Background: an optimization exercise with open tools, aiming at small area. Do not read the settings as production practice. The RTL was checked by simulation tests, not by an equivalence proof against the original design. The series may have gaps, and a smaller design here may also do less where the tests do not look. Power and IR drop assume default switching activity.

--- flow/run.sh ---
#!/bin/bash
# synth_recipe.tcl (not shown) runs the flow's synth.tcl, then flattens the netlist and writes it again
# the make line also repeats each setting of config.mk as NAME=value (left out here)
make -C /OpenROAD-flow-scripts/flow DESIGN_CONFIG=/design/flow/config.mk WORK_HOME=/design/flow/orfs CLKGATE_MAP_FILE= SYNTH_SCRIPT=/design/flow/synth_recipe.tcl finish
--- flow/config.mk ---
export PLATFORM = sky130hd
export DESIGN_NAME = action_processor
export DESIGN_NICKNAME = action_processor
export VERILOG_FILES = /design/flow/design.v
export SDC_FILE = /design/flow/constraint.sdc
export NUM_CORES = 4
export LEC_CHECK = 0
export CAP_MARGIN = 20
export CORE_MARGIN = 2
export CORE_UTILIZATION = 30
export PLACE_DENSITY = 0.5
export SLEW_MARGIN = 20
--- flow/constraint.sdc ---
create_clock -name core_clock -period 10.0 [get_ports {asclk}]
set_input_delay 2.0000 -clock core_clock [delete_from_list [all_inputs] [get_ports {asclk}]]
set_output_delay 2.0000 -clock core_clock [all_outputs]
set_load 0.01 [all_outputs]
--- flow/design.v ---
`timescale 1ns/1ps
  module small_fifo
    #(parameter WIDTH = 72,
      parameter MAX_DEPTH_BITS = 3,
      parameter PROG_FULL_THRESHOLD = 2**MAX_DEPTH_BITS - 1
      )
    (
     input [WIDTH-1:0] din,      
     input          wr_en,    
     input          rd_en,    
     output reg [WIDTH-1:0]  dout,     
     output         full,
     output         nearly_full,
     output         prog_full,
     output         empty,
     input          reset,
     input          clk
     );
parameter MAX_DEPTH        = 2 ** MAX_DEPTH_BITS;
reg [WIDTH-1:0] queue [MAX_DEPTH - 1 : 0];
reg [MAX_DEPTH_BITS - 1 : 0] rd_ptr;
reg [MAX_DEPTH_BITS - 1 : 0] wr_ptr;
reg [MAX_DEPTH_BITS : 0] depth;
always @(posedge clk)
begin
   if (wr_en)
      queue[wr_ptr] <= din;
   if (rd_en)
      dout <=
	      queue[rd_ptr];
end
always @(posedge clk)
begin
   if (reset) begin
      rd_ptr <= 'h0;
      wr_ptr <= 'h0;
      depth  <= 'h0;
   end
   else begin
      if (wr_en) wr_ptr <= wr_ptr + 'h1;
      if (rd_en) rd_ptr <= rd_ptr + 'h1;
      if (wr_en & ~rd_en) depth <=
				   depth + 'h1;
      else if (~wr_en & rd_en) depth <=
				   depth - 'h1;
   end
end
assign full = depth == MAX_DEPTH;
assign prog_full = (depth >= PROG_FULL_THRESHOLD);
assign nearly_full = depth >= MAX_DEPTH-1;
assign empty = depth == 'h0;
endmodule  
`timescale 1ns/1ps
module fallthrough_small_fifo
  #(parameter WIDTH = 72,
    parameter MAX_DEPTH_BITS = 4,
    parameter CAPACITY = 16,
    parameter PTR_BITS = 4)
   (
    input  [WIDTH-1:0] din,      
    input              wr_en,    
    input              rd_en,    
    output [WIDTH-1:0] dout,     
    output             nearly_full,
    output reg         empty,
    input              reset,
    input              clk
    );
   localparam MAX_DEPTH = 2 ** MAX_DEPTH_BITS;
   reg [WIDTH-1:0] ring [0:CAPACITY-1];
   reg [PTR_BITS-1:0] wr_ptr;
   reg [PTR_BITS-1:0] rd_ptr;
   reg [MAX_DEPTH_BITS:0] depth;
   wire q_empty = (depth == 0);
   wire q_rd = empty ? ~q_empty : (rd_en & ~q_empty);
   wire pop = rd_en & ~empty;
   always @(posedge clk) begin
      if (wr_en)
         ring[wr_ptr] <= din;
   end
   always @(posedge clk) begin
      if (reset) begin
         wr_ptr <= 0;
         rd_ptr <= 0;
         depth <= 0;
         empty <= 1'b1;
      end
      else begin
         if (wr_en)
            wr_ptr <= (wr_ptr == CAPACITY-1) ? 0 : wr_ptr + 1'b1;
         if (pop)
            rd_ptr <= (rd_ptr == CAPACITY-1) ? 0 : rd_ptr + 1'b1;
         if (wr_en & ~q_rd)
            depth <= depth + 1'b1;
         else if (~wr_en & q_rd)
            depth <= depth - 1'b1;
         if (empty)
            empty <= q_empty;
         else if (rd_en)
            empty <= q_empty;
      end
   end
   assign dout = ring[rd_ptr];
   assign nearly_full = depth >= MAX_DEPTH-1;
endmodule
`timescale 1ns/1ps
module action_processor
#(
   parameter C_AXIS_DATA_WIDTH = 64,
   parameter C_AXIS_TUSER_WIDTH=128,
   parameter C_AXIS_LEN_DATA_WIDTH=16,
   parameter C_AXIS_SPT_DATA_WIDTH=8,
   parameter C_AXIS_DPT_DATA_WIDTH=8,
   parameter OPENFLOW_ACTION_SIZE = 320
)
(
   input asclk,
   input aresetn,
   input [C_AXIS_DATA_WIDTH-1:0] s_axis_tdata,
   input [(C_AXIS_DATA_WIDTH/8)-1:0] s_axis_tstrb,
   input [C_AXIS_TUSER_WIDTH-1:0] s_axis_tuser,
   input  s_axis_tvalid,
   input  s_axis_tlast,
   output s_axis_tready,
   input [OPENFLOW_ACTION_SIZE -1: 0] lu_action,
   input lu_req,
   input lu_done,
   output [C_AXIS_DATA_WIDTH-1:0] m_axis_tdata,
   output [(C_AXIS_DATA_WIDTH/8)-1:0] m_axis_tstrb,
   output [C_AXIS_TUSER_WIDTH-1:0] m_axis_tuser,
   output m_axis_tvalid,
   output reg  m_axis_tlast,
   input  m_axis_tready,
   output reg [31:0] num_pkts_processed
);
   localparam FIFO_CTRL_WIDTH = 2;
   localparam FIFO_DATA_WIDTH = C_AXIS_DATA_WIDTH +
                                C_AXIS_DATA_WIDTH/8 +
                                FIFO_CTRL_WIDTH;
   localparam TUSER_LEN_POS = 0;
   localparam TUSER_SPT_POS = TUSER_LEN_POS
                            + C_AXIS_LEN_DATA_WIDTH;
   localparam TUSER_DPT_POS = TUSER_SPT_POS
                            + C_AXIS_SPT_DATA_WIDTH;
   localparam FLAG_START_MSB = 2'b10,
              FLAG_START_LSB = 2'b01;
   localparam NUM_DT_RD_STATES = 3;
   localparam DT_RD_1ST = 1,
              DT_RD_REST = 2,
              DT_RD_WAIT = 4;
   localparam NUM_DL_STATES = 8;
   localparam DL_HDR_1ST = 1,
              DL_HDR_2ND = 2,
              DL_THRU_CHK = 4,
              DL_THRU = 8,
              DL_HDR_3RD_POP = 16,
              DL_SFT_CHK = 32,
              DL_SFT = 64,
              DL_SFT_LAST = 128;
   localparam NUM_NW_STATES = 12;
   localparam NW_HDR_1ST = 1,
              NW_HDR_2ND_PTN1 = 2,
              NW_HDR_2ND_PTN2 = 4,
              NW_HDR_3RD_PTN1 = 8,
              NW_HDR_3RD_PTN2 = 16,
              NW_HDR_4TH_PTN1 = 32,
              NW_OPT_PASS = 64,
              TP_HDR_2ND_PTN1 = 128,
              TP_HDR_2ND_PTN2 = 256,
              TP_HDR_3RD_PTN1 = 512,
              TP_HDR_3RD_PTN2 = 1024,
              NW_THRU = 2048;
   localparam NUM_NWCS_STATES = 17;
   localparam NWCS_1ST = 1,
              NWCS_2ND = 2,
              NWCS_3RD = 4,
              NWCS_4TH = 8,
              NWCS_4TH_A = 16,
              NWCS_5TH = 32,
              NWCS_5TH_A = 64,
              NWCS_5TH_B = 128,
              NWCS_6TH = 256,
              NWCS_6TH_A = 512,
              NWCS_6TH_B = 1024,
              NWCS_6TH_C = 2048,
              NWCS_7TH = 4096,
              NWCS_7TH_A = 8192,
              NWCS_7TH_B = 16384,
              NWCS_7TH_C = 32768,
              NWCS_7TH_D = 65536;
   localparam NUM_TPCS_STATES = 13;
   localparam TPCS_1ST = 1,
              TPCS_2ND = 2,
              TPCS_3RD = 4,
              TPCS_3RD_A = 8,
              TPCS_4TH = 16,
              TPCS_4TH_A = 32,
              TPCS_4TH_B = 64,
              TPCS_5TH = 128,
              TPCS_5TH_A = 256,
              TPCS_5TH_B = 512,
              TPCS_6TH = 1024,
              TPCS_6TH_A = 2048,
              TPCS_6TH_B = 4096;
   localparam NUM_SHIFT_STATES = 2;
   localparam PKT_EXIST = 1,
              PKT_PUSH = 2;
   localparam NUM_TU_STATES = 2;
   localparam TU_WAIT_TVALID = 1,
              TU_WAIT_TLAST = 2;
   wire [C_AXIS_DATA_WIDTH-1:0] be_tx_data_infifo;
   reg [C_AXIS_DATA_WIDTH-1:0] be_tx_data;
   wire [(C_AXIS_DATA_WIDTH/8)-1:0] be_tx_strb_infifo;
   reg [(C_AXIS_DATA_WIDTH/8)-1:0] be_tx_strb;
   reg [OPENFLOW_ACTION_SIZE-1:0] result_reg;
   reg lu_done_d;
   reg lu_done_int;
   wire [16-1:0] forward_bitmask;
   wire [16-1:0] nf2_action_flag;
   wire [16-1:0] set_vlan_vid;
   wire [8-1:0] set_vlan_pcp;
   wire [48-1:0] set_dl_src;
   wire [48-1:0] set_dl_dst;
   wire [32-1:0] set_nw_src;
   wire [32-1:0] set_nw_dst;
   wire [6-1:0] set_nw_tos;
   wire [16-1:0] set_tp_src;
   wire [16-1:0] set_tp_dst;
   wire [2-1:0] set_nw_ecn;
   wire [15:0] set_vlan_type;
   wire [7:0] set_nw_ttl;
   reg fifo_rd_en;
   wire fifo_nearly_full;
   wire fifo_empty;
   reg tready_int;
   wire tx_valid_infifo;
   reg tx_valid, tx_valid_nxt;
   wire tx_last_infifo;
   reg tx_last, tx_last_nxt;
   wire [C_AXIS_DATA_WIDTH-1:0] tx_data;
   wire [C_AXIS_DATA_WIDTH/8-1:0] tx_strb;
   reg vlan_msb, vlan_lsb, vlan_lsb_or_msb, vlan_lsb_msb, vlan_lsb_not_msb;
   wire vlan_msb_nxt, vlan_lsb_nxt;
   reg [NUM_DT_RD_STATES-1:0] dt_rd_state, dt_rd_state_nxt;
   reg dt_rd_onemore, dt_rd_onemore_nxt;
   reg [NUM_DL_STATES-1:0]  dl_state, dl_state_nxt;
   reg dl_out_wr, dl_out_wr_nxt;
   reg [C_AXIS_DATA_WIDTH-1:0] dl_out_data, dl_out_data_nxt;
   reg [C_AXIS_DATA_WIDTH/2-1:0] dl_out_data_buf, dl_out_data_buf_nxt;
   reg [C_AXIS_DATA_WIDTH/8-1:0] dl_out_strb, dl_out_strb_nxt;
   reg [C_AXIS_DATA_WIDTH/16-1:0] dl_out_strb_buf, dl_out_strb_buf_nxt;
   reg dl_out_last, dl_out_last_nxt;
   reg dl_proc_start, dl_proc_start_nxt;
   reg [1:0] dl_proc_done, dl_proc_done_nxt;
   reg dl_out_wr_sft;
   reg dl_proc_done_sft;
   reg [C_AXIS_DATA_WIDTH-1:0] dl_out_data_sft;
   reg [NUM_NW_STATES-1:0] nw_diff_state;
   reg is_ip, is_ip_nxt, is_ip_1st, is_ip_2nd;
   reg is_udp, is_udp_nxt, is_udp_1st, is_udp_2nd;
   reg is_tcp, is_tcp_nxt, is_tcp_1st, is_tcp_2nd;
   reg is_sctp, is_sctp_nxt, is_sctp_1st, is_sctp_2nd;
   reg [4:0] ip_hlen, ip_hlen_nxt, ip_hlen_1st, ip_hlen_2nd;
   reg [NUM_NW_STATES-1:0]  nw_state, nw_state_nxt;
   reg nw_out_wr, nw_out_wr_nxt, nw_out_wr_1st, nw_out_wr_2nd;
   reg [C_AXIS_DATA_WIDTH-1:0] nw_out_data, nw_out_data_nxt, nw_out_data_1st, nw_out_data_2nd;
   reg [C_AXIS_DATA_WIDTH/8-1:0] nw_out_strb, nw_out_strb_nxt, nw_out_strb_1st, nw_out_strb_2nd;
   reg nw_out_last, nw_out_last_nxt, nw_out_last_1st, nw_out_last_2nd;
   reg [1:0] nw_dl_proc_done, nw_dl_proc_done_nxt, nw_dl_proc_done_1st, nw_dl_proc_done_2nd;
   reg [1:0] nw_proc_done, nw_proc_done_nxt, nw_proc_done_1st, nw_proc_done_2nd;
   reg [16:0] nw_tos_diff, nw_tos_diff_nxt, nw_tos_diff_2nd;
   reg [16:0] nw_ttl_diff, nw_ttl_diff_nxt, nw_ttl_diff_2nd;
   reg [16:0] nw_src_h_diff, nw_src_h_diff_nxt, nw_src_h_diff_2nd;
   reg [16:0] nw_src_l_diff, nw_src_l_diff_nxt, nw_src_l_diff_2nd;
   reg [16:0] nw_dst_h_diff, nw_dst_h_diff_nxt, nw_dst_h_diff_2nd;
   reg [16:0] nw_dst_l_diff, nw_dst_l_diff_nxt, nw_dst_l_diff_2nd;
   reg [16:0] nw_cs_inv, nw_cs_inv_nxt, nw_cs_inv_2nd;
   reg [16:0] tp_src_diff, tp_src_diff_nxt, tp_src_diff_2nd;
   reg [16:0] tp_dst_diff, tp_dst_diff_nxt, tp_dst_diff_2nd;
   reg [16:0] tp_cs_inv, tp_cs_inv_nxt, tp_cs_inv_2nd;
   reg [16:0] nw_diff1, nw_diff1_nxt;
   reg [16:0] nw_diff2, nw_diff2_nxt;
   reg [16:0] nw_pseudo_diff, nw_pseudo_diff_nxt;
   reg nw_cs_done, nw_cs_done_nxt;
   reg [NUM_NWCS_STATES-1:0] nwcs_state, nwcs_state_nxt;
   reg [1:0] nw_proc_flag, nw_proc_flag_nxt;
   reg [1:0] nw_nxt_proc_flag, nw_nxt_proc_flag_nxt;
   reg tp_proto, tp_proto_nxt;
   reg [16:0] tp_diff, tp_diff_nxt;
   reg tp_cs_done, tp_cs_done_nxt;
   reg [NUM_TPCS_STATES-1:0] tpcs_state, tpcs_state_nxt;
   reg [1:0] tp_proc_flag, tp_proc_flag_nxt;
   reg [C_AXIS_DATA_WIDTH-1:0] nw_out_data_1, nw_out_data_1_nxt;
   reg [C_AXIS_DATA_WIDTH/8-1:0] nw_out_strb_1, nw_out_strb_1_nxt;
   reg nw_out_last_1, nw_out_last_1_nxt;
   reg nw_out_wr_1, nw_out_wr_1_nxt;
   reg [C_AXIS_DATA_WIDTH-1:0] nw_out_data_2, nw_out_data_2_nxt;
   reg [C_AXIS_DATA_WIDTH/8-1:0] nw_out_strb_2, nw_out_strb_2_nxt;
   reg nw_out_last_2, nw_out_last_2_nxt;
   reg nw_out_wr_2, nw_out_wr_2_nxt;
   reg [C_AXIS_DATA_WIDTH-1:0] nw_out_data_3, nw_out_data_3_nxt;
   reg [C_AXIS_DATA_WIDTH/8-1:0] nw_out_strb_3, nw_out_strb_3_nxt;
   reg nw_out_last_3, nw_out_last_3_nxt;
   reg nw_out_wr_3, nw_out_wr_3_nxt;
   reg [C_AXIS_DATA_WIDTH-1:0] nw_out_data_4, nw_out_data_4_nxt;
   reg [C_AXIS_DATA_WIDTH/8-1:0] nw_out_strb_4, nw_out_strb_4_nxt;
   reg nw_out_last_4, nw_out_last_4_nxt;
   reg nw_out_wr_4, nw_out_wr_4_nxt;
   reg [C_AXIS_DATA_WIDTH-1:0] nw_out_data_5, nw_out_data_5_nxt;
   reg [C_AXIS_DATA_WIDTH/8-1:0] nw_out_strb_5, nw_out_strb_5_nxt;
   reg nw_out_last_5, nw_out_last_5_nxt;
   reg nw_out_wr_5, nw_out_wr_5_nxt;
   reg [C_AXIS_DATA_WIDTH-1:0] tp_out_data, tp_out_data_nxt;
   reg [C_AXIS_DATA_WIDTH/8-1:0] tp_out_strb, tp_out_strb_nxt;
   reg tp_out_last, tp_out_last_nxt;
   reg tp_out_wr, tp_out_wr_nxt;
   reg [2:0] shift_cnt, shift_cnt_nxt;
   reg [NUM_SHIFT_STATES-1:0] shift_state, shift_state_nxt;
   wire [C_AXIS_DATA_WIDTH-1:0] le_tp_out_data;
   wire [C_AXIS_DATA_WIDTH/8-1:0] le_tp_out_strb;
   wire m_axis_tlast_int;
   wire m_axis_tvalid_dummy;
   wire pkt_buf_empty;
   reg m_tdata_rd_en;
   reg s_tuser_valid, s_tuser_valid_nxt;
   wire s_tuser_wr_en;
   reg [C_AXIS_TUSER_WIDTH-1:TUSER_DPT_POS+C_AXIS_DPT_DATA_WIDTH] tx_user_hi;
   reg [C_AXIS_SPT_DATA_WIDTH-1:0] tx_user_spt;
   reg [C_AXIS_LEN_DATA_WIDTH-1:0] tx_user_len;
   reg [C_AXIS_LEN_DATA_WIDTH-1:0] tx_user_1, tx_user_1_nxt;
   reg [C_AXIS_LEN_DATA_WIDTH-1:0] m_tuser_len;
   reg tx_user_rd_en;
   reg [NUM_TU_STATES-1:0] s_tuser_state, s_tuser_state_nxt;
   reg mi_tuser_valid, mi_tuser_valid_nxt;
   wire m_tuser_wr_en;
   reg m_tuser_rd_en;
   reg [NUM_TU_STATES-1:0] mi_tuser_state, mi_tuser_state_nxt;
   reg [NUM_DT_RD_STATES-1:0] out_dt_rd_state, out_dt_rd_state_nxt;
   reg [31:0] num_pkts_processed_nxt;
   always @(*) begin
      s_tuser_valid_nxt = s_tuser_valid;
      s_tuser_state_nxt = s_tuser_state;
      case (s_tuser_state)
         TU_WAIT_TVALID: begin
            if (s_axis_tvalid) begin
               s_tuser_valid_nxt = 0;
               s_tuser_state_nxt = TU_WAIT_TLAST;
            end
         end
         TU_WAIT_TLAST: begin
            if (s_axis_tlast) begin
               s_tuser_valid_nxt = 1;
               s_tuser_state_nxt = TU_WAIT_TVALID;
            end
         end
      endcase
   end
   always @(posedge asclk) begin
      if (~aresetn) begin
         s_tuser_valid <= 1;
         s_tuser_state <= TU_WAIT_TVALID;
      end
      else begin
         s_tuser_valid <= s_tuser_valid_nxt;
         s_tuser_state <= s_tuser_state_nxt;
      end
   end
   assign s_tuser_wr_en = s_axis_tvalid && s_tuser_valid;
   always @(posedge asclk) begin
      if (s_tuser_wr_en) begin
         tx_user_hi <= s_axis_tuser[C_AXIS_TUSER_WIDTH-1:TUSER_DPT_POS+C_AXIS_DPT_DATA_WIDTH];
         tx_user_spt <= s_axis_tuser[TUSER_SPT_POS +: C_AXIS_SPT_DATA_WIDTH];
         tx_user_len <= s_axis_tuser[TUSER_LEN_POS +: C_AXIS_LEN_DATA_WIDTH];
      end
   end
   fallthrough_small_fifo
     #(.WIDTH(FIFO_DATA_WIDTH-1), .MAX_DEPTH_BITS(4),
       .CAPACITY(16), .PTR_BITS(4))
     input_buf
       (.din           ({s_axis_tlast,
                         s_axis_tstrb,
                         s_axis_tdata}),   
        .wr_en         ((s_axis_tvalid && s_axis_tready)),    
        .rd_en         (fifo_rd_en),       
        .dout          ({tx_last_infifo,
                        tx_strb,
                        tx_data}),
        .nearly_full   (fifo_nearly_full),
        .empty         (fifo_empty),
        .reset         (~aresetn),
        .clk           (asclk)
        );
   assign tx_valid_infifo = 1'b1;
   generate
      genvar i;
      for (i=0; i<8; i=i+1) begin:gen_network_order_data
         assign be_tx_strb_infifo[7-i] = tx_strb[i];
         assign be_tx_data_infifo[((56-i*8)+7):(56-i*8)]  = tx_data[(i*8+7):(i*8)];
      end
   endgenerate
   always @(posedge asclk) begin
      if (~aresetn) begin
         tready_int <= 0;
      end
      else begin
         if (lu_req) begin
            tready_int <= 1;
         end
         else if (s_axis_tlast) begin
            tready_int <= 0;
         end
      end
   end
   assign s_axis_tready = (~fifo_nearly_full) && tready_int;
   always @(posedge asclk) begin
      if (~aresetn) begin
         lu_done_d <= 0;
      end
      else begin
         lu_done_d <= lu_done;
      end
   end
   always @(posedge asclk) begin
      if (~aresetn) begin
         lu_done_int <= 0;
      end
      else begin
         if (lu_done_d) begin
            lu_done_int <= 1;
         end
         else if (dl_proc_start) begin
            lu_done_int <= 0;
         end
      end
   end
   always @(posedge asclk) begin
      if (~aresetn) begin
         result_reg <= 0;
      end
      else begin
         if (lu_done) begin
            result_reg <= lu_action;
         end
      end
   end
   assign forward_bitmask = (result_reg[0 +:
                             16]);
   assign nf2_action_flag = (result_reg[(0
                                         + 16) +:
                             16]);
   assign set_vlan_vid = (result_reg[((0
                                         + 16)
                                         + 16) +:
                          16]);
   assign set_vlan_pcp = (result_reg[(((0
                                         + 16)
                                         + 16)
                                        + 16) +:
                          8]);
   assign set_dl_src   = (result_reg[((((0
                                         + 16)
                                         + 16)
                                        + 16)
                                        + 8) +:
                          48]);
   assign set_dl_dst   = (result_reg[(((((0
                                         + 16)
                                         + 16)
                                        + 16)
                                        + 8)
                                        + 48) +:
                          48]);
   assign set_nw_src   = (result_reg[((((((0
                                         + 16)
                                         + 16)
                                        + 16)
                                        + 8)
                                        + 48)
                                        + 48) +:
                          32]);
   assign set_nw_dst   = (result_reg[(((((((0
                                         + 16)
                                         + 16)
                                        + 16)
                                        + 8)
                                        + 48)
                                        + 48)
                                        + 32) +:
                          32]);
   assign set_nw_tos   = (result_reg[((((((((0
                                         + 16)
                                         + 16)
                                        + 16)
                                        + 8)
                                        + 48)
                                        + 48)
                                        + 32)
                                        + 32) +:
                          6]);
   assign set_tp_src   = (result_reg[((((((((((0
                                         + 16)
                                         + 16)
                                        + 16)
                                        + 8)
                                        + 48)
                                        + 48)
                                        + 32)
                                        + 32)
                                        + 6)
                                        + 2) +:
                          16]);
   assign set_tp_dst   = (result_reg[(((((((((((0
                                         + 16)
                                         + 16)
                                        + 16)
                                        + 8)
                                        + 48)
                                        + 48)
                                        + 32)
                                        + 32)
                                        + 6)
                                        + 2)
                                        + 16) +:
                          16]);
   assign set_nw_ecn   = (result_reg[(((((((((0
                                         + 16)
                                         + 16)
                                        + 16)
                                        + 8)
                                        + 48)
                                        + 48)
                                        + 32)
                                        + 32)
                                        + 6) +:
                          2]);
   assign set_vlan_type = 16'h8100;
   assign set_nw_ttl = 8'h0;
   always @(*) begin
      fifo_rd_en = 0;
      tx_valid_nxt = 0;
      tx_last_nxt = 0;
      dt_rd_onemore_nxt = 0;
      dt_rd_state_nxt = dt_rd_state;
      case (dt_rd_state)
         DT_RD_1ST: begin
            if (lu_done_int) begin
               if (~fifo_empty) begin
                  fifo_rd_en = 1;
                  tx_valid_nxt = tx_valid_infifo;
                  dt_rd_state_nxt = DT_RD_REST;
               end
            end
         end
         DT_RD_REST: begin
            if (~fifo_empty) begin
               fifo_rd_en = 1;
               tx_valid_nxt = tx_valid_infifo;
               tx_last_nxt = tx_last_infifo;
               if (tx_last_infifo) begin
                  if (|be_tx_strb_infifo[3:0]) begin
                     dt_rd_onemore_nxt = 1;
                     dt_rd_state_nxt = DT_RD_WAIT;
                  end
                  else begin
                     dt_rd_state_nxt = DT_RD_1ST;
                  end
               end
            end
         end
         DT_RD_WAIT: begin
            dt_rd_state_nxt = DT_RD_1ST;
         end
      endcase
   end
   always @(posedge asclk) begin
      if (~aresetn) begin
         tx_valid <= 0;
         tx_last <= 0;
         dt_rd_onemore <= 0;
         dt_rd_state <= DT_RD_1ST;
      end
      else begin
         tx_valid <= tx_valid_nxt;
         tx_last <= tx_last_nxt;
         dt_rd_onemore <= dt_rd_onemore_nxt;
         dt_rd_state <= dt_rd_state_nxt;
      end
   end
   assign vlan_msb_nxt = ((be_tx_data_infifo[63:48] == 16'h8100) || (be_tx_data_infifo[63:48] == 16'h88a8)) ? 1 : 0;
   assign vlan_lsb_nxt = ((be_tx_data_infifo[31:16] == 16'h8100) || (be_tx_data_infifo[31:16] == 16'h88a8)) ? 1 : 0;
   always @(posedge asclk) begin
      if (~aresetn) begin
         be_tx_data <= 0;
         be_tx_strb <= 0;
         vlan_msb <= 0;
         vlan_lsb <= 0;
         vlan_lsb_or_msb <= 0;
         vlan_lsb_msb <= 0;
         vlan_lsb_not_msb <= 0;
      end
      else begin
         be_tx_data <= be_tx_data_infifo;
         be_tx_strb <= be_tx_strb_infifo;
         vlan_lsb <= vlan_lsb_nxt;
         vlan_msb <= vlan_msb_nxt;
         vlan_lsb_or_msb <= (vlan_lsb_nxt || vlan_msb_nxt);
         vlan_lsb_msb <= (vlan_lsb_nxt && vlan_msb_nxt);
         vlan_lsb_not_msb <= (vlan_lsb_nxt && ~vlan_msb_nxt);
      end
   end
   always @(*) begin
      tx_user_rd_en = 0;
      dl_out_wr_nxt = 0;
      tx_user_1_nxt = tx_user_1;
      dl_out_data_nxt = be_tx_data;
      dl_out_strb_nxt = be_tx_strb;
      dl_out_data_buf_nxt = dl_out_data_buf;
      dl_out_strb_buf_nxt = dl_out_strb_buf;
      dl_out_last_nxt = tx_last;
      dl_proc_start_nxt = 0;
      dl_proc_done_nxt = 0;
      dl_state_nxt = dl_state;
      case (dl_state)
         DL_HDR_1ST: begin
            tx_user_1_nxt = tx_user_len;
            if (tx_valid) begin
               tx_user_rd_en = 1;
               dl_out_wr_nxt = 1;
               if (nf2_action_flag & 16'h0020) begin
                  dl_out_data_nxt[63:16] = set_dl_dst;
               end
               if (nf2_action_flag & 16'h0010) begin
                  dl_out_data_nxt[15:0] = set_dl_src[47:32];
               end
               dl_proc_start_nxt = 1;
               dl_state_nxt = DL_HDR_2ND;
            end
         end
         DL_HDR_2ND: begin
            if (tx_valid) begin
               if (nf2_action_flag & 16'h0010) begin
                  dl_out_data_nxt[63:32] = set_dl_src[31:0];
               end
               if (nf2_action_flag & 16'h0008) begin
                  if (vlan_lsb) begin
                     if (nf2_action_flag & 16'h0010) begin
                        dl_out_data_buf_nxt = set_dl_src[31:0];
                     end
                     else begin
                        dl_out_data_buf_nxt = be_tx_data[63:32];
                     end
                     dl_out_strb_buf_nxt = be_tx_strb[7:4];
                     tx_user_1_nxt = tx_user_1-4;
                     dl_state_nxt = DL_HDR_3RD_POP;
                  end
                  else begin
                     dl_out_wr_nxt = 1;
                     dl_proc_done_nxt = FLAG_START_LSB;
                     dl_state_nxt = DL_THRU;
                  end
               end
               else if (nf2_action_flag & 16'h1000) begin
                  dl_out_wr_nxt = 1;
                  dl_out_data_nxt[31:16] = set_vlan_type;
                  dl_out_data_nxt[12] = 0;
                  dl_out_strb_nxt[3:0] = 4'b1111;
                  dl_out_data_buf_nxt = be_tx_data[31:0];
                  dl_out_strb_buf_nxt = be_tx_strb[3:0];
                  tx_user_1_nxt = tx_user_1+4;
                  dl_state_nxt = DL_SFT_CHK;
                  if (vlan_lsb_or_msb) begin
                     if (nf2_action_flag & 16'h0002) begin
                        dl_out_data_nxt[11:0] = set_vlan_vid[11:0];
                     end
                     if (nf2_action_flag & 16'h0004) begin
                        dl_out_data_nxt[15:13] = set_vlan_pcp[2:0];
                     end
                  end
                  else begin
                     if (nf2_action_flag & 16'h0002) begin
                        dl_out_data_nxt[11:0] = set_vlan_vid[11:0];
                     end
                     else begin
                        dl_out_data_nxt[11:0] = 0;
                     end
                     if (nf2_action_flag & 16'h0004) begin
                        dl_out_data_nxt[15:13] = set_vlan_pcp[2:0];
                     end
                     else begin
                        dl_out_data_nxt[15:13] = 0;
                     end
                  end
               end
               else begin
                  dl_out_wr_nxt = 1;
                  if (vlan_lsb) begin
                     if (nf2_action_flag & 16'h0002) begin
                        dl_out_data_nxt[11:0] = set_vlan_vid[11:0];
                     end
                     if (nf2_action_flag & 16'h0004) begin
                        dl_out_data_nxt[15:13] = set_vlan_pcp[2:0];
                     end
                     dl_state_nxt = DL_THRU_CHK;
                  end
                  else begin
                     dl_proc_done_nxt = FLAG_START_LSB;
                     dl_state_nxt = DL_THRU;
                  end
               end
            end
         end
         DL_THRU_CHK: begin
            if (tx_valid) begin
               dl_out_wr_nxt = 1;
               if (vlan_lsb_msb) begin
                  dl_state_nxt = DL_THRU_CHK;
               end
               if (vlan_lsb_not_msb) begin
                  dl_proc_done_nxt = FLAG_START_LSB;
                  dl_state_nxt = DL_THRU;
               end
               if (~vlan_lsb) begin
                  dl_proc_done_nxt = FLAG_START_MSB;
                  dl_state_nxt = DL_THRU;
               end
            end
         end
         DL_THRU: begin
            if (tx_valid) begin
               dl_out_wr_nxt = 1;
               if (tx_last) begin
                  dl_state_nxt = DL_HDR_1ST;
               end
            end
         end
         DL_HDR_3RD_POP: begin
            if (tx_valid) begin
               dl_out_wr_nxt = 1;
               dl_out_data_nxt[63:32] = dl_out_data_buf;
               dl_out_data_nxt[31:0] = be_tx_data[63:32];
               dl_out_data_buf_nxt = be_tx_data[31:0];
               dl_out_strb_nxt[7:4] = dl_out_strb_buf;
               dl_out_strb_nxt[3:0] = be_tx_strb[7:4];
               dl_out_strb_buf_nxt = be_tx_strb[3:0];
               if (vlan_msb) begin
                  dl_state_nxt = DL_SFT_CHK;
               end
               else begin
                  dl_proc_done_nxt = FLAG_START_LSB;
                  dl_state_nxt = DL_SFT;
               end
            end
         end
         DL_SFT_CHK: begin
            if (tx_valid) begin
               dl_out_wr_nxt = 1;
               dl_out_data_nxt[63:32] = dl_out_data_buf;
               dl_out_data_nxt[31:0] = be_tx_data[63:32];
               dl_out_data_buf_nxt = be_tx_data[31:0];
               dl_out_strb_nxt[7:4] = dl_out_strb_buf;
               dl_out_strb_nxt[3:0] = be_tx_strb[7:4];
               dl_out_strb_buf_nxt = be_tx_strb[3:0];
               if (vlan_lsb_msb) begin
                  dl_state_nxt = DL_SFT_CHK;
               end
               if (vlan_lsb_not_msb) begin
                  dl_proc_done_nxt = FLAG_START_LSB;
                  dl_state_nxt = DL_SFT;
               end
               if (~vlan_lsb) begin
                  dl_proc_done_nxt = FLAG_START_MSB;
                  dl_state_nxt = DL_SFT;
               end
            end
         end
         DL_SFT: begin
            if (tx_valid) begin
               dl_out_wr_nxt = 1;
               dl_out_data_nxt[63:32] = dl_out_data_buf;
               dl_out_data_nxt[31:0] = be_tx_data[63:32];
               dl_out_data_buf_nxt = be_tx_data[31:0];
               dl_out_strb_nxt[7:4] = dl_out_strb_buf;
               dl_out_strb_nxt[3:0] = be_tx_strb[7:4];
               dl_out_strb_buf_nxt = be_tx_strb[3:0];
               if (tx_last) begin
                  if (dt_rd_onemore) begin
                     dl_out_last_nxt = 0;
                     dl_state_nxt = DL_SFT_LAST;
                  end
                  else begin
                     dl_state_nxt = DL_HDR_1ST;
                  end
               end
            end
         end
         DL_SFT_LAST: begin
            dl_out_wr_nxt = 1;
            dl_out_data_nxt[63:32] = dl_out_data_buf;
            dl_out_data_nxt[31:0] = 32'hCAFE_F00D;
            dl_out_strb_nxt[7:4] = dl_out_strb_buf;
            dl_out_strb_nxt[3:0] = 0;
            dl_out_last_nxt = 1;
            dl_state_nxt = DL_HDR_1ST;
         end
      endcase
   end
   always @(posedge asclk) begin
      if (~aresetn) begin
         tx_user_1 <= 0;
         dl_out_wr <= 0;
         dl_out_data <= 0;
         dl_out_data_buf <= 0;
         dl_out_strb <= 0;
         dl_out_strb_buf <= 0;
         dl_out_last <= 0;
         dl_proc_start <= 0;
         dl_proc_done <= 0;
         dl_state <= DL_HDR_1ST;
      end
      else begin
         tx_user_1 <= tx_user_1_nxt;
         dl_out_wr <= dl_out_wr_nxt;
         dl_out_data <= dl_out_data_nxt;
         dl_out_data_buf <= dl_out_data_buf_nxt;
         dl_out_strb <= dl_out_strb_nxt;
         dl_out_strb_buf <= dl_out_strb_buf_nxt;
         dl_out_last <= dl_out_last_nxt;
         dl_proc_start <= dl_proc_start_nxt;
         dl_proc_done <= dl_proc_done_nxt;
         dl_state <= dl_state_nxt;
      end
   end
   always @(*) begin
      nw_out_data_nxt = nw_out_data_1st;
      nw_out_strb_nxt = nw_out_strb_1st;
      nw_out_last_nxt = dl_out_last;
      nw_out_wr_nxt = dl_out_wr;
      nw_dl_proc_done_nxt = dl_proc_done;
      nw_proc_done_nxt = 0;
      is_ip_nxt = is_ip_1st;
      is_udp_nxt = is_udp_1st;
      is_tcp_nxt = is_tcp_1st;
      is_sctp_nxt = is_sctp_1st;
      ip_hlen_nxt = ip_hlen_1st;
      nw_state_nxt = nw_state;
      case (nw_state)
         NW_HDR_1ST: begin
            is_udp_nxt = 0;
            is_tcp_nxt = 0;
            is_sctp_nxt = 0;
            if (dl_out_wr) begin
               nw_out_data_nxt = dl_out_data;
               nw_out_strb_nxt = dl_out_strb;
               if (dl_proc_done == FLAG_START_MSB) begin
                  if (dl_out_data[63:48] == 16'h0800) begin
                     is_ip_nxt = 1;
                     ip_hlen_nxt = dl_out_data[43:40] *2-3;
                     if (nf2_action_flag & 16'h0100) begin
                        nw_out_data_nxt[39:34] = set_nw_tos;
                     end
                     if (nf2_action_flag & 16'h0800) begin
                        nw_out_data_nxt[33:32] = set_nw_ecn;
                     end
                     nw_state_nxt = NW_HDR_2ND_PTN2;
                  end
                  else begin
                     is_ip_nxt = 0;
                     nw_state_nxt = NW_THRU;
                  end
               end
               else if (dl_proc_done == FLAG_START_LSB) begin
                  if (dl_out_data[31:16] == 16'h0800) begin
                     is_ip_nxt = 1;
                     ip_hlen_nxt = dl_out_data[11:8] *2-1;
                     if (nf2_action_flag & 16'h0100) begin
                        nw_out_data_nxt[7:2] = set_nw_tos;
                     end
                     if (nf2_action_flag & 16'h0800) begin
                        nw_out_data_nxt[1:0] = set_nw_ecn;
                     end
                     nw_state_nxt = NW_HDR_2ND_PTN1;
                  end
                  else begin
                     is_ip_nxt = 0;
                     nw_state_nxt = NW_THRU;
                  end
               end
            end
         end
         NW_HDR_2ND_PTN1: begin
            if (dl_out_wr) begin
               nw_out_data_nxt = dl_out_data;
               nw_out_strb_nxt = dl_out_strb;
               ip_hlen_nxt = ip_hlen_1st-4;
               if (nf2_action_flag & 16'h2000) begin
                  nw_out_data_nxt[15:8] = set_nw_ttl;
               end
               else if (nf2_action_flag & 16'h4000) begin
                  nw_out_data_nxt[15:8] = dl_out_data[15:8] - 1;
               end
               if (dl_out_data[7:0] == 8'h06) begin
                  is_tcp_nxt = 1;
               end
               else if (dl_out_data[7:0] == 8'h11) begin
                  is_udp_nxt = 1;
               end
               else if (dl_out_data[7:0] == 8'h84) begin
                  is_sctp_nxt = 1;
               end
               nw_state_nxt = NW_HDR_3RD_PTN1;
            end
         end
         NW_HDR_2ND_PTN2: begin
            if (dl_out_wr) begin
               nw_out_data_nxt = dl_out_data;
               nw_out_strb_nxt = dl_out_strb;
               ip_hlen_nxt = ip_hlen_1st-4;
               if (nf2_action_flag & 16'h2000) begin
                  nw_out_data_nxt[47:40] = set_nw_ttl;
               end
               else if (nf2_action_flag & 16'h4000) begin
                  nw_out_data_nxt[47:40] = dl_out_data[47:40] - 1;
               end
               if (dl_out_data[39:32] == 8'h06) begin
                  is_tcp_nxt = 1;
               end
               else if (dl_out_data[39:32] == 8'h11) begin
                  is_udp_nxt = 1;
               end
               else if (dl_out_data[39:32] == 8'h84) begin
                  is_sctp_nxt = 1;
               end
               if (nf2_action_flag & 16'h0040) begin
                  nw_out_data_nxt[15:0] = set_nw_src[31:16];
               end
               nw_state_nxt = NW_HDR_3RD_PTN2;
            end
         end
         NW_HDR_3RD_PTN1: begin
            if (dl_out_wr) begin
               nw_out_data_nxt = dl_out_data;
               nw_out_strb_nxt = dl_out_strb;
               ip_hlen_nxt = ip_hlen_1st-4;
               if (nf2_action_flag & 16'h0040) begin
                  nw_out_data_nxt[47:16] = set_nw_src;
               end
               if (nf2_action_flag & 16'h0080) begin
                  nw_out_data_nxt[15:0] = set_nw_dst[31:16];
               end
               nw_state_nxt = NW_HDR_4TH_PTN1;
            end
         end
         NW_HDR_3RD_PTN2: begin
            if (dl_out_wr) begin
               nw_out_data_nxt = dl_out_data;
               nw_out_strb_nxt = dl_out_strb;
               if (nf2_action_flag & 16'h0040) begin
                  nw_out_data_nxt[63:48] = set_nw_src[15:0];
               end
               if (nf2_action_flag & 16'h0080) begin
                  nw_out_data_nxt[47:16] = set_nw_dst;
               end
               if (ip_hlen_1st == 3) begin
                  if (is_udp_1st || is_tcp_1st) begin
                     if (nf2_action_flag & 16'h0200) begin
                        nw_out_data_nxt[15:0] = set_tp_src;
                     end
                     nw_state_nxt = TP_HDR_2ND_PTN1;
                  end
                  else begin
                     nw_state_nxt = NW_THRU;
                  end
                  nw_proc_done_nxt = FLAG_START_LSB;
               end
               else begin
                  ip_hlen_nxt = ip_hlen_1st-4;
                  nw_state_nxt = NW_OPT_PASS;
               end
            end
         end
         NW_HDR_4TH_PTN1: begin
            if (dl_out_wr) begin
               nw_out_data_nxt = dl_out_data;
               nw_out_strb_nxt = dl_out_strb;
               if (nf2_action_flag & 16'h0080) begin
                  nw_out_data_nxt[63:48] = set_nw_dst[15:0];
               end
               if (ip_hlen_1st == 1) begin
                  if (is_udp_1st || is_tcp_1st) begin
                     if (nf2_action_flag & 16'h0200) begin
                        nw_out_data_nxt[47:32] = set_tp_src;
                     end
                     if (nf2_action_flag & 16'h0400) begin
                        nw_out_data_nxt[31:16] = set_tp_dst;
                     end
                     nw_state_nxt = TP_HDR_2ND_PTN2;
                  end
                  else begin
                     nw_state_nxt = NW_THRU;
                  end
                  nw_proc_done_nxt = FLAG_START_MSB;
               end
               else if (ip_hlen_1st == 3) begin
                  if (is_udp_1st || is_tcp_1st) begin
                     if (nf2_action_flag & 16'h0200) begin
                        nw_out_data_nxt[15:0] = set_tp_src;
                     end
                     nw_state_nxt = TP_HDR_2ND_PTN1;
                  end
                  else begin
                     nw_state_nxt = NW_THRU;
                  end
                  nw_proc_done_nxt = FLAG_START_LSB;
               end
               else begin
                  ip_hlen_nxt = ip_hlen_1st - 4;
                  nw_state_nxt = NW_OPT_PASS;
               end
            end
         end
         NW_OPT_PASS: begin
            if (dl_out_wr) begin
               nw_out_data_nxt = dl_out_data;
               nw_out_strb_nxt = dl_out_strb;
               if (ip_hlen_1st == 1) begin
                  if (is_udp_1st || is_tcp_1st) begin
                     if (nf2_action_flag & 16'h0200) begin
                        nw_out_data_nxt[48:32] = set_tp_src;
                     end
                     if (nf2_action_flag & 16'h0400) begin
                        nw_out_data_nxt[31:16] = set_tp_dst;
                     end
                     nw_state_nxt = TP_HDR_2ND_PTN2;
                  end
                  else begin
                     nw_state_nxt = NW_THRU;
                  end
                  nw_proc_done_nxt = FLAG_START_MSB;
               end
               else if (ip_hlen_1st == 3) begin
                  if (is_udp_1st || is_tcp_1st) begin
                     if (nf2_action_flag & 16'h0200) begin
                        nw_out_data_nxt[15:0] = set_tp_src;
                     end
                     nw_state_nxt = TP_HDR_2ND_PTN1;
                  end
                  else begin
                     nw_state_nxt = NW_THRU;
                  end
                  nw_proc_done_nxt = FLAG_START_LSB;
               end
               else begin
                  ip_hlen_nxt = ip_hlen_1st-4;
               end
            end
         end
         TP_HDR_2ND_PTN1: begin
            if (dl_out_wr) begin
               nw_out_data_nxt = dl_out_data;
               nw_out_strb_nxt = dl_out_strb;
               if (nf2_action_flag & 16'h0400) begin
                  nw_out_data_nxt[63:48] = set_tp_dst;
               end
               if (is_tcp_1st) begin
                  nw_state_nxt = TP_HDR_3RD_PTN1;
               end
               else begin
                  nw_state_nxt = NW_THRU;
               end
            end
         end
         TP_HDR_2ND_PTN2: begin
            if (dl_out_wr) begin
               nw_out_data_nxt = dl_out_data;
               nw_out_strb_nxt = dl_out_strb;
               if (is_tcp_1st) begin
                  nw_state_nxt = TP_HDR_3RD_PTN2;
               end
               else begin
                  nw_state_nxt = NW_THRU;
               end
            end
         end
         TP_HDR_3RD_PTN1: begin
            if (dl_out_wr) begin
               nw_out_data_nxt = dl_out_data;
               nw_out_strb_nxt = dl_out_strb;
               nw_state_nxt = NW_THRU;
            end
         end
         TP_HDR_3RD_PTN2: begin
            if (dl_out_wr) begin
               nw_out_data_nxt = dl_out_data;
               nw_out_strb_nxt = dl_out_strb;
               nw_state_nxt = NW_THRU;
            end
         end
         NW_THRU: begin
            if (dl_out_wr) begin
               nw_out_data_nxt = dl_out_data;
               nw_out_strb_nxt = dl_out_strb;
               if (dl_out_last) begin
                  nw_state_nxt = NW_HDR_1ST;
               end
            end
         end
      endcase
   end
   always @(*) begin
      nw_tos_diff_nxt = nw_tos_diff_2nd;
      nw_ttl_diff_nxt = nw_ttl_diff_2nd;
      nw_src_h_diff_nxt = nw_src_h_diff_2nd;
      nw_src_l_diff_nxt = nw_src_l_diff_2nd;
      nw_dst_h_diff_nxt = nw_dst_h_diff_2nd;
      nw_dst_l_diff_nxt = nw_dst_l_diff_2nd;
      nw_cs_inv_nxt = nw_cs_inv_2nd;
      tp_src_diff_nxt = tp_src_diff_2nd;
      tp_dst_diff_nxt = tp_dst_diff_2nd;
      tp_cs_inv_nxt = tp_cs_inv_2nd;
      case (nw_diff_state)
         NW_HDR_1ST: begin
            if (dl_out_wr_sft) begin
               if (dl_proc_done_sft == FLAG_START_MSB) begin
                  if (dl_out_data_sft[63:48] == 16'h0800) begin
                     nw_tos_diff_nxt = {9'h00, nw_out_data_1st[39:32]} +
                                       {9'hFF, ~dl_out_data_sft[39:32]};
                  end
                  else begin
                     nw_tos_diff_nxt = 0;
                     nw_ttl_diff_nxt = 0;
                     nw_src_h_diff_nxt = 0;
                     nw_src_l_diff_nxt = 0;
                     nw_dst_h_diff_nxt = 0;
                     nw_dst_l_diff_nxt = 0;
                     nw_cs_inv_nxt = 0;
                  end
               end
               else if (dl_proc_done_sft == FLAG_START_LSB) begin
                  if (dl_out_data_sft[31:16] == 16'h0800) begin
                     nw_tos_diff_nxt = {9'h00, nw_out_data_1st[7:0]} +
                                       {9'hFF, ~dl_out_data_sft[7:0]};
                  end
                  else begin
                     nw_tos_diff_nxt = 0;
                     nw_ttl_diff_nxt = 0;
                     nw_src_h_diff_nxt = 0;
                     nw_src_l_diff_nxt = 0;
                     nw_dst_h_diff_nxt = 0;
                     nw_dst_l_diff_nxt = 0;
                     nw_cs_inv_nxt = 0;
                  end
               end
            end
         end
         NW_HDR_2ND_PTN1: begin
            if (dl_out_wr_sft) begin
               nw_ttl_diff_nxt = {1'b0, nw_out_data_1st[15:8], 8'h00} +
                                 {1'b0, ~dl_out_data_sft[15:8], 8'hFF};
            end
         end
         NW_HDR_2ND_PTN2: begin
            if (dl_out_wr_sft) begin
               nw_ttl_diff_nxt = {1'b0, nw_out_data_1st[47:40], 8'h00} +
                                 {1'b0, ~dl_out_data_sft[47:40], 8'hFF};
               nw_src_h_diff_nxt = {1'b0, nw_out_data_1st[15:0]} +
                                   {1'b0, ~dl_out_data_sft[15:0]};
               nw_cs_inv_nxt = {1'b0, ~dl_out_data_sft[31:16]};
            end
         end
         NW_HDR_3RD_PTN1: begin
            if (dl_out_wr_sft) begin
               nw_src_h_diff_nxt = {1'b0, nw_out_data_1st[47:32]} +
                                   {1'b0, ~dl_out_data_sft[47:32]};
               nw_src_l_diff_nxt = {1'b0, nw_out_data_1st[31:16]} +
                                   {1'b0,~dl_out_data_sft[31:16]};
               nw_dst_h_diff_nxt = {1'b0, nw_out_data_1st[15:0]} +
                                   {1'b0, ~dl_out_data_sft[15:0]};
               nw_cs_inv_nxt = {1'b0, ~dl_out_data_sft[63:48]};
            end
         end
         NW_HDR_3RD_PTN2: begin
            if (dl_out_wr_sft) begin
               nw_src_l_diff_nxt = {1'b0, nw_out_data_1st[63:48]} +
                                   {1'b0,~dl_out_data_sft[63:48]};
               nw_dst_h_diff_nxt = {1'b0, nw_out_data_1st[47:32]} +
                                   {1'b0, ~dl_out_data_sft[47:32]};
               nw_dst_l_diff_nxt = {1'b0, nw_out_data_1st[31:16]} +
                                   {1'b0, ~dl_out_data_sft[31:16]};
               tp_src_diff_nxt = {1'b0, nw_out_data_1st[15:0]} +
                                 {1'b0, ~dl_out_data_sft[15:0]};
            end
         end
         NW_HDR_4TH_PTN1: begin
            if (dl_out_wr_sft) begin
               if (ip_hlen_2nd == 1) begin
                  if (is_udp_2nd || is_tcp_2nd) begin
                     tp_src_diff_nxt = {1'b0, nw_out_data_1st[47:32]} +
                                       {1'b0, ~dl_out_data_sft[47:32]};
                     tp_dst_diff_nxt = {1'b0, nw_out_data_1st[31:16]} +
                                       {1'b0, ~dl_out_data_sft[31:16]};
                  end
                  else begin
                     tp_src_diff_nxt = 0;
                     tp_dst_diff_nxt = 0;
                  end
               end
               else if (ip_hlen_2nd == 3) begin
                  if (is_udp_2nd || is_tcp_2nd) begin
                     tp_src_diff_nxt = {1'b0, nw_out_data_1st[15:0]} +
                                       {1'b0, ~dl_out_data_sft[15:0]};
                  end
                  else begin
                     tp_src_diff_nxt = 0;
                     tp_dst_diff_nxt = 0;
                  end
               end
               nw_dst_l_diff_nxt = {1'b0, nw_out_data_1st[63:48]} +
                                   {1'b0, ~dl_out_data_sft[63:48]};
            end
         end
         NW_OPT_PASS: begin
            if (dl_out_wr_sft) begin
               if (ip_hlen_2nd == 1) begin
                  if (is_udp_2nd || is_tcp_2nd) begin
                     tp_src_diff_nxt = {1'b0, nw_out_data_1st[47:32]} +
                                       {1'b0, ~dl_out_data_sft[47:32]};
                     tp_dst_diff_nxt = {1'b0, nw_out_data_1st[31:16]} +
                                       {1'b0, ~dl_out_data_sft[31:16]};
                  end
                  else begin
                     tp_src_diff_nxt = 0;
                     tp_dst_diff_nxt = 0;
                  end
               end
               else if (ip_hlen_2nd == 3) begin
                  if (is_udp_2nd || is_tcp_2nd) begin
                     tp_src_diff_nxt = {1'b0, nw_out_data_1st[15:0]} +
                                       {1'b0, ~dl_out_data_sft[15:0]};
                  end
                  else begin
                     tp_src_diff_nxt = 0;
                     tp_dst_diff_nxt = 0;
                  end
               end
            end
         end
         TP_HDR_2ND_PTN1: begin
            if (dl_out_wr_sft) begin
               tp_dst_diff_nxt = {1'b0, nw_out_data_1st[63:48]} +
                                 {1'b0, ~dl_out_data_sft[63:48]};
               if (is_udp_2nd) begin
                  tp_cs_inv_nxt = {1'b0, ~dl_out_data_sft[31:16]};
               end
            end
         end
         TP_HDR_2ND_PTN2: begin
            if (dl_out_wr_sft) begin
               if (is_udp_2nd) begin
                  tp_cs_inv_nxt = {1'b0, ~dl_out_data_sft[63:48]};
               end
            end
         end
         TP_HDR_3RD_PTN1: begin
            if (dl_out_wr_sft) begin
               if (is_tcp_2nd) begin
                  tp_cs_inv_nxt = {1'b0, ~dl_out_data_sft[15:0]};
               end
            end
         end
         TP_HDR_3RD_PTN2: begin
            if (dl_out_wr_sft) begin
               if (is_tcp_2nd) begin
                  tp_cs_inv_nxt = {1'b0, ~dl_out_data_sft[47:32]};
               end
            end
         end
      endcase
   end
   always @(posedge asclk) begin
      if (~aresetn) begin
         nw_tos_diff_2nd <= 0;
         nw_ttl_diff_2nd <= 0;
         nw_src_h_diff_2nd <= 0;
         nw_src_l_diff_2nd <= 0;
         nw_dst_h_diff_2nd <= 0;
         nw_dst_l_diff_2nd <= 0;
         nw_cs_inv_2nd <= 0;
         tp_src_diff_2nd <= 0;
         tp_dst_diff_2nd <= 0;
         tp_cs_inv_2nd <= 0;
      end
      else begin
         nw_tos_diff_2nd <= nw_tos_diff_nxt;
         nw_ttl_diff_2nd <= nw_ttl_diff_nxt;
         nw_src_h_diff_2nd <= nw_src_h_diff_nxt;
         nw_src_l_diff_2nd <= nw_src_l_diff_nxt;
         nw_dst_h_diff_2nd <= nw_dst_h_diff_nxt;
         nw_dst_l_diff_2nd <= nw_dst_l_diff_nxt;
         nw_cs_inv_2nd <= nw_cs_inv_nxt;
         tp_src_diff_2nd <= tp_src_diff_nxt;
         tp_dst_diff_2nd <= tp_dst_diff_nxt;
         tp_cs_inv_2nd <= tp_cs_inv_nxt;
      end
   end
   always @(posedge asclk) begin
      if (~aresetn) begin
         dl_out_wr_sft <= 0;
         dl_proc_done_sft <= 0;
         dl_out_data_sft <= 0;
         nw_diff_state <= NW_HDR_1ST;
      end
      else begin
         dl_out_wr_sft <= dl_out_wr;
         dl_proc_done_sft <= dl_proc_done;
         dl_out_data_sft <= dl_out_data;
         nw_diff_state <= nw_state;
      end
   end
   always @(posedge asclk) begin
      if (~aresetn) begin
         nw_out_data_1st <= 0;
         nw_out_strb_1st <= 0;
         nw_out_last_1st <= 0;
         nw_out_wr_1st <= 0;
         nw_dl_proc_done_1st <= 0;
         nw_proc_done_1st <= 0;
         is_ip_1st <= 0;
         is_udp_1st <= 0;
         is_tcp_1st <= 0;
         is_sctp_1st <= 0;
         ip_hlen_1st <= 0;
         nw_state <= NW_HDR_1ST;
      end
      else begin
         nw_out_data_1st <= nw_out_data_nxt;
         nw_out_strb_1st <= nw_out_strb_nxt;
         nw_out_last_1st <= nw_out_last_nxt;
         nw_out_wr_1st <= nw_out_wr_nxt;
         nw_dl_proc_done_1st <= nw_dl_proc_done_nxt;
         nw_proc_done_1st <= nw_proc_done_nxt;
         is_ip_1st <= is_ip_nxt;
         is_udp_1st <= is_udp_nxt;
         is_tcp_1st <= is_tcp_nxt;
         is_sctp_1st <= is_sctp_nxt;
         ip_hlen_1st <= ip_hlen_nxt;
         nw_state <= nw_state_nxt;
      end
   end
   always @(posedge asclk) begin
      if (~aresetn) begin
         nw_out_data_2nd <= 0;
         nw_out_strb_2nd <= 0;
         nw_out_last_2nd <= 0;
         nw_out_wr_2nd <= 0;
         nw_dl_proc_done_2nd <= 0;
         nw_proc_done_2nd <= 0;
         is_ip_2nd <= 0;
         is_udp_2nd <= 0;
         is_tcp_2nd <= 0;
         is_sctp_2nd <= 0;
         ip_hlen_2nd <= 0;
      end
      else begin
         nw_out_data_2nd <= nw_out_data_1st;
         nw_out_strb_2nd <= nw_out_strb_1st;
         nw_out_last_2nd <= nw_out_last_1st;
         nw_out_wr_2nd <= nw_out_wr_1st;
         nw_dl_proc_done_2nd <= nw_dl_proc_done_1st;
         nw_proc_done_2nd <= nw_proc_done_1st;
         is_ip_2nd <= is_ip_1st;
         is_udp_2nd <= is_udp_1st;
         is_tcp_2nd <= is_tcp_1st;
         is_sctp_2nd <= is_sctp_1st;
         ip_hlen_2nd <= ip_hlen_1st;
      end
   end
   always @(posedge asclk) begin
      if (~aresetn) begin
         nw_out_data <= 0;
         nw_out_strb <= 0;
         nw_out_last <= 0;
         nw_out_wr <= 0;
         nw_dl_proc_done <= 0;
         nw_proc_done <= 0;
         is_ip <= 0;
         is_udp <= 0;
         is_tcp <= 0;
         is_sctp <= 0;
         ip_hlen <= 0;
      end
      else begin
         nw_out_data <= nw_out_data_2nd;
         nw_out_strb <= nw_out_strb_2nd;
         nw_out_last <= nw_out_last_2nd;
         nw_out_wr <= nw_out_wr_2nd;
         nw_dl_proc_done <= nw_dl_proc_done_2nd;
         nw_proc_done <= nw_proc_done_2nd;
         is_ip <= is_ip_2nd;
         is_udp <= is_udp_2nd;
         is_tcp <= is_tcp_2nd;
         is_sctp <= is_sctp_2nd;
         ip_hlen <= ip_hlen_2nd;
      end
   end
   always @(posedge asclk) begin
      if (~aresetn) begin
         nw_tos_diff <= 0;
         nw_ttl_diff <= 0;
         nw_src_h_diff <= 0;
         nw_src_l_diff <= 0;
         nw_dst_h_diff <= 0;
         nw_dst_l_diff <= 0;
         nw_cs_inv <= 0;
         tp_src_diff <= 0;
         tp_dst_diff <= 0;
         tp_cs_inv <= 0;
      end
      else begin
         if (nw_tos_diff_2nd[16] == 1) begin
            nw_tos_diff <= nw_tos_diff_2nd[15:0] + 1;
         end
         else begin
            nw_tos_diff <= nw_tos_diff_2nd;
         end
         if (nw_ttl_diff_2nd[16] == 1) begin
            nw_ttl_diff <= nw_ttl_diff_2nd[15:0] + 1;
         end
         else begin
            nw_ttl_diff <= nw_ttl_diff_2nd;
         end
         if (nw_src_h_diff_2nd[16] == 1) begin
            nw_src_h_diff <= nw_src_h_diff_2nd[15:0] + 1;
         end
         else begin
            nw_src_h_diff <= nw_src_h_diff_2nd;
         end
         if (nw_src_l_diff_2nd[16] == 1) begin
            nw_src_l_diff <= nw_src_l_diff_2nd[15:0] + 1;
         end
         else begin
            nw_src_l_diff <= nw_src_l_diff_2nd;
         end
         if (nw_dst_h_diff_2nd[16] == 1) begin
            nw_dst_h_diff <= nw_dst_h_diff_2nd[15:0] + 1;
         end
         else begin
            nw_dst_h_diff <= nw_dst_h_diff_2nd;
         end
         if (nw_dst_l_diff_2nd[16] == 1) begin
            nw_dst_l_diff <= nw_dst_l_diff_2nd[15:0] + 1;
         end
         else begin
            nw_dst_l_diff <= nw_dst_l_diff_2nd;
         end
         nw_cs_inv <= nw_cs_inv_2nd;
         if (tp_src_diff_2nd[16] == 1) begin
            tp_src_diff <= tp_src_diff_2nd[15:0] + 1;
         end
         else begin
            tp_src_diff <= tp_src_diff_2nd;
         end
         if (tp_dst_diff_2nd[16] == 1) begin
            tp_dst_diff <= tp_dst_diff_2nd[15:0] + 1;
         end
         else begin
            tp_dst_diff <= tp_dst_diff_2nd;
         end
         tp_cs_inv <= tp_cs_inv_2nd;
      end
   end
   always @(*) begin
      nw_diff1_nxt = nw_diff1;
      nw_diff2_nxt = nw_diff2;
      nw_pseudo_diff_nxt = nw_pseudo_diff;
      nw_cs_done_nxt = 0;
      case (nwcs_state)
         NWCS_3RD: begin
            nw_diff1_nxt = nw_tos_diff + nw_ttl_diff;
            nw_diff1_nxt = {1'b0, nw_diff1_nxt[15:0]} +
                           {16'h0000, nw_diff1_nxt[16]};
         end
         NWCS_4TH, NWCS_4TH_A: begin
            nw_diff2_nxt = nw_src_h_diff + nw_src_l_diff;
            nw_diff2_nxt = {1'b0, nw_diff2_nxt[15:0]} +
                           {16'h0000, nw_diff2_nxt[16]};
            nw_diff1_nxt = nw_diff1 + nw_cs_inv;
            nw_diff1_nxt = {1'b0, nw_diff1_nxt[15:0]} +
                           {16'h0000, nw_diff1_nxt[16]};
         end
         NWCS_5TH, NWCS_5TH_A, NWCS_5TH_B: begin
            nw_diff1_nxt = nw_diff1 + nw_diff2;
            nw_diff1_nxt = {1'b0, nw_diff1_nxt[15:0]} +
                           {16'h0000, nw_diff1_nxt[16]};
            nw_diff2_nxt = nw_dst_h_diff + nw_dst_l_diff;
            nw_diff2_nxt = {1'b0, nw_diff2_nxt[15:0]} +
                           {16'h0000, nw_diff2_nxt[16]};
            nw_pseudo_diff_nxt = nw_diff2;
         end
         NWCS_6TH, NWCS_6TH_A, NWCS_6TH_B, NWCS_6TH_C: begin
            nw_diff1_nxt = nw_diff1 + nw_diff2;
            nw_diff1_nxt = {1'b0, nw_diff1_nxt[15:0]} +
                           {16'h0000, nw_diff1_nxt[16]};
            nw_pseudo_diff_nxt = nw_pseudo_diff + nw_diff2;
            nw_pseudo_diff_nxt = {1'b0, nw_pseudo_diff_nxt[15:0]} +
                           {16'h0000, nw_pseudo_diff_nxt[16]};
            nw_cs_done_nxt = 1;
         end
      endcase
   end
   always @(posedge asclk) begin
      if (~aresetn) begin
         nw_diff1 <= 0;
         nw_diff2 <= 0;
         nw_pseudo_diff <= 0;
         nw_cs_done <= 0;
      end
      else begin
         nw_diff1 <= nw_diff1_nxt;
         nw_diff2 <= nw_diff2_nxt;
         nw_pseudo_diff <= nw_pseudo_diff_nxt;
         nw_cs_done <= nw_cs_done_nxt;
      end
   end
   always @(*) begin
      nw_proc_flag_nxt = nw_proc_flag;
      nw_nxt_proc_flag_nxt = nw_nxt_proc_flag;
      nwcs_state_nxt = nwcs_state;
      case (nwcs_state)
         NWCS_1ST: begin
            if (nw_out_wr) begin
               if (((nw_dl_proc_done == FLAG_START_MSB) && is_ip)||
                  ((nw_dl_proc_done == FLAG_START_LSB) && is_ip)) begin
                  nw_proc_flag_nxt = nw_dl_proc_done;
                  nwcs_state_nxt = NWCS_2ND;
               end
               else begin
                  nw_proc_flag_nxt = 0;
               end
            end
         end
         NWCS_2ND: begin
            if (nw_out_wr) begin
               nwcs_state_nxt = NWCS_3RD;
            end
         end
         NWCS_3RD: begin
            if (nw_out_wr) begin
               if (nw_out_last) begin
                  nwcs_state_nxt = NWCS_4TH_A;
               end
               else begin
                  nwcs_state_nxt = NWCS_4TH;
               end
            end
         end
         NWCS_4TH: begin
            if (nw_out_wr) begin
               if (nw_out_last) begin
                  nwcs_state_nxt = NWCS_5TH_A;
               end
               else begin
                  nwcs_state_nxt = NWCS_5TH;
               end
            end
         end
         NWCS_4TH_A: begin
            if (nw_out_wr) begin
               nwcs_state_nxt = NWCS_5TH_B;
            end
            else begin
               nwcs_state_nxt = NWCS_5TH_A;
            end
         end
         NWCS_5TH: begin
            if (nw_out_wr) begin
               if (nw_out_last) begin
                  nwcs_state_nxt = NWCS_6TH_A;
               end
               else begin
                  nwcs_state_nxt = NWCS_6TH;
               end
            end
         end
         NWCS_5TH_A: begin
            if (nw_out_wr) begin
               nwcs_state_nxt = NWCS_6TH_B;
            end
            else begin
               nwcs_state_nxt = NWCS_6TH_A;
            end
         end
         NWCS_5TH_B: begin
            if (nw_out_wr) begin
               if ((nw_dl_proc_done == FLAG_START_MSB) ||
                  (nw_dl_proc_done == FLAG_START_LSB)) begin
                  nw_nxt_proc_flag_nxt = nw_dl_proc_done;
                  nwcs_state_nxt = NWCS_6TH_C;
               end
               else begin
                  nwcs_state_nxt = NWCS_6TH_B;
               end
            end
         end
         NWCS_6TH: begin
            if (nw_out_wr) begin
               if (nw_out_last) begin
                  nwcs_state_nxt = NWCS_7TH_A;
               end
               else begin
                  nwcs_state_nxt = NWCS_7TH;
               end
            end
         end
         NWCS_6TH_A: begin
            if (nw_out_wr) begin
               nwcs_state_nxt = NWCS_7TH_B;
            end
            else begin
               nwcs_state_nxt = NWCS_7TH_A;
            end
         end
         NWCS_6TH_B: begin
            if (nw_out_wr) begin
               if ((nw_dl_proc_done == FLAG_START_MSB) ||
                  (nw_dl_proc_done == FLAG_START_LSB)) begin
                  nw_nxt_proc_flag_nxt = nw_dl_proc_done;
                  nwcs_state_nxt = NWCS_7TH_C;
               end
               else begin
                  nwcs_state_nxt = NWCS_7TH_B;
               end
            end
         end
         NWCS_6TH_C: begin
            if (nw_out_wr) begin
               nwcs_state_nxt = NWCS_7TH_D;
            end
         end
         NWCS_7TH: begin
            if (nw_out_wr) begin
               nwcs_state_nxt = NWCS_1ST;
            end
         end
         NWCS_7TH_A: begin
            nwcs_state_nxt = NWCS_1ST;
         end
         NWCS_7TH_B: begin
            if (nw_out_wr) begin
               if ((nw_dl_proc_done == FLAG_START_MSB) ||
                  (nw_dl_proc_done == FLAG_START_LSB)) begin
                  nw_proc_flag_nxt = nw_dl_proc_done;
                  nw_nxt_proc_flag_nxt = 0;
                  nwcs_state_nxt = NWCS_2ND;
               end
               else begin
                  nw_proc_flag_nxt = 0;
                  nw_nxt_proc_flag_nxt = 0;
                  nwcs_state_nxt = NWCS_1ST;
               end
            end
         end
         NWCS_7TH_C: begin
            if (nw_out_wr) begin
               nw_proc_flag_nxt = nw_dl_proc_done;
               nw_nxt_proc_flag_nxt = 0;
               nwcs_state_nxt = NWCS_3RD;
            end
         end
         NWCS_7TH_D: begin
            if (nw_out_wr) begin
               nw_proc_flag_nxt = nw_dl_proc_done;
               nw_nxt_proc_flag_nxt = 0;
               if (nw_out_last) begin
                  nwcs_state_nxt = NWCS_4TH_A;
               end
               else begin
                  nwcs_state_nxt = NWCS_4TH;
               end
            end
         end
      endcase
   end
   always @(posedge asclk) begin
      if (~aresetn) begin
         nw_proc_flag <= 0;
         nw_nxt_proc_flag <= 0;
         nwcs_state <= NWCS_1ST;
      end
      else begin
         nw_proc_flag <= nw_proc_flag_nxt;
         nw_nxt_proc_flag <= nw_nxt_proc_flag_nxt;
         nwcs_state <= nwcs_state_nxt;
      end
   end
   always @(*) begin
      tp_diff_nxt = tp_diff;
      tp_cs_done_nxt = 0;
      case (tpcs_state)
         TPCS_3RD, TPCS_3RD_A: begin
            tp_diff_nxt = tp_src_diff + tp_dst_diff;
            tp_diff_nxt = {1'b0, tp_diff_nxt[15:0]} +
                           {16'h0000, tp_diff_nxt[16]};
         end
         TPCS_4TH, TPCS_4TH_A, TPCS_4TH_B: begin
            tp_diff_nxt = tp_diff + tp_cs_inv;
            tp_diff_nxt = {1'b0, tp_diff_nxt[15:0]} +
                           {16'h0000, tp_diff_nxt[16]};
         end
         TPCS_5TH, TPCS_5TH_A, TPCS_5TH_B: begin
            tp_diff_nxt = tp_diff + nw_pseudo_diff;
            tp_diff_nxt = {1'b0, tp_diff_nxt[15:0]} +
                           {16'h0000, tp_diff_nxt[16]};
            tp_cs_done_nxt = 1;
         end
      endcase
   end
   always @(posedge asclk) begin
      if (~aresetn) begin
         tp_diff <= 0;
         tp_cs_done <= 0;
      end
      else begin
         tp_diff <= tp_diff_nxt;
         tp_cs_done <= tp_cs_done_nxt;
      end
   end
   always @(*) begin
      tp_proto_nxt = tp_proto;
      tp_proc_flag_nxt = tp_proc_flag;
      tpcs_state_nxt = tpcs_state;
      case (tpcs_state)
         TPCS_1ST: begin
            if (nw_out_wr) begin
               if (((nw_proc_done == FLAG_START_MSB) ||
                  (nw_proc_done == FLAG_START_LSB)) &&
                  (is_tcp || is_udp)) begin
                  tp_proto_nxt = (is_tcp ? 0 : 1);
                  tp_proc_flag_nxt = nw_proc_done;
                  tpcs_state_nxt = TPCS_2ND;
               end
               else begin
                  tp_proc_flag_nxt = 0;
               end
            end
         end
         TPCS_2ND: begin
            if (nw_out_wr) begin
               if (nw_out_last) begin
                  tpcs_state_nxt = TPCS_3RD_A;
               end
               else begin
                  tpcs_state_nxt = TPCS_3RD;
               end
            end
         end
         TPCS_3RD: begin
            if (nw_out_wr) begin
               if (nw_out_last) begin
                  tpcs_state_nxt = TPCS_4TH_A;
               end
               else begin
                  tpcs_state_nxt = TPCS_4TH;
               end
            end
         end
         TPCS_3RD_A: begin
            if (nw_out_wr) begin
               tpcs_state_nxt = TPCS_4TH_B;
            end
            else begin
               tpcs_state_nxt = TPCS_4TH_A;
            end
         end
         TPCS_4TH: begin
            if (nw_out_wr) begin
               if (nw_out_last) begin
                  tpcs_state_nxt = TPCS_5TH_A;
               end
               else begin
                  tpcs_state_nxt = TPCS_5TH;
               end
            end
         end
         TPCS_4TH_A: begin
            if (nw_out_wr) begin
               tpcs_state_nxt = TPCS_5TH_B;
            end
            else begin
               tpcs_state_nxt = TPCS_5TH_A;
            end
         end
         TPCS_4TH_B: begin
            if (nw_out_wr) begin
               tpcs_state_nxt = TPCS_5TH_B;
            end
         end
         TPCS_5TH: begin
            if (nw_out_wr) begin
               if (nw_out_last) begin
                  tpcs_state_nxt = TPCS_6TH_A;
               end
               else begin
                  tpcs_state_nxt = TPCS_6TH;
               end
            end
         end
         TPCS_5TH_A: begin
            if (nw_out_wr) begin
               tpcs_state_nxt = TPCS_6TH;
            end
            else begin
               tpcs_state_nxt = TPCS_6TH_A;
            end
         end
         TPCS_5TH_B: begin
            if (nw_out_wr) begin
               tpcs_state_nxt = TPCS_6TH;
            end
         end
         TPCS_6TH: begin
            if (nw_out_wr) begin
               tpcs_state_nxt = TPCS_1ST;
            end
         end
         TPCS_6TH_A: begin
            tpcs_state_nxt = TPCS_1ST;
         end
      endcase
   end
   always @(posedge asclk) begin
      if (~aresetn) begin
         tp_proto <= 0;
         tp_proc_flag <= 0;
         tpcs_state <= TPCS_1ST;
      end
      else begin
         tp_proto <= tp_proto_nxt;
         tp_proc_flag <= tp_proc_flag_nxt;
         tpcs_state <= tpcs_state_nxt;
      end
   end
   always @(*) begin
      nw_out_data_1_nxt = nw_out_data_1;
      nw_out_strb_1_nxt = nw_out_strb_1;
      nw_out_last_1_nxt = nw_out_last_1;
      nw_out_wr_1_nxt = nw_out_wr_1;
      nw_out_data_2_nxt = nw_out_data_2;
      nw_out_strb_2_nxt = nw_out_strb_2;
      nw_out_last_2_nxt = nw_out_last_2;
      nw_out_wr_2_nxt = nw_out_wr_2;
      nw_out_data_3_nxt = nw_out_data_3;
      nw_out_strb_3_nxt = nw_out_strb_3;
      nw_out_last_3_nxt = nw_out_last_3;
      nw_out_wr_3_nxt = nw_out_wr_3;
      nw_out_data_4_nxt = nw_out_data_4;
      nw_out_strb_4_nxt = nw_out_strb_4;
      nw_out_last_4_nxt = nw_out_last_4;
      nw_out_wr_4_nxt = nw_out_wr_4;
      nw_out_data_5_nxt = nw_out_data_5;
      nw_out_strb_5_nxt = nw_out_strb_5;
      nw_out_last_5_nxt = nw_out_last_5;
      nw_out_wr_5_nxt = nw_out_wr_5;
      tp_out_data_nxt = tp_out_data;
      tp_out_strb_nxt = tp_out_strb;
      tp_out_last_nxt = tp_out_last;
      tp_out_wr_nxt = 0;
      shift_cnt_nxt = shift_cnt;
      shift_state_nxt = shift_state;
      case (shift_state)
         PKT_EXIST: begin
            if (nw_out_wr) begin
               nw_out_data_1_nxt = nw_out_data;
               nw_out_strb_1_nxt = nw_out_strb;
               nw_out_last_1_nxt = nw_out_last;
               nw_out_wr_1_nxt = nw_out_wr;
               nw_out_data_2_nxt = nw_out_data_1;
               nw_out_strb_2_nxt = nw_out_strb_1;
               nw_out_last_2_nxt = nw_out_last_1;
               nw_out_wr_2_nxt = nw_out_wr_1;
               nw_out_data_3_nxt = nw_out_data_2;
               nw_out_strb_3_nxt = nw_out_strb_2;
               nw_out_last_3_nxt = nw_out_last_2;
               nw_out_wr_3_nxt = nw_out_wr_2;
               nw_out_data_4_nxt = nw_out_data_3;
               if (tp_cs_done && (tp_proto == 0)) begin
                  if (tp_proc_flag == FLAG_START_MSB) begin
                     nw_out_data_4_nxt[47:32] = ~tp_diff;
                  end
                  else begin
                     nw_out_data_4_nxt[15:0] = ~tp_diff;
                  end
               end
               nw_out_strb_4_nxt = nw_out_strb_3;
               nw_out_last_4_nxt = nw_out_last_3;
               nw_out_wr_4_nxt = nw_out_wr_3;
               nw_out_data_5_nxt = nw_out_data_4;
               if (nw_cs_done && (nw_proc_flag == FLAG_START_LSB)) begin
                  nw_out_data_5_nxt[63:48] = ~nw_diff1;
               end
               else if (tp_cs_done && (tp_proto == 1)) begin
                  if (tp_proc_flag == FLAG_START_MSB) begin
                     nw_out_data_5_nxt[63:48] = ~tp_diff;
                  end
                  else begin
                     nw_out_data_5_nxt[31:16] = ~tp_diff;
                  end
               end
               nw_out_strb_5_nxt = nw_out_strb_4;
               nw_out_last_5_nxt = nw_out_last_4;
               nw_out_wr_5_nxt = nw_out_wr_4;
               tp_out_data_nxt = nw_out_data_5;
               if (nw_cs_done && (nw_proc_flag == FLAG_START_MSB)) begin
                  tp_out_data_nxt[31:16] = ~nw_diff1;
               end
               tp_out_strb_nxt = nw_out_strb_5;
               tp_out_last_nxt = nw_out_last_5;
               tp_out_wr_nxt = nw_out_wr_5;
               if (nw_out_last) begin
                  shift_cnt_nxt = 5;
                  shift_state_nxt = PKT_PUSH;
               end
            end
         end
         PKT_PUSH: begin
            nw_out_data_1_nxt = nw_out_data;
            nw_out_strb_1_nxt = nw_out_strb;
            nw_out_last_1_nxt = nw_out_last;
            nw_out_wr_1_nxt = nw_out_wr;
            nw_out_data_2_nxt = nw_out_data_1;
            nw_out_strb_2_nxt = nw_out_strb_1;
            nw_out_last_2_nxt = nw_out_last_1;
            nw_out_wr_2_nxt = nw_out_wr_1;
            nw_out_data_3_nxt = nw_out_data_2;
            nw_out_strb_3_nxt = nw_out_strb_2;
            nw_out_last_3_nxt = nw_out_last_2;
            nw_out_wr_3_nxt = nw_out_wr_2;
            nw_out_data_4_nxt = nw_out_data_3;
            if (tp_cs_done && (tp_proto == 0)) begin
               if (tp_proc_flag == FLAG_START_MSB) begin
                  nw_out_data_4_nxt[47:32] = ~tp_diff;
               end
               else begin
                  nw_out_data_4_nxt[15:0] = ~tp_diff;
               end
            end
            nw_out_strb_4_nxt = nw_out_strb_3;
            nw_out_last_4_nxt = nw_out_last_3;
            nw_out_wr_4_nxt = nw_out_wr_3;
            nw_out_data_5_nxt = nw_out_data_4;
            if (nw_cs_done && (nw_proc_flag == FLAG_START_LSB)) begin
               nw_out_data_5_nxt[63:48] = ~nw_diff1;
            end
            else if (tp_cs_done && (tp_proto == 1)) begin
               if (tp_proc_flag == FLAG_START_MSB) begin
                  nw_out_data_5_nxt[63:48] = ~tp_diff;
               end
               else begin
                  nw_out_data_5_nxt[31:16] = ~tp_diff;
               end
            end
            nw_out_strb_5_nxt = nw_out_strb_4;
            nw_out_last_5_nxt = nw_out_last_4;
            nw_out_wr_5_nxt = nw_out_wr_4;
            tp_out_data_nxt = nw_out_data_5;
            if (nw_cs_done && (nw_proc_flag == FLAG_START_MSB)) begin
               tp_out_data_nxt[31:16] = ~nw_diff1;
            end
            tp_out_strb_nxt = nw_out_strb_5;
            tp_out_last_nxt = nw_out_last_5;
            tp_out_wr_nxt = nw_out_wr_5;
            shift_cnt_nxt = shift_cnt -1;
            if (nw_out_wr || (shift_cnt == 0)) begin
               shift_state_nxt = PKT_EXIST;
            end
         end
      endcase
   end
   always @(posedge asclk) begin
      if (~aresetn) begin
         nw_out_data_1 <= 0;
         nw_out_strb_1 <= 0;
         nw_out_last_1 <= 0;
         nw_out_wr_1 <= 0;
         nw_out_data_2 <= 0;
         nw_out_strb_2 <= 0;
         nw_out_last_2 <= 0;
         nw_out_wr_2 <= 0;
         nw_out_data_3 <= 0;
         nw_out_strb_3 <= 0;
         nw_out_last_3 <= 0;
         nw_out_wr_3 <= 0;
         nw_out_data_4 <= 0;
         nw_out_strb_4 <= 0;
         nw_out_last_4 <= 0;
         nw_out_wr_4 <= 0;
         nw_out_data_5 <= 0;
         nw_out_strb_5 <= 0;
         nw_out_last_5 <= 0;
         nw_out_wr_5 <= 0;
         tp_out_data <= 0;
         tp_out_strb <= 0;
         tp_out_last <= 0;
         tp_out_wr <= 0;
         shift_cnt <= 0;
         shift_state <= PKT_EXIST;
      end
      else begin
         nw_out_data_1 <= nw_out_data_1_nxt;
         nw_out_strb_1 <= nw_out_strb_1_nxt;
         nw_out_last_1 <= nw_out_last_1_nxt;
         nw_out_wr_1 <= nw_out_wr_1_nxt;
         nw_out_data_2 <= nw_out_data_2_nxt;
         nw_out_strb_2 <= nw_out_strb_2_nxt;
         nw_out_last_2 <= nw_out_last_2_nxt;
         nw_out_wr_2 <= nw_out_wr_2_nxt;
         nw_out_data_3 <= nw_out_data_3_nxt;
         nw_out_strb_3 <= nw_out_strb_3_nxt;
         nw_out_last_3 <= nw_out_last_3_nxt;
         nw_out_wr_3 <= nw_out_wr_3_nxt;
         nw_out_data_4 <= nw_out_data_4_nxt;
         nw_out_strb_4 <= nw_out_strb_4_nxt;
         nw_out_last_4 <= nw_out_last_4_nxt;
         nw_out_wr_4 <= nw_out_wr_4_nxt;
         nw_out_data_5 <= nw_out_data_5_nxt;
         nw_out_strb_5 <= nw_out_strb_5_nxt;
         nw_out_last_5 <= nw_out_last_5_nxt;
         nw_out_wr_5 <= nw_out_wr_5_nxt;
         tp_out_data <= tp_out_data_nxt;
         tp_out_strb <= tp_out_strb_nxt;
         tp_out_last <= tp_out_last_nxt;
         tp_out_wr <= tp_out_wr_nxt;
         shift_cnt <= shift_cnt_nxt;
         shift_state <= shift_state_nxt;
      end
   end
   generate
      genvar j;
      for (j=0; j<8; j=j+1) begin:gen_little_endian_data
         assign le_tp_out_strb[7-j] = tp_out_strb[j];
         assign le_tp_out_data[((56-j*8)+7):(56-j*8)]  =
            tp_out_data[(j*8+7):(j*8)];
      end
   endgenerate
   fallthrough_small_fifo
     #(.WIDTH(FIFO_DATA_WIDTH-1), .MAX_DEPTH_BITS(4),
       .CAPACITY(14), .PTR_BITS(4))
     output_fifo
       (.din           ({tp_out_last,
                         le_tp_out_strb,
                         le_tp_out_data}),   
        .wr_en         (tp_out_wr),    
        .rd_en         (m_tdata_rd_en),
        .dout          ({m_axis_tlast_int,
                         m_axis_tstrb,
                         m_axis_tdata}),
        .nearly_full   (),
        .empty         (pkt_buf_empty),
        .reset         (~aresetn),
        .clk           (asclk)
        );
   assign m_axis_tvalid = ~pkt_buf_empty;
   always @(*) begin
      mi_tuser_valid_nxt = mi_tuser_valid;
      mi_tuser_state_nxt = mi_tuser_state;
      case (mi_tuser_state)
         TU_WAIT_TVALID: begin
            if (tp_out_wr) begin
               mi_tuser_valid_nxt = 0;
               mi_tuser_state_nxt = TU_WAIT_TLAST;
            end
         end
         TU_WAIT_TLAST: begin
            if (tp_out_wr && tp_out_last) begin
               mi_tuser_valid_nxt = 1;
               mi_tuser_state_nxt = TU_WAIT_TVALID;
            end
         end
      endcase
   end
   always @(posedge asclk) begin
      if (~aresetn) begin
         mi_tuser_valid <= 1;
         mi_tuser_state <= TU_WAIT_TVALID;
      end
      else begin
         mi_tuser_valid <= mi_tuser_valid_nxt;
         mi_tuser_state <= mi_tuser_state_nxt;
      end
   end
   assign m_tuser_wr_en = tp_out_wr && mi_tuser_valid;
   always @(posedge asclk) begin
      if (m_tuser_wr_en) begin
         m_tuser_len <= tx_user_1;
      end
   end
   assign m_axis_tuser = {tx_user_hi,
                          forward_bitmask[C_AXIS_DPT_DATA_WIDTH-1:0],
                          tx_user_spt,
                          m_tuser_len};
   always @(*) begin
      num_pkts_processed_nxt = num_pkts_processed;
      m_tdata_rd_en = 0;
      m_tuser_rd_en = 0;
      m_axis_tlast = 0;
      out_dt_rd_state_nxt = out_dt_rd_state;
      case (out_dt_rd_state)
         DT_RD_1ST: begin
            if (~pkt_buf_empty && m_axis_tready) begin
               m_tdata_rd_en = 1;
               m_tuser_rd_en = 1;
               out_dt_rd_state_nxt = DT_RD_REST;
            end
         end
         DT_RD_REST: begin
            if (~pkt_buf_empty && m_axis_tready) begin
               m_tdata_rd_en = 1;
               if (m_axis_tlast_int) begin
                  num_pkts_processed_nxt = num_pkts_processed+1;
                  m_axis_tlast = 1; 
                  out_dt_rd_state_nxt = DT_RD_1ST;
               end
            end
         end
      endcase
   end
   always @(posedge asclk) begin
      if (~aresetn) begin
         out_dt_rd_state <= DT_RD_1ST;
         num_pkts_processed <= 0;
      end
      else begin
         out_dt_rd_state <= out_dt_rd_state_nxt;
         num_pkts_processed <= num_pkts_processed_nxt;
      end
   end
endmodule
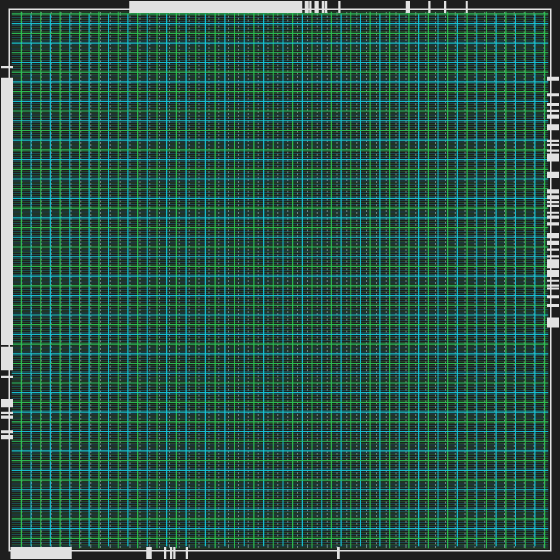
Run 1: power grid
Pins as bars on the die edge. Tap cells in grey.
legend:
  cyan:
    net: VDD
  green:
    net: VSS
met4 straps: 55
rows: 276

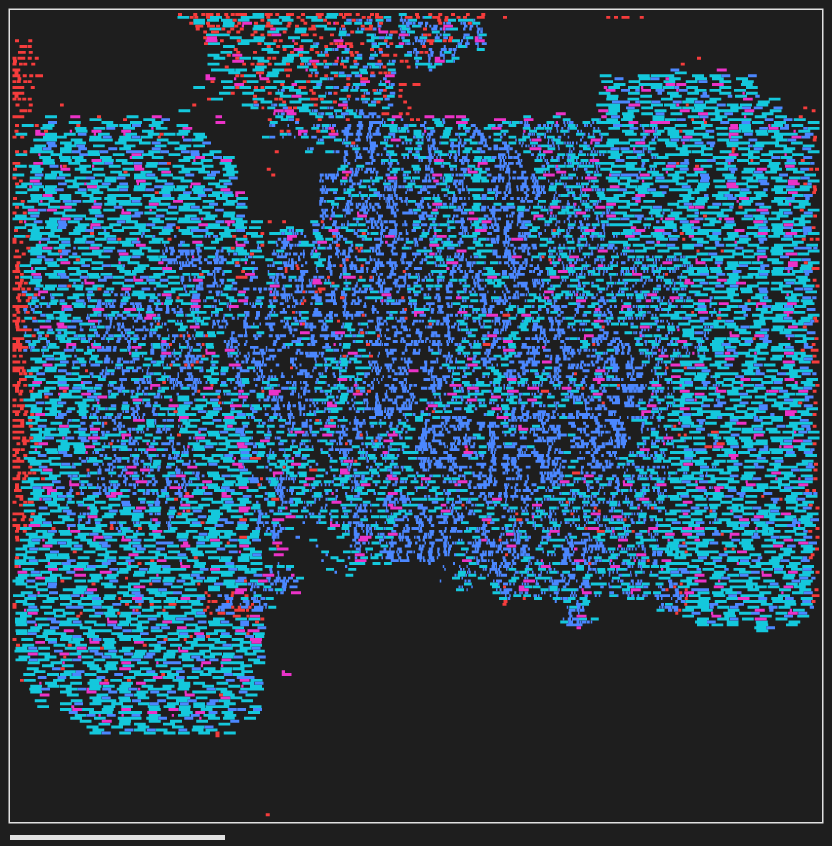
Run 1: placement by cell class
Scale bar: 200 µm.
legend:
  cyan:
    class: flip-flops
    cells: 4,076
    share_of_their_area: 55%
  blue:
    class: all other logic
    cells: 8,454
    share_of_their_area: 33%
  magenta:
    class: clock drivers and dummy loads
    cells: 799
    share_of_their_area: 7.7%
  red:
    class: other buffers and delay cells
    cells: 859
    share_of_their_area: 4.4%

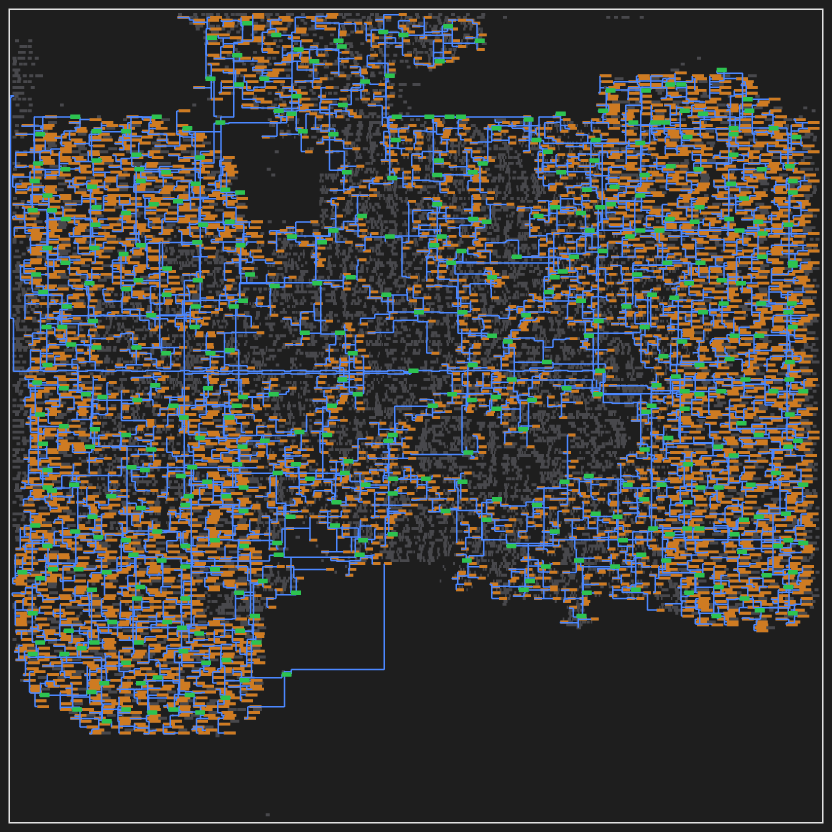
Run 1: clock network drawn from the DEF
legend:
  orange:
    item: flip-flops
    count: 4,076
  blue:
    item: clock wires
    length: 52.6 mm
  green:
    item: cells driving clock nets
    count: 430
routed clock nets: 431

==> results by group, run 1 <==
STA
  • Final Hold Viols: 0
  • Tcrit/Tclk final: 0.6801
  • # setup viols final: 0
  • Unrepaired setup endpoints after global routing: false
  • Slew Viols, Final: 0
  • Max_slew headroom: 0.1927
  • TNS Setup: 0 ns
  • PnR worst setup slack: 3.199 ns
  • Clk_skew: 0.09280 ns
  • Fin crit period: 6.801 ns
  • Fin Hold WS: 0.4129 ns
  • Worst Tran Pin Value: 1.202 ns
  • FMAX: 147.0 MHz

Setup path
  • Slowest cell delay on critical path: 0.75 ns
  • Critical Path RT: 8.00 ns
  • Crit Path Category: register to output port
  • CP Capture Point: m_axis_tdata[61]
  • Reg-to-reg endpoint: tp_diff[14]
  • Crit-path cells: buf_4 > buf_4 > mux4_2 > mux4_2 > clkdlybuf4s50_1
  • Buf/Inv on CP: 3
  • Startpoint Class: register
  • Worst reg2reg path depth: 22
  • Worst path slowest cell: buf_4
  • CP endpoint kind: output port
  • CP Max Fanout: 44
  • Reg2Reg Setup Slack: 4.52 ns
  • CP top delay family: buffers and inverters
  • R2R Path Start: tp_diff[0]
  • CP arrival: 4.80 ns

Cells and area
  • Antenna cell count: 62
  • Non-Clock Inverter Count: 219
  • Commonest non-fill, non-tap cells in the layout: edfxtp_1, dfxtp_1, nand2_1, nor2_1, a21oi_1
  • Fraction of area in multi-input gates: 0.3072
  • Seq area share: 0.5257
  • Layout cell share with drive strength beyond 1: 0.1226
  • Register area: 0.1049 mm²
  • Area Growth Syn to Fin: 17.58%
  • Clock buf/inv share: 0.07314
  • # nets final: 14,650
  • Non-clock buffer share: 0.04199
  • FILL cells: 55,270
  • Number of clock buffers in the layout: 572
  • Design area: 0.1996 mm²
  • Max reg flops: 1,168
  • Bufs w/o clock: 859
  • Commonest non-fill, non-tap cell in the layout: edfxtp_1
  • Comb_multi_in: 8,235
  • Largest class: flip-flops and latches
  • Seq cells: 4,076
  • Footprint of the multi-input gates: 0.06132 mm²
  • Non-Filler Instances: 21,760

Synth
  • Flops & latches, synth: 4,076
  • Largest family of logic cells by synthesized area: multiplexers
  • Total number of yosys warnings: 3
  • Net count after synthesis: 14,140
  • Seq/Total Area, Yosys: 0.6179
  • Post-synth EDFFs: 2,326
  • Yosys top cell area share: 0.4115
  • Post-synthesis compound-gate area fraction: 0.08744
  • Synth top cells by count: edfxtp_1, dfxtp_1, nand2_1, nor2_1, a21oi_1
  • Dominant cell type by area after synthesis: edfxtp_1
  • Prevailing post-synth register cell: edfxtp_1
  • Multiplexer share of the synthesized area: 0.1210
  • Avg Cell Area, Syn: 12.75 µm²
  • Synth Area in Simple Gates: 0.1049
  • Top cells by area, synth: edfxtp_1, dfxtp_1, mux4_2
  • Async SR Flop Fraction: 0
  • Yosys cell types: 103
  • Cell area after synthesis: 0.1698 mm²
  • Xor-xnor portion of the synthesized cell area: 0.02311
  • Top-count cell post-synth: edfxtp_1

Clocking
  • CTS tree: done
  • Clock latency on the worst-skew pair: 1.06 ns
  • Clock Tree Root: clkbuf_16
  • Clock tree sinks: 4,076
  • H-tree levels: 5
  • TritonCTS Buffers: 430
  • Clock transition at path regs: 0.07 ns
  • Resize count post-CTS: 0
  • # Post-CTS Setup Buffers: 0
  • Buffer depth of the longest clock path: 4
  • CTS Hold Bufs: 0

Floorplanning
  • Core ar.: 0.5643 mm²
  • Initial core utilization: 0.3008
  • Tap cell count: 7,506
  • I/O pins: 762
  • Die H: 756.2 µm
  • FP Rows: 276
  • Die Area: 0.5719 mm²

Detailed routing
  • DR pass1 iterations: 6
  • WL final: 585,100 µm
  • Metal-1 WL: 258,600 µm
  • Iter 0 DRT Violations: 11,070
  • Avg Vias per Cell: 5.108
  • WL/cell: 26.89 µm
  • DRC Markers: 0
  • Highest routed layer: met5
  • Post-route ant nets: 0
  • Met2 wire len: 261,700 µm
  • Vias: 111,100

Placement
  • DP HPWL: 408,200 µm
  • Placed cell area: 0.1848 mm²
  • Pre-CTS setup slack: 3.988 ns
  • Port-buffer cells: 670
  • GP Congestion: 1.016

Global route
  • Global-route wire length before repair: 818,900 µm
  • Pin count of the biggest net entering global routing: 210
  • Antenna violations before repair: 139
  • Vias in the first global route: 105,300
  • Grt ovf: 0
  • GRT Overall Usage: 0.1973

Power
  • Sequential fraction of design power: 0.482
  • Peak VDD IR: 0.1688 mV
  • P_sw: 8.967 mW
  • Clock network power share: 0.438
  • Cell-internal power: 28.93 mW
  • Pleak: 66.76 nW
  • Switching portion of total power: 0.2366
  • PD cells: 189.9 mW/mm²

Min path
  • Min-delay src: nw_out_data_2[13]
  • Worst Hold End: nw_out_data_3[13]
  • Hold Crit Depth: 2
  • Hold Path Class: register to register

Status
  • Status: complete, no violations

Job
  • Max-cap violations: 0
==> run 1: kinds of logic after synthesis <==
family	count (synthesis)
and+or+nand+nor	3900
buffers and inverters	1007
muxes	1222
AOI/OAI and AO/OA	2368
xor gates and xnor gates	448
adders and majority gates	297
DFF	4076
==> run 1: power by group through the flow <==
stage / sequential (mW) / combinational [mW] / clock (mW)
6_report: 18.3 / 3.03 / 16.6
4_1_cts: 18.3 / 3.05 / 16.9
2_1_floorplan: 18.4 / 1.92 / 0
3_3_place_gp: 18.6 / 3.03 / 0
5_1_grt: 18.3 / 3.26 / 17.6
3_5_place_dp: 18.6 / 3.04 / 0
==> run 1: stage by stage <==
| step | utilization | total power [mW] |
|---|---|---|
| global route | 0.3535 | 39.12 |
| detailed placement | 0.3275 | 21.66 |
| finish | 0.3537 | 37.90 |
| floorplan | - | 20.31 |
| global placement | 0.3275 | 21.65 |
| CTS | 0.3534 | 38.26 |
==> run 1: metal layers <==
metal,global-route usage,up-vias
met2,0.3072,3625
met1,0.2728,55760
li1,-,50730
met3,0.03467,972
met4,0.07869,38
met5,0,-
Run 1, signal wires by layer:
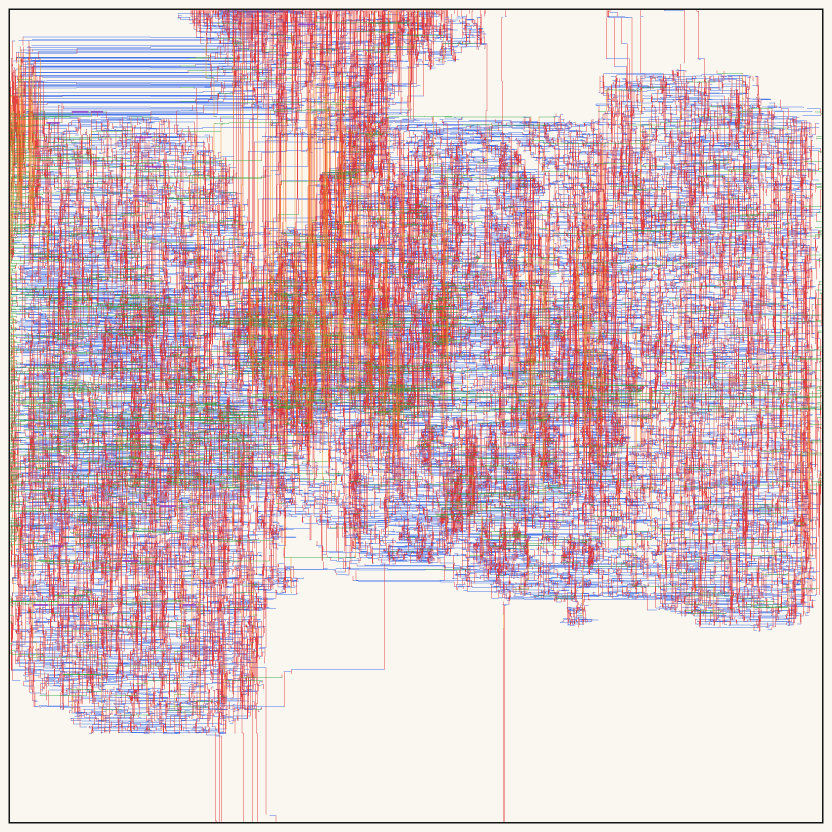

--- run 2 (diff from run 1) ---
--- a/flow/design.v
+++ b/flow/design.v
@@ -375,4 +375,9 @@
    end
+   wire [2:0] s_strb_code = s_axis_tstrb[7] ? 3'd7 : s_axis_tstrb[6] ? 3'd6 :
+                            s_axis_tstrb[5] ? 3'd5 : s_axis_tstrb[4] ? 3'd4 :
+                            s_axis_tstrb[3] ? 3'd3 : s_axis_tstrb[2] ? 3'd2 :
+                            s_axis_tstrb[1] ? 3'd1 : 3'd0;
+   wire [2:0] tx_strb_code;
    fallthrough_small_fifo
-     #(.WIDTH(FIFO_DATA_WIDTH-1), .MAX_DEPTH_BITS(4),
+     #(.WIDTH(C_AXIS_DATA_WIDTH+4), .MAX_DEPTH_BITS(4),
        .CAPACITY(16), .PTR_BITS(4))
@@ -380,3 +385,3 @@
        (.din           ({s_axis_tlast,
-                         s_axis_tstrb,
+                         s_strb_code,
                          s_axis_tdata}),   
@@ -385,3 +390,3 @@
         .dout          ({tx_last_infifo,
-                        tx_strb,
+                        tx_strb_code,
                         tx_data}),
@@ -394,2 +399,8 @@
    generate
+      genvar k;
+      for (k=0; k<8; k=k+1) begin:gen_tx_strb
+         assign tx_strb[k] = (tx_strb_code >= k);
+      end
+   endgenerate
+   generate
       genvar i;
@@ -2043,4 +2054,10 @@
    endgenerate
+   wire [2:0] le_tp_out_strb_code =
+      le_tp_out_strb[7] ? 3'd7 : le_tp_out_strb[6] ? 3'd6 :
+      le_tp_out_strb[5] ? 3'd5 : le_tp_out_strb[4] ? 3'd4 :
+      le_tp_out_strb[3] ? 3'd3 : le_tp_out_strb[2] ? 3'd2 :
+      le_tp_out_strb[1] ? 3'd1 : 3'd0;
+   wire [2:0] m_strb_code;
    fallthrough_small_fifo
-     #(.WIDTH(FIFO_DATA_WIDTH-1), .MAX_DEPTH_BITS(4),
+     #(.WIDTH(C_AXIS_DATA_WIDTH+4), .MAX_DEPTH_BITS(4),
        .CAPACITY(14), .PTR_BITS(4))
@@ -2048,3 +2065,3 @@
        (.din           ({tp_out_last,
-                         le_tp_out_strb,
+                         le_tp_out_strb_code,
                          le_tp_out_data}),   
@@ -2053,3 +2070,3 @@
         .dout          ({m_axis_tlast_int,
-                         m_axis_tstrb,
+                         m_strb_code,
                          m_axis_tdata}),
@@ -2060,2 +2077,8 @@
         );
+   generate
+      genvar m;
+      for (m=0; m<8; m=m+1) begin:gen_m_strb
+         assign m_axis_tstrb[m] = (m_strb_code >= m);
+      end
+   endgenerate
    assign m_axis_tvalid = ~pkt_buf_empty;
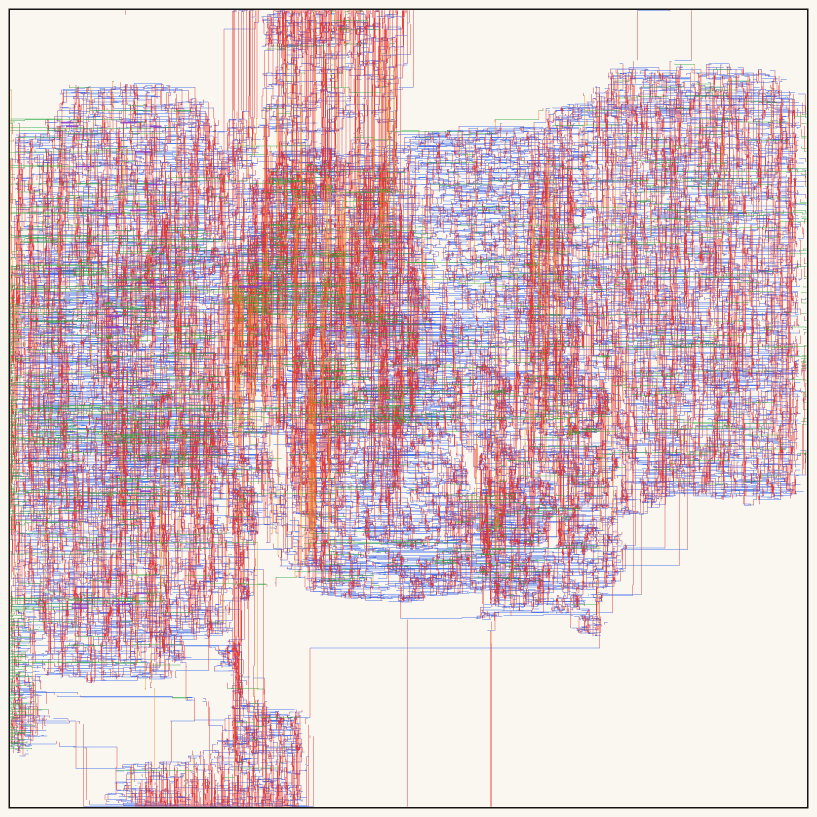
Run 2: signal wires by layer
legend:
  blue:
    layer: met1
    wire_length: 226 mm
  purple:
    layer: met5
    wire_length: 327 µm
  orange:
    layer: met4
    wire_length: 21.3 mm
  red:
    layer: met2
    wire_length: 247 mm
  green:
    layer: met3
    wire_length: 33.7 mm

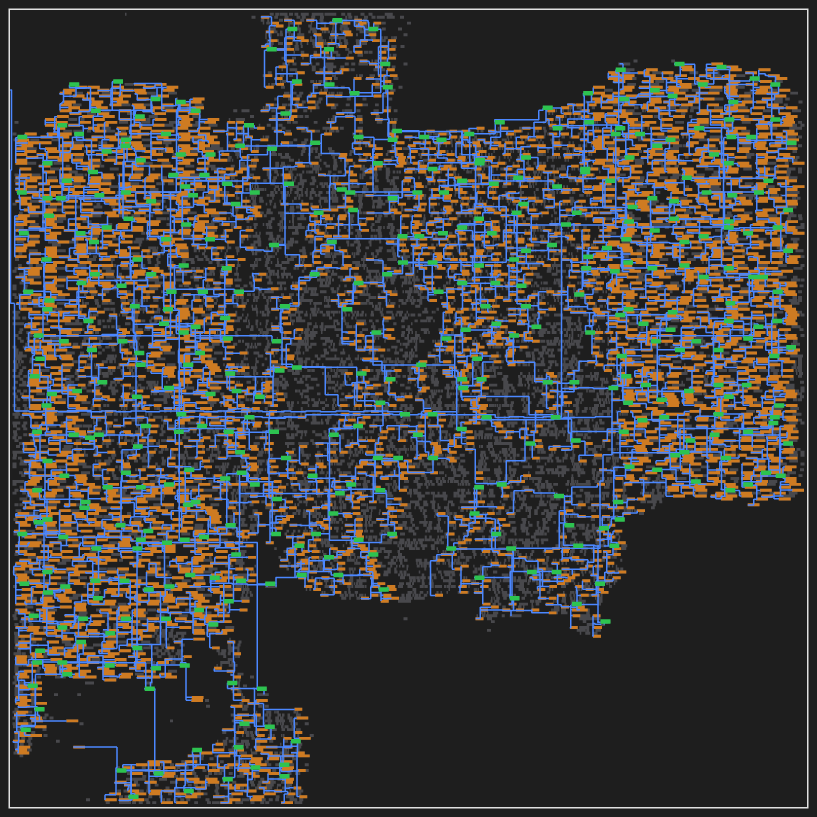
Run 2: clock network drawn from the DEF
legend:
  green:
    item: cells driving clock nets
    count: 425
  orange:
    item: flip-flops
    count: 3,915
  blue:
    item: clock wires
    length: 51.2 mm
routed clock nets: 426

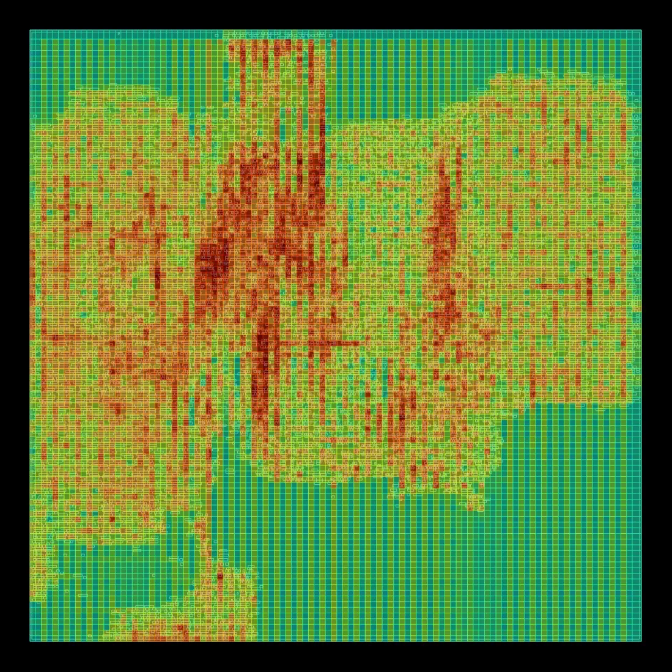
Run 2: track usage over the die
fin util: 0.3534
GRT Overall Usage: 0.1842

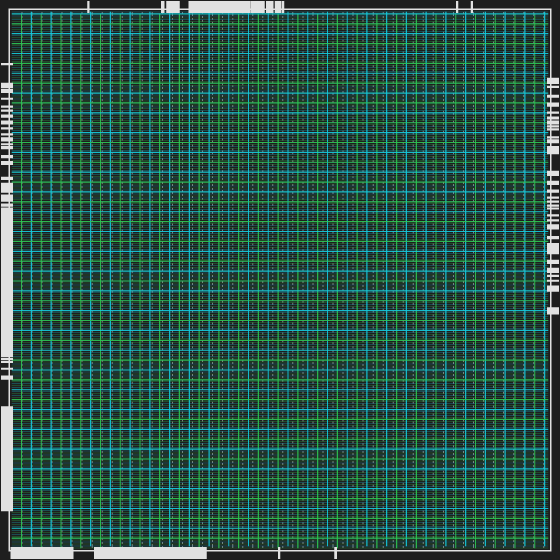
Run 2: power grid
Pins as bars on the die edge. Tap cells in grey.
legend:
  green:
    net: VSS
  cyan:
    net: VDD
met4 straps: 54
met5 straps: 54
signal pins: 762
rows: 271

==> results by group, run 2 <==
Status
  • Status: complete, no violations

Power
  • Peak VDD IR: 0.1487 mV (-12%)
  • Overall Power: 36.03 mW (-4.9%)
  • Pleak: 64.46 nW (-3.4%)
  • Switching portion of total power: 0.2378 (+0.001174)
  • Flop+latch power: 17.5 mW (-4%)
  • Combinational cell power: 2.79 mW (-7.9%)
  • Top pwr grp: sequential cells

Cells and area
  • Commonest non-fill, non-tap cell in the layout: edfxtp_1
  • Design area: 0.1922 mm² (-3.7%)
  • Seq cells: 3,915 (-3.9%)
  • Clock buf/inv share: 0.07250 (-0.0006416)
  • Fraction of area in multi-input gates: 0.3112 (+0.003955)
  • Largest class: flip-flops and latches
  • Register area: 0.1002 mm² (-4.5%)
  • Number of clock buffers in the layout: 601 (+5.1%)
  • # nets final: 14,310 (-2.3%)
  • Non-Clock Inverter Count: 248 (+13%)
  • Max reg flops: 1,088 (-6.8%)
  • Seq area share: 0.5212 (-0.004443)

Placement
  • Port-buffer cells: 668 (-0.30%)
  • Pre-CTS setup slack: 3.920 ns (-0.06802 ns)
  • Placed cell area: 0.1782 mm² (-3.6%)
  • GP Congestion: 0.9516 (-6.3%)

Detailed routing
  • DRC Markers: 0 (unchanged)
  • Post-route ant nets: 0 (unchanged)
  • Met2 wire len: 246,500 µm (-5.8%)
  • Vias: 107,000 (-3.7%)
  • DR pass1 iterations: 6 (unchanged)
  • WL final: 527,800 µm (-9.8%)
  • Avg Vias per Cell: 5.068 (-0.78%)

Setup path
  • Crit Path Category: register to output port
  • Buf/Inv on CP: 2 (-1)
  • CP arrival: 4.58 ns (-0.22 ns)
  • Startpoint Class: register
  • CP Max Fanout: 40 (-9.1%)
  • CP top delay family: buffers and inverters
  • Crit-path cells: buf_4 > mux2i_1 > nor2_1 > a21oi_1 > or2_2 > nand2_1 > clkdlybuf4s50_1

STA
  • Unrepaired setup endpoints after global routing: false
  • Final Hold Viols: 0 (unchanged)
  • Fin Hold WS: 0.4290 ns (+0.01608 ns)
  • Max_slew headroom: 0.2039 (+0.01123)
  • Clk_skew: 0.05770 ns (-0.03510 ns)
  • Slew Viols, Final: 0 (unchanged)
  • Tcrit/Tclk final: 0.6575 (-0.02255)
  • Fin crit period: 6.575 ns (-0.2255 ns)

Synth
  • Yosys cell types: 109 (+5.8%)
  • Total number of yosys warnings: 3 (unchanged)
  • Top cells by area, synth: edfxtp_1, dfxtp_1, mux4_2
  • Prevailing post-synth register cell: edfxtp_1
  • Net count after synthesis: 13,800 (-2.4%)
  • Top-count cell post-synth: edfxtp_1

Clocking
  • Clock transition at path regs: 0.06 ns (about the same)
  • CTS Hold Bufs: 0 (unchanged)
  • # Post-CTS Setup Buffers: 0 (unchanged)
  • Clock Tree Root: clkbuf_16
  • H-tree levels: 5 (unchanged)

Global route
  • Global-route wire length before repair: 750,200 µm (-8.4%)

Floorplanning
  • FP Rows: 271 (-1.8%)
  • Die Area: 0.5513 mm² (-3.6%)

Job
  • Max-cap violations: 0 (unchanged)
-- run 2: logic make-up (layout without fill, tap and decap cells) --
logic type,after synthesis,in the layout,share of synthesized area
flip-flops,3915,3915,0.6121
AND/OR/NAND/NOR,3787,3787,0.1064
AO/OA/AOI/OAI,2329,2329,0.09039
multiplexers,1169,1169,0.1186
buffers and inverters,1019,1894,0.02433
XOR/XNOR,459,459,0.02457
adder cells (fa/ha/maj),297,297,0.02358
other,1,24,0.00002292
-- run 2: path summary, 6_finish.rpt --
path                                     startpoint               to  slack, ns  depth (start not counted)
worst min register to register  nw_out_data_2nd[30]  nw_out_data[30]       0.43                          1
worst max-delay path                       register  m_axis_tstrb[3]       3.42                          7
worst min-delay path            nw_out_data_2nd[30]  nw_out_data[30]       0.43                          1
worst max register to register           tp_diff[0]      tp_diff[15]       4.41                         19
-- run 2: routing by layer --
| layer | vias to the layer above | track usage |
|---|---|---|
| met2 | 3294 | 0.3003 |
| met1 | 53460 | 0.2461 |
| met3 | 920 | 0.03276 |
| li1 | 49260 | - |
| met5 | - | 0 |
| met4 | 50 | 0.06512 |
Run 2, placement by cell class:
Scale bar: 200 µm.
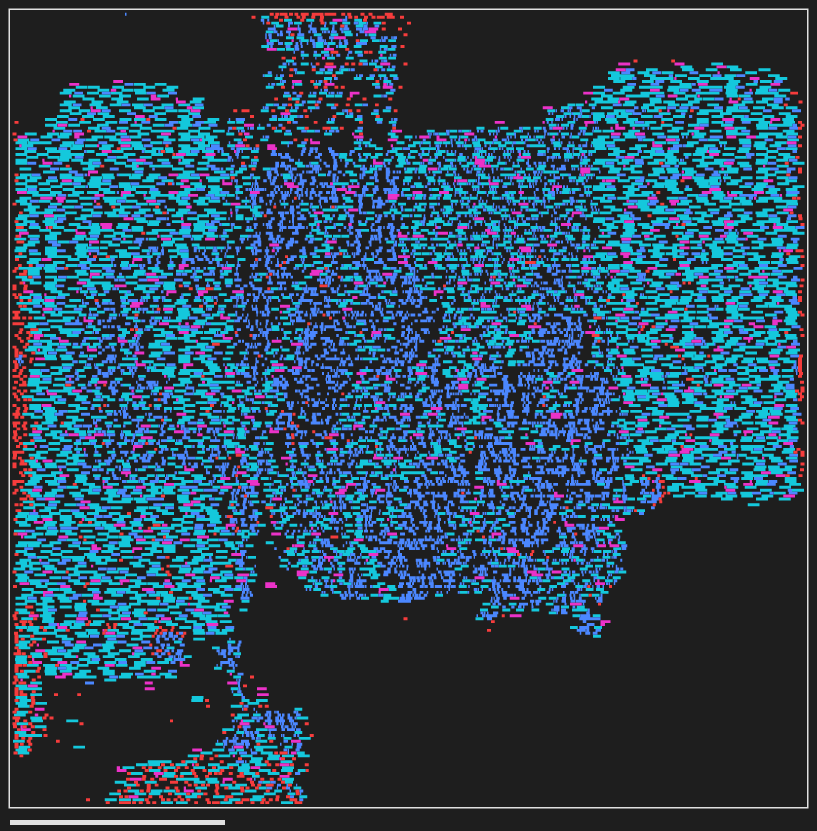

--- run 3 (diff from run 2) ---
--- a/flow/design.v
+++ b/flow/design.v
@@ -210,6 +210,4 @@
               TU_WAIT_TLAST = 2;
-   wire [C_AXIS_DATA_WIDTH-1:0] be_tx_data_infifo;
-   reg [C_AXIS_DATA_WIDTH-1:0] be_tx_data;
-   wire [(C_AXIS_DATA_WIDTH/8)-1:0] be_tx_strb_infifo;
-   reg [(C_AXIS_DATA_WIDTH/8)-1:0] be_tx_strb;
+   wire [C_AXIS_DATA_WIDTH-1:0] be_tx_data;
+   wire [(C_AXIS_DATA_WIDTH/8)-1:0] be_tx_strb;
    reg [OPENFLOW_ACTION_SIZE-1:0] result_reg;
@@ -241,4 +239,3 @@
    wire [C_AXIS_DATA_WIDTH/8-1:0] tx_strb;
-   reg vlan_msb, vlan_lsb, vlan_lsb_or_msb, vlan_lsb_msb, vlan_lsb_not_msb;
-   wire vlan_msb_nxt, vlan_lsb_nxt;
+   wire vlan_msb, vlan_lsb, vlan_lsb_or_msb, vlan_lsb_msb, vlan_lsb_not_msb;
    reg [NUM_DT_RD_STATES-1:0] dt_rd_state, dt_rd_state_nxt;
@@ -254,6 +251,6 @@
    reg [1:0] dl_proc_done, dl_proc_done_nxt;
-   reg dl_out_wr_sft;
-   reg dl_proc_done_sft;
-   reg [C_AXIS_DATA_WIDTH-1:0] dl_out_data_sft;
-   reg [NUM_NW_STATES-1:0] nw_diff_state;
+   function [16:0] fold;
+      input [16:0] v;
+      fold = v[16] ? {1'b0, v[15:0] + 16'd1} : v;
+   endfunction
    reg is_ip, is_ip_nxt, is_ip_1st, is_ip_2nd;
@@ -312,4 +309,4 @@
    reg nw_out_wr_5, nw_out_wr_5_nxt;
-   reg [C_AXIS_DATA_WIDTH-1:0] tp_out_data, tp_out_data_nxt;
-   reg [C_AXIS_DATA_WIDTH/8-1:0] tp_out_strb, tp_out_strb_nxt;
+   reg [C_AXIS_DATA_WIDTH-1:0] tp_out_data_nxt;
+   reg [C_AXIS_DATA_WIDTH/8-1:0] tp_out_strb_nxt;
    reg tp_out_last, tp_out_last_nxt;
@@ -329,4 +326,5 @@
    reg [C_AXIS_LEN_DATA_WIDTH-1:0] tx_user_len;
-   reg [C_AXIS_LEN_DATA_WIDTH-1:0] tx_user_1, tx_user_1_nxt;
-   reg [C_AXIS_LEN_DATA_WIDTH-1:0] m_tuser_len;
+   reg [2:0] tx_user_1, tx_user_1_nxt;
+   reg [2:0] m_tuser_adj;
+   wire [C_AXIS_LEN_DATA_WIDTH-1:0] m_tuser_len;
    reg tx_user_rd_en;
@@ -380,19 +378,47 @@
    wire [2:0] tx_strb_code;
-   fallthrough_small_fifo
-     #(.WIDTH(C_AXIS_DATA_WIDTH+4), .MAX_DEPTH_BITS(4),
-       .CAPACITY(16), .PTR_BITS(4))
-     input_buf
-       (.din           ({s_axis_tlast,
-                         s_strb_code,
-                         s_axis_tdata}),   
-        .wr_en         ((s_axis_tvalid && s_axis_tready)),    
-        .rd_en         (fifo_rd_en),       
-        .dout          ({tx_last_infifo,
-                        tx_strb_code,
-                        tx_data}),
-        .nearly_full   (fifo_nearly_full),
-        .empty         (fifo_empty),
-        .reset         (~aresetn),
-        .clk           (asclk)
-        );
+   localparam RING_WIDTH = C_AXIS_DATA_WIDTH + 4;
+   reg [RING_WIDTH-1:0] in_ring [0:15];
+   reg [3:0] in_wp, in_rp;
+   reg [4:0] in_depth;
+   reg in_empty;
+   wire in_wr = s_axis_tvalid && s_axis_tready;
+   wire [RING_WIDTH-1:0] in_din = {s_axis_tlast, s_strb_code, s_axis_tdata};
+   wire in_q_empty = (in_depth == 0);
+   wire in_q_rd = in_empty ? ~in_q_empty : (fifo_rd_en & ~in_q_empty);
+   wire in_pop = fifo_rd_en & ~in_empty;
+   assign fifo_empty = in_empty;
+   assign fifo_nearly_full = (in_depth >= 15);
+   reg [3:0] in_rp_d;
+   wire [RING_WIDTH-1:0] in_head = in_ring[in_rp];
+   assign tx_last_infifo = in_head[RING_WIDTH-1];
+   assign {tx_strb_code, tx_data} = in_ring[in_rp_d][RING_WIDTH-2:0];
+   wire tx_head_lsb_valid = (in_head[RING_WIDTH-2 -: 3] >= 3'd4);
+   always @(posedge asclk) begin
+      if (~aresetn) begin
+         in_wp <= 0;
+         in_rp <= 0;
+         in_rp_d <= 0;
+         in_depth <= 0;
+         in_empty <= 1'b1;
+      end
+      else begin
+         in_rp_d <= in_rp;
+         if (lu_req) begin
+            in_wp <= 0;
+            in_rp <= 0;
+         end
+         else begin
+            if (in_wr)
+               in_wp <= in_wp + 1'b1;
+            if (in_pop)
+               in_rp <= in_rp + 1'b1;
+         end
+         if (in_wr & ~in_q_rd)
+            in_depth <= in_depth + 1'b1;
+         else if (~in_wr & in_q_rd)
+            in_depth <= in_depth - 1'b1;
+         if (in_empty | fifo_rd_en)
+            in_empty <= in_q_empty;
+      end
+   end
    assign tx_valid_infifo = 1'b1;
@@ -407,4 +433,4 @@
       for (i=0; i<8; i=i+1) begin:gen_network_order_data
-         assign be_tx_strb_infifo[7-i] = tx_strb[i];
-         assign be_tx_data_infifo[((56-i*8)+7):(56-i*8)]  = tx_data[(i*8+7):(i*8)];
+         assign be_tx_strb[7-i] = tx_strb[i];
+         assign be_tx_data[((56-i*8)+7):(56-i*8)]  = tx_data[(i*8+7):(i*8)];
       end
@@ -570,3 +596,3 @@
                if (tx_last_infifo) begin
-                  if (|be_tx_strb_infifo[3:0]) begin
+                  if (tx_head_lsb_valid) begin
                      dt_rd_onemore_nxt = 1;
@@ -599,24 +625,7 @@
    end
-   assign vlan_msb_nxt = ((be_tx_data_infifo[63:48] == 16'h8100) || (be_tx_data_infifo[63:48] == 16'h88a8)) ? 1 : 0;
-   assign vlan_lsb_nxt = ((be_tx_data_infifo[31:16] == 16'h8100) || (be_tx_data_infifo[31:16] == 16'h88a8)) ? 1 : 0;
-   always @(posedge asclk) begin
-      if (~aresetn) begin
-         be_tx_data <= 0;
-         be_tx_strb <= 0;
-         vlan_msb <= 0;
-         vlan_lsb <= 0;
-         vlan_lsb_or_msb <= 0;
-         vlan_lsb_msb <= 0;
-         vlan_lsb_not_msb <= 0;
-      end
-      else begin
-         be_tx_data <= be_tx_data_infifo;
-         be_tx_strb <= be_tx_strb_infifo;
-         vlan_lsb <= vlan_lsb_nxt;
-         vlan_msb <= vlan_msb_nxt;
-         vlan_lsb_or_msb <= (vlan_lsb_nxt || vlan_msb_nxt);
-         vlan_lsb_msb <= (vlan_lsb_nxt && vlan_msb_nxt);
-         vlan_lsb_not_msb <= (vlan_lsb_nxt && ~vlan_msb_nxt);
-      end
-   end
+   assign vlan_msb = ((be_tx_data[63:48] == 16'h8100) || (be_tx_data[63:48] == 16'h88a8)) ? 1 : 0;
+   assign vlan_lsb = ((be_tx_data[31:16] == 16'h8100) || (be_tx_data[31:16] == 16'h88a8)) ? 1 : 0;
+   assign vlan_lsb_or_msb = vlan_lsb || vlan_msb;
+   assign vlan_lsb_msb = vlan_lsb && vlan_msb;
+   assign vlan_lsb_not_msb = vlan_lsb && ~vlan_msb;
    always @(*) begin
@@ -635,3 +644,3 @@
          DL_HDR_1ST: begin
-            tx_user_1_nxt = tx_user_len;
+            tx_user_1_nxt = 0;
             if (tx_valid) begin
@@ -663,3 +672,3 @@
                      dl_out_strb_buf_nxt = be_tx_strb[7:4];
-                     tx_user_1_nxt = tx_user_1-4;
+                     tx_user_1_nxt = tx_user_1-1;
                      dl_state_nxt = DL_HDR_3RD_POP;
@@ -679,3 +688,3 @@
                   dl_out_strb_buf_nxt = be_tx_strb[3:0];
-                  tx_user_1_nxt = tx_user_1+4;
+                  tx_user_1_nxt = tx_user_1+1;
                   dl_state_nxt = DL_SFT_CHK;
@@ -1130,9 +1139,9 @@
       tp_cs_inv_nxt = tp_cs_inv_2nd;
-      case (nw_diff_state)
+      case (nw_state)
          NW_HDR_1ST: begin
-            if (dl_out_wr_sft) begin
-               if (dl_proc_done_sft == FLAG_START_MSB) begin
-                  if (dl_out_data_sft[63:48] == 16'h0800) begin
-                     nw_tos_diff_nxt = {9'h00, nw_out_data_1st[39:32]} +
-                                       {9'hFF, ~dl_out_data_sft[39:32]};
+            if (dl_out_wr) begin
+               if (dl_proc_done[0] == FLAG_START_MSB) begin
+                  if (dl_out_data[63:48] == 16'h0800) begin
+                     nw_tos_diff_nxt = {9'h00, nw_out_data_nxt[39:32]} +
+                                       {9'hFF, ~dl_out_data[39:32]};
                   end
@@ -1148,6 +1157,6 @@
                end
-               else if (dl_proc_done_sft == FLAG_START_LSB) begin
-                  if (dl_out_data_sft[31:16] == 16'h0800) begin
-                     nw_tos_diff_nxt = {9'h00, nw_out_data_1st[7:0]} +
-                                       {9'hFF, ~dl_out_data_sft[7:0]};
+               else if (dl_proc_done[0] == FLAG_START_LSB) begin
+                  if (dl_out_data[31:16] == 16'h0800) begin
+                     nw_tos_diff_nxt = {9'h00, nw_out_data_nxt[7:0]} +
+                                       {9'hFF, ~dl_out_data[7:0]};
                   end
@@ -1166,5 +1175,5 @@
          NW_HDR_2ND_PTN1: begin
-            if (dl_out_wr_sft) begin
-               nw_ttl_diff_nxt = {1'b0, nw_out_data_1st[15:8], 8'h00} +
-                                 {1'b0, ~dl_out_data_sft[15:8], 8'hFF};
+            if (dl_out_wr) begin
+               nw_ttl_diff_nxt = {1'b0, nw_out_data_nxt[15:8], 8'h00} +
+                                 {1'b0, ~dl_out_data[15:8], 8'hFF};
             end
@@ -1172,8 +1181,8 @@
          NW_HDR_2ND_PTN2: begin
-            if (dl_out_wr_sft) begin
-               nw_ttl_diff_nxt = {1'b0, nw_out_data_1st[47:40], 8'h00} +
-                                 {1'b0, ~dl_out_data_sft[47:40], 8'hFF};
-               nw_src_h_diff_nxt = {1'b0, nw_out_data_1st[15:0]} +
-                                   {1'b0, ~dl_out_data_sft[15:0]};
-               nw_cs_inv_nxt = {1'b0, ~dl_out_data_sft[31:16]};
+            if (dl_out_wr) begin
+               nw_ttl_diff_nxt = {1'b0, nw_out_data_nxt[47:40], 8'h00} +
+                                 {1'b0, ~dl_out_data[47:40], 8'hFF};
+               nw_src_h_diff_nxt = {1'b0, nw_out_data_nxt[15:0]} +
+                                   {1'b0, ~dl_out_data[15:0]};
+               nw_cs_inv_nxt = {1'b0, ~dl_out_data[31:16]};
             end
@@ -1181,10 +1190,10 @@
          NW_HDR_3RD_PTN1: begin
-            if (dl_out_wr_sft) begin
-               nw_src_h_diff_nxt = {1'b0, nw_out_data_1st[47:32]} +
-                                   {1'b0, ~dl_out_data_sft[47:32]};
-               nw_src_l_diff_nxt = {1'b0, nw_out_data_1st[31:16]} +
-                                   {1'b0,~dl_out_data_sft[31:16]};
-               nw_dst_h_diff_nxt = {1'b0, nw_out_data_1st[15:0]} +
-                                   {1'b0, ~dl_out_data_sft[15:0]};
-               nw_cs_inv_nxt = {1'b0, ~dl_out_data_sft[63:48]};
+            if (dl_out_wr) begin
+               nw_src_h_diff_nxt = {1'b0, nw_out_data_nxt[47:32]} +
+                                   {1'b0, ~dl_out_data[47:32]};
+               nw_src_l_diff_nxt = {1'b0, nw_out_data_nxt[31:16]} +
+                                   {1'b0,~dl_out_data[31:16]};
+               nw_dst_h_diff_nxt = {1'b0, nw_out_data_nxt[15:0]} +
+                                   {1'b0, ~dl_out_data[15:0]};
+               nw_cs_inv_nxt = {1'b0, ~dl_out_data[63:48]};
             end
@@ -1192,11 +1201,11 @@
          NW_HDR_3RD_PTN2: begin
-            if (dl_out_wr_sft) begin
-               nw_src_l_diff_nxt = {1'b0, nw_out_data_1st[63:48]} +
-                                   {1'b0,~dl_out_data_sft[63:48]};
-               nw_dst_h_diff_nxt = {1'b0, nw_out_data_1st[47:32]} +
-                                   {1'b0, ~dl_out_data_sft[47:32]};
-               nw_dst_l_diff_nxt = {1'b0, nw_out_data_1st[31:16]} +
-                                   {1'b0, ~dl_out_data_sft[31:16]};
-               tp_src_diff_nxt = {1'b0, nw_out_data_1st[15:0]} +
-                                 {1'b0, ~dl_out_data_sft[15:0]};
+            if (dl_out_wr) begin
+               nw_src_l_diff_nxt = {1'b0, nw_out_data_nxt[63:48]} +
+                                   {1'b0,~dl_out_data[63:48]};
+               nw_dst_h_diff_nxt = {1'b0, nw_out_data_nxt[47:32]} +
+                                   {1'b0, ~dl_out_data[47:32]};
+               nw_dst_l_diff_nxt = {1'b0, nw_out_data_nxt[31:16]} +
+                                   {1'b0, ~dl_out_data[31:16]};
+               tp_src_diff_nxt = {1'b0, nw_out_data_nxt[15:0]} +
+                                 {1'b0, ~dl_out_data[15:0]};
             end
@@ -1204,9 +1213,9 @@
          NW_HDR_4TH_PTN1: begin
-            if (dl_out_wr_sft) begin
-               if (ip_hlen_2nd == 1) begin
-                  if (is_udp_2nd || is_tcp_2nd) begin
-                     tp_src_diff_nxt = {1'b0, nw_out_data_1st[47:32]} +
-                                       {1'b0, ~dl_out_data_sft[47:32]};
-                     tp_dst_diff_nxt = {1'b0, nw_out_data_1st[31:16]} +
-                                       {1'b0, ~dl_out_data_sft[31:16]};
+            if (dl_out_wr) begin
+               if (ip_hlen_1st == 1) begin
+                  if (is_udp_1st || is_tcp_1st) begin
+                     tp_src_diff_nxt = {1'b0, nw_out_data_nxt[47:32]} +
+                                       {1'b0, ~dl_out_data[47:32]};
+                     tp_dst_diff_nxt = {1'b0, nw_out_data_nxt[31:16]} +
+                                       {1'b0, ~dl_out_data[31:16]};
                   end
@@ -1217,6 +1226,6 @@
                end
-               else if (ip_hlen_2nd == 3) begin
-                  if (is_udp_2nd || is_tcp_2nd) begin
-                     tp_src_diff_nxt = {1'b0, nw_out_data_1st[15:0]} +
-                                       {1'b0, ~dl_out_data_sft[15:0]};
+               else if (ip_hlen_1st == 3) begin
+                  if (is_udp_1st || is_tcp_1st) begin
+                     tp_src_diff_nxt = {1'b0, nw_out_data_nxt[15:0]} +
+                                       {1'b0, ~dl_out_data[15:0]};
                   end
@@ -1227,4 +1236,4 @@
                end
-               nw_dst_l_diff_nxt = {1'b0, nw_out_data_1st[63:48]} +
-                                   {1'b0, ~dl_out_data_sft[63:48]};
+               nw_dst_l_diff_nxt = {1'b0, nw_out_data_nxt[63:48]} +
+                                   {1'b0, ~dl_out_data[63:48]};
             end
@@ -1232,9 +1241,9 @@
          NW_OPT_PASS: begin
-            if (dl_out_wr_sft) begin
-               if (ip_hlen_2nd == 1) begin
-                  if (is_udp_2nd || is_tcp_2nd) begin
-                     tp_src_diff_nxt = {1'b0, nw_out_data_1st[47:32]} +
-                                       {1'b0, ~dl_out_data_sft[47:32]};
-                     tp_dst_diff_nxt = {1'b0, nw_out_data_1st[31:16]} +
-                                       {1'b0, ~dl_out_data_sft[31:16]};
+            if (dl_out_wr) begin
+               if (ip_hlen_1st == 1) begin
+                  if (is_udp_1st || is_tcp_1st) begin
+                     tp_src_diff_nxt = {1'b0, nw_out_data_nxt[47:32]} +
+                                       {1'b0, ~dl_out_data[47:32]};
+                     tp_dst_diff_nxt = {1'b0, nw_out_data_nxt[31:16]} +
+                                       {1'b0, ~dl_out_data[31:16]};
                   end
@@ -1245,6 +1254,6 @@
                end
-               else if (ip_hlen_2nd == 3) begin
-                  if (is_udp_2nd || is_tcp_2nd) begin
-                     tp_src_diff_nxt = {1'b0, nw_out_data_1st[15:0]} +
-                                       {1'b0, ~dl_out_data_sft[15:0]};
+               else if (ip_hlen_1st == 3) begin
+                  if (is_udp_1st || is_tcp_1st) begin
+                     tp_src_diff_nxt = {1'b0, nw_out_data_nxt[15:0]} +
+                                       {1'b0, ~dl_out_data[15:0]};
                   end
@@ -1258,7 +1267,7 @@
          TP_HDR_2ND_PTN1: begin
-            if (dl_out_wr_sft) begin
-               tp_dst_diff_nxt = {1'b0, nw_out_data_1st[63:48]} +
-                                 {1'b0, ~dl_out_data_sft[63:48]};
-               if (is_udp_2nd) begin
-                  tp_cs_inv_nxt = {1'b0, ~dl_out_data_sft[31:16]};
+            if (dl_out_wr) begin
+               tp_dst_diff_nxt = {1'b0, nw_out_data_nxt[63:48]} +
+                                 {1'b0, ~dl_out_data[63:48]};
+               if (is_udp_1st) begin
+                  tp_cs_inv_nxt = {1'b0, ~dl_out_data[31:16]};
                end
@@ -1267,5 +1276,5 @@
          TP_HDR_2ND_PTN2: begin
-            if (dl_out_wr_sft) begin
-               if (is_udp_2nd) begin
-                  tp_cs_inv_nxt = {1'b0, ~dl_out_data_sft[63:48]};
+            if (dl_out_wr) begin
+               if (is_udp_1st) begin
+                  tp_cs_inv_nxt = {1'b0, ~dl_out_data[63:48]};
                end
@@ -1274,5 +1283,5 @@
          TP_HDR_3RD_PTN1: begin
-            if (dl_out_wr_sft) begin
-               if (is_tcp_2nd) begin
-                  tp_cs_inv_nxt = {1'b0, ~dl_out_data_sft[15:0]};
+            if (dl_out_wr) begin
+               if (is_tcp_1st) begin
+                  tp_cs_inv_nxt = {1'b0, ~dl_out_data[15:0]};
                end
@@ -1281,5 +1290,5 @@
          TP_HDR_3RD_PTN2: begin
-            if (dl_out_wr_sft) begin
-               if (is_tcp_2nd) begin
-                  tp_cs_inv_nxt = {1'b0, ~dl_out_data_sft[47:32]};
+            if (dl_out_wr) begin
+               if (is_tcp_1st) begin
+                  tp_cs_inv_nxt = {1'b0, ~dl_out_data[47:32]};
                end
@@ -1303,26 +1312,12 @@
       else begin
-         nw_tos_diff_2nd <= nw_tos_diff_nxt;
-         nw_ttl_diff_2nd <= nw_ttl_diff_nxt;
-         nw_src_h_diff_2nd <= nw_src_h_diff_nxt;
-         nw_src_l_diff_2nd <= nw_src_l_diff_nxt;
-         nw_dst_h_diff_2nd <= nw_dst_h_diff_nxt;
-         nw_dst_l_diff_2nd <= nw_dst_l_diff_nxt;
-         nw_cs_inv_2nd <= nw_cs_inv_nxt;
-         tp_src_diff_2nd <= tp_src_diff_nxt;
-         tp_dst_diff_2nd <= tp_dst_diff_nxt;
-         tp_cs_inv_2nd <= tp_cs_inv_nxt;
-      end
-   end
-   always @(posedge asclk) begin
-      if (~aresetn) begin
-         dl_out_wr_sft <= 0;
-         dl_proc_done_sft <= 0;
-         dl_out_data_sft <= 0;
-         nw_diff_state <= NW_HDR_1ST;
-      end
-      else begin
-         dl_out_wr_sft <= dl_out_wr;
-         dl_proc_done_sft <= dl_proc_done;
-         dl_out_data_sft <= dl_out_data;
-         nw_diff_state <= nw_state;
+         nw_tos_diff_2nd <= fold(nw_tos_diff_nxt);
+         nw_ttl_diff_2nd <= fold(nw_ttl_diff_nxt);
+         nw_src_h_diff_2nd <= fold(nw_src_h_diff_nxt);
+         nw_src_l_diff_2nd <= fold(nw_src_l_diff_nxt);
+         nw_dst_h_diff_2nd <= fold(nw_dst_h_diff_nxt);
+         nw_dst_l_diff_2nd <= fold(nw_dst_l_diff_nxt);
+         nw_cs_inv_2nd <= {1'b0, nw_cs_inv_nxt[15:0]};
+         tp_src_diff_2nd <= fold(tp_src_diff_nxt);
+         tp_dst_diff_2nd <= fold(tp_dst_diff_nxt);
+         tp_cs_inv_2nd <= {1'b0, tp_cs_inv_nxt[15:0]};
       end
@@ -1415,67 +1410,13 @@
    end
-   always @(posedge asclk) begin
-      if (~aresetn) begin
-         nw_tos_diff <= 0;
-         nw_ttl_diff <= 0;
-         nw_src_h_diff <= 0;
-         nw_src_l_diff <= 0;
-         nw_dst_h_diff <= 0;
-         nw_dst_l_diff <= 0;
-         nw_cs_inv <= 0;
-         tp_src_diff <= 0;
-         tp_dst_diff <= 0;
-         tp_cs_inv <= 0;
-      end
-      else begin
-         if (nw_tos_diff_2nd[16] == 1) begin
-            nw_tos_diff <= nw_tos_diff_2nd[15:0] + 1;
-         end
-         else begin
-            nw_tos_diff <= nw_tos_diff_2nd;
-         end
-         if (nw_ttl_diff_2nd[16] == 1) begin
-            nw_ttl_diff <= nw_ttl_diff_2nd[15:0] + 1;
-         end
-         else begin
-            nw_ttl_diff <= nw_ttl_diff_2nd;
-         end
-         if (nw_src_h_diff_2nd[16] == 1) begin
-            nw_src_h_diff <= nw_src_h_diff_2nd[15:0] + 1;
-         end
-         else begin
-            nw_src_h_diff <= nw_src_h_diff_2nd;
-         end
-         if (nw_src_l_diff_2nd[16] == 1) begin
-            nw_src_l_diff <= nw_src_l_diff_2nd[15:0] + 1;
-         end
-         else begin
-            nw_src_l_diff <= nw_src_l_diff_2nd;
-         end
-         if (nw_dst_h_diff_2nd[16] == 1) begin
-            nw_dst_h_diff <= nw_dst_h_diff_2nd[15:0] + 1;
-         end
-         else begin
-            nw_dst_h_diff <= nw_dst_h_diff_2nd;
-         end
-         if (nw_dst_l_diff_2nd[16] == 1) begin
-            nw_dst_l_diff <= nw_dst_l_diff_2nd[15:0] + 1;
-         end
-         else begin
-            nw_dst_l_diff <= nw_dst_l_diff_2nd;
-         end
-         nw_cs_inv <= nw_cs_inv_2nd;
-         if (tp_src_diff_2nd[16] == 1) begin
-            tp_src_diff <= tp_src_diff_2nd[15:0] + 1;
-         end
-         else begin
-            tp_src_diff <= tp_src_diff_2nd;
-         end
-         if (tp_dst_diff_2nd[16] == 1) begin
-            tp_dst_diff <= tp_dst_diff_2nd[15:0] + 1;
-         end
-         else begin
-            tp_dst_diff <= tp_dst_diff_2nd;
-         end
-         tp_cs_inv <= tp_cs_inv_2nd;
-      end
+   always @(*) begin
+      nw_tos_diff = nw_tos_diff_2nd;
+      nw_ttl_diff = nw_ttl_diff_2nd;
+      nw_src_h_diff = nw_src_h_diff_2nd;
+      nw_src_l_diff = nw_src_l_diff_2nd;
+      nw_dst_h_diff = nw_dst_h_diff_2nd;
+      nw_dst_l_diff = nw_dst_l_diff_2nd;
+      nw_cs_inv = nw_cs_inv_2nd;
+      tp_src_diff = tp_src_diff_2nd;
+      tp_dst_diff = tp_dst_diff_2nd;
+      tp_cs_inv = tp_cs_inv_2nd;
    end
@@ -1528,5 +1469,5 @@
       else begin
-         nw_diff1 <= nw_diff1_nxt;
-         nw_diff2 <= nw_diff2_nxt;
-         nw_pseudo_diff <= nw_pseudo_diff_nxt;
+         nw_diff1 <= {1'b0, nw_diff1_nxt[15:0]};
+         nw_diff2 <= {1'b0, nw_diff2_nxt[15:0]};
+         nw_pseudo_diff <= {1'b0, nw_pseudo_diff_nxt[15:0]};
          nw_cs_done <= nw_cs_done_nxt;
@@ -1733,3 +1674,3 @@
       else begin
-         tp_diff <= tp_diff_nxt;
+         tp_diff <= {1'b0, tp_diff_nxt[15:0]};
          tp_cs_done <= tp_cs_done_nxt;
@@ -1873,4 +1814,4 @@
       nw_out_wr_5_nxt = nw_out_wr_5;
-      tp_out_data_nxt = tp_out_data;
-      tp_out_strb_nxt = tp_out_strb;
+      tp_out_data_nxt = nw_out_data_5;
+      tp_out_strb_nxt = nw_out_strb_5;
       tp_out_last_nxt = tp_out_last;
@@ -2010,4 +1951,2 @@
          nw_out_wr_5 <= 0;
-         tp_out_data <= 0;
-         tp_out_strb <= 0;
          tp_out_last <= 0;
@@ -2038,4 +1977,2 @@
          nw_out_wr_5 <= nw_out_wr_5_nxt;
-         tp_out_data <= tp_out_data_nxt;
-         tp_out_strb <= tp_out_strb_nxt;
          tp_out_last <= tp_out_last_nxt;
@@ -2049,5 +1986,5 @@
       for (j=0; j<8; j=j+1) begin:gen_little_endian_data
-         assign le_tp_out_strb[7-j] = tp_out_strb[j];
+         assign le_tp_out_strb[7-j] = tp_out_strb_nxt[j];
          assign le_tp_out_data[((56-j*8)+7):(56-j*8)]  =
-            tp_out_data[(j*8+7):(j*8)];
+            tp_out_data_nxt[(j*8+7):(j*8)];
       end
@@ -2060,19 +1997,94 @@
    wire [2:0] m_strb_code;
-   fallthrough_small_fifo
-     #(.WIDTH(C_AXIS_DATA_WIDTH+4), .MAX_DEPTH_BITS(4),
-       .CAPACITY(14), .PTR_BITS(4))
-     output_fifo
-       (.din           ({tp_out_last,
-                         le_tp_out_strb_code,
-                         le_tp_out_data}),   
-        .wr_en         (tp_out_wr),    
-        .rd_en         (m_tdata_rd_en),
-        .dout          ({m_axis_tlast_int,
-                         m_strb_code,
-                         m_axis_tdata}),
-        .nearly_full   (),
-        .empty         (pkt_buf_empty),
-        .reset         (~aresetn),
-        .clk           (asclk)
-        );
+   reg [4:0] o_depth;
+   reg o_empty;
+   reg [RING_WIDTH-1:0] o_ring [0:2];
+   reg [1:0] o_wp, o_rp, o_cnt;
+   reg [3:0] o_wj, o_rj;
+   reg [15:0] o_loc;
+   wire o_we = tp_out_wr_nxt;
+   wire [RING_WIDTH-1:0] o_din = {tp_out_last_nxt, le_tp_out_strb_code, le_tp_out_data};
+   reg [RING_WIDTH-1:0] o_spill_word;
+   wire o_q_empty = (o_depth == 0);
+   wire o_q_rd = o_empty ? ~o_q_empty : (m_tdata_rd_en & ~o_q_empty);
+   wire o_pop = m_tdata_rd_en & ~o_empty;
+   wire o_rd_loc = o_loc[o_rj];
+   wire o_ring_pop = o_pop & ~o_rd_loc;
+   wire o_spill = o_we & (o_cnt == 2'd3) & ~o_ring_pop;
+   wire o_ring_wr = o_we & ~o_spill;
+   wire o_spill_own = o_spill & (o_wj >= 3) & (o_wj <= 6);
+   wire [RING_WIDTH-1:0] in_bus = (o_spill & ~o_spill_own) ? o_din : in_din;
+   assign pkt_buf_empty = o_empty;
+   assign {m_axis_tlast_int, m_strb_code, m_axis_tdata} =
+      o_rd_loc ? o_spill_word : o_ring[o_rp];
+   always @(*) begin
+      case (o_rj)
+         4'd4: o_spill_word = in_ring[4];
+         4'd5: o_spill_word = in_ring[5];
+         4'd6: o_spill_word = in_ring[6];
+         4'd7: o_spill_word = in_ring[7];
+         4'd8: o_spill_word = in_ring[8];
+         4'd9: o_spill_word = in_ring[9];
+         4'd10: o_spill_word = in_ring[10];
+         4'd11: o_spill_word = in_ring[11];
+         4'd12: o_spill_word = in_ring[12];
+         4'd13: o_spill_word = in_ring[13];
+         default: o_spill_word = in_ring[3];
+      endcase
+   end
+   integer r;
+   always @(posedge asclk) begin
+      for (r=0; r<16; r=r+1) begin
+         if (r >= 3 && r <= 6) begin
+            if (o_spill_own && o_wj == r)
+               in_ring[r] <= o_din;
+            else if (in_wr && in_wp == r)
+               in_ring[r] <= in_din;
+         end
+         else begin
+            if ((o_spill && o_wj == r) || (in_wr && in_wp == r))
+               in_ring[r] <= in_bus;
+         end
+      end
+      if (o_ring_wr)
+         o_ring[o_wp] <= o_din;
+      if (o_we)
+         o_loc[o_wj] <= o_spill;
+   end
+   always @(posedge asclk) begin
+      if (~aresetn) begin
+         o_depth <= 0;
+         o_empty <= 1'b1;
+         o_wp <= 0;
+         o_rp <= 0;
+         o_cnt <= 0;
+         o_wj <= 0;
+         o_rj <= 0;
+      end
+      else begin
+         if (tp_out_wr & ~o_q_rd)
+            o_depth <= o_depth + 1'b1;
+         else if (~tp_out_wr & o_q_rd)
+            o_depth <= o_depth - 1'b1;
+         if (o_empty | m_tdata_rd_en)
+            o_empty <= o_q_empty;
+         if (o_ring_wr)
+            o_wp <= (o_wp == 2'd2) ? 2'd0 : o_wp + 1'b1;
+         if (o_ring_pop)
+            o_rp <= (o_rp == 2'd2) ? 2'd0 : o_rp + 1'b1;
+         if (o_ring_wr & ~o_ring_pop)
+            o_cnt <= o_cnt + 1'b1;
+         else if (~o_ring_wr & o_ring_pop)
+            o_cnt <= o_cnt - 1'b1;
+         if (lu_req) begin
+            o_wj <= 0;
+            o_rj <= 0;
+         end
+         else begin
+            if (o_we)
+               o_wj <= o_wj + 1'b1;
+            if (o_pop)
+               o_rj <= o_rj + 1'b1;
+         end
+      end
+   end
    generate
@@ -2115,5 +2127,6 @@
       if (m_tuser_wr_en) begin
-         m_tuser_len <= tx_user_1;
+         m_tuser_adj <= tx_user_1;
       end
    end
+   assign m_tuser_len = tx_user_len + {{(C_AXIS_LEN_DATA_WIDTH-5){m_tuser_adj[2]}}, m_tuser_adj, 2'b00};
    assign m_axis_tuser = {tx_user_hi,
==> flow/flow/run.sh (new file) <==
#!/bin/bash
# The standard layout (standard.sh, unchanged synthesis) with two changes:
# ports are buffered with the smallest buffer, and clock tree synthesis adds
# no dummy loads. Each tool's output is in the ORFS logs under orfs/logs.
set -euo pipefail
export BUFFER_PORTS_ARGS="-buffer_cell sky130_fd_sc_hd__buf_1"
export CTS_ARGS="-sink_clustering_enable -repair_clock_nets -dont_use_dummy_load"
bash standard.sh > standard_flow.log 2>&1
==> flow/standard.sh (new file) <==
#!/bin/bash
# synth_recipe.tcl (not shown) runs the flow's synth.tcl, then flattens the netlist and writes it again
# the make line also repeats each setting of config.mk as NAME=value (left out here)
make -C /OpenROAD-flow-scripts/flow DESIGN_CONFIG=/design/flow/config.mk WORK_HOME=/design/flow/orfs CLKGATE_MAP_FILE= SYNTH_SCRIPT=/design/flow/synth_recipe.tcl "${@:-finish}"
removed: flow/run.sh
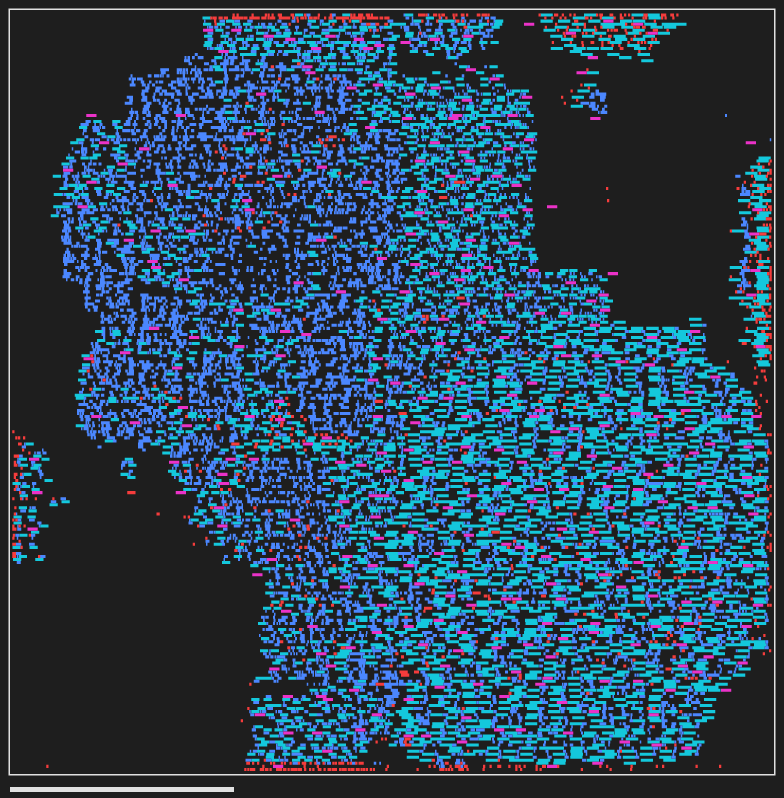
Run 3: placement by cell class
Scale bar: 200 µm.
legend:
  red:
    class: other buffers and delay cells
    cells: 1,009
    share_of_their_area: 3.5%
  magenta:
    class: cells driving clock nets
    cells: 326
    share_of_their_area: 5.5%
  blue:
    class: all other logic
    cells: 10,212
    share_of_their_area: 44%
  cyan:
    class: flip-flops
    cells: 2,766
    share_of_their_area: 47%

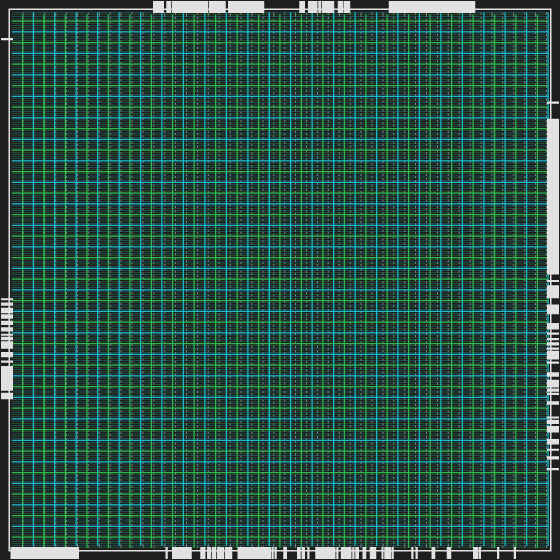
Run 3: power grid
Pins as bars on the die edge. Tap cells in grey.
legend:
  cyan:
    net: VDD
  green:
    net: VSS
met5 straps: 49
tap cells: 6,149
rows: 249
met4 straps: 50
signal pins: 762

==> results by group, run 3 <==
Cells and area
  • Antenna cell count: 55
  • Commonest non-fill, non-tap cells in the layout: nand2_1, edfxtp_1, dfxtp_1, nor2_1, a21oi_1
  • Seq area share: 0.4457 (-0.07553)
  • Comb_multi_in: 9,942
  • Max reg flops: 1,088 (unchanged)
  • Non-clock buffer share: 0.03363
  • Register area: 0.06973 mm² (-30%)
  • Seq cells: 2,766 (-29%)
  • # nets final: 15,150 (+5.9%)
  • Footprint of the multi-input gates: 0.06445 mm²
  • Largest class: flip-flops and latches
  • Number of clock buffers in the layout: 326 (-46%)
  • Area Growth Syn to Fin: 13.06%
  • Clock buf/inv share: 0.05214 (-0.02036)
  • Fraction of area in multi-input gates: 0.4119 (+0.1008)
  • Non-Clock Inverter Count: 270 (+8.9%)
  • Layout cell share with drive strength beyond 1: 0.08691
  • FILL cells: 47,040
  • Bufs w/o clock: 1,009
  • Commonest non-fill, non-tap cell in the layout: nand2_1

Floorplanning
  • I/O pins: 762
  • Initial core utilization: 0.3011
  • Die Area: 0.4667 mm² (-15%)
  • FP Rows: 249 (-8.1%)
  • Die X: 683.2 µm
  • Tap cell count: 6,149
  • Die H: 683.2 µm
  • Core ar.: 0.4595 mm²

Setup path
  • CP arrival: 9.57 ns (+4.99 ns)
  • R2R Path Start: nw_state[8]
  • Startpoint Class: register
  • CP top delay family: simple AND/OR/NAND/NOR gates
  • Buf/Inv on CP: 2 (unchanged)
  • CP Depth: 21 (+14)
  • Reg-to-reg endpoint: nw_src_l_diff_2nd[15]
  • Crit-path cells: or4_1 > nor2_1 > nand3_1 > nand2_1 > nor2_1 > buf_4 > nor2_4 > buf_12 > nor2_1 > a21oi_1 > ha_1 > a211oi_1 > o21ai_0 > nand3_1 > nand2_1 > o21ai_0 > o21ai_0 > a221oi_1 > nand4b_1 > or4b_1 > a21oi_1
  • Critical Path RT: 10.83 ns
  • Crit Path Category: register to register
  • CP endpoint kind: register
  • Slowest cell delay on critical path: 0.93 ns
  • Worst path slowest cell: or4_1
  • Reg2Reg Setup Slack: 1.26 ns (-3.15 ns)
  • Crit path from: nw_state[8]
  • CP Capture Point: nw_src_l_diff_2nd[15]
  • Worst reg2reg path depth: 21 (+2)
  • CP Max Fanout: 68 (+70%)

Synth
  • Seq/Total Area, Yosys: 0.5037
  • Yosys top cell area share: 0.3105
  • Yosys cell types: 117 (+7.3%)
  • Top-count cell post-synth: nand2_1
  • Cell area after synthesis: 0.1384 mm²
  • Top cells by area, synth: edfxtp_1, dfxtp_1, nand2_1
  • Post-Syn Instances: 13,950
  • Total number of yosys warnings: 2 (-1)
  • Async SR Flop Fraction: 0
  • Net count after synthesis: 14,790 (+7.2%)
  • Dominant cell type by area after synthesis: edfxtp_1
  • Avg Cell Area, Syn: 9.918 µm²
  • Post-synth EDFFs: 1,431
  • Flops & latches, synth: 2,766
  • Prevailing post-synth register cell: edfxtp_1
  • Synth top cells by count: nand2_1, edfxtp_1, dfxtp_1, nor2_1, a21oi_1

Power
  • P_sw: 6.239 mW
  • Clock network power share: 0.415
  • Flop+latch power: 12.3 mW (-30%)
  • Peak VDD IR: 0.1282 mV (-14%)
  • Clock group power: 10.2 mW
  • Switching portion of total power: 0.2527 (+0.01492)
  • Top pwr grp: sequential cells
  • Cell-internal power: 18.45 mW
  • Combinational Power Share: 0.086
  • Sequential fraction of design power: 0.499
  • PD cells: 157.8 mW/mm²
  • Combinational cell power: 2.12 mW (-24%)
  • Pleak: 53.88 nW (-16%)

Detailed routing
  • Iter 0 DRT Violations: 16,190
  • Vias: 120,100 (+12%)
  • DR pass1 iterations: 8 (+2)
  • Highest routed layer: met5
  • Metal-1 WL: 255,000 µm
  • Avg Vias per Cell: 5.854 (+16%)
  • Routed length on met3: 67,480 µm
  • DRC Markers: 0 (unchanged)
  • Post-route ant nets: 0 (unchanged)
  • Met2 wire len: 276,400 µm (+12%)
  • WL final: 643,100 µm (+22%)

Min path
  • Hold Crit Depth: 2 (+1)
  • Min-delay src: lu_done_d
  • Hold Path Class: register to register
  • Worst Hold End: lu_done_int

Clocking
  • H-tree levels: 5 (unchanged)
  • Clock latency on the worst-skew pair: 1.03 ns
  • # Post-CTS Setup Buffers: 0 (unchanged)
  • Clock Tree Root: clkbuf_16
  • CTS Hold Bufs: 0 (unchanged)
  • Buffer depth of the longest clock path: 4
  • Clock tree sinks: 2,766
  • CTS tree: done
  • Clock transition at path regs: 0.06 ns (about the same)
  • TritonCTS Buffers: 326
  • Resize count post-CTS: 0

Placement
  • Port-buffer cells: 668 (unchanged)
  • DP HPWL: 447,300 µm
  • GP Congestion: 0.9905 (+4.1%)

Global route
  • Global-route wire length before repair: 878,400 µm (+17%)
  • Vias in the first global route: 109,800
  • GRT Overall Usage: 0.2617 (+0.07752)
  • Pin count of the biggest net entering global routing: 218
  • GR met1 Demand/Resource: 0.3415 (+0.09541)
  • Antenna violations before repair: 88
  • Grt ovf: 0

STA
  • Fin crit period: 8.736 ns (+2.161 ns)
  • Tcrit/Tclk final: 0.8736 (+0.2161)
  • Slew Viols, Final: 0 (unchanged)
  • # setup viols final: 0
  • Max_slew headroom: 0.1316 (-0.07224)
  • Final Hold Viols: 0 (unchanged)
  • Clk_skew: 0.1613 ns (+0.1036 ns)
  • Worst Tran Pin Value: 1.303 ns
  • TNS Setup: 0 ns
  • FMAX: 114.5 MHz
  • Unrepaired setup endpoints after global routing: false

Job
  • Max-cap violations: 0 (unchanged)

Status
  • Status: complete, no violations
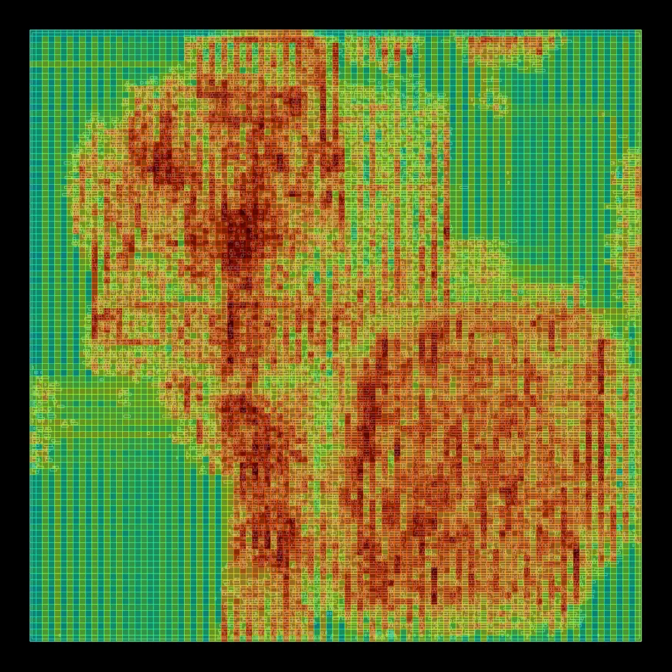
Run 3: track usage over the die
fin util: 0.3404
WL/cell: 31.34 µm
GRT Max-Usage Layer: met2
met2 usage: 0.3939
M3 GR Usage: 0.06357

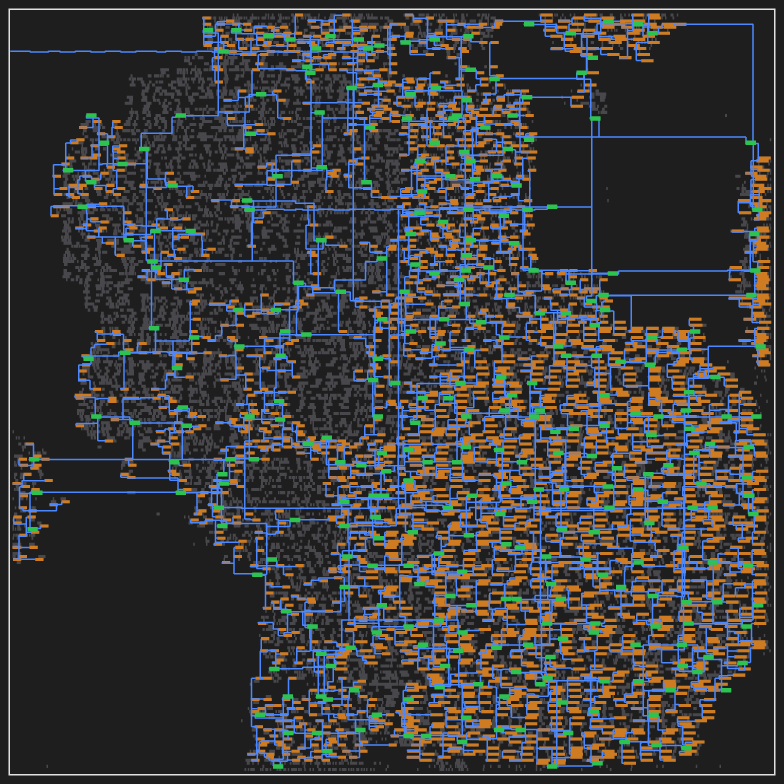
Run 3: clock network drawn from the DEF
legend:
  green:
    item: cells driving clock nets
    count: 326
  blue:
    item: clock wires
    length: 39.4 mm
  orange:
    item: flip-flops
    count: 2,766
routed clock nets: 327

==> run 3: cell count changes in the layout (fill, tap and decap cells not counted), sizes merged, moves of 87 or more <==
cell           change
nand2            +369
dfxtp            -404
clkdlybuf4s50    -666
clkbuf           -273
buf              +821
a22oi            +502
a21oi            +242
edfxtp           -745
a22o             +110
mux2             +245
a31oi             +87
o21ai            +155
clkinv           -119
mux4             -593
==> run 3: stage by stage <==
stage	setup WS (ns)	power, mW	cells	hold WS (ns)	cell area [µm²]
floorplan	1.239	13.65	13950	0.4119	138400
global placement	1.768	14.60	20130	0.4130	148000
detailed placement	1.772	14.61	20130	0.4184	148100
CTS	1.708	24.80	20460	0.3984	156200
global route	0.8995	25.37	20490	0.4081	156400
finish	1.264	24.69	20520	0.3930	156400
==> run 3: cell families (layout without fill, tap and decap cells) <==
kind of cell	Yosys count	in the layout	share of synthesized area
muxes	812	812	0.06305
other	1	56	0.00002710
DFF	2766	2766	0.5037
buffers and inverters	1244	1605	0.03570
AOI/OAI and AO/OA	3909	3909	0.1906
and+or+nand+nor	4518	4518	0.1527
adders and majority gates	314	314	0.02944
xor gates and xnor gates	388	388	0.02487
Run 3, signal wires by layer:
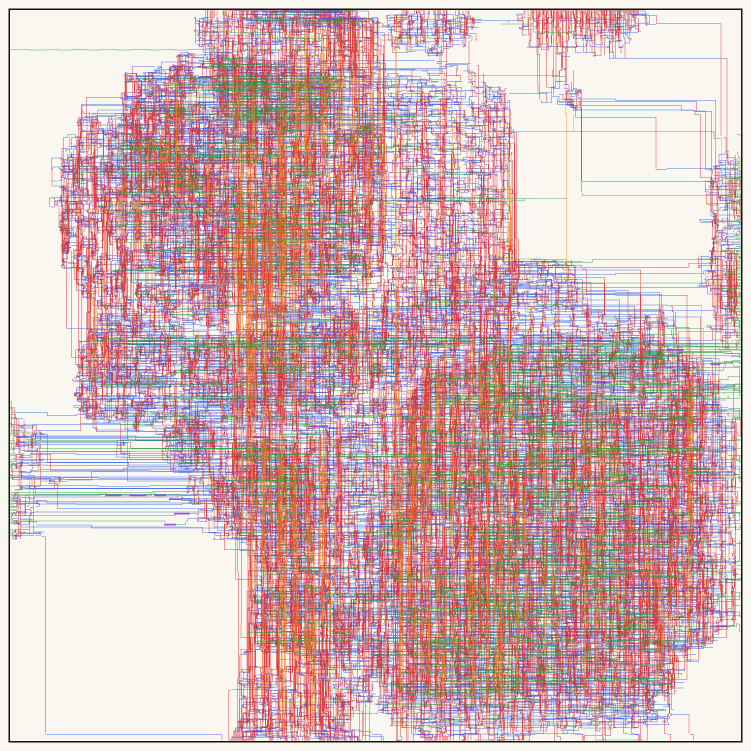

--- run 4 (diff from run 3) ---
--- a/flow/flow/run.sh
+++ b/flow/flow/run.sh
@@ -6,3 +6,3 @@
 export BUFFER_PORTS_ARGS="-buffer_cell sky130_fd_sc_hd__buf_1"
-export CTS_ARGS="-sink_clustering_enable -repair_clock_nets -dont_use_dummy_load"
+export CTS_ARGS="-sink_clustering_enable -repair_clock_nets -dont_use_dummy_load -buf_list {sky130_fd_sc_hd__clkbuf_4 sky130_fd_sc_hd__clkbuf_8}"
 bash standard.sh > standard_flow.log 2>&1
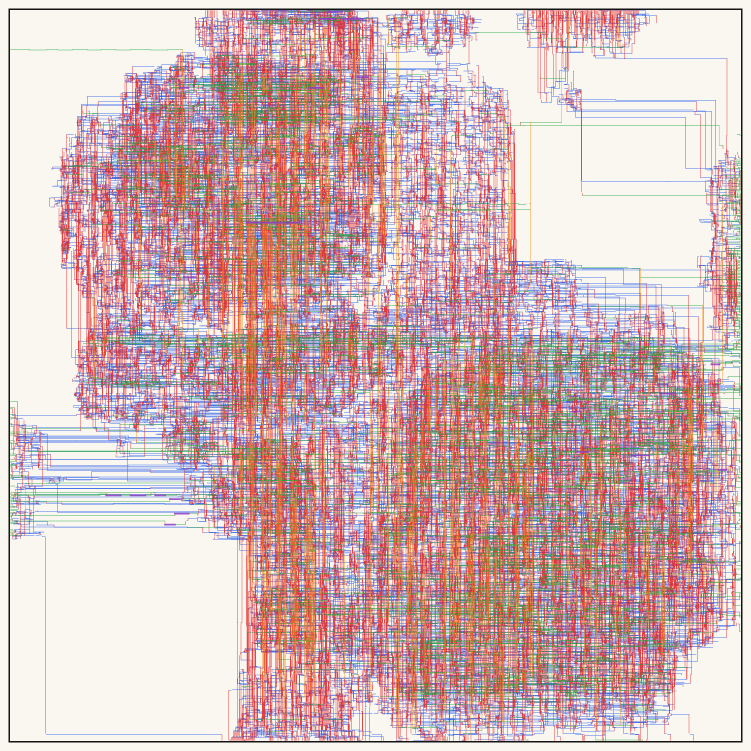
Run 4: signal wires by layer
legend:
  orange:
    layer: met4
    wire_length: 46.4 mm
  blue:
    layer: met1
    wire_length: 256 mm
  green:
    layer: met3
    wire_length: 67.2 mm
  red:
    layer: met2
    wire_length: 275 mm
  purple:
    layer: met5
    wire_length: 294 µm

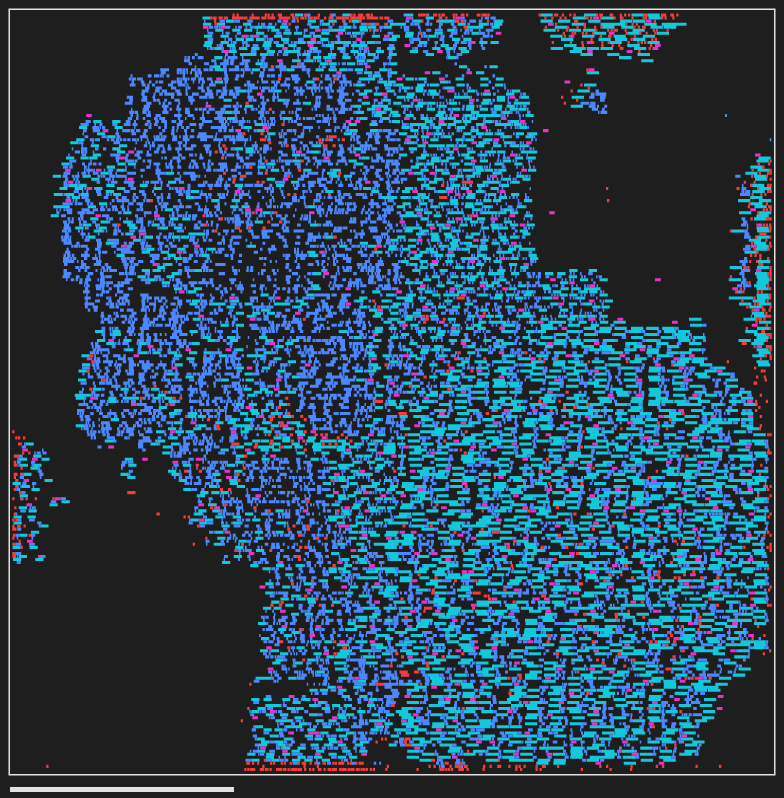
Run 4: placement by cell class
Scale bar: 200 µm.
legend:
  red:
    class: other buffers and delay cells
    cells: 1,009
    share_of_their_area: 3.6%
  blue:
    class: all other logic
    cells: 10,212
    share_of_their_area: 44%
  magenta:
    class: cells driving clock nets
    cells: 485
    share_of_their_area: 4.5%
  cyan:
    class: flip-flops
    cells: 2,766
    share_of_their_area: 47%

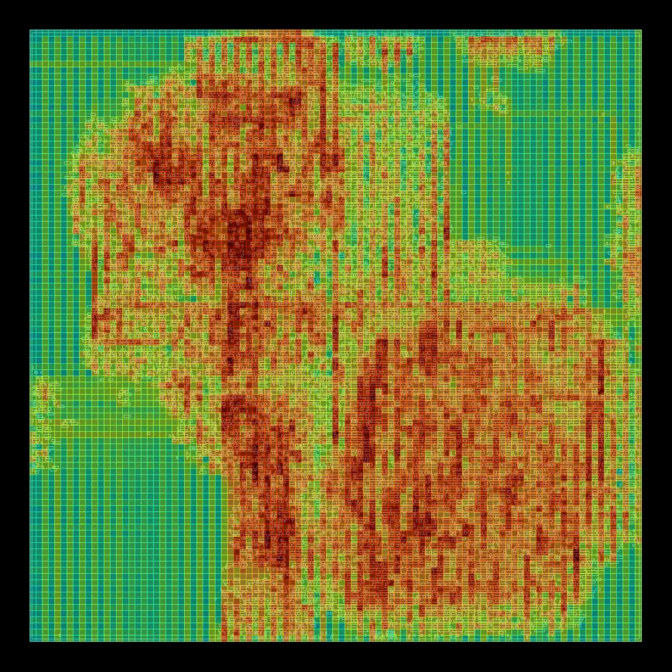
Run 4: track usage over the die
fin util: 0.3372
GR met1 Demand/Resource: 0.3408
GRT Overall Usage: 0.2624

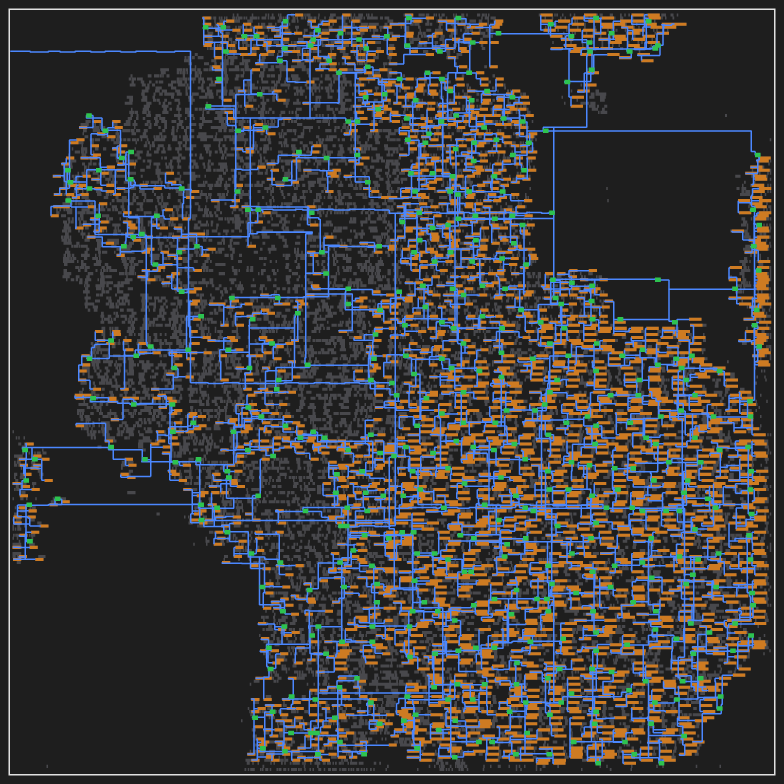
Run 4: clock network drawn from the DEF
legend:
  green:
    item: cells driving clock nets
    count: 485
  orange:
    item: flip-flops
    count: 2,766
  blue:
    item: clock wires
    length: 41.6 mm
routed clock nets: 486

==> results by group, run 4 <==
Status
  • Status: complete, no violations

Placement
  • DP HPWL: 447,300 µm (unchanged)
  • Inst Count DP: 20,130 (unchanged)
  • Placed cell area: 0.1481 mm² (unchanged)
  • Port-buffer cells: 668 (unchanged)
  • Pre-CTS setup slack: 1.772 ns (unchanged)
  • GP Congestion: 0.9905 (unchanged)

Power
  • Switching portion of total power: 0.2668 (+0.01404)
  • Combinational cell power: 2.12 mW (about the same)
  • PD cells: 149.5 mW/mm² (-5.3%)
  • Flop+latch power: 12.3 mW (about the same)
  • Top pwr grp: sequential cells
  • Pleak: 53.35 nW (-0.98%)
  • Sequential fraction of design power: 0.532 (+0.033)
  • P_sw: 6.180 mW (-0.94%)
  • Combinational Power Share: 0.092 (+0.006)
  • Overall Power: 23.17 mW (-6.2%)
  • Clock network power share: 0.376 (-0.039)
  • Peak VDD IR: 0.1211 mV (-5.5%)
  • Clock group power: 8.72 mW (-15%)
  • Cell-internal power: 16.99 mW (-7.9%)

Detailed routing
  • Highest routed layer: met5
  • Post-route ant nets: 0 (unchanged)
  • Met2 wire len: 275,000 µm (-0.53%)
  • DRC Markers: 0 (unchanged)
  • WL final: 645,200 µm (+0.34%)
  • Vias: 120,800 (+0.60%)
  • DR pass1 iterations: 9 (+1)
  • Routed length on met3: 67,240 µm (-0.36%)
  • WL/cell: 31.21 µm (-0.42%)
  • Avg Vias per Cell: 5.845 (-0.16%)
  • Iter 0 DRT Violations: 15,900 (-1.8%)
  • Metal-1 WL: 256,400 µm (+0.53%)

Global route
  • Vias in the first global route: 111,000 (+1.1%)
  • M3 GR Usage: 0.06500 (+0.001430)
  • Antenna violations before repair: 83 (-5.7%)
  • Met2 usage: 0.3923 (-0.001531)
  • Grt ovf: 0 (unchanged)
  • GRT Max-Usage Layer: met2
  • Global-route wire length before repair: 880,900 µm (+0.28%)
  • Pin count of the biggest net entering global routing: 218 (unchanged)

Setup path
  • CP Max Fanout: 68 (unchanged)
  • R2R Path Start: nw_state[8]
  • Reg-to-reg endpoint: nw_src_l_diff_2nd[15]
  • Worst path slowest cell: or4_1
  • Startpoint Class: register
  • Crit-path cells: or4_1 > nor2_1 > nand3_1 > nand2_1 > nor2_1 > buf_4 > nor2_4 > buf_12 > nor2_1 > a21oi_1 > ha_1 > a211oi_1 > o21ai_0 > nand3_1 > nand2_1 > o21ai_0 > o21ai_0 > a221oi_1 > nand4b_1 > or4b_1 > a21oi_1
  • Buf/Inv on CP: 2 (unchanged)
  • CP Depth: 21 (unchanged)
  • CP arrival: 9.80 ns (+0.23 ns)
  • Crit path from: nw_state[8]
  • Critical Path RT: 11.08 ns (+0.25 ns)
  • Slowest cell delay on critical path: 0.93 ns (about the same)
  • CP endpoint kind: register
  • CP Capture Point: nw_src_l_diff_2nd[15]
  • CP top delay family: simple AND/OR/NAND/NOR gates
  • Reg2Reg Setup Slack: 1.28 ns (+0.02 ns)
  • Crit Path Category: register to register
  • Worst reg2reg path depth: 21 (unchanged)

Clocking
  • Resize count post-CTS: 0 (unchanged)
  • CTS Hold Bufs: 0 (unchanged)
  • TritonCTS Buffers: 485 (+49%)
  • Clock Tree Root: clkbuf_8
  • Clock tree sinks: 2,766 (unchanged)
  • Buffer depth of the longest clock path: 4 (unchanged)
  • Clock latency on the worst-skew pair: 1.27 ns (+0.24 ns)
  • H-tree levels: 5 (unchanged)
  • CTS tree: done
  • # Post-CTS Setup Buffers: 0 (unchanged)
  • Clock transition at path regs: 0.05 ns (about the same)

STA
  • Final Hold Viols: 0 (unchanged)
  • FMAX: 114.7 MHz (+0.21%)
  • Max_slew headroom: 0.1030 (-0.02870)
  • PnR worst setup slack: 1.282 ns (+0.01827 ns)
  • # setup viols final: 0 (unchanged)
  • Unrepaired setup endpoints after global routing: false
  • Slew Viols, Final: 0 (unchanged)
  • Fin Hold WS: 0.3814 ns (-0.01166 ns)
  • Fin crit period: 8.718 ns (-0.01827 ns)
  • TNS Setup: 0 ns (unchanged)
  • Tcrit/Tclk final: 0.8718 (-0.001827)
  • Worst Tran Pin Value: 1.343 ns (+0.04028 ns)
  • Clk_skew: 0.2092 ns (+0.04786 ns)

Synth
  • Prevailing post-synth register cell: edfxtp_1
  • Post-synth EDFFs: 1,431 (unchanged)
  • Synth top cells by count: nand2_1, edfxtp_1, dfxtp_1, nor2_1, a21oi_1
  • Yosys top cell area share: 0.3105 (unchanged)
  • Post-Syn Instances: 13,950 (unchanged)
  • Seq/Total Area, Yosys: 0.5037 (unchanged)
  • Top-count cell post-synth: nand2_1
  • Avg Cell Area, Syn: 9.918 µm² (unchanged)
  • Yosys cell types: 117 (unchanged)
  • Total number of yosys warnings: 2 (unchanged)
  • Net count after synthesis: 14,790 (unchanged)
  • Dominant cell type by area after synthesis: edfxtp_1
  • Flops & latches, synth: 2,766 (unchanged)
  • Async SR Flop Fraction: 0 (unchanged)
  • Top cells by area, synth: edfxtp_1, dfxtp_1, nand2_1
  • Cell area after synthesis: 0.1384 mm² (unchanged)

Cells and area
  • # nets final: 15,310 (+1.0%)
  • Commonest non-fill, non-tap cells in the layout: nand2_1, edfxtp_1, dfxtp_1, nor2_1, a21oi_1
  • Commonest non-fill, non-tap cell in the layout: nand2_1
  • Layout cell share with drive strength beyond 1: 0.09695 (+0.01003)
  • Area Growth Syn to Fin: 11.98%
  • Max reg flops: 1,088 (unchanged)
  • Design area: 0.1550 mm² (-0.95%)
  • Non-Filler Instances: 20,670 (+0.77%)
  • FILL cells: 47,310 (+0.57%)

Floorplanning
  • FP Rows: 249 (unchanged)
  • I/O pins: 762 (unchanged)
  • Initial core utilization: 0.3011 (unchanged)
  • Core ar.: 0.4595 mm² (unchanged)
  • Die Area: 0.4667 mm² (unchanged)
  • Die H: 683.2 µm (unchanged)
  • Die X: 683.2 µm (unchanged)

Min path
  • Hold Path Class: register to register

Job
  • Max-cap violations: 0 (unchanged)
run 4: area by class of cell:
type	instances	area, µm²	share of cell area
flip-flops and latches	2766	69730	0.4500
well taps	6149	7694	0.04965
multi-input cells	9942	64450	0.4159
repair buffers	1009	5261	0.03395
diodes	53	132.6	0.0008559
inverters	270	1023	0.006605
clock buffers	485	6675	0.04308
run 4: worst min-delay path, cell delays in order (launching register included):
cell and delay (ns):
dfxtp_1 0.29, nand2_1 0.04, a21oi_1 0.05
run 4: cells by family after synthesis:
kind of cell	share of synthesized area
other cells	0.00002710
mux	0.06305
fa+ha+maj	0.02944
flops	0.5037
compound gates	0.1906
buf+inv	0.03570
xor+xnor	0.02487
simple gates	0.1527
run 4: how the worst min path moves through the flow:
stage / cells after the start / to / from
4_1_cts: 1 / nw_out_last / nw_out_last_2nd
3_3_place_gp: 1 / nw_out_strb[2] / nw_out_strb_2nd[2]
2_1_floorplan: 1 / is_ip / is_ip_2nd
6_report: 2 / nw_out_data_1[17] / nw_out_data[17]
3_5_place_dp: 1 / nw_out_data[17] / nw_out_data_2nd[17]
5_1_grt: 1 / nw_out_last / nw_out_last_2nd
--- run 5 (diff from run 4) ---
==> flow/run.sh (new file) <==
#!/bin/bash
# synth_recipe.tcl (not shown) runs the flow's synth.tcl, then flattens the netlist and writes it again
# the make line also repeats each setting of config.mk as NAME=value (left out here)
make -C /OpenROAD-flow-scripts/flow DESIGN_CONFIG=/design/flow/config.mk WORK_HOME=/design/flow/orfs CLKGATE_MAP_FILE= SYNTH_SCRIPT=/design/flow/synth_recipe.tcl finish
removed: flow/flow/run.sh
removed: flow/standard.sh
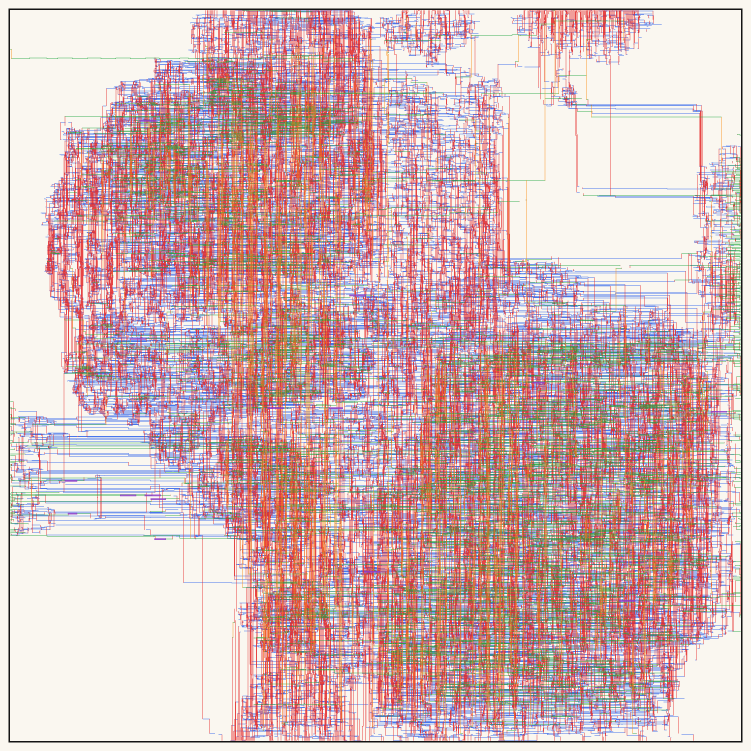
Run 5: signal wires by layer
legend:
  red:
    layer: met2
    wire_length: 277 mm
  blue:
    layer: met1
    wire_length: 260 mm
  green:
    layer: met3
    wire_length: 68.4 mm
  purple:
    layer: met5
    wire_length: 200 µm
  orange:
    layer: met4
    wire_length: 42.3 mm

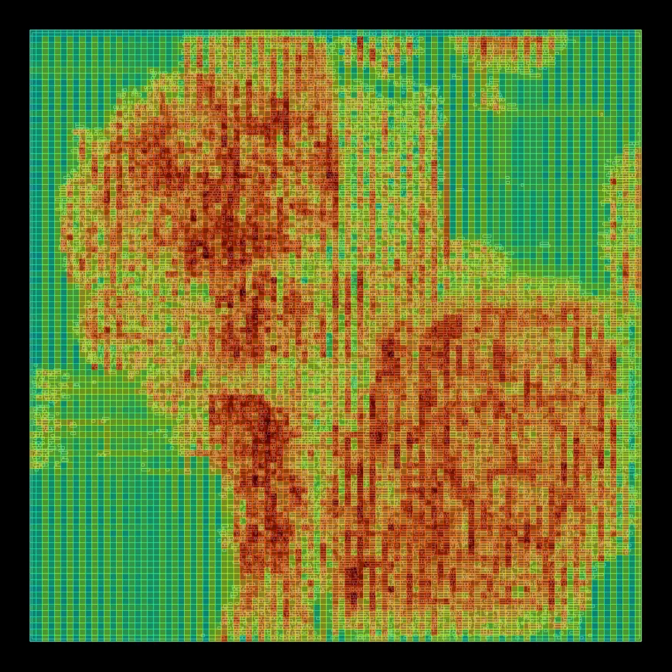
Run 5: track usage over the die
GRT Overall Usage: 0.2646
M3 GR Usage: 0.06501
fin util: 0.3553
met2 usage: 0.3981

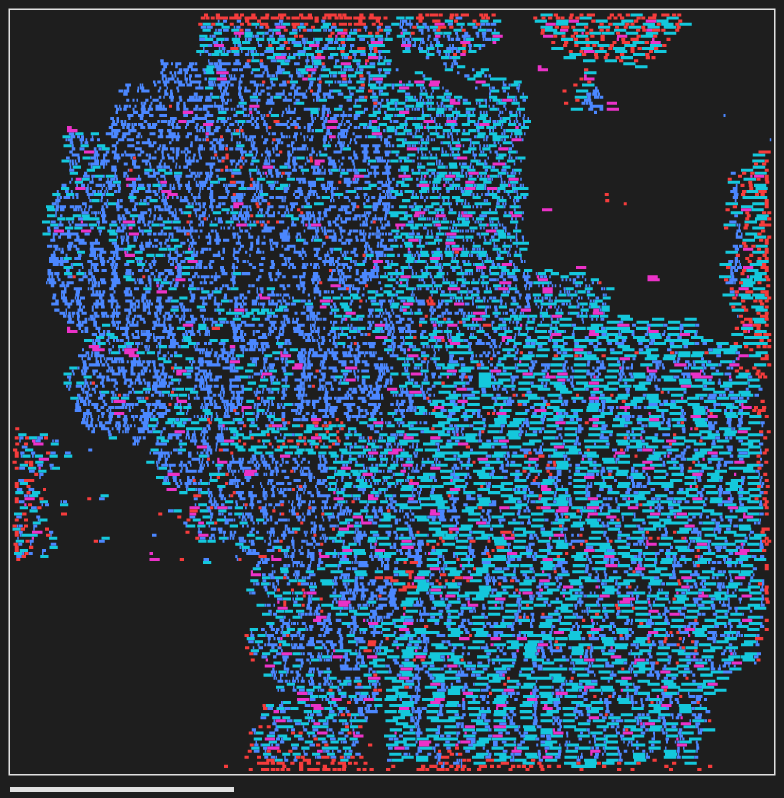
Run 5: placement by cell class
Scale bar: 200 µm.
legend:
  blue:
    class: all other logic
    cells: 10,212
    share_of_their_area: 42%
  red:
    class: other buffers and delay cells
    cells: 1,012
    share_of_their_area: 6.1%
  magenta:
    class: clock drivers and dummy loads
    cells: 590
    share_of_their_area: 6.9%
  cyan:
    class: flip-flops
    cells: 2,766
    share_of_their_area: 45%

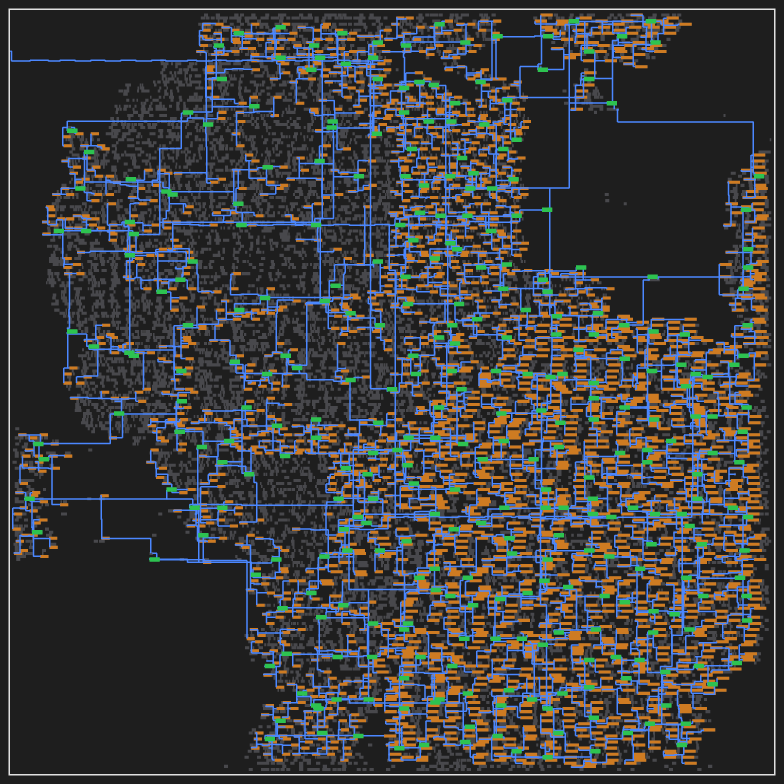
Run 5: clock network drawn from the DEF
legend:
  green:
    item: cells driving clock nets
    count: 327
  blue:
    item: clock wires
    length: 41.2 mm
  orange:
    item: flip-flops
    count: 2,766
routed clock nets: 328

==> results by group, run 5 <==
Setup path
  • Crit path from: dl_out_data[24]
  • Worst path slowest cell: or4_1
  • Reg-to-reg endpoint: tp_src_diff_2nd[15]
  • Reg2Reg Setup Slack: 1.66 ns (+0.38 ns)
  • Crit Path Category: register to register
  • Crit-path cells: buf_4 > or4_1 > or4_1 > nor2_1 > nand3_1 > nor2_1 > a221oi_1 > a21oi_1 > o32a_1 > ha_1 > o21a_1 > a2111oi_2 > nor2_1 > o22a_1 > fa_1 > nand3_1 > a21o_1 > o2111ai_1 > o22ai_1 > nor3b_2 > nand4_1 > nor4_1 > and4_1 > nor3_1
  • CP endpoint kind: register
  • Slowest cell delay on critical path: 0.86 ns (-0.07 ns)
  • Worst reg2reg path depth: 24 (+14%)
  • CP Capture Point: tp_src_diff_2nd[15]
  • Startpoint Class: register
  • Critical Path RT: 10.79 ns (-0.29 ns)
  • R2R Path Start: dl_out_data[24]
  • CP arrival: 9.13 ns (-0.67 ns)

Synth
  • Dominant cell type by area after synthesis: edfxtp_1
  • Largest family of logic cells by synthesized area: compound AO/OA/AOI/OAI gates
  • Total number of yosys warnings: 2 (unchanged)
  • Xor-xnor portion of the synthesized cell area: 0.02487 (unchanged)
  • Seq/Total Area, Yosys: 0.5037 (unchanged)
  • Prevailing post-synth register cell: edfxtp_1
  • Yosys top cell area share: 0.3105 (unchanged)
  • Post-Syn Instances: 13,950 (unchanged)
  • Synth top cells by count: nand2_1, edfxtp_1, dfxtp_1, nor2_1, a21oi_1
  • Top cells by area, synth: edfxtp_1, dfxtp_1, nand2_1
  • Synth Area in Adders: 0.02944 (unchanged)
  • Cell area after synthesis: 0.1384 mm² (unchanged)
  • Post-synth EDFFs: 1,431 (unchanged)
  • Flops & latches, synth: 2,766 (unchanged)
  • Async SR Flop Fraction: 0 (unchanged)
  • Avg Cell Area, Syn: 9.918 µm² (unchanged)
  • Multiplexer share of the synthesized area: 0.06305 (unchanged)
  • Yosys cell types: 117 (unchanged)
  • Synth Area in Simple Gates: 0.1527 (unchanged)
  • Top-count cell post-synth: nand2_1
  • Post-synthesis compound-gate area fraction: 0.1906 (unchanged)

Power
  • Clock group power: 12.3 mW (+41%)
  • Top pwr grp: sequential cells
  • Peak VDD IR: 0.1309 mV (+8.1%)
  • Pleak: 56.94 nW (+6.7%)
  • Cell-internal power: 20.03 mW (+18%)
  • P_sw: 6.890 mW (+11%)
  • Switching portion of total power: 0.2560 (-0.01076)
  • Flop+latch power: 12.3 mW (about the same)
  • PD cells: 164.9 mW/mm² (+10%)
  • Combinational Power Share: 0.086 (-0.006)
  • Sequential fraction of design power: 0.457 (-0.075)
  • Clock network power share: 0.456 (+0.080)
  • Combinational cell power: 2.32 mW (+9.4%)

Clocking
  • Clock Tree Root: clkbuf_16
  • Buffer depth of the longest clock path: 4 (unchanged)
  • CTS tree: done
  • Clock transition at path regs: 0.06 ns (about the same)
  • H-tree levels: 5 (unchanged)
  • Clock latency on the worst-skew pair: 1.04 ns (-0.23 ns)
  • CTS Hold Bufs: 0 (unchanged)
  • TritonCTS Buffers: 327 (-33%)
  • # Post-CTS Setup Buffers: 0 (unchanged)
  • Clock tree sinks: 2,766 (unchanged)

Cells and area
  • Fraction of area in multi-input gates: 0.3946 (-0.02130)
  • Non-clock buffer share: 0.05837 (+0.02442)
  • Seq area share: 0.4271 (-0.02291)
  • Largest class: flip-flops and latches
  • Register area: 0.06973 mm² (unchanged)
  • Commonest non-fill, non-tap cells in the layout: nand2_1, edfxtp_1, dfxtp_1, nor2_1, a21oi_1
  • # nets final: 15,160 (-1.0%)
  • Footprint of the multi-input gates: 0.06443 mm² (about the same)
  • FILL cells: 46,360 (-2.0%)
  • Clock buf/inv share: 0.06600 (+0.02292)
  • Max reg flops: 1,088 (unchanged)
  • Layout cell share with drive strength beyond 1: 0.09568 (-0.001267)
  • Non-Clock Inverter Count: 270 (unchanged)
  • Number of clock buffers in the layout: 442 (-8.9%)
  • Commonest non-fill, non-tap cell in the layout: nand2_1
  • Seq cells: 2,766 (unchanged)
  • Comb_multi_in: 9,942 (unchanged)
  • Area Growth Syn to Fin: 17.99%
  • Antenna cell count: 38 (-28%)
  • Bufs w/o clock: 1,012 (+0.30%)

Global route
  • Grt ovf: 0 (unchanged)
  • Vias in the first global route: 111,100 (+0.0081%)
  • GRT Max-Usage Layer: met2
  • Global-route wire length before repair: 888,200 µm (+0.83%)
  • GR met1 Demand/Resource: 0.3483 (+0.007539)
  • Antenna violations before repair: 83 (unchanged)
  • Pin count of the biggest net entering global routing: 212 (-2.8%)

Detailed routing
  • Vias: 120,400 (-0.38%)
  • Post-route ant nets: 0 (unchanged)
  • WL/cell: 31.24 µm (+0.11%)
  • DRC Markers: 0 (unchanged)
  • Avg Vias per Cell: 5.797 (-0.82%)
  • DR pass1 iterations: 8 (-1)
  • WL final: 648,800 µm (+0.56%)
  • Met2 wire len: 277,500 µm (+0.91%)
  • Metal-1 WL: 260,400 µm (+1.6%)
  • Routed length on met3: 68,450 µm (+1.8%)
  • Highest routed layer: met5
  • Iter 0 DRT Violations: 15,660 (-1.5%)

Floorplanning
  • Die Area: 0.4667 mm² (unchanged)
  • Core ar.: 0.4595 mm² (unchanged)
  • FP Rows: 249 (unchanged)
  • Die H: 683.2 µm (unchanged)
  • Initial core utilization: 0.3011 (unchanged)
  • Die X: 683.2 µm (unchanged)
  • I/O pins: 762 (unchanged)
  • Tap cell count: 6,149 (unchanged)

STA
  • Worst Tran Pin Value: 1.254 ns (-0.08864 ns)
  • Clk_skew: 0.1076 ns (-0.1016 ns)
  • Max_slew headroom: 0.1639 (+0.06094)
  • Tcrit/Tclk final: 0.8336 (-0.03823)
  • PnR worst setup slack: 1.664 ns (+0.3823 ns)
  • FMAX: 120.0 MHz (+4.6%)
  • Final Hold Viols: 0 (unchanged)
  • Fin crit period: 8.336 ns (-0.3823 ns)
  • # setup viols final: 0 (unchanged)
  • TNS Setup: 0 ns (unchanged)
  • Unrepaired setup endpoints after global routing: false
  • Slew Viols, Final: 0 (unchanged)

Placement
  • Port-buffer cells: 668 (unchanged)
  • DP HPWL: 443,400 µm (-0.86%)
  • GP Congestion: 0.9874 (-0.31%)
  • Pre-CTS setup slack: 1.948 ns (+0.1758 ns)

Status
  • Status: complete, no violations

Min path
  • Hold Path Class: register to register
  • Min-delay src: nw_out_strb_2nd[1]

Job
  • Max-cap violations: 0 (unchanged)
run 5: cell counts after synthesis:
Identical to the previous run, type by type.
run 5: critical path, delay by kind of cell (launching register included):
kind,cells,cell delay (ns)
AO/OA/AOI/OAI,9,2.22
adder cells (fa/ha/maj),2,1.07
buffers and inverters,1,0.18
flip-flops,1,0.29
AND/OR/NAND/NOR,12,4.39
run 5: stage by stage:
stage / instances / area [µm²] / hold WS (ns) / utilization / total power, mW
4_1_cts: 20730 / 163100 / 0.4041 / 0.3550 / 27.05
3_5_place_dp: 20140 / 152300 / 0.4169 / 0.3315 / 14.81
2_1_floorplan: 13950 / 138400 / 0.4119 / - / 13.65
6_report: 20770 / 163300 / 0.4209 / 0.3553 / 26.92
3_3_place_gp: 20140 / 152300 / 0.4135 / 0.3315 / 14.79
5_1_grt: 20740 / 163200 / 0.4014 / 0.3552 / 27.67
run 5: worst min path at each step:
stage                  endpoint  slack, ns  cells after the start
6_report         nw_out_strb[1]       0.42                      1
5_1_grt        nw_out_strb_1[4]       0.40                      2
4_1_cts        nw_out_strb_1[4]       0.40                      2
3_5_place_dp     nw_out_data[0]       0.42                      1
3_3_place_gp    nw_proc_done[1]       0.41                      1
2_1_floorplan             is_ip       0.41                      1
## Run 6: large edit since run 5, in outline
flow/design.v: 2172 -> 2110 lines; modules unchanged: 1
  fallthrough_small_fifo: edited, 52 -> 64 lines
  action_processor: edited, 2066 -> 1992 lines
==> module fallthrough_small_fifo as of run 6 <==
  module fallthrough_small_fifo
    #(parameter WIDTH = 72,
      parameter MAX_DEPTH_BITS = 3,
      parameter PROG_FULL_THRESHOLD = 2**MAX_DEPTH_BITS - 1)
    (
     input [WIDTH-1:0] din,      
     input          wr_en,    
     input          rd_en,    
     output [WIDTH-1:0]  dout,     
     output         full,
     output         nearly_full,
     output         prog_full,
     output reg     empty,
     input          reset,
     input          clk
     );
   reg  fifo_rd_en, empty_nxt;
   small_fifo
     #(.WIDTH (WIDTH),
       .MAX_DEPTH_BITS (MAX_DEPTH_BITS),
       .PROG_FULL_THRESHOLD (PROG_FULL_THRESHOLD))
       fifo
        (.din           (din),
         .wr_en         (wr_en),
         .rd_en         (fifo_rd_en),
         .dout          (dout),
         .full          (full),
         .nearly_full   (nearly_full),
         .prog_full     (prog_full),
         .empty         (fifo_empty),
         .reset         (reset),
         .clk           (clk)
         );
   always @(*) begin
      empty_nxt  = empty;
      fifo_rd_en = 0;
      case (empty)
         1'b1: begin
            if(!fifo_empty) begin
               fifo_rd_en = 1;
               empty_nxt  = 0;
            end
         end
         1'b0: begin
            if(rd_en) begin
               if(fifo_empty) begin
                  empty_nxt = 1;
               end
               else begin
                  fifo_rd_en = 1;
               end
            end
         end
      endcase  
   end  
   always @(posedge clk) begin
      if(reset) begin
         empty <= 1'b1;
      end
      else begin
         empty <= empty_nxt;
      end
   end
endmodule  
==> flow/flow/run.sh (new file) <==
#!/bin/bash
# The standard layout (standard.sh, unchanged synthesis) with two changes:
# ports are buffered with the smallest buffer, and clock tree synthesis adds
# no dummy loads. Each tool's output is in the ORFS logs under orfs/logs.
set -euo pipefail
export BUFFER_PORTS_ARGS="-buffer_cell sky130_fd_sc_hd__buf_1"
export CTS_ARGS="-sink_clustering_enable -repair_clock_nets -dont_use_dummy_load -buf_list {sky130_fd_sc_hd__clkbuf_4 sky130_fd_sc_hd__clkbuf_8}"
bash standard.sh > standard_flow.log 2>&1
==> flow/standard.sh (new file) <==
#!/bin/bash
# synth_recipe.tcl (not shown) runs the flow's synth.tcl, then flattens the netlist and writes it again
# the make line also repeats each setting of config.mk as NAME=value (left out here)
make -C /OpenROAD-flow-scripts/flow DESIGN_CONFIG=/design/flow/config.mk WORK_HOME=/design/flow/orfs CLKGATE_MAP_FILE= SYNTH_SCRIPT=/design/flow/synth_recipe.tcl "${@:-finish}"
removed: flow/run.sh
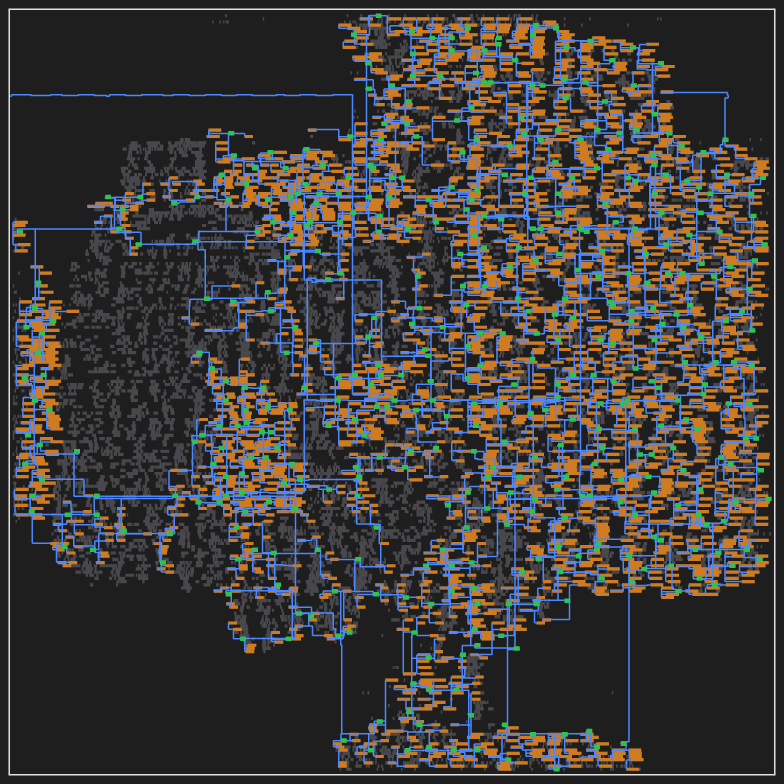
Run 6: clock network drawn from the DEF
legend:
  green:
    item: cells driving clock nets
    count: 456
  orange:
    item: flip-flops
    count: 2,695
  blue:
    item: clock wires
    length: 36.8 mm
routed clock nets: 457

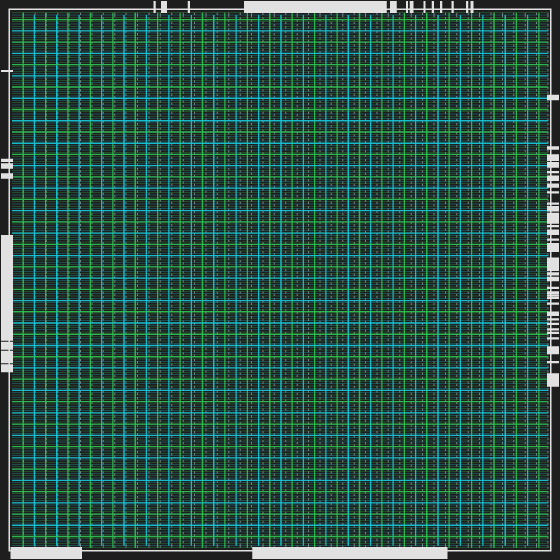
Run 6: power grid
Pins as bars on the die edge. Tap cells in grey.
legend:
  cyan:
    net: VDD
  green:
    net: VSS
met4 straps: 47
met5 straps: 47

==> results by group, run 6 <==
Power
  • Pleak: 48.32 nW (-15%)
  • Peak VDD IR: 0.1206 mV (-7.9%)
  • Switching portion of total power: 0.2943 (+0.03830)
  • Cell-internal power: 17.76 mW (-11%)
  • Sequential fraction of design power: 0.510 (+0.053)
  • Clock group power: 8.12 mW (-34%)
  • Clock network power share: 0.322 (-0.134)
  • Combinational Power Share: 0.167 (+0.081)
  • Combinational cell power: 4.21 mW (+81%)
  • Top pwr grp: sequential cells
  • PD cells: 177.1 mW/mm² (+7.4%)
  • Flop+latch power: 12.8 mW (+4%)
  • P_sw: 7.408 mW (+7.5%)

Clocking
  • Clock latency on the worst-skew pair: 1.19 ns (+0.15 ns)
  • Buffer depth of the longest clock path: 4 (unchanged)
  • Clock transition at path regs: 0.06 ns (about the same)
  • CTS tree: done
  • TritonCTS Buffers: 456 (+39%)
  • Resize count post-CTS: 0
  • Clock Tree Root: clkbuf_8
  • # Post-CTS Setup Buffers: 0 (unchanged)
  • Clock tree sinks: 2,695 (-2.6%)
  • CTS Hold Bufs: 0 (unchanged)
  • H-tree levels: 5 (unchanged)

Synth
  • Post-synthesis compound-gate area fraction: 0.1747 (-0.01586)
  • Post-Syn Instances: 10,540 (-24%)
  • Cell area after synthesis: 0.1266 mm² (-8.5%)
  • Prevailing post-synth register cell: edfxtp_1
  • Top-count cell post-synth: edfxtp_1
  • Total number of yosys warnings: 2 (unchanged)
  • Synth top cells by count: edfxtp_1, nand2_1, dfxtp_1, nor2_1, a21oi_1
  • Net count after synthesis: 11,430
  • Post-synth EDFFs: 1,976 (+38%)
  • Seq/Total Area, Yosys: 0.5825 (+0.07883)
  • Avg Cell Area, Syn: 12.01 µm² (+21%)
  • Xor-xnor portion of the synthesized cell area: 0.03224 (+0.007370)
  • Yosys cell types: 117 (unchanged)
  • Async SR Flop Fraction: 0 (unchanged)
  • Flops & latches, synth: 2,695 (-2.6%)
  • Top cells by area, synth: edfxtp_1, dfxtp_1, ha_1
  • Dominant cell type by area after synthesis: edfxtp_1
  • Yosys top cell area share: 0.4688 (+0.1583)
  • Synth Area in Simple Gates: 0.09452 (-0.05814)
  • Multiplexer share of the synthesized area: 0.05190 (-0.01115)
  • Largest family of logic cells by synthesized area: compound AO/OA/AOI/OAI gates
  • Synth Area in Adders: 0.03699 (+0.007549)

Detailed routing
  • Iter 0 DRT Violations: 13,710 (-12%)
  • WL/cell: 32.60 µm (+4.4%)
  • Highest routed layer: met5
  • Routed length on met3: 52,750 µm (-23%)
  • DRC Markers: 0 (unchanged)
  • DR pass1 iterations: 10 (+2)
  • Vias: 99,790 (-17%)
  • Avg Vias per Cell: 5.900 (+1.8%)
  • WL final: 551,500 µm (-15%)
  • Metal-1 WL: 211,600 µm (-19%)
  • Met2 wire len: 252,500 µm (-9.0%)
  • Post-route ant nets: 0 (unchanged)

Cells and area
  • Layout cell share with drive strength beyond 1: 0.1030 (+0.007358)
  • Seq cells: 2,695 (-2.6%)
  • Register area: 0.07384 mm² (+5.9%)
  • FILL cells: 41,510 (-10%)
  • Clock buf/inv share: 0.04416 (-0.02184)
  • Footprint of the multi-input gates: 0.04972 mm² (-23%)
  • Number of clock buffers in the layout: 456 (+3.2%)
  • Comb_multi_in: 6,981 (-30%)
  • Max reg flops: 1,024 (-5.9%)
  • Bufs w/o clock: 911 (-10%)
  • Seq area share: 0.5196 (+0.09250)
  • Non-Clock Inverter Count: 186 (-31%)
  • Commonest non-fill, non-tap cell in the layout: edfxtp_1
  • # nets final: 12,120 (-20%)
  • Non-clock buffer share: 0.03087 (-0.02750)
  • Antenna cell count: 45 (+18%)
  • Commonest non-fill, non-tap cells in the layout: edfxtp_1, nand2_1, dfxtp_1, nor2_1, buf_1
  • Fin util: 0.3383 (-0.01704)
  • Largest class: flip-flops and latches
  • Fraction of area in multi-input gates: 0.3499 (-0.04473)
  • Area Growth Syn to Fin: 12.29%

STA
  • FMAX: 146.0 MHz (+22%)
  • Worst Tran Pin Value: 1.173 ns (-0.08140 ns)
  • Unrepaired setup endpoints after global routing: false
  • Slew Viols, Final: 0 (unchanged)
  • TNS Setup: 0 ns (unchanged)
  • Final Hold Viols: 0 (unchanged)
  • Clk_skew: 0.2027 ns (+0.09509 ns)
  • # setup viols final: 0 (unchanged)
  • Tcrit/Tclk final: 0.6847 (-0.1489)
  • Max_slew headroom: 0.2121 (+0.04825)
  • Fin crit period: 6.847 ns (-1.489 ns)

Placement
  • Port-buffer cells: 668 (unchanged)
  • DP HPWL: 370,200 µm (-17%)
  • GP Congestion: 0.9520 (-3.6%)

Floorplanning
  • Core ar.: 0.4202 mm² (-8.6%)
  • Die X: 653.6 µm (-4.3%)
  • Die Area: 0.4271 mm² (-8.5%)
  • Initial core utilization: 0.3012 (about the same)
  • Die H: 653.6 µm (-4.3%)
  • FP Rows: 238 (-4.4%)
  • Tap cell count: 5,640 (-8.3%)
  • I/O pins: 762 (unchanged)

Setup path
  • Worst path slowest cell: mux4_4
  • Startpoint Class: register
  • CP arrival: 4.85 ns (-4.28 ns)
  • Slowest cell delay on critical path: 0.97 ns (+0.11 ns)
  • Crit Path Category: register to output port
  • Critical Path RT: 8.00 ns (-2.79 ns)
  • CP endpoint kind: output port
  • Crit-path cells: mux4_2 > mux4_4 > buf_4 > a211oi_1 > a41oi_1 > buf_1
  • CP Max Fanout: 46

Global route
  • Vias in the first global route: 95,700 (-14%)
  • Pin count of the biggest net entering global routing: 177 (-17%)
  • GRT Max-Usage Layer: met2
  • Global-route wire length before repair: 748,400 µm (-16%)
  • Grt ovf: 0 (unchanged)
  • Antenna violations before repair: 90 (+8.4%)

Job
  • Max-cap violations: 0 (unchanged)

Status
  • Status: complete, no violations

Min path
  • Hold Path Class: register to register
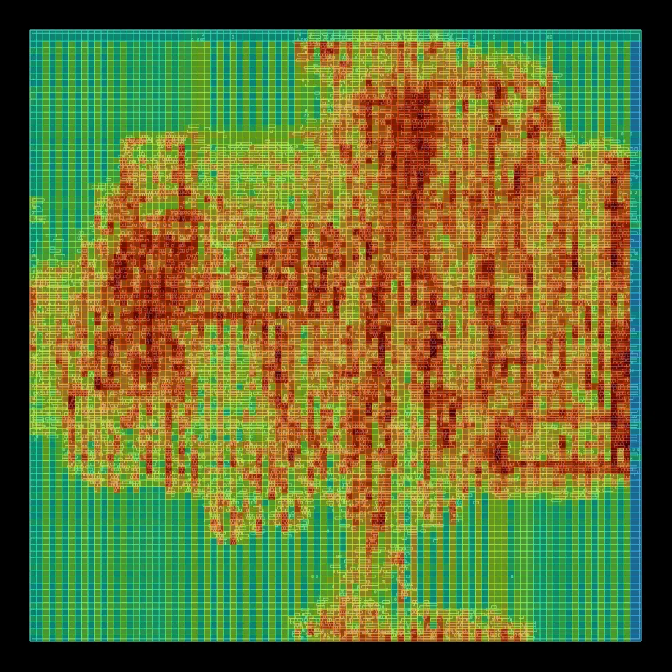
Run 6: track usage over the die
GRT Overall Usage: 0.2467
met2 usage: 0.3961
M3 GR Usage: 0.05482
GR met1 Demand/Resource: 0.3069

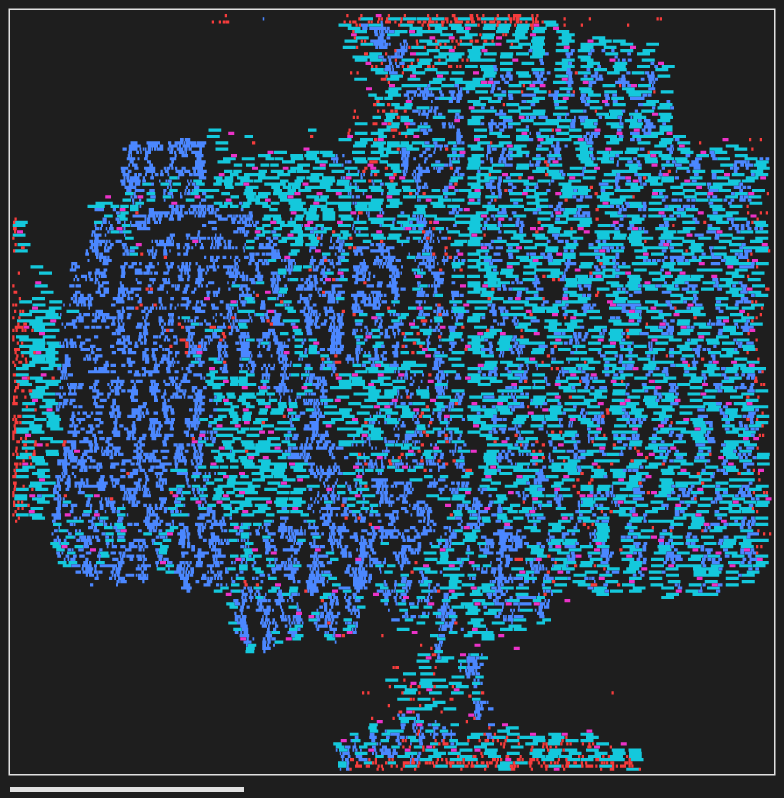
Run 6: placement by cell class
Scale bar: 200 µm.
legend:
  red:
    class: other buffers and delay cells
    cells: 911
    share_of_their_area: 3.3%
  magenta:
    class: cells driving clock nets
    cells: 456
    share_of_their_area: 4.7%
  cyan:
    class: flip-flops
    cells: 2,695
    share_of_their_area: 55%
  blue:
    class: all other logic
    cells: 7,167
    share_of_their_area: 37%

==> run 6: changes by cell type after synthesis, sizes merged, moves of 310 or more <==
cell    delta
a21oi    -551
nand2    -974
nor2     -475
a22oi    -396
clkbuf   -310
dfxtp    -616
edfxtp   +545
==> run 6: metrics by stage <==
step	worst slack [ns]	power [mW]	cell area, µm²	instances	hold slack, ns
floorplan	1.450	15.27	126600	10540	0.3096
global placement	3.102	17.13	135700	16410	0.3114
detailed placement	3.089	17.16	135700	16410	0.3121
CTS	3.120	25.24	142000	16870	0.2329
global route	2.973	26.00	142100	16890	0.2475
finish	3.153	25.17	142100	16910	0.2582
==> run 6: path summary, 6_finish.rpt <==
check                startpoint                 end  slack [ns]  depth (start not counted)
max                     o_rj[0]    m_axis_tdata[25]        3.15                          6
min          nw_out_strb_1st[1]  nw_out_strb_2nd[1]        0.26                          0
max reg2reg         nw_state[9]  nw_tos_diff_2nd[8]        3.35                         22
min reg2reg  nw_out_strb_1st[1]  nw_out_strb_2nd[1]        0.26                          0
==> run 6: worst max-delay path: cells and delay by family (launching register included) <==
kind            cells  cell delay (ns)
flops               1             0.57
buf+inv             2             0.69
mux                 2             1.54
compound gates      2             0.80
Run 6, signal wires by layer:
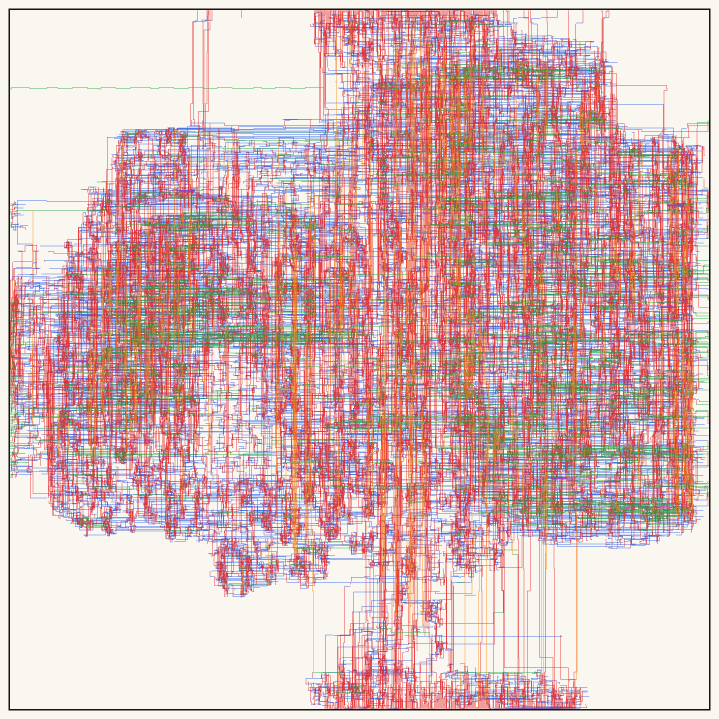

==> run 7: too many edits to list; what changed since run 6 <==
flow/design.v: 2110 -> 2054 lines; modules unchanged: 2
  action_processor: edited, 1992 -> 1936 lines
==> flow/flow/run.sh (replaced) <==
#!/bin/bash
# The standard layout (standard.sh, unchanged synthesis) with two changes:
# ports are buffered with the smallest buffer, and clock tree synthesis adds
# no dummy loads and uses sink clusters of up to 15 flip-flops, with small
# buffers. Each tool's output is in the ORFS logs under orfs/logs, and
# standard.sh's own output in standard_flow.log.
set -euo pipefail
export BUFFER_PORTS_ARGS="-buffer_cell sky130_fd_sc_hd__buf_1"
export CTS_ARGS="-sink_clustering_enable -repair_clock_nets -dont_use_dummy_load -sink_clustering_size 15 -sink_clustering_max_diameter 60 -buf_list {sky130_fd_sc_hd__clkbuf_4 sky130_fd_sc_hd__clkbuf_8}"
bash standard.sh > standard_flow.log 2>&1
--- a/flow/config.mk
+++ b/flow/config.mk
@@ -8,5 +8,5 @@
 export CAP_MARGIN = 20
 export CORE_MARGIN = 2
-export CORE_UTILIZATION = 30
-export PLACE_DENSITY = 0.5
+export CORE_UTILIZATION = 50
+export PLACE_DENSITY = 0.6
 export SLEW_MARGIN = 20
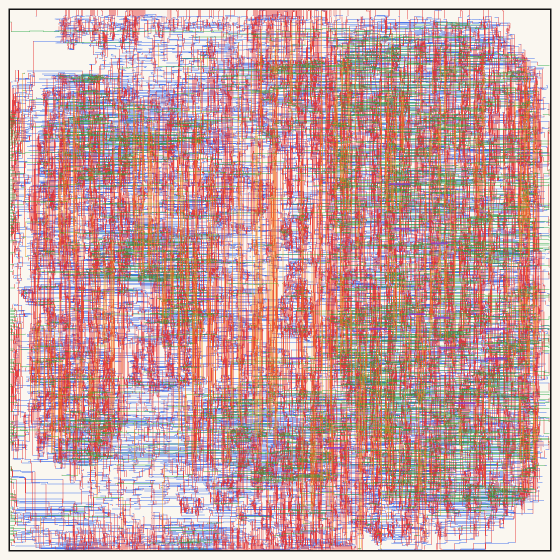
Run 7: signal wires by layer
legend:
  green:
    layer: met3
    wire_length: 52.2 mm
  blue:
    layer: met1
    wire_length: 173 mm
  orange:
    layer: met4
    wire_length: 34.5 mm
  red:
    layer: met2
    wire_length: 207 mm
  purple:
    layer: met5
    wire_length: 202 µm

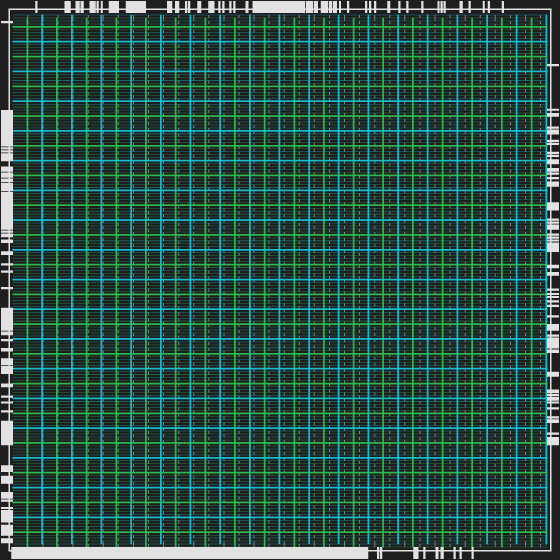
Run 7: power grid
Pins as bars on the die edge. Tap cells in grey.
legend:
  cyan:
    net: VDD
  green:
    net: VSS
signal pins: 762
met4 straps: 36
tap cells: 3,167
rows: 179

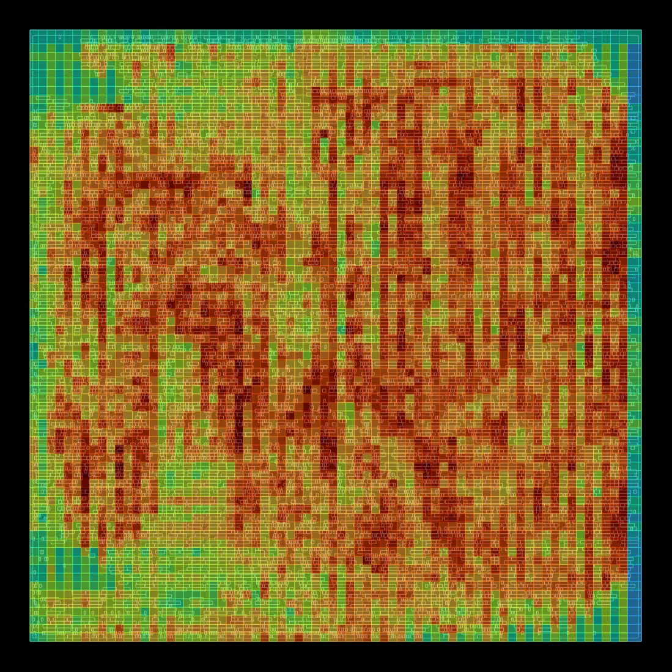
Run 7: track usage over the die
WL/cell: 34.40 µm
fin util: 0.5435
M3 GR Usage: 0.08374
GRT Overall Usage: 0.3710
GR met1 Demand/Resource: 0.4805

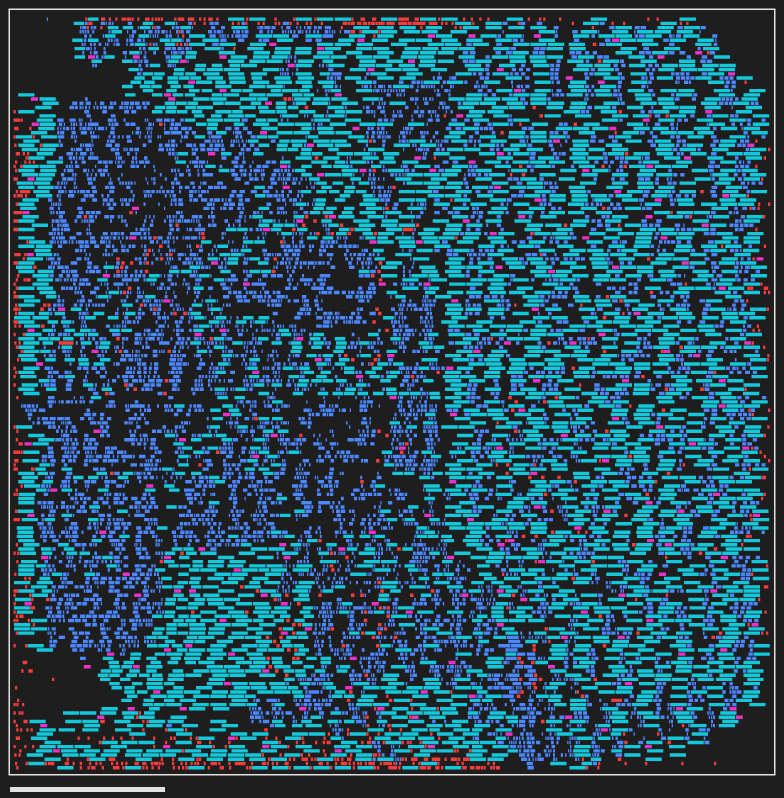
Run 7: placement by cell class
Scale bar: 100 µm.
legend:
  magenta:
    class: cells driving clock nets
    cells: 219
    share_of_their_area: 2.4%
  blue:
    class: all other logic
    cells: 6,578
    share_of_their_area: 36%
  cyan:
    class: flip-flops
    cells: 2,659
    share_of_their_area: 58%
  red:
    class: other buffers and delay cells
    cells: 906
    share_of_their_area: 3.5%

==> results by group, run 7 <==
Cells and area
  • Design area: 0.1295 mm² (-8.9%)
  • # nets final: 11,170 (-7.8%)
  • Area Growth Syn to Fin: 7.804%
  • Register area: 0.07292 mm² (-1.3%)
  • Antenna cell count: 33 (-27%)
  • Bufs w/o clock: 906 (-0.55%)
  • Clock buf/inv share: 0.02327 (-0.02088)
  • Non-Filler Instances: 13,560 (-20%)
  • Comb_multi_in: 6,359 (-8.9%)
  • Commonest non-fill, non-tap cells in the layout: edfxtp_1, nand2_1, dfxtp_1, buf_1, nor2_1
  • Number of clock buffers in the layout: 219 (-52%)
  • Seq cells: 2,659 (-1.3%)
  • Seq area share: 0.5631 (+0.04350)
  • Footprint of the multi-input gates: 0.04433 mm² (-11%)
  • Fraction of area in multi-input gates: 0.3423 (-0.007577)
  • Commonest non-fill, non-tap cell in the layout: edfxtp_1
  • Largest class: flip-flops and latches
  • Max reg flops: 1,024 (unchanged)

Synth
  • Yosys cell types: 115 (-1.7%)
  • Xor-xnor portion of the synthesized cell area: 0.02143 (-0.01080)
  • Post-synth EDFFs: 1,956 (-1.0%)
  • Prevailing post-synth register cell: edfxtp_1
  • Net count after synthesis: 10,700 (-6.4%)
  • Dominant cell type by area after synthesis: edfxtp_1
  • Total number of yosys warnings: 2 (unchanged)
  • Synth Area in Simple Gates: 0.08999 (-0.004535)
  • Multiplexer share of the synthesized area: 0.06175 (+0.009854)
  • Synth top cells by count: edfxtp_1, nand2_1, dfxtp_1, nor2_1, a21oi_1
  • Largest family of logic cells by synthesized area: compound AO/OA/AOI/OAI gates
  • Top cells by area, synth: edfxtp_1, dfxtp_1, mux2_2
  • Flops & latches, synth: 2,659 (-1.3%)
  • Seq/Total Area, Yosys: 0.6061 (+0.02357)
  • Synth Area in Adders: 0.03037 (-0.006620)
  • Async SR Flop Fraction: 0 (unchanged)

Detailed routing
  • DR pass1 iterations: 13 (+3)
  • Vias: 91,790 (-8.0%)
  • Avg Vias per Cell: 6.768 (+15%)
  • Iter 0 DRT Violations: 13,230 (-3.5%)
  • DRC Markers: 0 (unchanged)
  • Post-route ant nets: 0 (unchanged)
  • WL final: 466,500 µm (-15%)

Power
  • Peak VDD IR: 0.1232 mV (+2.2%)
  • Sequential fraction of design power: 0.618 (+0.108)
  • Cell-internal power: 14.82 mW (-17%)
  • Overall Power: 20.12 mW (-20%)
  • Combinational cell power: 2.27 mW (-46%)
  • Clock group power: 5.42 mW (-33%)
  • Switching portion of total power: 0.2637 (-0.03064)
  • Pleak: 44.54 nW (-7.8%)
  • P_sw: 5.305 mW (-28%)
  • Combinational Power Share: 0.113 (-0.054)
  • Clock network power share: 0.269 (-0.053)
  • Top pwr grp: sequential cells
  • Flop+latch power: 12.4 mW (-3%)
  • PD cells: 155.4 mW/mm² (-12%)

Floorplanning
  • Die H: 494.2 µm (-24%)
  • I/O pins: 762 (unchanged)
  • FP Rows: 179 (-25%)
  • Tap cell count: 3,167 (-44%)
  • Die Area: 0.2442 mm² (-43%)
  • Die X: 494.2 µm (-24%)
  • Initial core utilization: 0.5041 (+0.2029)
  • Core ar.: 0.2383 mm² (-43%)

STA
  • Fin Hold WS: 0.2516 ns (-0.006621 ns)
  • Worst Tran Pin Value: 1.234 ns (+0.06163 ns)
  • Max_slew headroom: 0.1684 (-0.04377)
  • Unrepaired setup endpoints after global routing: false
  • TNS Setup: 0 ns (unchanged)
  • Clk_skew: 0.1263 ns (-0.07639 ns)
  • Fin crit period: 8.994 ns (+2.147 ns)
  • PnR worst setup slack: 1.006 ns (-2.147 ns)
  • FMAX: 111.2 MHz (-24%)
  • # setup viols final: 0 (unchanged)
  • Slew Viols, Final: 0 (unchanged)

Global route
  • Pin count of the biggest net entering global routing: 175 (-1.1%)
  • Antenna violations before repair: 48 (-47%)
  • Vias in the first global route: 86,930 (-9.2%)
  • Grt ovf: 0 (unchanged)

Clocking
  • Resize count post-CTS: 0 (unchanged)
  • # Post-CTS Setup Buffers: 0 (unchanged)
  • Clock latency on the worst-skew pair: 1.09 ns (-0.10 ns)
  • H-tree levels: 4 (-1)
  • TritonCTS Buffers: 219 (-52%)
  • Clock transition at path regs: 0.10 ns (+0.04 ns)
  • Clock Tree Root: clkbuf_8
  • Clock tree sinks: 2,659 (-1.3%)
  • CTS Hold Bufs: 0 (unchanged)

Min path
  • Hold Crit Depth: 0 (unchanged)
  • Hold Path Class: register to register

Placement
  • Placed cell area: 0.1264 mm² (-6.9%)
  • GP Congestion: 0.9499 (-0.22%)
  • DP HPWL: 308,700 µm (-17%)
  • Pre-CTS setup slack: 0.7667 ns (-2.322 ns)
  • Inst Count DP: 13,310 (-19%)
  • Port-buffer cells: 668 (unchanged)

Setup path
  • CP endpoint kind: register
  • Worst path slowest cell: nor4_1
  • CP arrival: 9.91 ns (+5.06 ns)
  • CP top delay family: simple AND/OR/NAND/NOR gates
  • Startpoint Class: register
  • Worst reg2reg path depth: 32 (+45%)
  • Slowest cell delay on critical path: 0.59 ns (-0.38 ns)
  • Crit Path Category: register to register
  • CP Depth: 32 (+26)
  • Buf/Inv on CP: 2 (unchanged)

Job
  • Max-cap violations: 0 (unchanged)

Status
  • Status: complete, no violations
## run 7: cell types whose count changed after synthesis, moves of 42 or more
| cell | before | now |
|---|---|---|
| a221oi_1 | 428 | 280 |
| a22oi_1 | 161 | 308 |
| xnor2_1 | 272 | 161 |
| a22o_1 | 375 | 270 |
| ha_1 | 339 | 258 |
| mux2_2 | 274 | 347 |
| a21oi_1 | 522 | 594 |
| xor2_1 | 186 | 125 |
| a21o_1 | 130 | 77 |
| buf_2 | 55 | 8 |
| o21ai_0 | 514 | 468 |
| nand2_1 | 739 | 782 |
| a211oi_1 | 178 | 136 |
## run 7: final timing paths
| kind | start | end |
|---|---|---|
| worst max-delay path | nwcs_state[8] | nw_diff2[15] |
| worst min-delay path | nw_out_data_2nd[1] | nw_out_data[1] |
| worst max register to register | nwcs_state[8] | nw_diff2[15] |
| worst min register to register | nw_out_data_2nd[1] | nw_out_data[1] |
## run 7: routing by layer
layer | up-vias | GRT usage | share of wire | wire [µm]
met3 | 1492 | 0.08374 | 0.11 | 52230
li1 | 38850 | - | - | -
met1 | 45160 | 0.4805 | 0.37 | 173000
met5 | - | 0 | 0.00043 | 202
met4 | 26 | 0.2320 | 0.074 | 34470
met2 | 6260 | 0.5662 | 0.44 | 206500
Run 7, clock network drawn from the DEF:
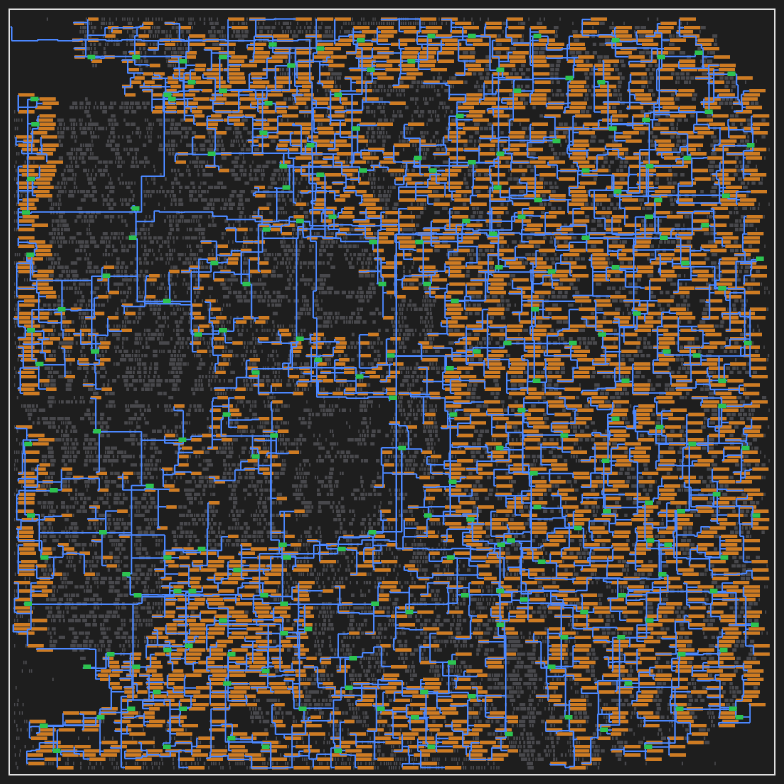

--- run 8 (diff from run 7) ---
--- a/flow/config.mk
+++ b/flow/config.mk
@@ -9,4 +9,4 @@
 export CORE_MARGIN = 2
-export CORE_UTILIZATION = 50
-export PLACE_DENSITY = 0.6
+export CORE_UTILIZATION = 60
+export PLACE_DENSITY = 0.7
 export SLEW_MARGIN = 20
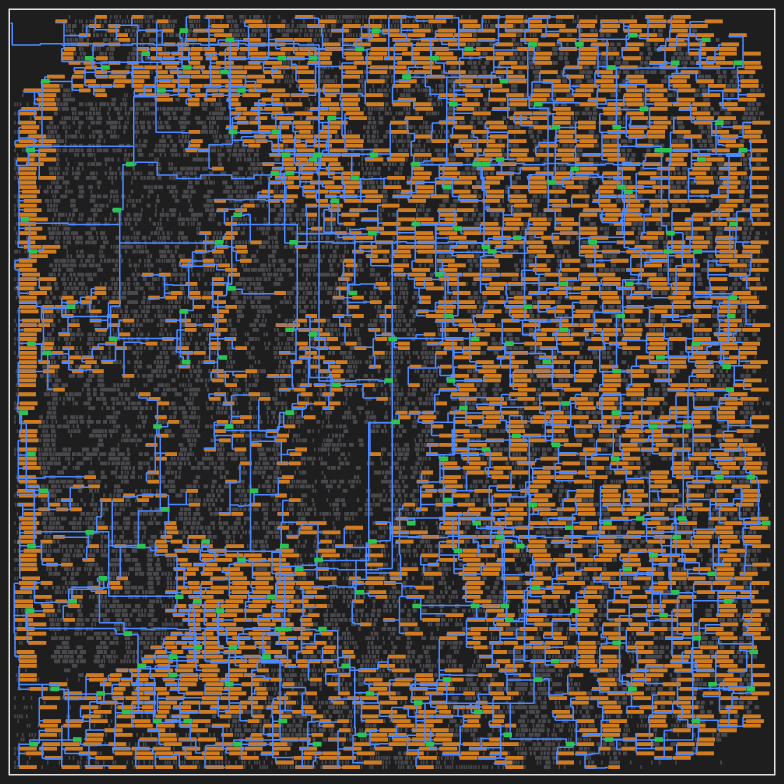
Run 8: clock network drawn from the DEF
legend:
  orange:
    item: flip-flops
    count: 2,659
  blue:
    item: clock wires
    length: 27.8 mm
  green:
    item: cells driving clock nets
    count: 210
routed clock nets: 211
flops lie: all over the die

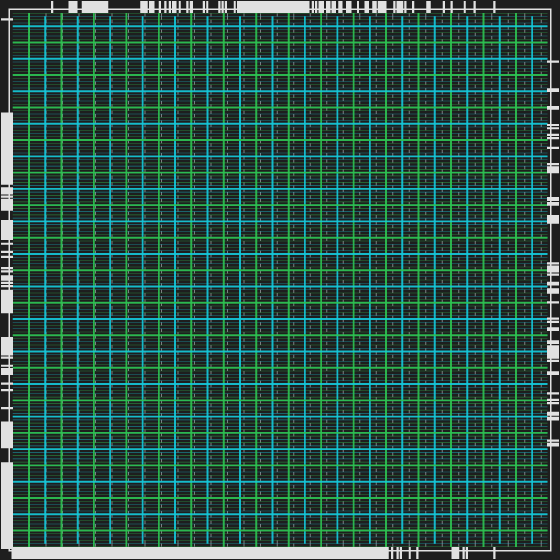
Run 8: power grid
Pins as bars on the die edge. Tap cells in grey.
legend:
  green:
    net: VSS
  cyan:
    net: VDD
met1 rails: 165
tap cells: 2,656
rows: 164
met5 straps: 32

==> results by group, run 8 <==
Status
  • Status: complete, no violations

Power
  • Overall Power: 19.91 mW (-1.0%)
  • Clock network power share: 0.264 (-0.005)
  • P_sw: 5.171 mW (-2.5%)
  • Cell-internal power: 14.74 mW (-0.51%)
  • Clock group power: 5.25 mW (-3%)
  • Combinational cell power: 2.25 mW (about the same)
  • Pleak: 44.44 nW (-0.24%)
  • Sequential fraction of design power: 0.623 (+0.005)
  • Switching portion of total power: 0.2597 (-0.003970)
  • PD cells: 154.7 mW/mm² (-0.44%)
  • Combinational Power Share: 0.113 (about the same)
  • Flop+latch power: 12.4 mW (about the same)
  • Top pwr grp: sequential cells
  • Peak VDD IR: 0.1377 mV (+12%)

Clocking
  • CTS Hold Bufs: 0 (unchanged)
  • H-tree levels: 4 (unchanged)
  • CTS tree: done
  • Clock tree sinks: 2,659 (unchanged)
  • TritonCTS Buffers: 210 (-4.1%)
  • Clock Tree Root: clkbuf_8
  • Resize count post-CTS: 0 (unchanged)
  • Buffer depth of the longest clock path: 3
  • Clock transition at path regs: 0.09 ns (about the same)
  • Clock latency on the worst-skew pair: 1.05 ns (-0.04 ns)
  • # Post-CTS Setup Buffers: 0 (unchanged)

Synth
  • Multiplexer share of the synthesized area: 0.06175 (unchanged)
  • Flops & latches, synth: 2,659 (unchanged)
  • Cell area after synthesis: 0.1201 mm²
  • Yosys cell types: 115 (unchanged)
  • Top cells by area, synth: edfxtp_1, dfxtp_1, mux2_2
  • Top-count cell post-synth: edfxtp_1
  • Synth Area in Adders: 0.03037 (unchanged)
  • Net count after synthesis: 10,700 (unchanged)
  • Synth Area in Simple Gates: 0.08999 (unchanged)
  • Largest family of logic cells by synthesized area: compound AO/OA/AOI/OAI gates
  • Xor-xnor portion of the synthesized cell area: 0.02143 (unchanged)
  • Avg Cell Area, Syn: 12.14 µm²
  • Async SR Flop Fraction: 0 (unchanged)
  • Dominant cell type by area after synthesis: edfxtp_1
  • Seq/Total Area, Yosys: 0.6061 (unchanged)
  • Post-synth EDFFs: 1,956 (unchanged)
  • Post-synthesis compound-gate area fraction: 0.1623
  • Synth top cells by count: edfxtp_1, nand2_1, dfxtp_1, nor2_1, a21oi_1
  • Total number of yosys warnings: 2 (unchanged)
  • Post-Syn Instances: 9,892
  • Yosys top cell area share: 0.4889
  • Prevailing post-synth register cell: edfxtp_1

Setup path
  • Crit Path Category: register to register
  • Startpoint Class: register
  • Worst path slowest cell: nor4_1
  • CP Capture Point: nw_diff2[14]
  • Slowest cell delay on critical path: 0.49 ns (-0.10 ns)
  • Crit path from: nwcs_state[12]
  • Reg-to-reg endpoint: nw_diff2[14]
  • Critical Path RT: 10.93 ns
  • CP endpoint kind: register
  • CP Max Fanout: 20
  • R2R Path Start: nwcs_state[12]
  • Worst reg2reg path depth: 31 (-3.1%)
  • Crit path top cell by count: ha_1
  • Reg2Reg Setup Slack: 0.91 ns
  • CP arrival: 10.02 ns (+0.11 ns)

Global route
  • M3 GR Usage: 0.1206 (+0.03682)
  • GRT Overall Usage: 0.4260 (+0.05492)
  • GR met1 Demand/Resource: 0.5275 (+0.04703)
  • Vias in the first global route: 87,920 (+1.1%)
  • Global-route wire length before repair: 623,200 µm
  • Grt ovf: 0 (unchanged)
  • Pin count of the biggest net entering global routing: 154 (-12%)
  • Antenna violations before repair: 48 (unchanged)
  • GRT Max-Usage Layer: met2

Cells and area
  • Non-Filler Instances: 13,040 (-3.8%)
  • Layout cell share with drive strength beyond 1: 0.09136
  • Commonest non-fill, non-tap cells in the layout: edfxtp_1, nand2_1, dfxtp_1, buf_1, nor2_1
  • Design area: 0.1287 mm² (-0.60%)
  • # nets final: 11,150 (-0.16%)
  • Area Growth Syn to Fin: 7.153%
  • Commonest non-fill, non-tap cell in the layout: edfxtp_1
  • Max reg flops: 1,024 (unchanged)
  • Fin util: 0.6454 (+0.1019)

Detailed routing
  • Iter 0 DRT Violations: 15,070 (+14%)
  • DR pass1 iterations: 13 (unchanged)
  • Highest routed layer: met5
  • Routed length on met3: 58,040 µm (+11%)
  • Met2 wire len: 193,900 µm (-6.1%)
  • Avg Vias per Cell: 7.097 (+4.8%)
  • DRC Markers: 0 (unchanged)
  • Metal-1 WL: 154,000 µm (-11%)
  • Vias: 92,550 (+0.83%)
  • Post-route ant nets: 0 (unchanged)
  • WL final: 445,500 µm (-4.5%)

STA
  • # setup viols final: 0 (unchanged)
  • PnR worst setup slack: 0.9123 ns (-0.09413 ns)
  • Unrepaired setup endpoints after global routing: false
  • FMAX: 110.0 MHz (-1.0%)
  • Worst Tran Pin Value: 1.337 ns (+0.1026 ns)
  • Final Hold Viols: 0
  • Max_slew headroom: 0.09924 (-0.06913)
  • Fin crit period: 9.088 ns (+0.09413 ns)
  • Tcrit/Tclk final: 0.9088
  • Slew Viols, Final: 0 (unchanged)
  • Clk_skew: 0.09205 ns (-0.03422 ns)
  • TNS Setup: 0 ns (unchanged)
  • Fin Hold WS: 0.2714 ns (+0.01982 ns)

Floorplanning
  • FP Rows: 164 (-8.4%)
  • Core ar.: 0.1995 mm² (-16%)
  • Die H: 451.5 µm (-8.6%)
  • I/O pins: 762 (unchanged)
  • Initial core utilization: 0.6023 (+0.09819)
  • Die X: 451.5 µm (-8.6%)
  • Die Area: 0.2038 mm² (-17%)

Placement
  • Placed cell area: 0.1256 mm² (-0.58%)
  • Port-buffer cells: 668 (unchanged)
  • Inst Count DP: 12,790 (-3.9%)
  • GP Congestion: 0.9801 (+3.2%)
  • DP HPWL: 293,700 µm (-4.8%)
  • Pre-CTS setup slack: 0.7600 ns (-0.006664 ns)

Job
  • Max-cap violations: 0 (unchanged)

Min path
  • Hold Path Class: register to register
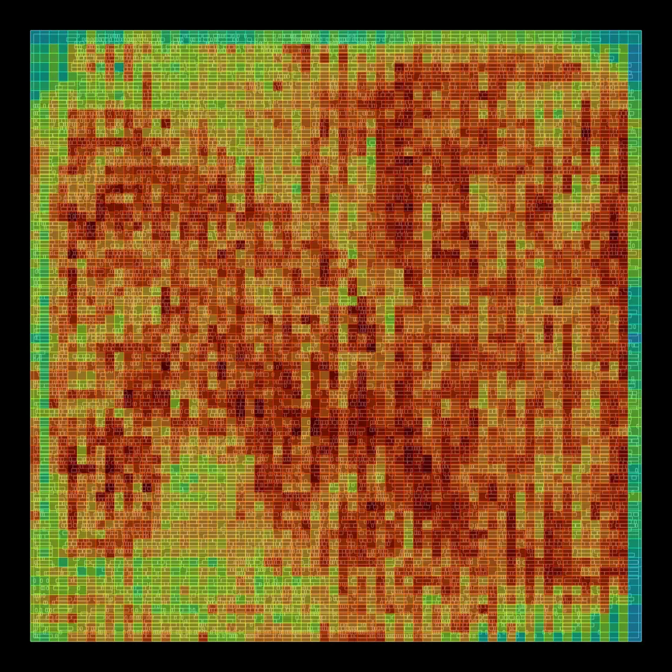
Run 8: track usage over the die
WL/cell: 34.16 µm
met2 usage: 0.6415

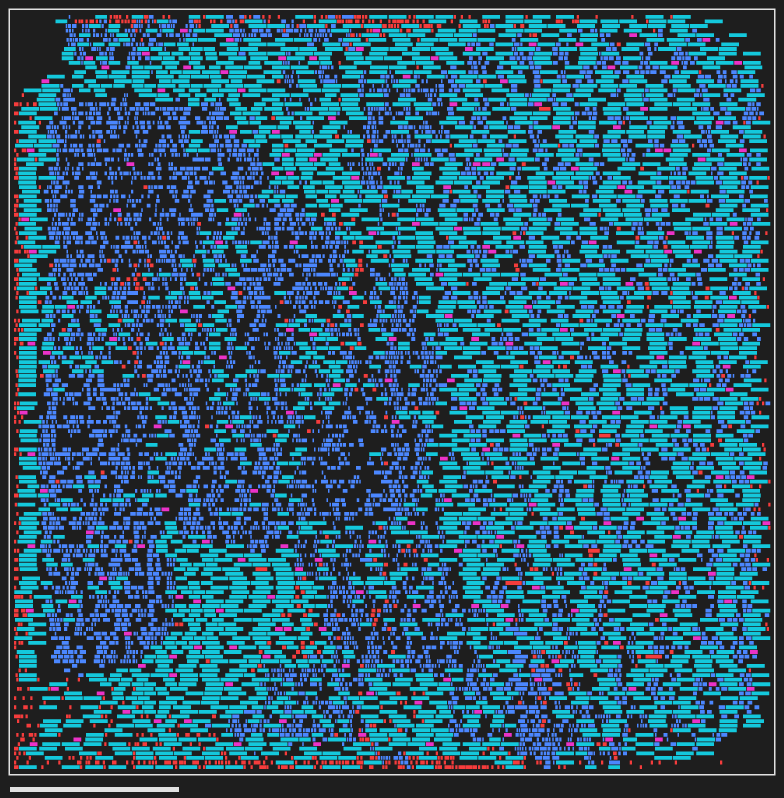
Run 8: placement by cell class
Scale bar: 100 µm.
legend:
  cyan:
    class: flip-flops
    cells: 2,659
    share_of_their_area: 58%
  blue:
    class: all other logic
    cells: 6,578
    share_of_their_area: 36%
  red:
    class: other buffers and delay cells
    cells: 897
    share_of_their_area: 3.5%
  magenta:
    class: cells driving clock nets
    cells: 210
    share_of_their_area: 2.3%

[run 8: cell counts after synthesis]
No cell type changed its count.
[run 8: area by class of cell]
| cell class | count | area [µm²] |
|---|---|---|
| Sequential cell | 2659 | 72920 |
| Fill cell | 15430 | 70730 |
| Multi-Input combinational cell | 6359 | 44320 |
| Timing Repair Buffer | 897 | 4324 |
| Tap cell | 2656 | 3323 |
| Clock buffer | 210 | 2890 |
| Inverter | 219 | 842.1 |
| Antenna cell | 42 | 105.1 |
[run 8: worst min path at each step]
stage	end	start	depth (start not counted)
floorplan	nw_out_data[0]	nw_out_data_2nd[0]	0
global placement	nw_out_data[26]	nw_out_data_2nd[26]	0
detailed placement	nw_out_data[18]	nw_out_data_2nd[18]	0
CTS	nw_out_data[3]	nw_out_data_2nd[3]	0
global route	nw_out_data_2nd[0]	nw_out_data_1st[0]	0
finish	nw_out_data[11]	nw_out_data_2nd[11]	0
[run 8: worst max-delay path: cells and delay by family (launching register included)]
kind	cells	cell delay, ns
and+or+nand+nor	12	3.39
AOI/OAI and AO/OA	11	2.92
adders and majority gates	5	1.33
muxes	1	0.41
DFF	1	0.39
buffers and inverters	1	0.35
xor gates and xnor gates	1	0.15
Run 8, signal wires by layer:
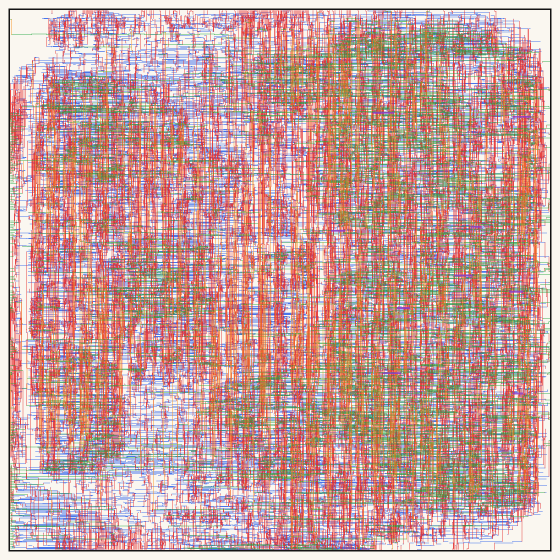

--- run 9 (diff from run 8) ---
==> flow/flow/run.sh (replaced) <==
#!/bin/bash
# The standard layout (standard.sh, unchanged synthesis) with two changes:
# ports are buffered with the smallest buffer, and clock tree synthesis adds
# no dummy loads and uses small buffers. Each tool's output is in the ORFS
# logs under orfs/logs, and standard.sh's own output in standard_flow.log.
set -euo pipefail
export BUFFER_PORTS_ARGS="-buffer_cell sky130_fd_sc_hd__buf_1"
export CTS_ARGS="-sink_clustering_enable -repair_clock_nets -dont_use_dummy_load -buf_list {sky130_fd_sc_hd__clkbuf_4 sky130_fd_sc_hd__clkbuf_8}"
bash standard.sh > standard_flow.log 2>&1
--- a/flow/config.mk
+++ b/flow/config.mk
@@ -9,4 +9,4 @@
 export CORE_MARGIN = 2
-export CORE_UTILIZATION = 60
-export PLACE_DENSITY = 0.7
+export CORE_UTILIZATION = 50
+export PLACE_DENSITY = 0.6
 export SLEW_MARGIN = 20
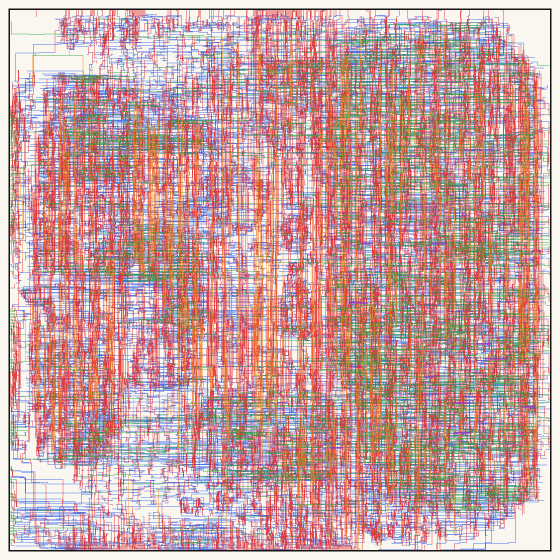
Run 9: signal wires by layer
legend:
  blue:
    layer: met1
    wire_length: 174 mm
  green:
    layer: met3
    wire_length: 53.3 mm
  orange:
    layer: met4
    wire_length: 35.7 mm
  purple:
    layer: met5
    wire_length: 128 µm
  red:
    layer: met2
    wire_length: 207 mm

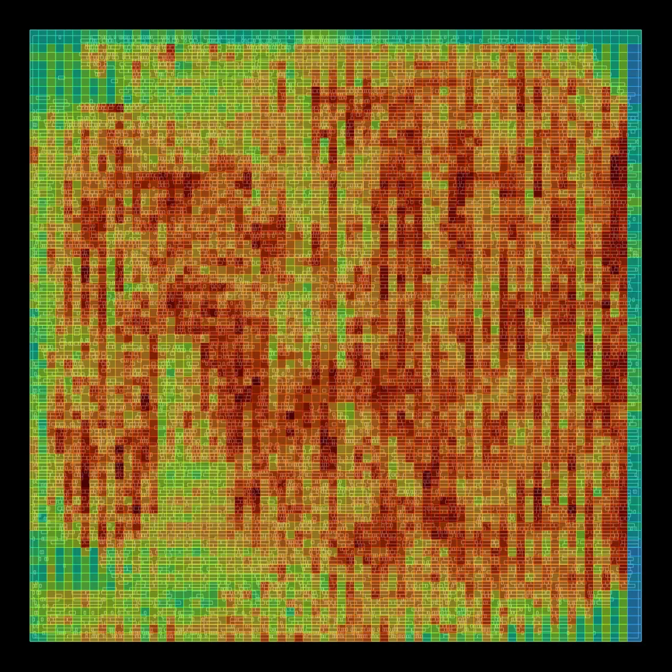
Run 9: track usage over the die
GR met1 Demand/Resource: 0.4780
GRT Overall Usage: 0.3734
fin util: 0.5565
M3 GR Usage: 0.09061

==> results by group, run 9 <==
Status
  • Status: complete, no violations

Setup path
  • CP endpoint kind: register
  • Crit path from: nwcs_state[13]
  • Slowest cell delay on critical path: 0.50 ns (about the same)
  • Worst path slowest cell: nor4_1
  • Reg2Reg Setup Slack: 1.0 ns (+0.09 ns)
  • Buf/Inv on CP: 2 (+1)
  • Startpoint Class: register
  • Reg-to-reg endpoint: nw_diff2[15]
  • Crit path top cell by count: ha_1
  • CP arrival: 9.97 ns (-0.05 ns)
  • Critical Path RT: 10.97 ns (+0.04 ns)
  • CP top delay family: simple AND/OR/NAND/NOR gates
  • Worst reg2reg path depth: 32 (+3.2%)
  • R2R Path Start: nwcs_state[13]
  • CP Max Fanout: 17 (-15%)
  • Crit Path Category: register to register

Min path
  • Hold Crit Depth: 0 (unchanged)
  • Min-delay src: nw_out_data_2nd[7]
  • Hold Path Class: register to register
  • Worst Hold End: nw_out_data[7]

Cells and area
  • Number of clock buffers in the layout: 445 (+110%)
  • # nets final: 11,400 (+2.2%)
  • Commonest non-fill, non-tap cells in the layout: edfxtp_1, nand2_1, dfxtp_1, buf_1, nor2_1
  • Footprint of the multi-input gates: 0.04433 mm² (about the same)
  • Area Growth Syn to Fin: 10.39%
  • Clock buf/inv share: 0.04618 (+0.02373)
  • Layout cell share with drive strength beyond 1: 0.1123 (+0.02094)
  • Seq area share: 0.5499 (-0.01660)
  • Seq cells: 2,659 (unchanged)
  • Max reg flops: 1,024 (unchanged)
  • Comb_multi_in: 6,359 (unchanged)
  • Design area: 0.1326 mm² (+3.0%)
  • Non-Clock Inverter Count: 219 (unchanged)
  • Non-Filler Instances: 13,790 (+5.7%)
  • Non-clock buffer share: 0.03287 (-0.0007205)
  • Largest class: flip-flops and latches
  • Fraction of area in multi-input gates: 0.3343 (-0.01005)
  • Antenna cell count: 31 (-26%)
  • Bufs w/o clock: 906 (+1.0%)
  • Commonest non-fill, non-tap cell in the layout: edfxtp_1
  • Register area: 0.07292 mm² (unchanged)
  • FILL cells: 20,170 (+31%)

Detailed routing
  • DR pass1 iterations: 9 (-4)
  • Avg Vias per Cell: 6.743 (-5.0%)
  • Iter 0 DRT Violations: 12,980 (-14%)
  • WL/cell: 34.08 µm (-0.23%)
  • DRC Markers: 0 (unchanged)
  • Post-route ant nets: 0 (unchanged)
  • WL final: 469,900 µm (+5.5%)
  • Vias: 92,960 (+0.44%)

Floorplanning
  • Die H: 494.2 µm (+9.5%)
  • Die X: 494.2 µm (+9.5%)
  • Tap cell count: 3,167 (+19%)
  • I/O pins: 762 (unchanged)
  • Initial core utilization: 0.5041 (-0.09819)
  • FP Rows: 179 (+9.1%)
  • Die Area: 0.2442 mm² (+20%)
  • Core ar.: 0.2383 mm² (+19%)

STA
  • Fin Hold WS: 0.2673 ns (-0.004064 ns)
  • Slew Viols, Final: 0 (unchanged)
  • Unrepaired setup endpoints after global routing: false
  • TNS Setup: 0 ns (unchanged)
  • Max_slew headroom: 0.2089 (+0.1097)
  • Fin crit period: 9.002 ns (-0.08568 ns)
  • Worst Tran Pin Value: 1.182 ns (-0.1547 ns)
  • PnR worst setup slack: 0.9980 ns (+0.08568 ns)
  • Final Hold Viols: 0 (unchanged)
  • Tcrit/Tclk final: 0.9002 (-0.008568)
  • FMAX: 111.1 MHz (+0.95%)
  • # setup viols final: 0 (unchanged)
  • Clk_skew: 0.1759 ns (+0.08389 ns)

Power
  • Overall Power: 22.57 mW (+13%)
  • PD cells: 170.2 mW/mm² (+10%)
  • Pleak: 46.17 nW (+3.9%)
  • Peak VDD IR: 0.1315 mV (-4.5%)

Placement
  • Inst Count DP: 13,310 (+4.1%)
  • Pre-CTS setup slack: 0.7667 ns (+0.006664 ns)
  • Placed cell area: 0.1264 mm² (+0.58%)
  • GP Congestion: 0.9499 (-3.1%)
  • Port-buffer cells: 668 (unchanged)
  • DP HPWL: 308,700 µm (+5.1%)

Clocking
  • Clock latency on the worst-skew pair: 1.18 ns (+0.13 ns)
  • Clock Tree Root: clkbuf_8
  • TritonCTS Buffers: 445 (+110%)
  • Buffer depth of the longest clock path: 4 (+1)
  • CTS Hold Bufs: 0 (unchanged)
  • H-tree levels: 5 (+1)
  • CTS tree: done
  • Clock transition at path regs: 0.06 ns (-0.03 ns)
  • # Post-CTS Setup Buffers: 0 (unchanged)
  • Clock tree sinks: 2,659 (unchanged)

Synth
  • Yosys top cell area share: 0.4889 (unchanged)
  • Flops & latches, synth: 2,659 (unchanged)
  • Dominant cell type by area after synthesis: edfxtp_1
  • Top-count cell post-synth: edfxtp_1
  • Yosys cell types: 115 (unchanged)
  • Net count after synthesis: 10,700 (unchanged)
  • Seq/Total Area, Yosys: 0.6061 (unchanged)
  • Post-synth EDFFs: 1,956 (unchanged)
  • Cell area after synthesis: 0.1201 mm² (unchanged)
  • Avg Cell Area, Syn: 12.14 µm² (unchanged)
  • Top cells by area, synth: edfxtp_1, dfxtp_1, mux2_2
  • Prevailing post-synth register cell: edfxtp_1
  • Post-Syn Instances: 9,892 (unchanged)
  • Synth top cells by count: edfxtp_1, nand2_1, dfxtp_1, nor2_1, a21oi_1
  • Async SR Flop Fraction: 0 (unchanged)
  • Total number of yosys warnings: 2 (unchanged)

Global route
  • Pin count of the biggest net entering global routing: 175 (+14%)
  • Global-route wire length before repair: 652,100 µm (+4.6%)
  • Antenna violations before repair: 50 (+4.2%)
  • Grt ovf: 0 (unchanged)
  • Vias in the first global route: 88,740 (+0.93%)

Job
  • Max-cap violations: 0 (unchanged)
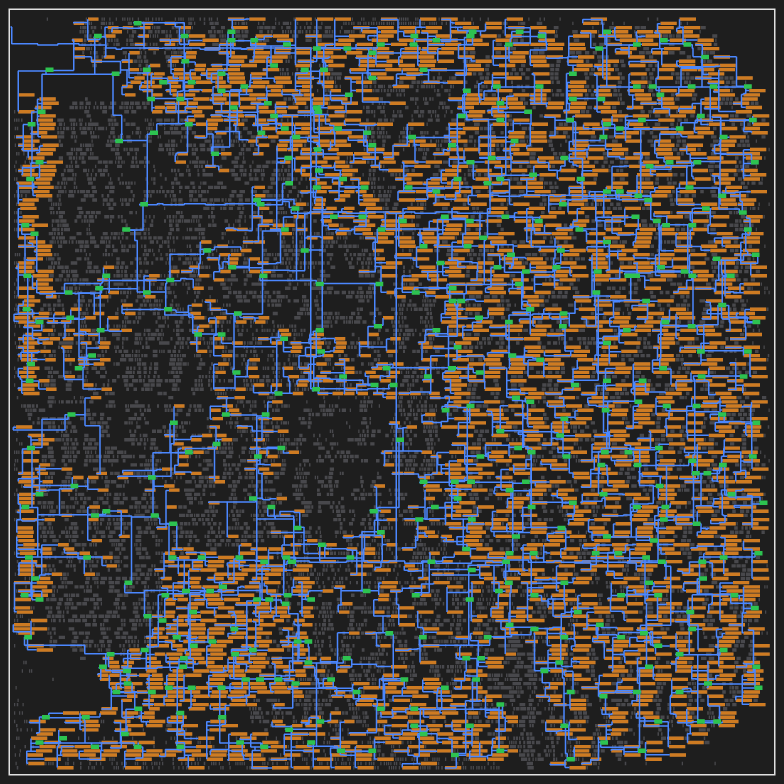
Run 9: clock network drawn from the DEF
legend:
  blue:
    item: clock wires
    length: 32.7 mm
  green:
    item: cells driving clock nets
    count: 445
  orange:
    item: flip-flops
    count: 2,659
flops lie: all over the die
routed clock nets: 446

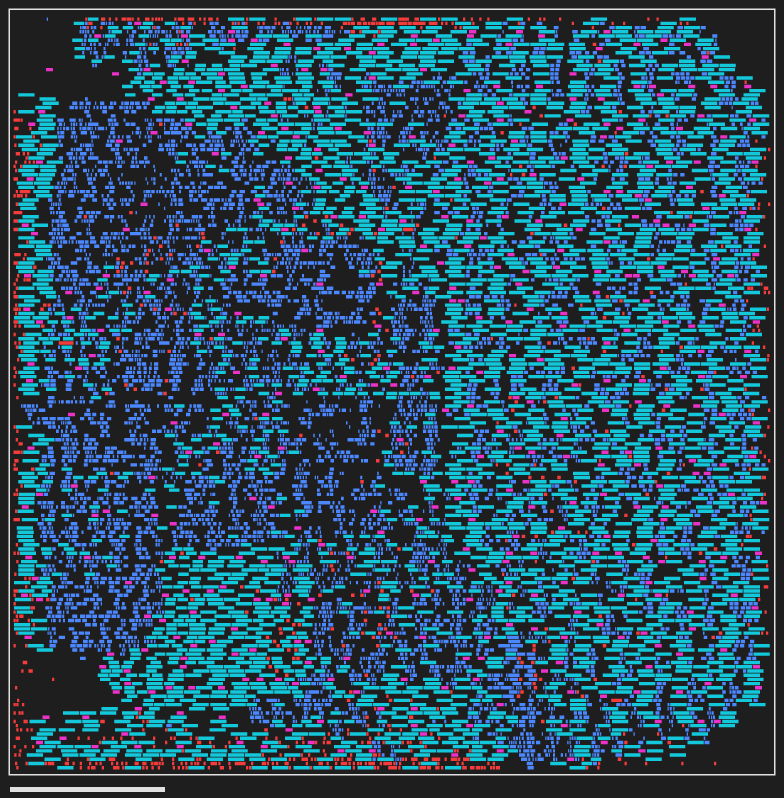
Run 9: placement by cell class
Scale bar: 100 µm.
legend:
  blue:
    class: all other logic
    cells: 6,578
    share_of_their_area: 35%
  red:
    class: other buffers and delay cells
    cells: 906
    share_of_their_area: 3.4%
  magenta:
    class: cells driving clock nets
    cells: 445
    share_of_their_area: 4.8%
  cyan:
    class: flip-flops
    cells: 2,659
    share_of_their_area: 57%

## run 9: cell families after synthesis
logic type | Yosys count | synth area share
AO/OA/AOI/OAI | 2777 | 0.1623
XOR/XNOR | 289 | 0.02143
adder cells (fa/ha/maj) | 280 | 0.03037
buffers and inverters | 874 | 0.02806
flip-flops | 2659 | 0.6061
multiplexers | 691 | 0.06175
other | 1 | 0.00003122
AND/OR/NAND/NOR | 2321 | 0.08999
## run 9: worst max path at each step
| stage | end | depth (start not counted) |
|---|---|---|
| after floorplan | nw_out_data_1[0] | 6 |
| after global placement | nw_diff2[14] | 32 |
| after detailed placement | nw_diff2[12] | 32 |
| after CTS | nw_diff2[12] | 32 |
| after global routing | nw_diff2[15] | 32 |
| final | nw_diff2[15] | 32 |
## run 9: per-layer routing
layer	track usage	vias up	routed length, µm
met4	0.2368	20	35670
li1	-	39290	-
met5	0.0003914	-	127
met1	0.4780	45560	174000
met3	0.09061	1626	53310
met2	0.5698	6464	206800
## run 9: timing repair
item,CTS,global route
endpoints found under the setup margin,0,4
endpoints found under the hold margin,0,0
resized for setup,0,2
## run 9: where the power goes
group          internal (mW)  switching, mW
clock                   3.89           3.95
combinational          0.774           1.50
sequential              12.1          0.325

==> separate check: timing with driven ports <==
The results above use ideal ports. As a check the final layouts listed here were re-extracted and re-timed, cells and wires unchanged. Step 1 (the two cells are an assumption about what drives the block):
set clk [get_ports {asclk}]
set_driving_cell -lib_cell sky130_fd_sc_hd__clkbuf_16 $clk
set_driving_cell -lib_cell sky130_fd_sc_hd__buf_2 [delete_from_list [all_inputs] $clk]
Step 2 adds t to the input delays and takes it off the output delays; t is the mean of the earliest and latest rising clock arrival at the registers after step 1. Input paths then give back, and output paths get back, about the clock's delay inside the block. Slacks: no drivers / after step 1 / after step 2; pairs: no drivers / after step 1.
| run | shift t [ns] | setup slack, ns | worst setup path after step 2 | slew at the worst register clock pin (ns) | pins driven straight from the clock port |
|---|---|---|---|---|---|
| run 1 | 1.143 | 3.199 / 3.068 / 4.011 | input to output | 0.08 / 0.08 | 1 |
| run 2 | 1.135 | 3.425 / 3.293 / 3.992 | input to output | 0.07 / 0.07 | 1 |
| run 3 | 1.065 | 1.264 / 1.264 / 1.264 | register to register | 0.07 / 0.07 | 1 |
| run 4 | 1.302 | 1.282 / 1.282 / 1.282 | register to register | 0.07 / 0.07 | 1 |
| run 5 | 1.097 | 1.664 / 1.664 / 1.664 | register to register | 0.07 / 0.07 | 1 |
| run 6 | 1.192 | 3.153 / 3.049 / 2.957 | input to register | 0.07 / 0.07 | 1 |
| run 7 | 1.107 | 1.006 / 1.006 / 1.006 | register to register | 0.10 / 0.10 | 1 |
| run 8 | 1.094 | 0.912 / 0.912 / 0.912 | register to register | 0.11 / 0.11 | 1 |
| run 9 | 1.193 | 0.998 / 0.998 / 0.998 | register to register | 0.07 / 0.07 | 1 |
After both steps setup and hold are still met in every run listed. For run 6, which loses most, drivers alone change the setup slack by -0.104 ns; drivers and shift together by -0.196 ns.
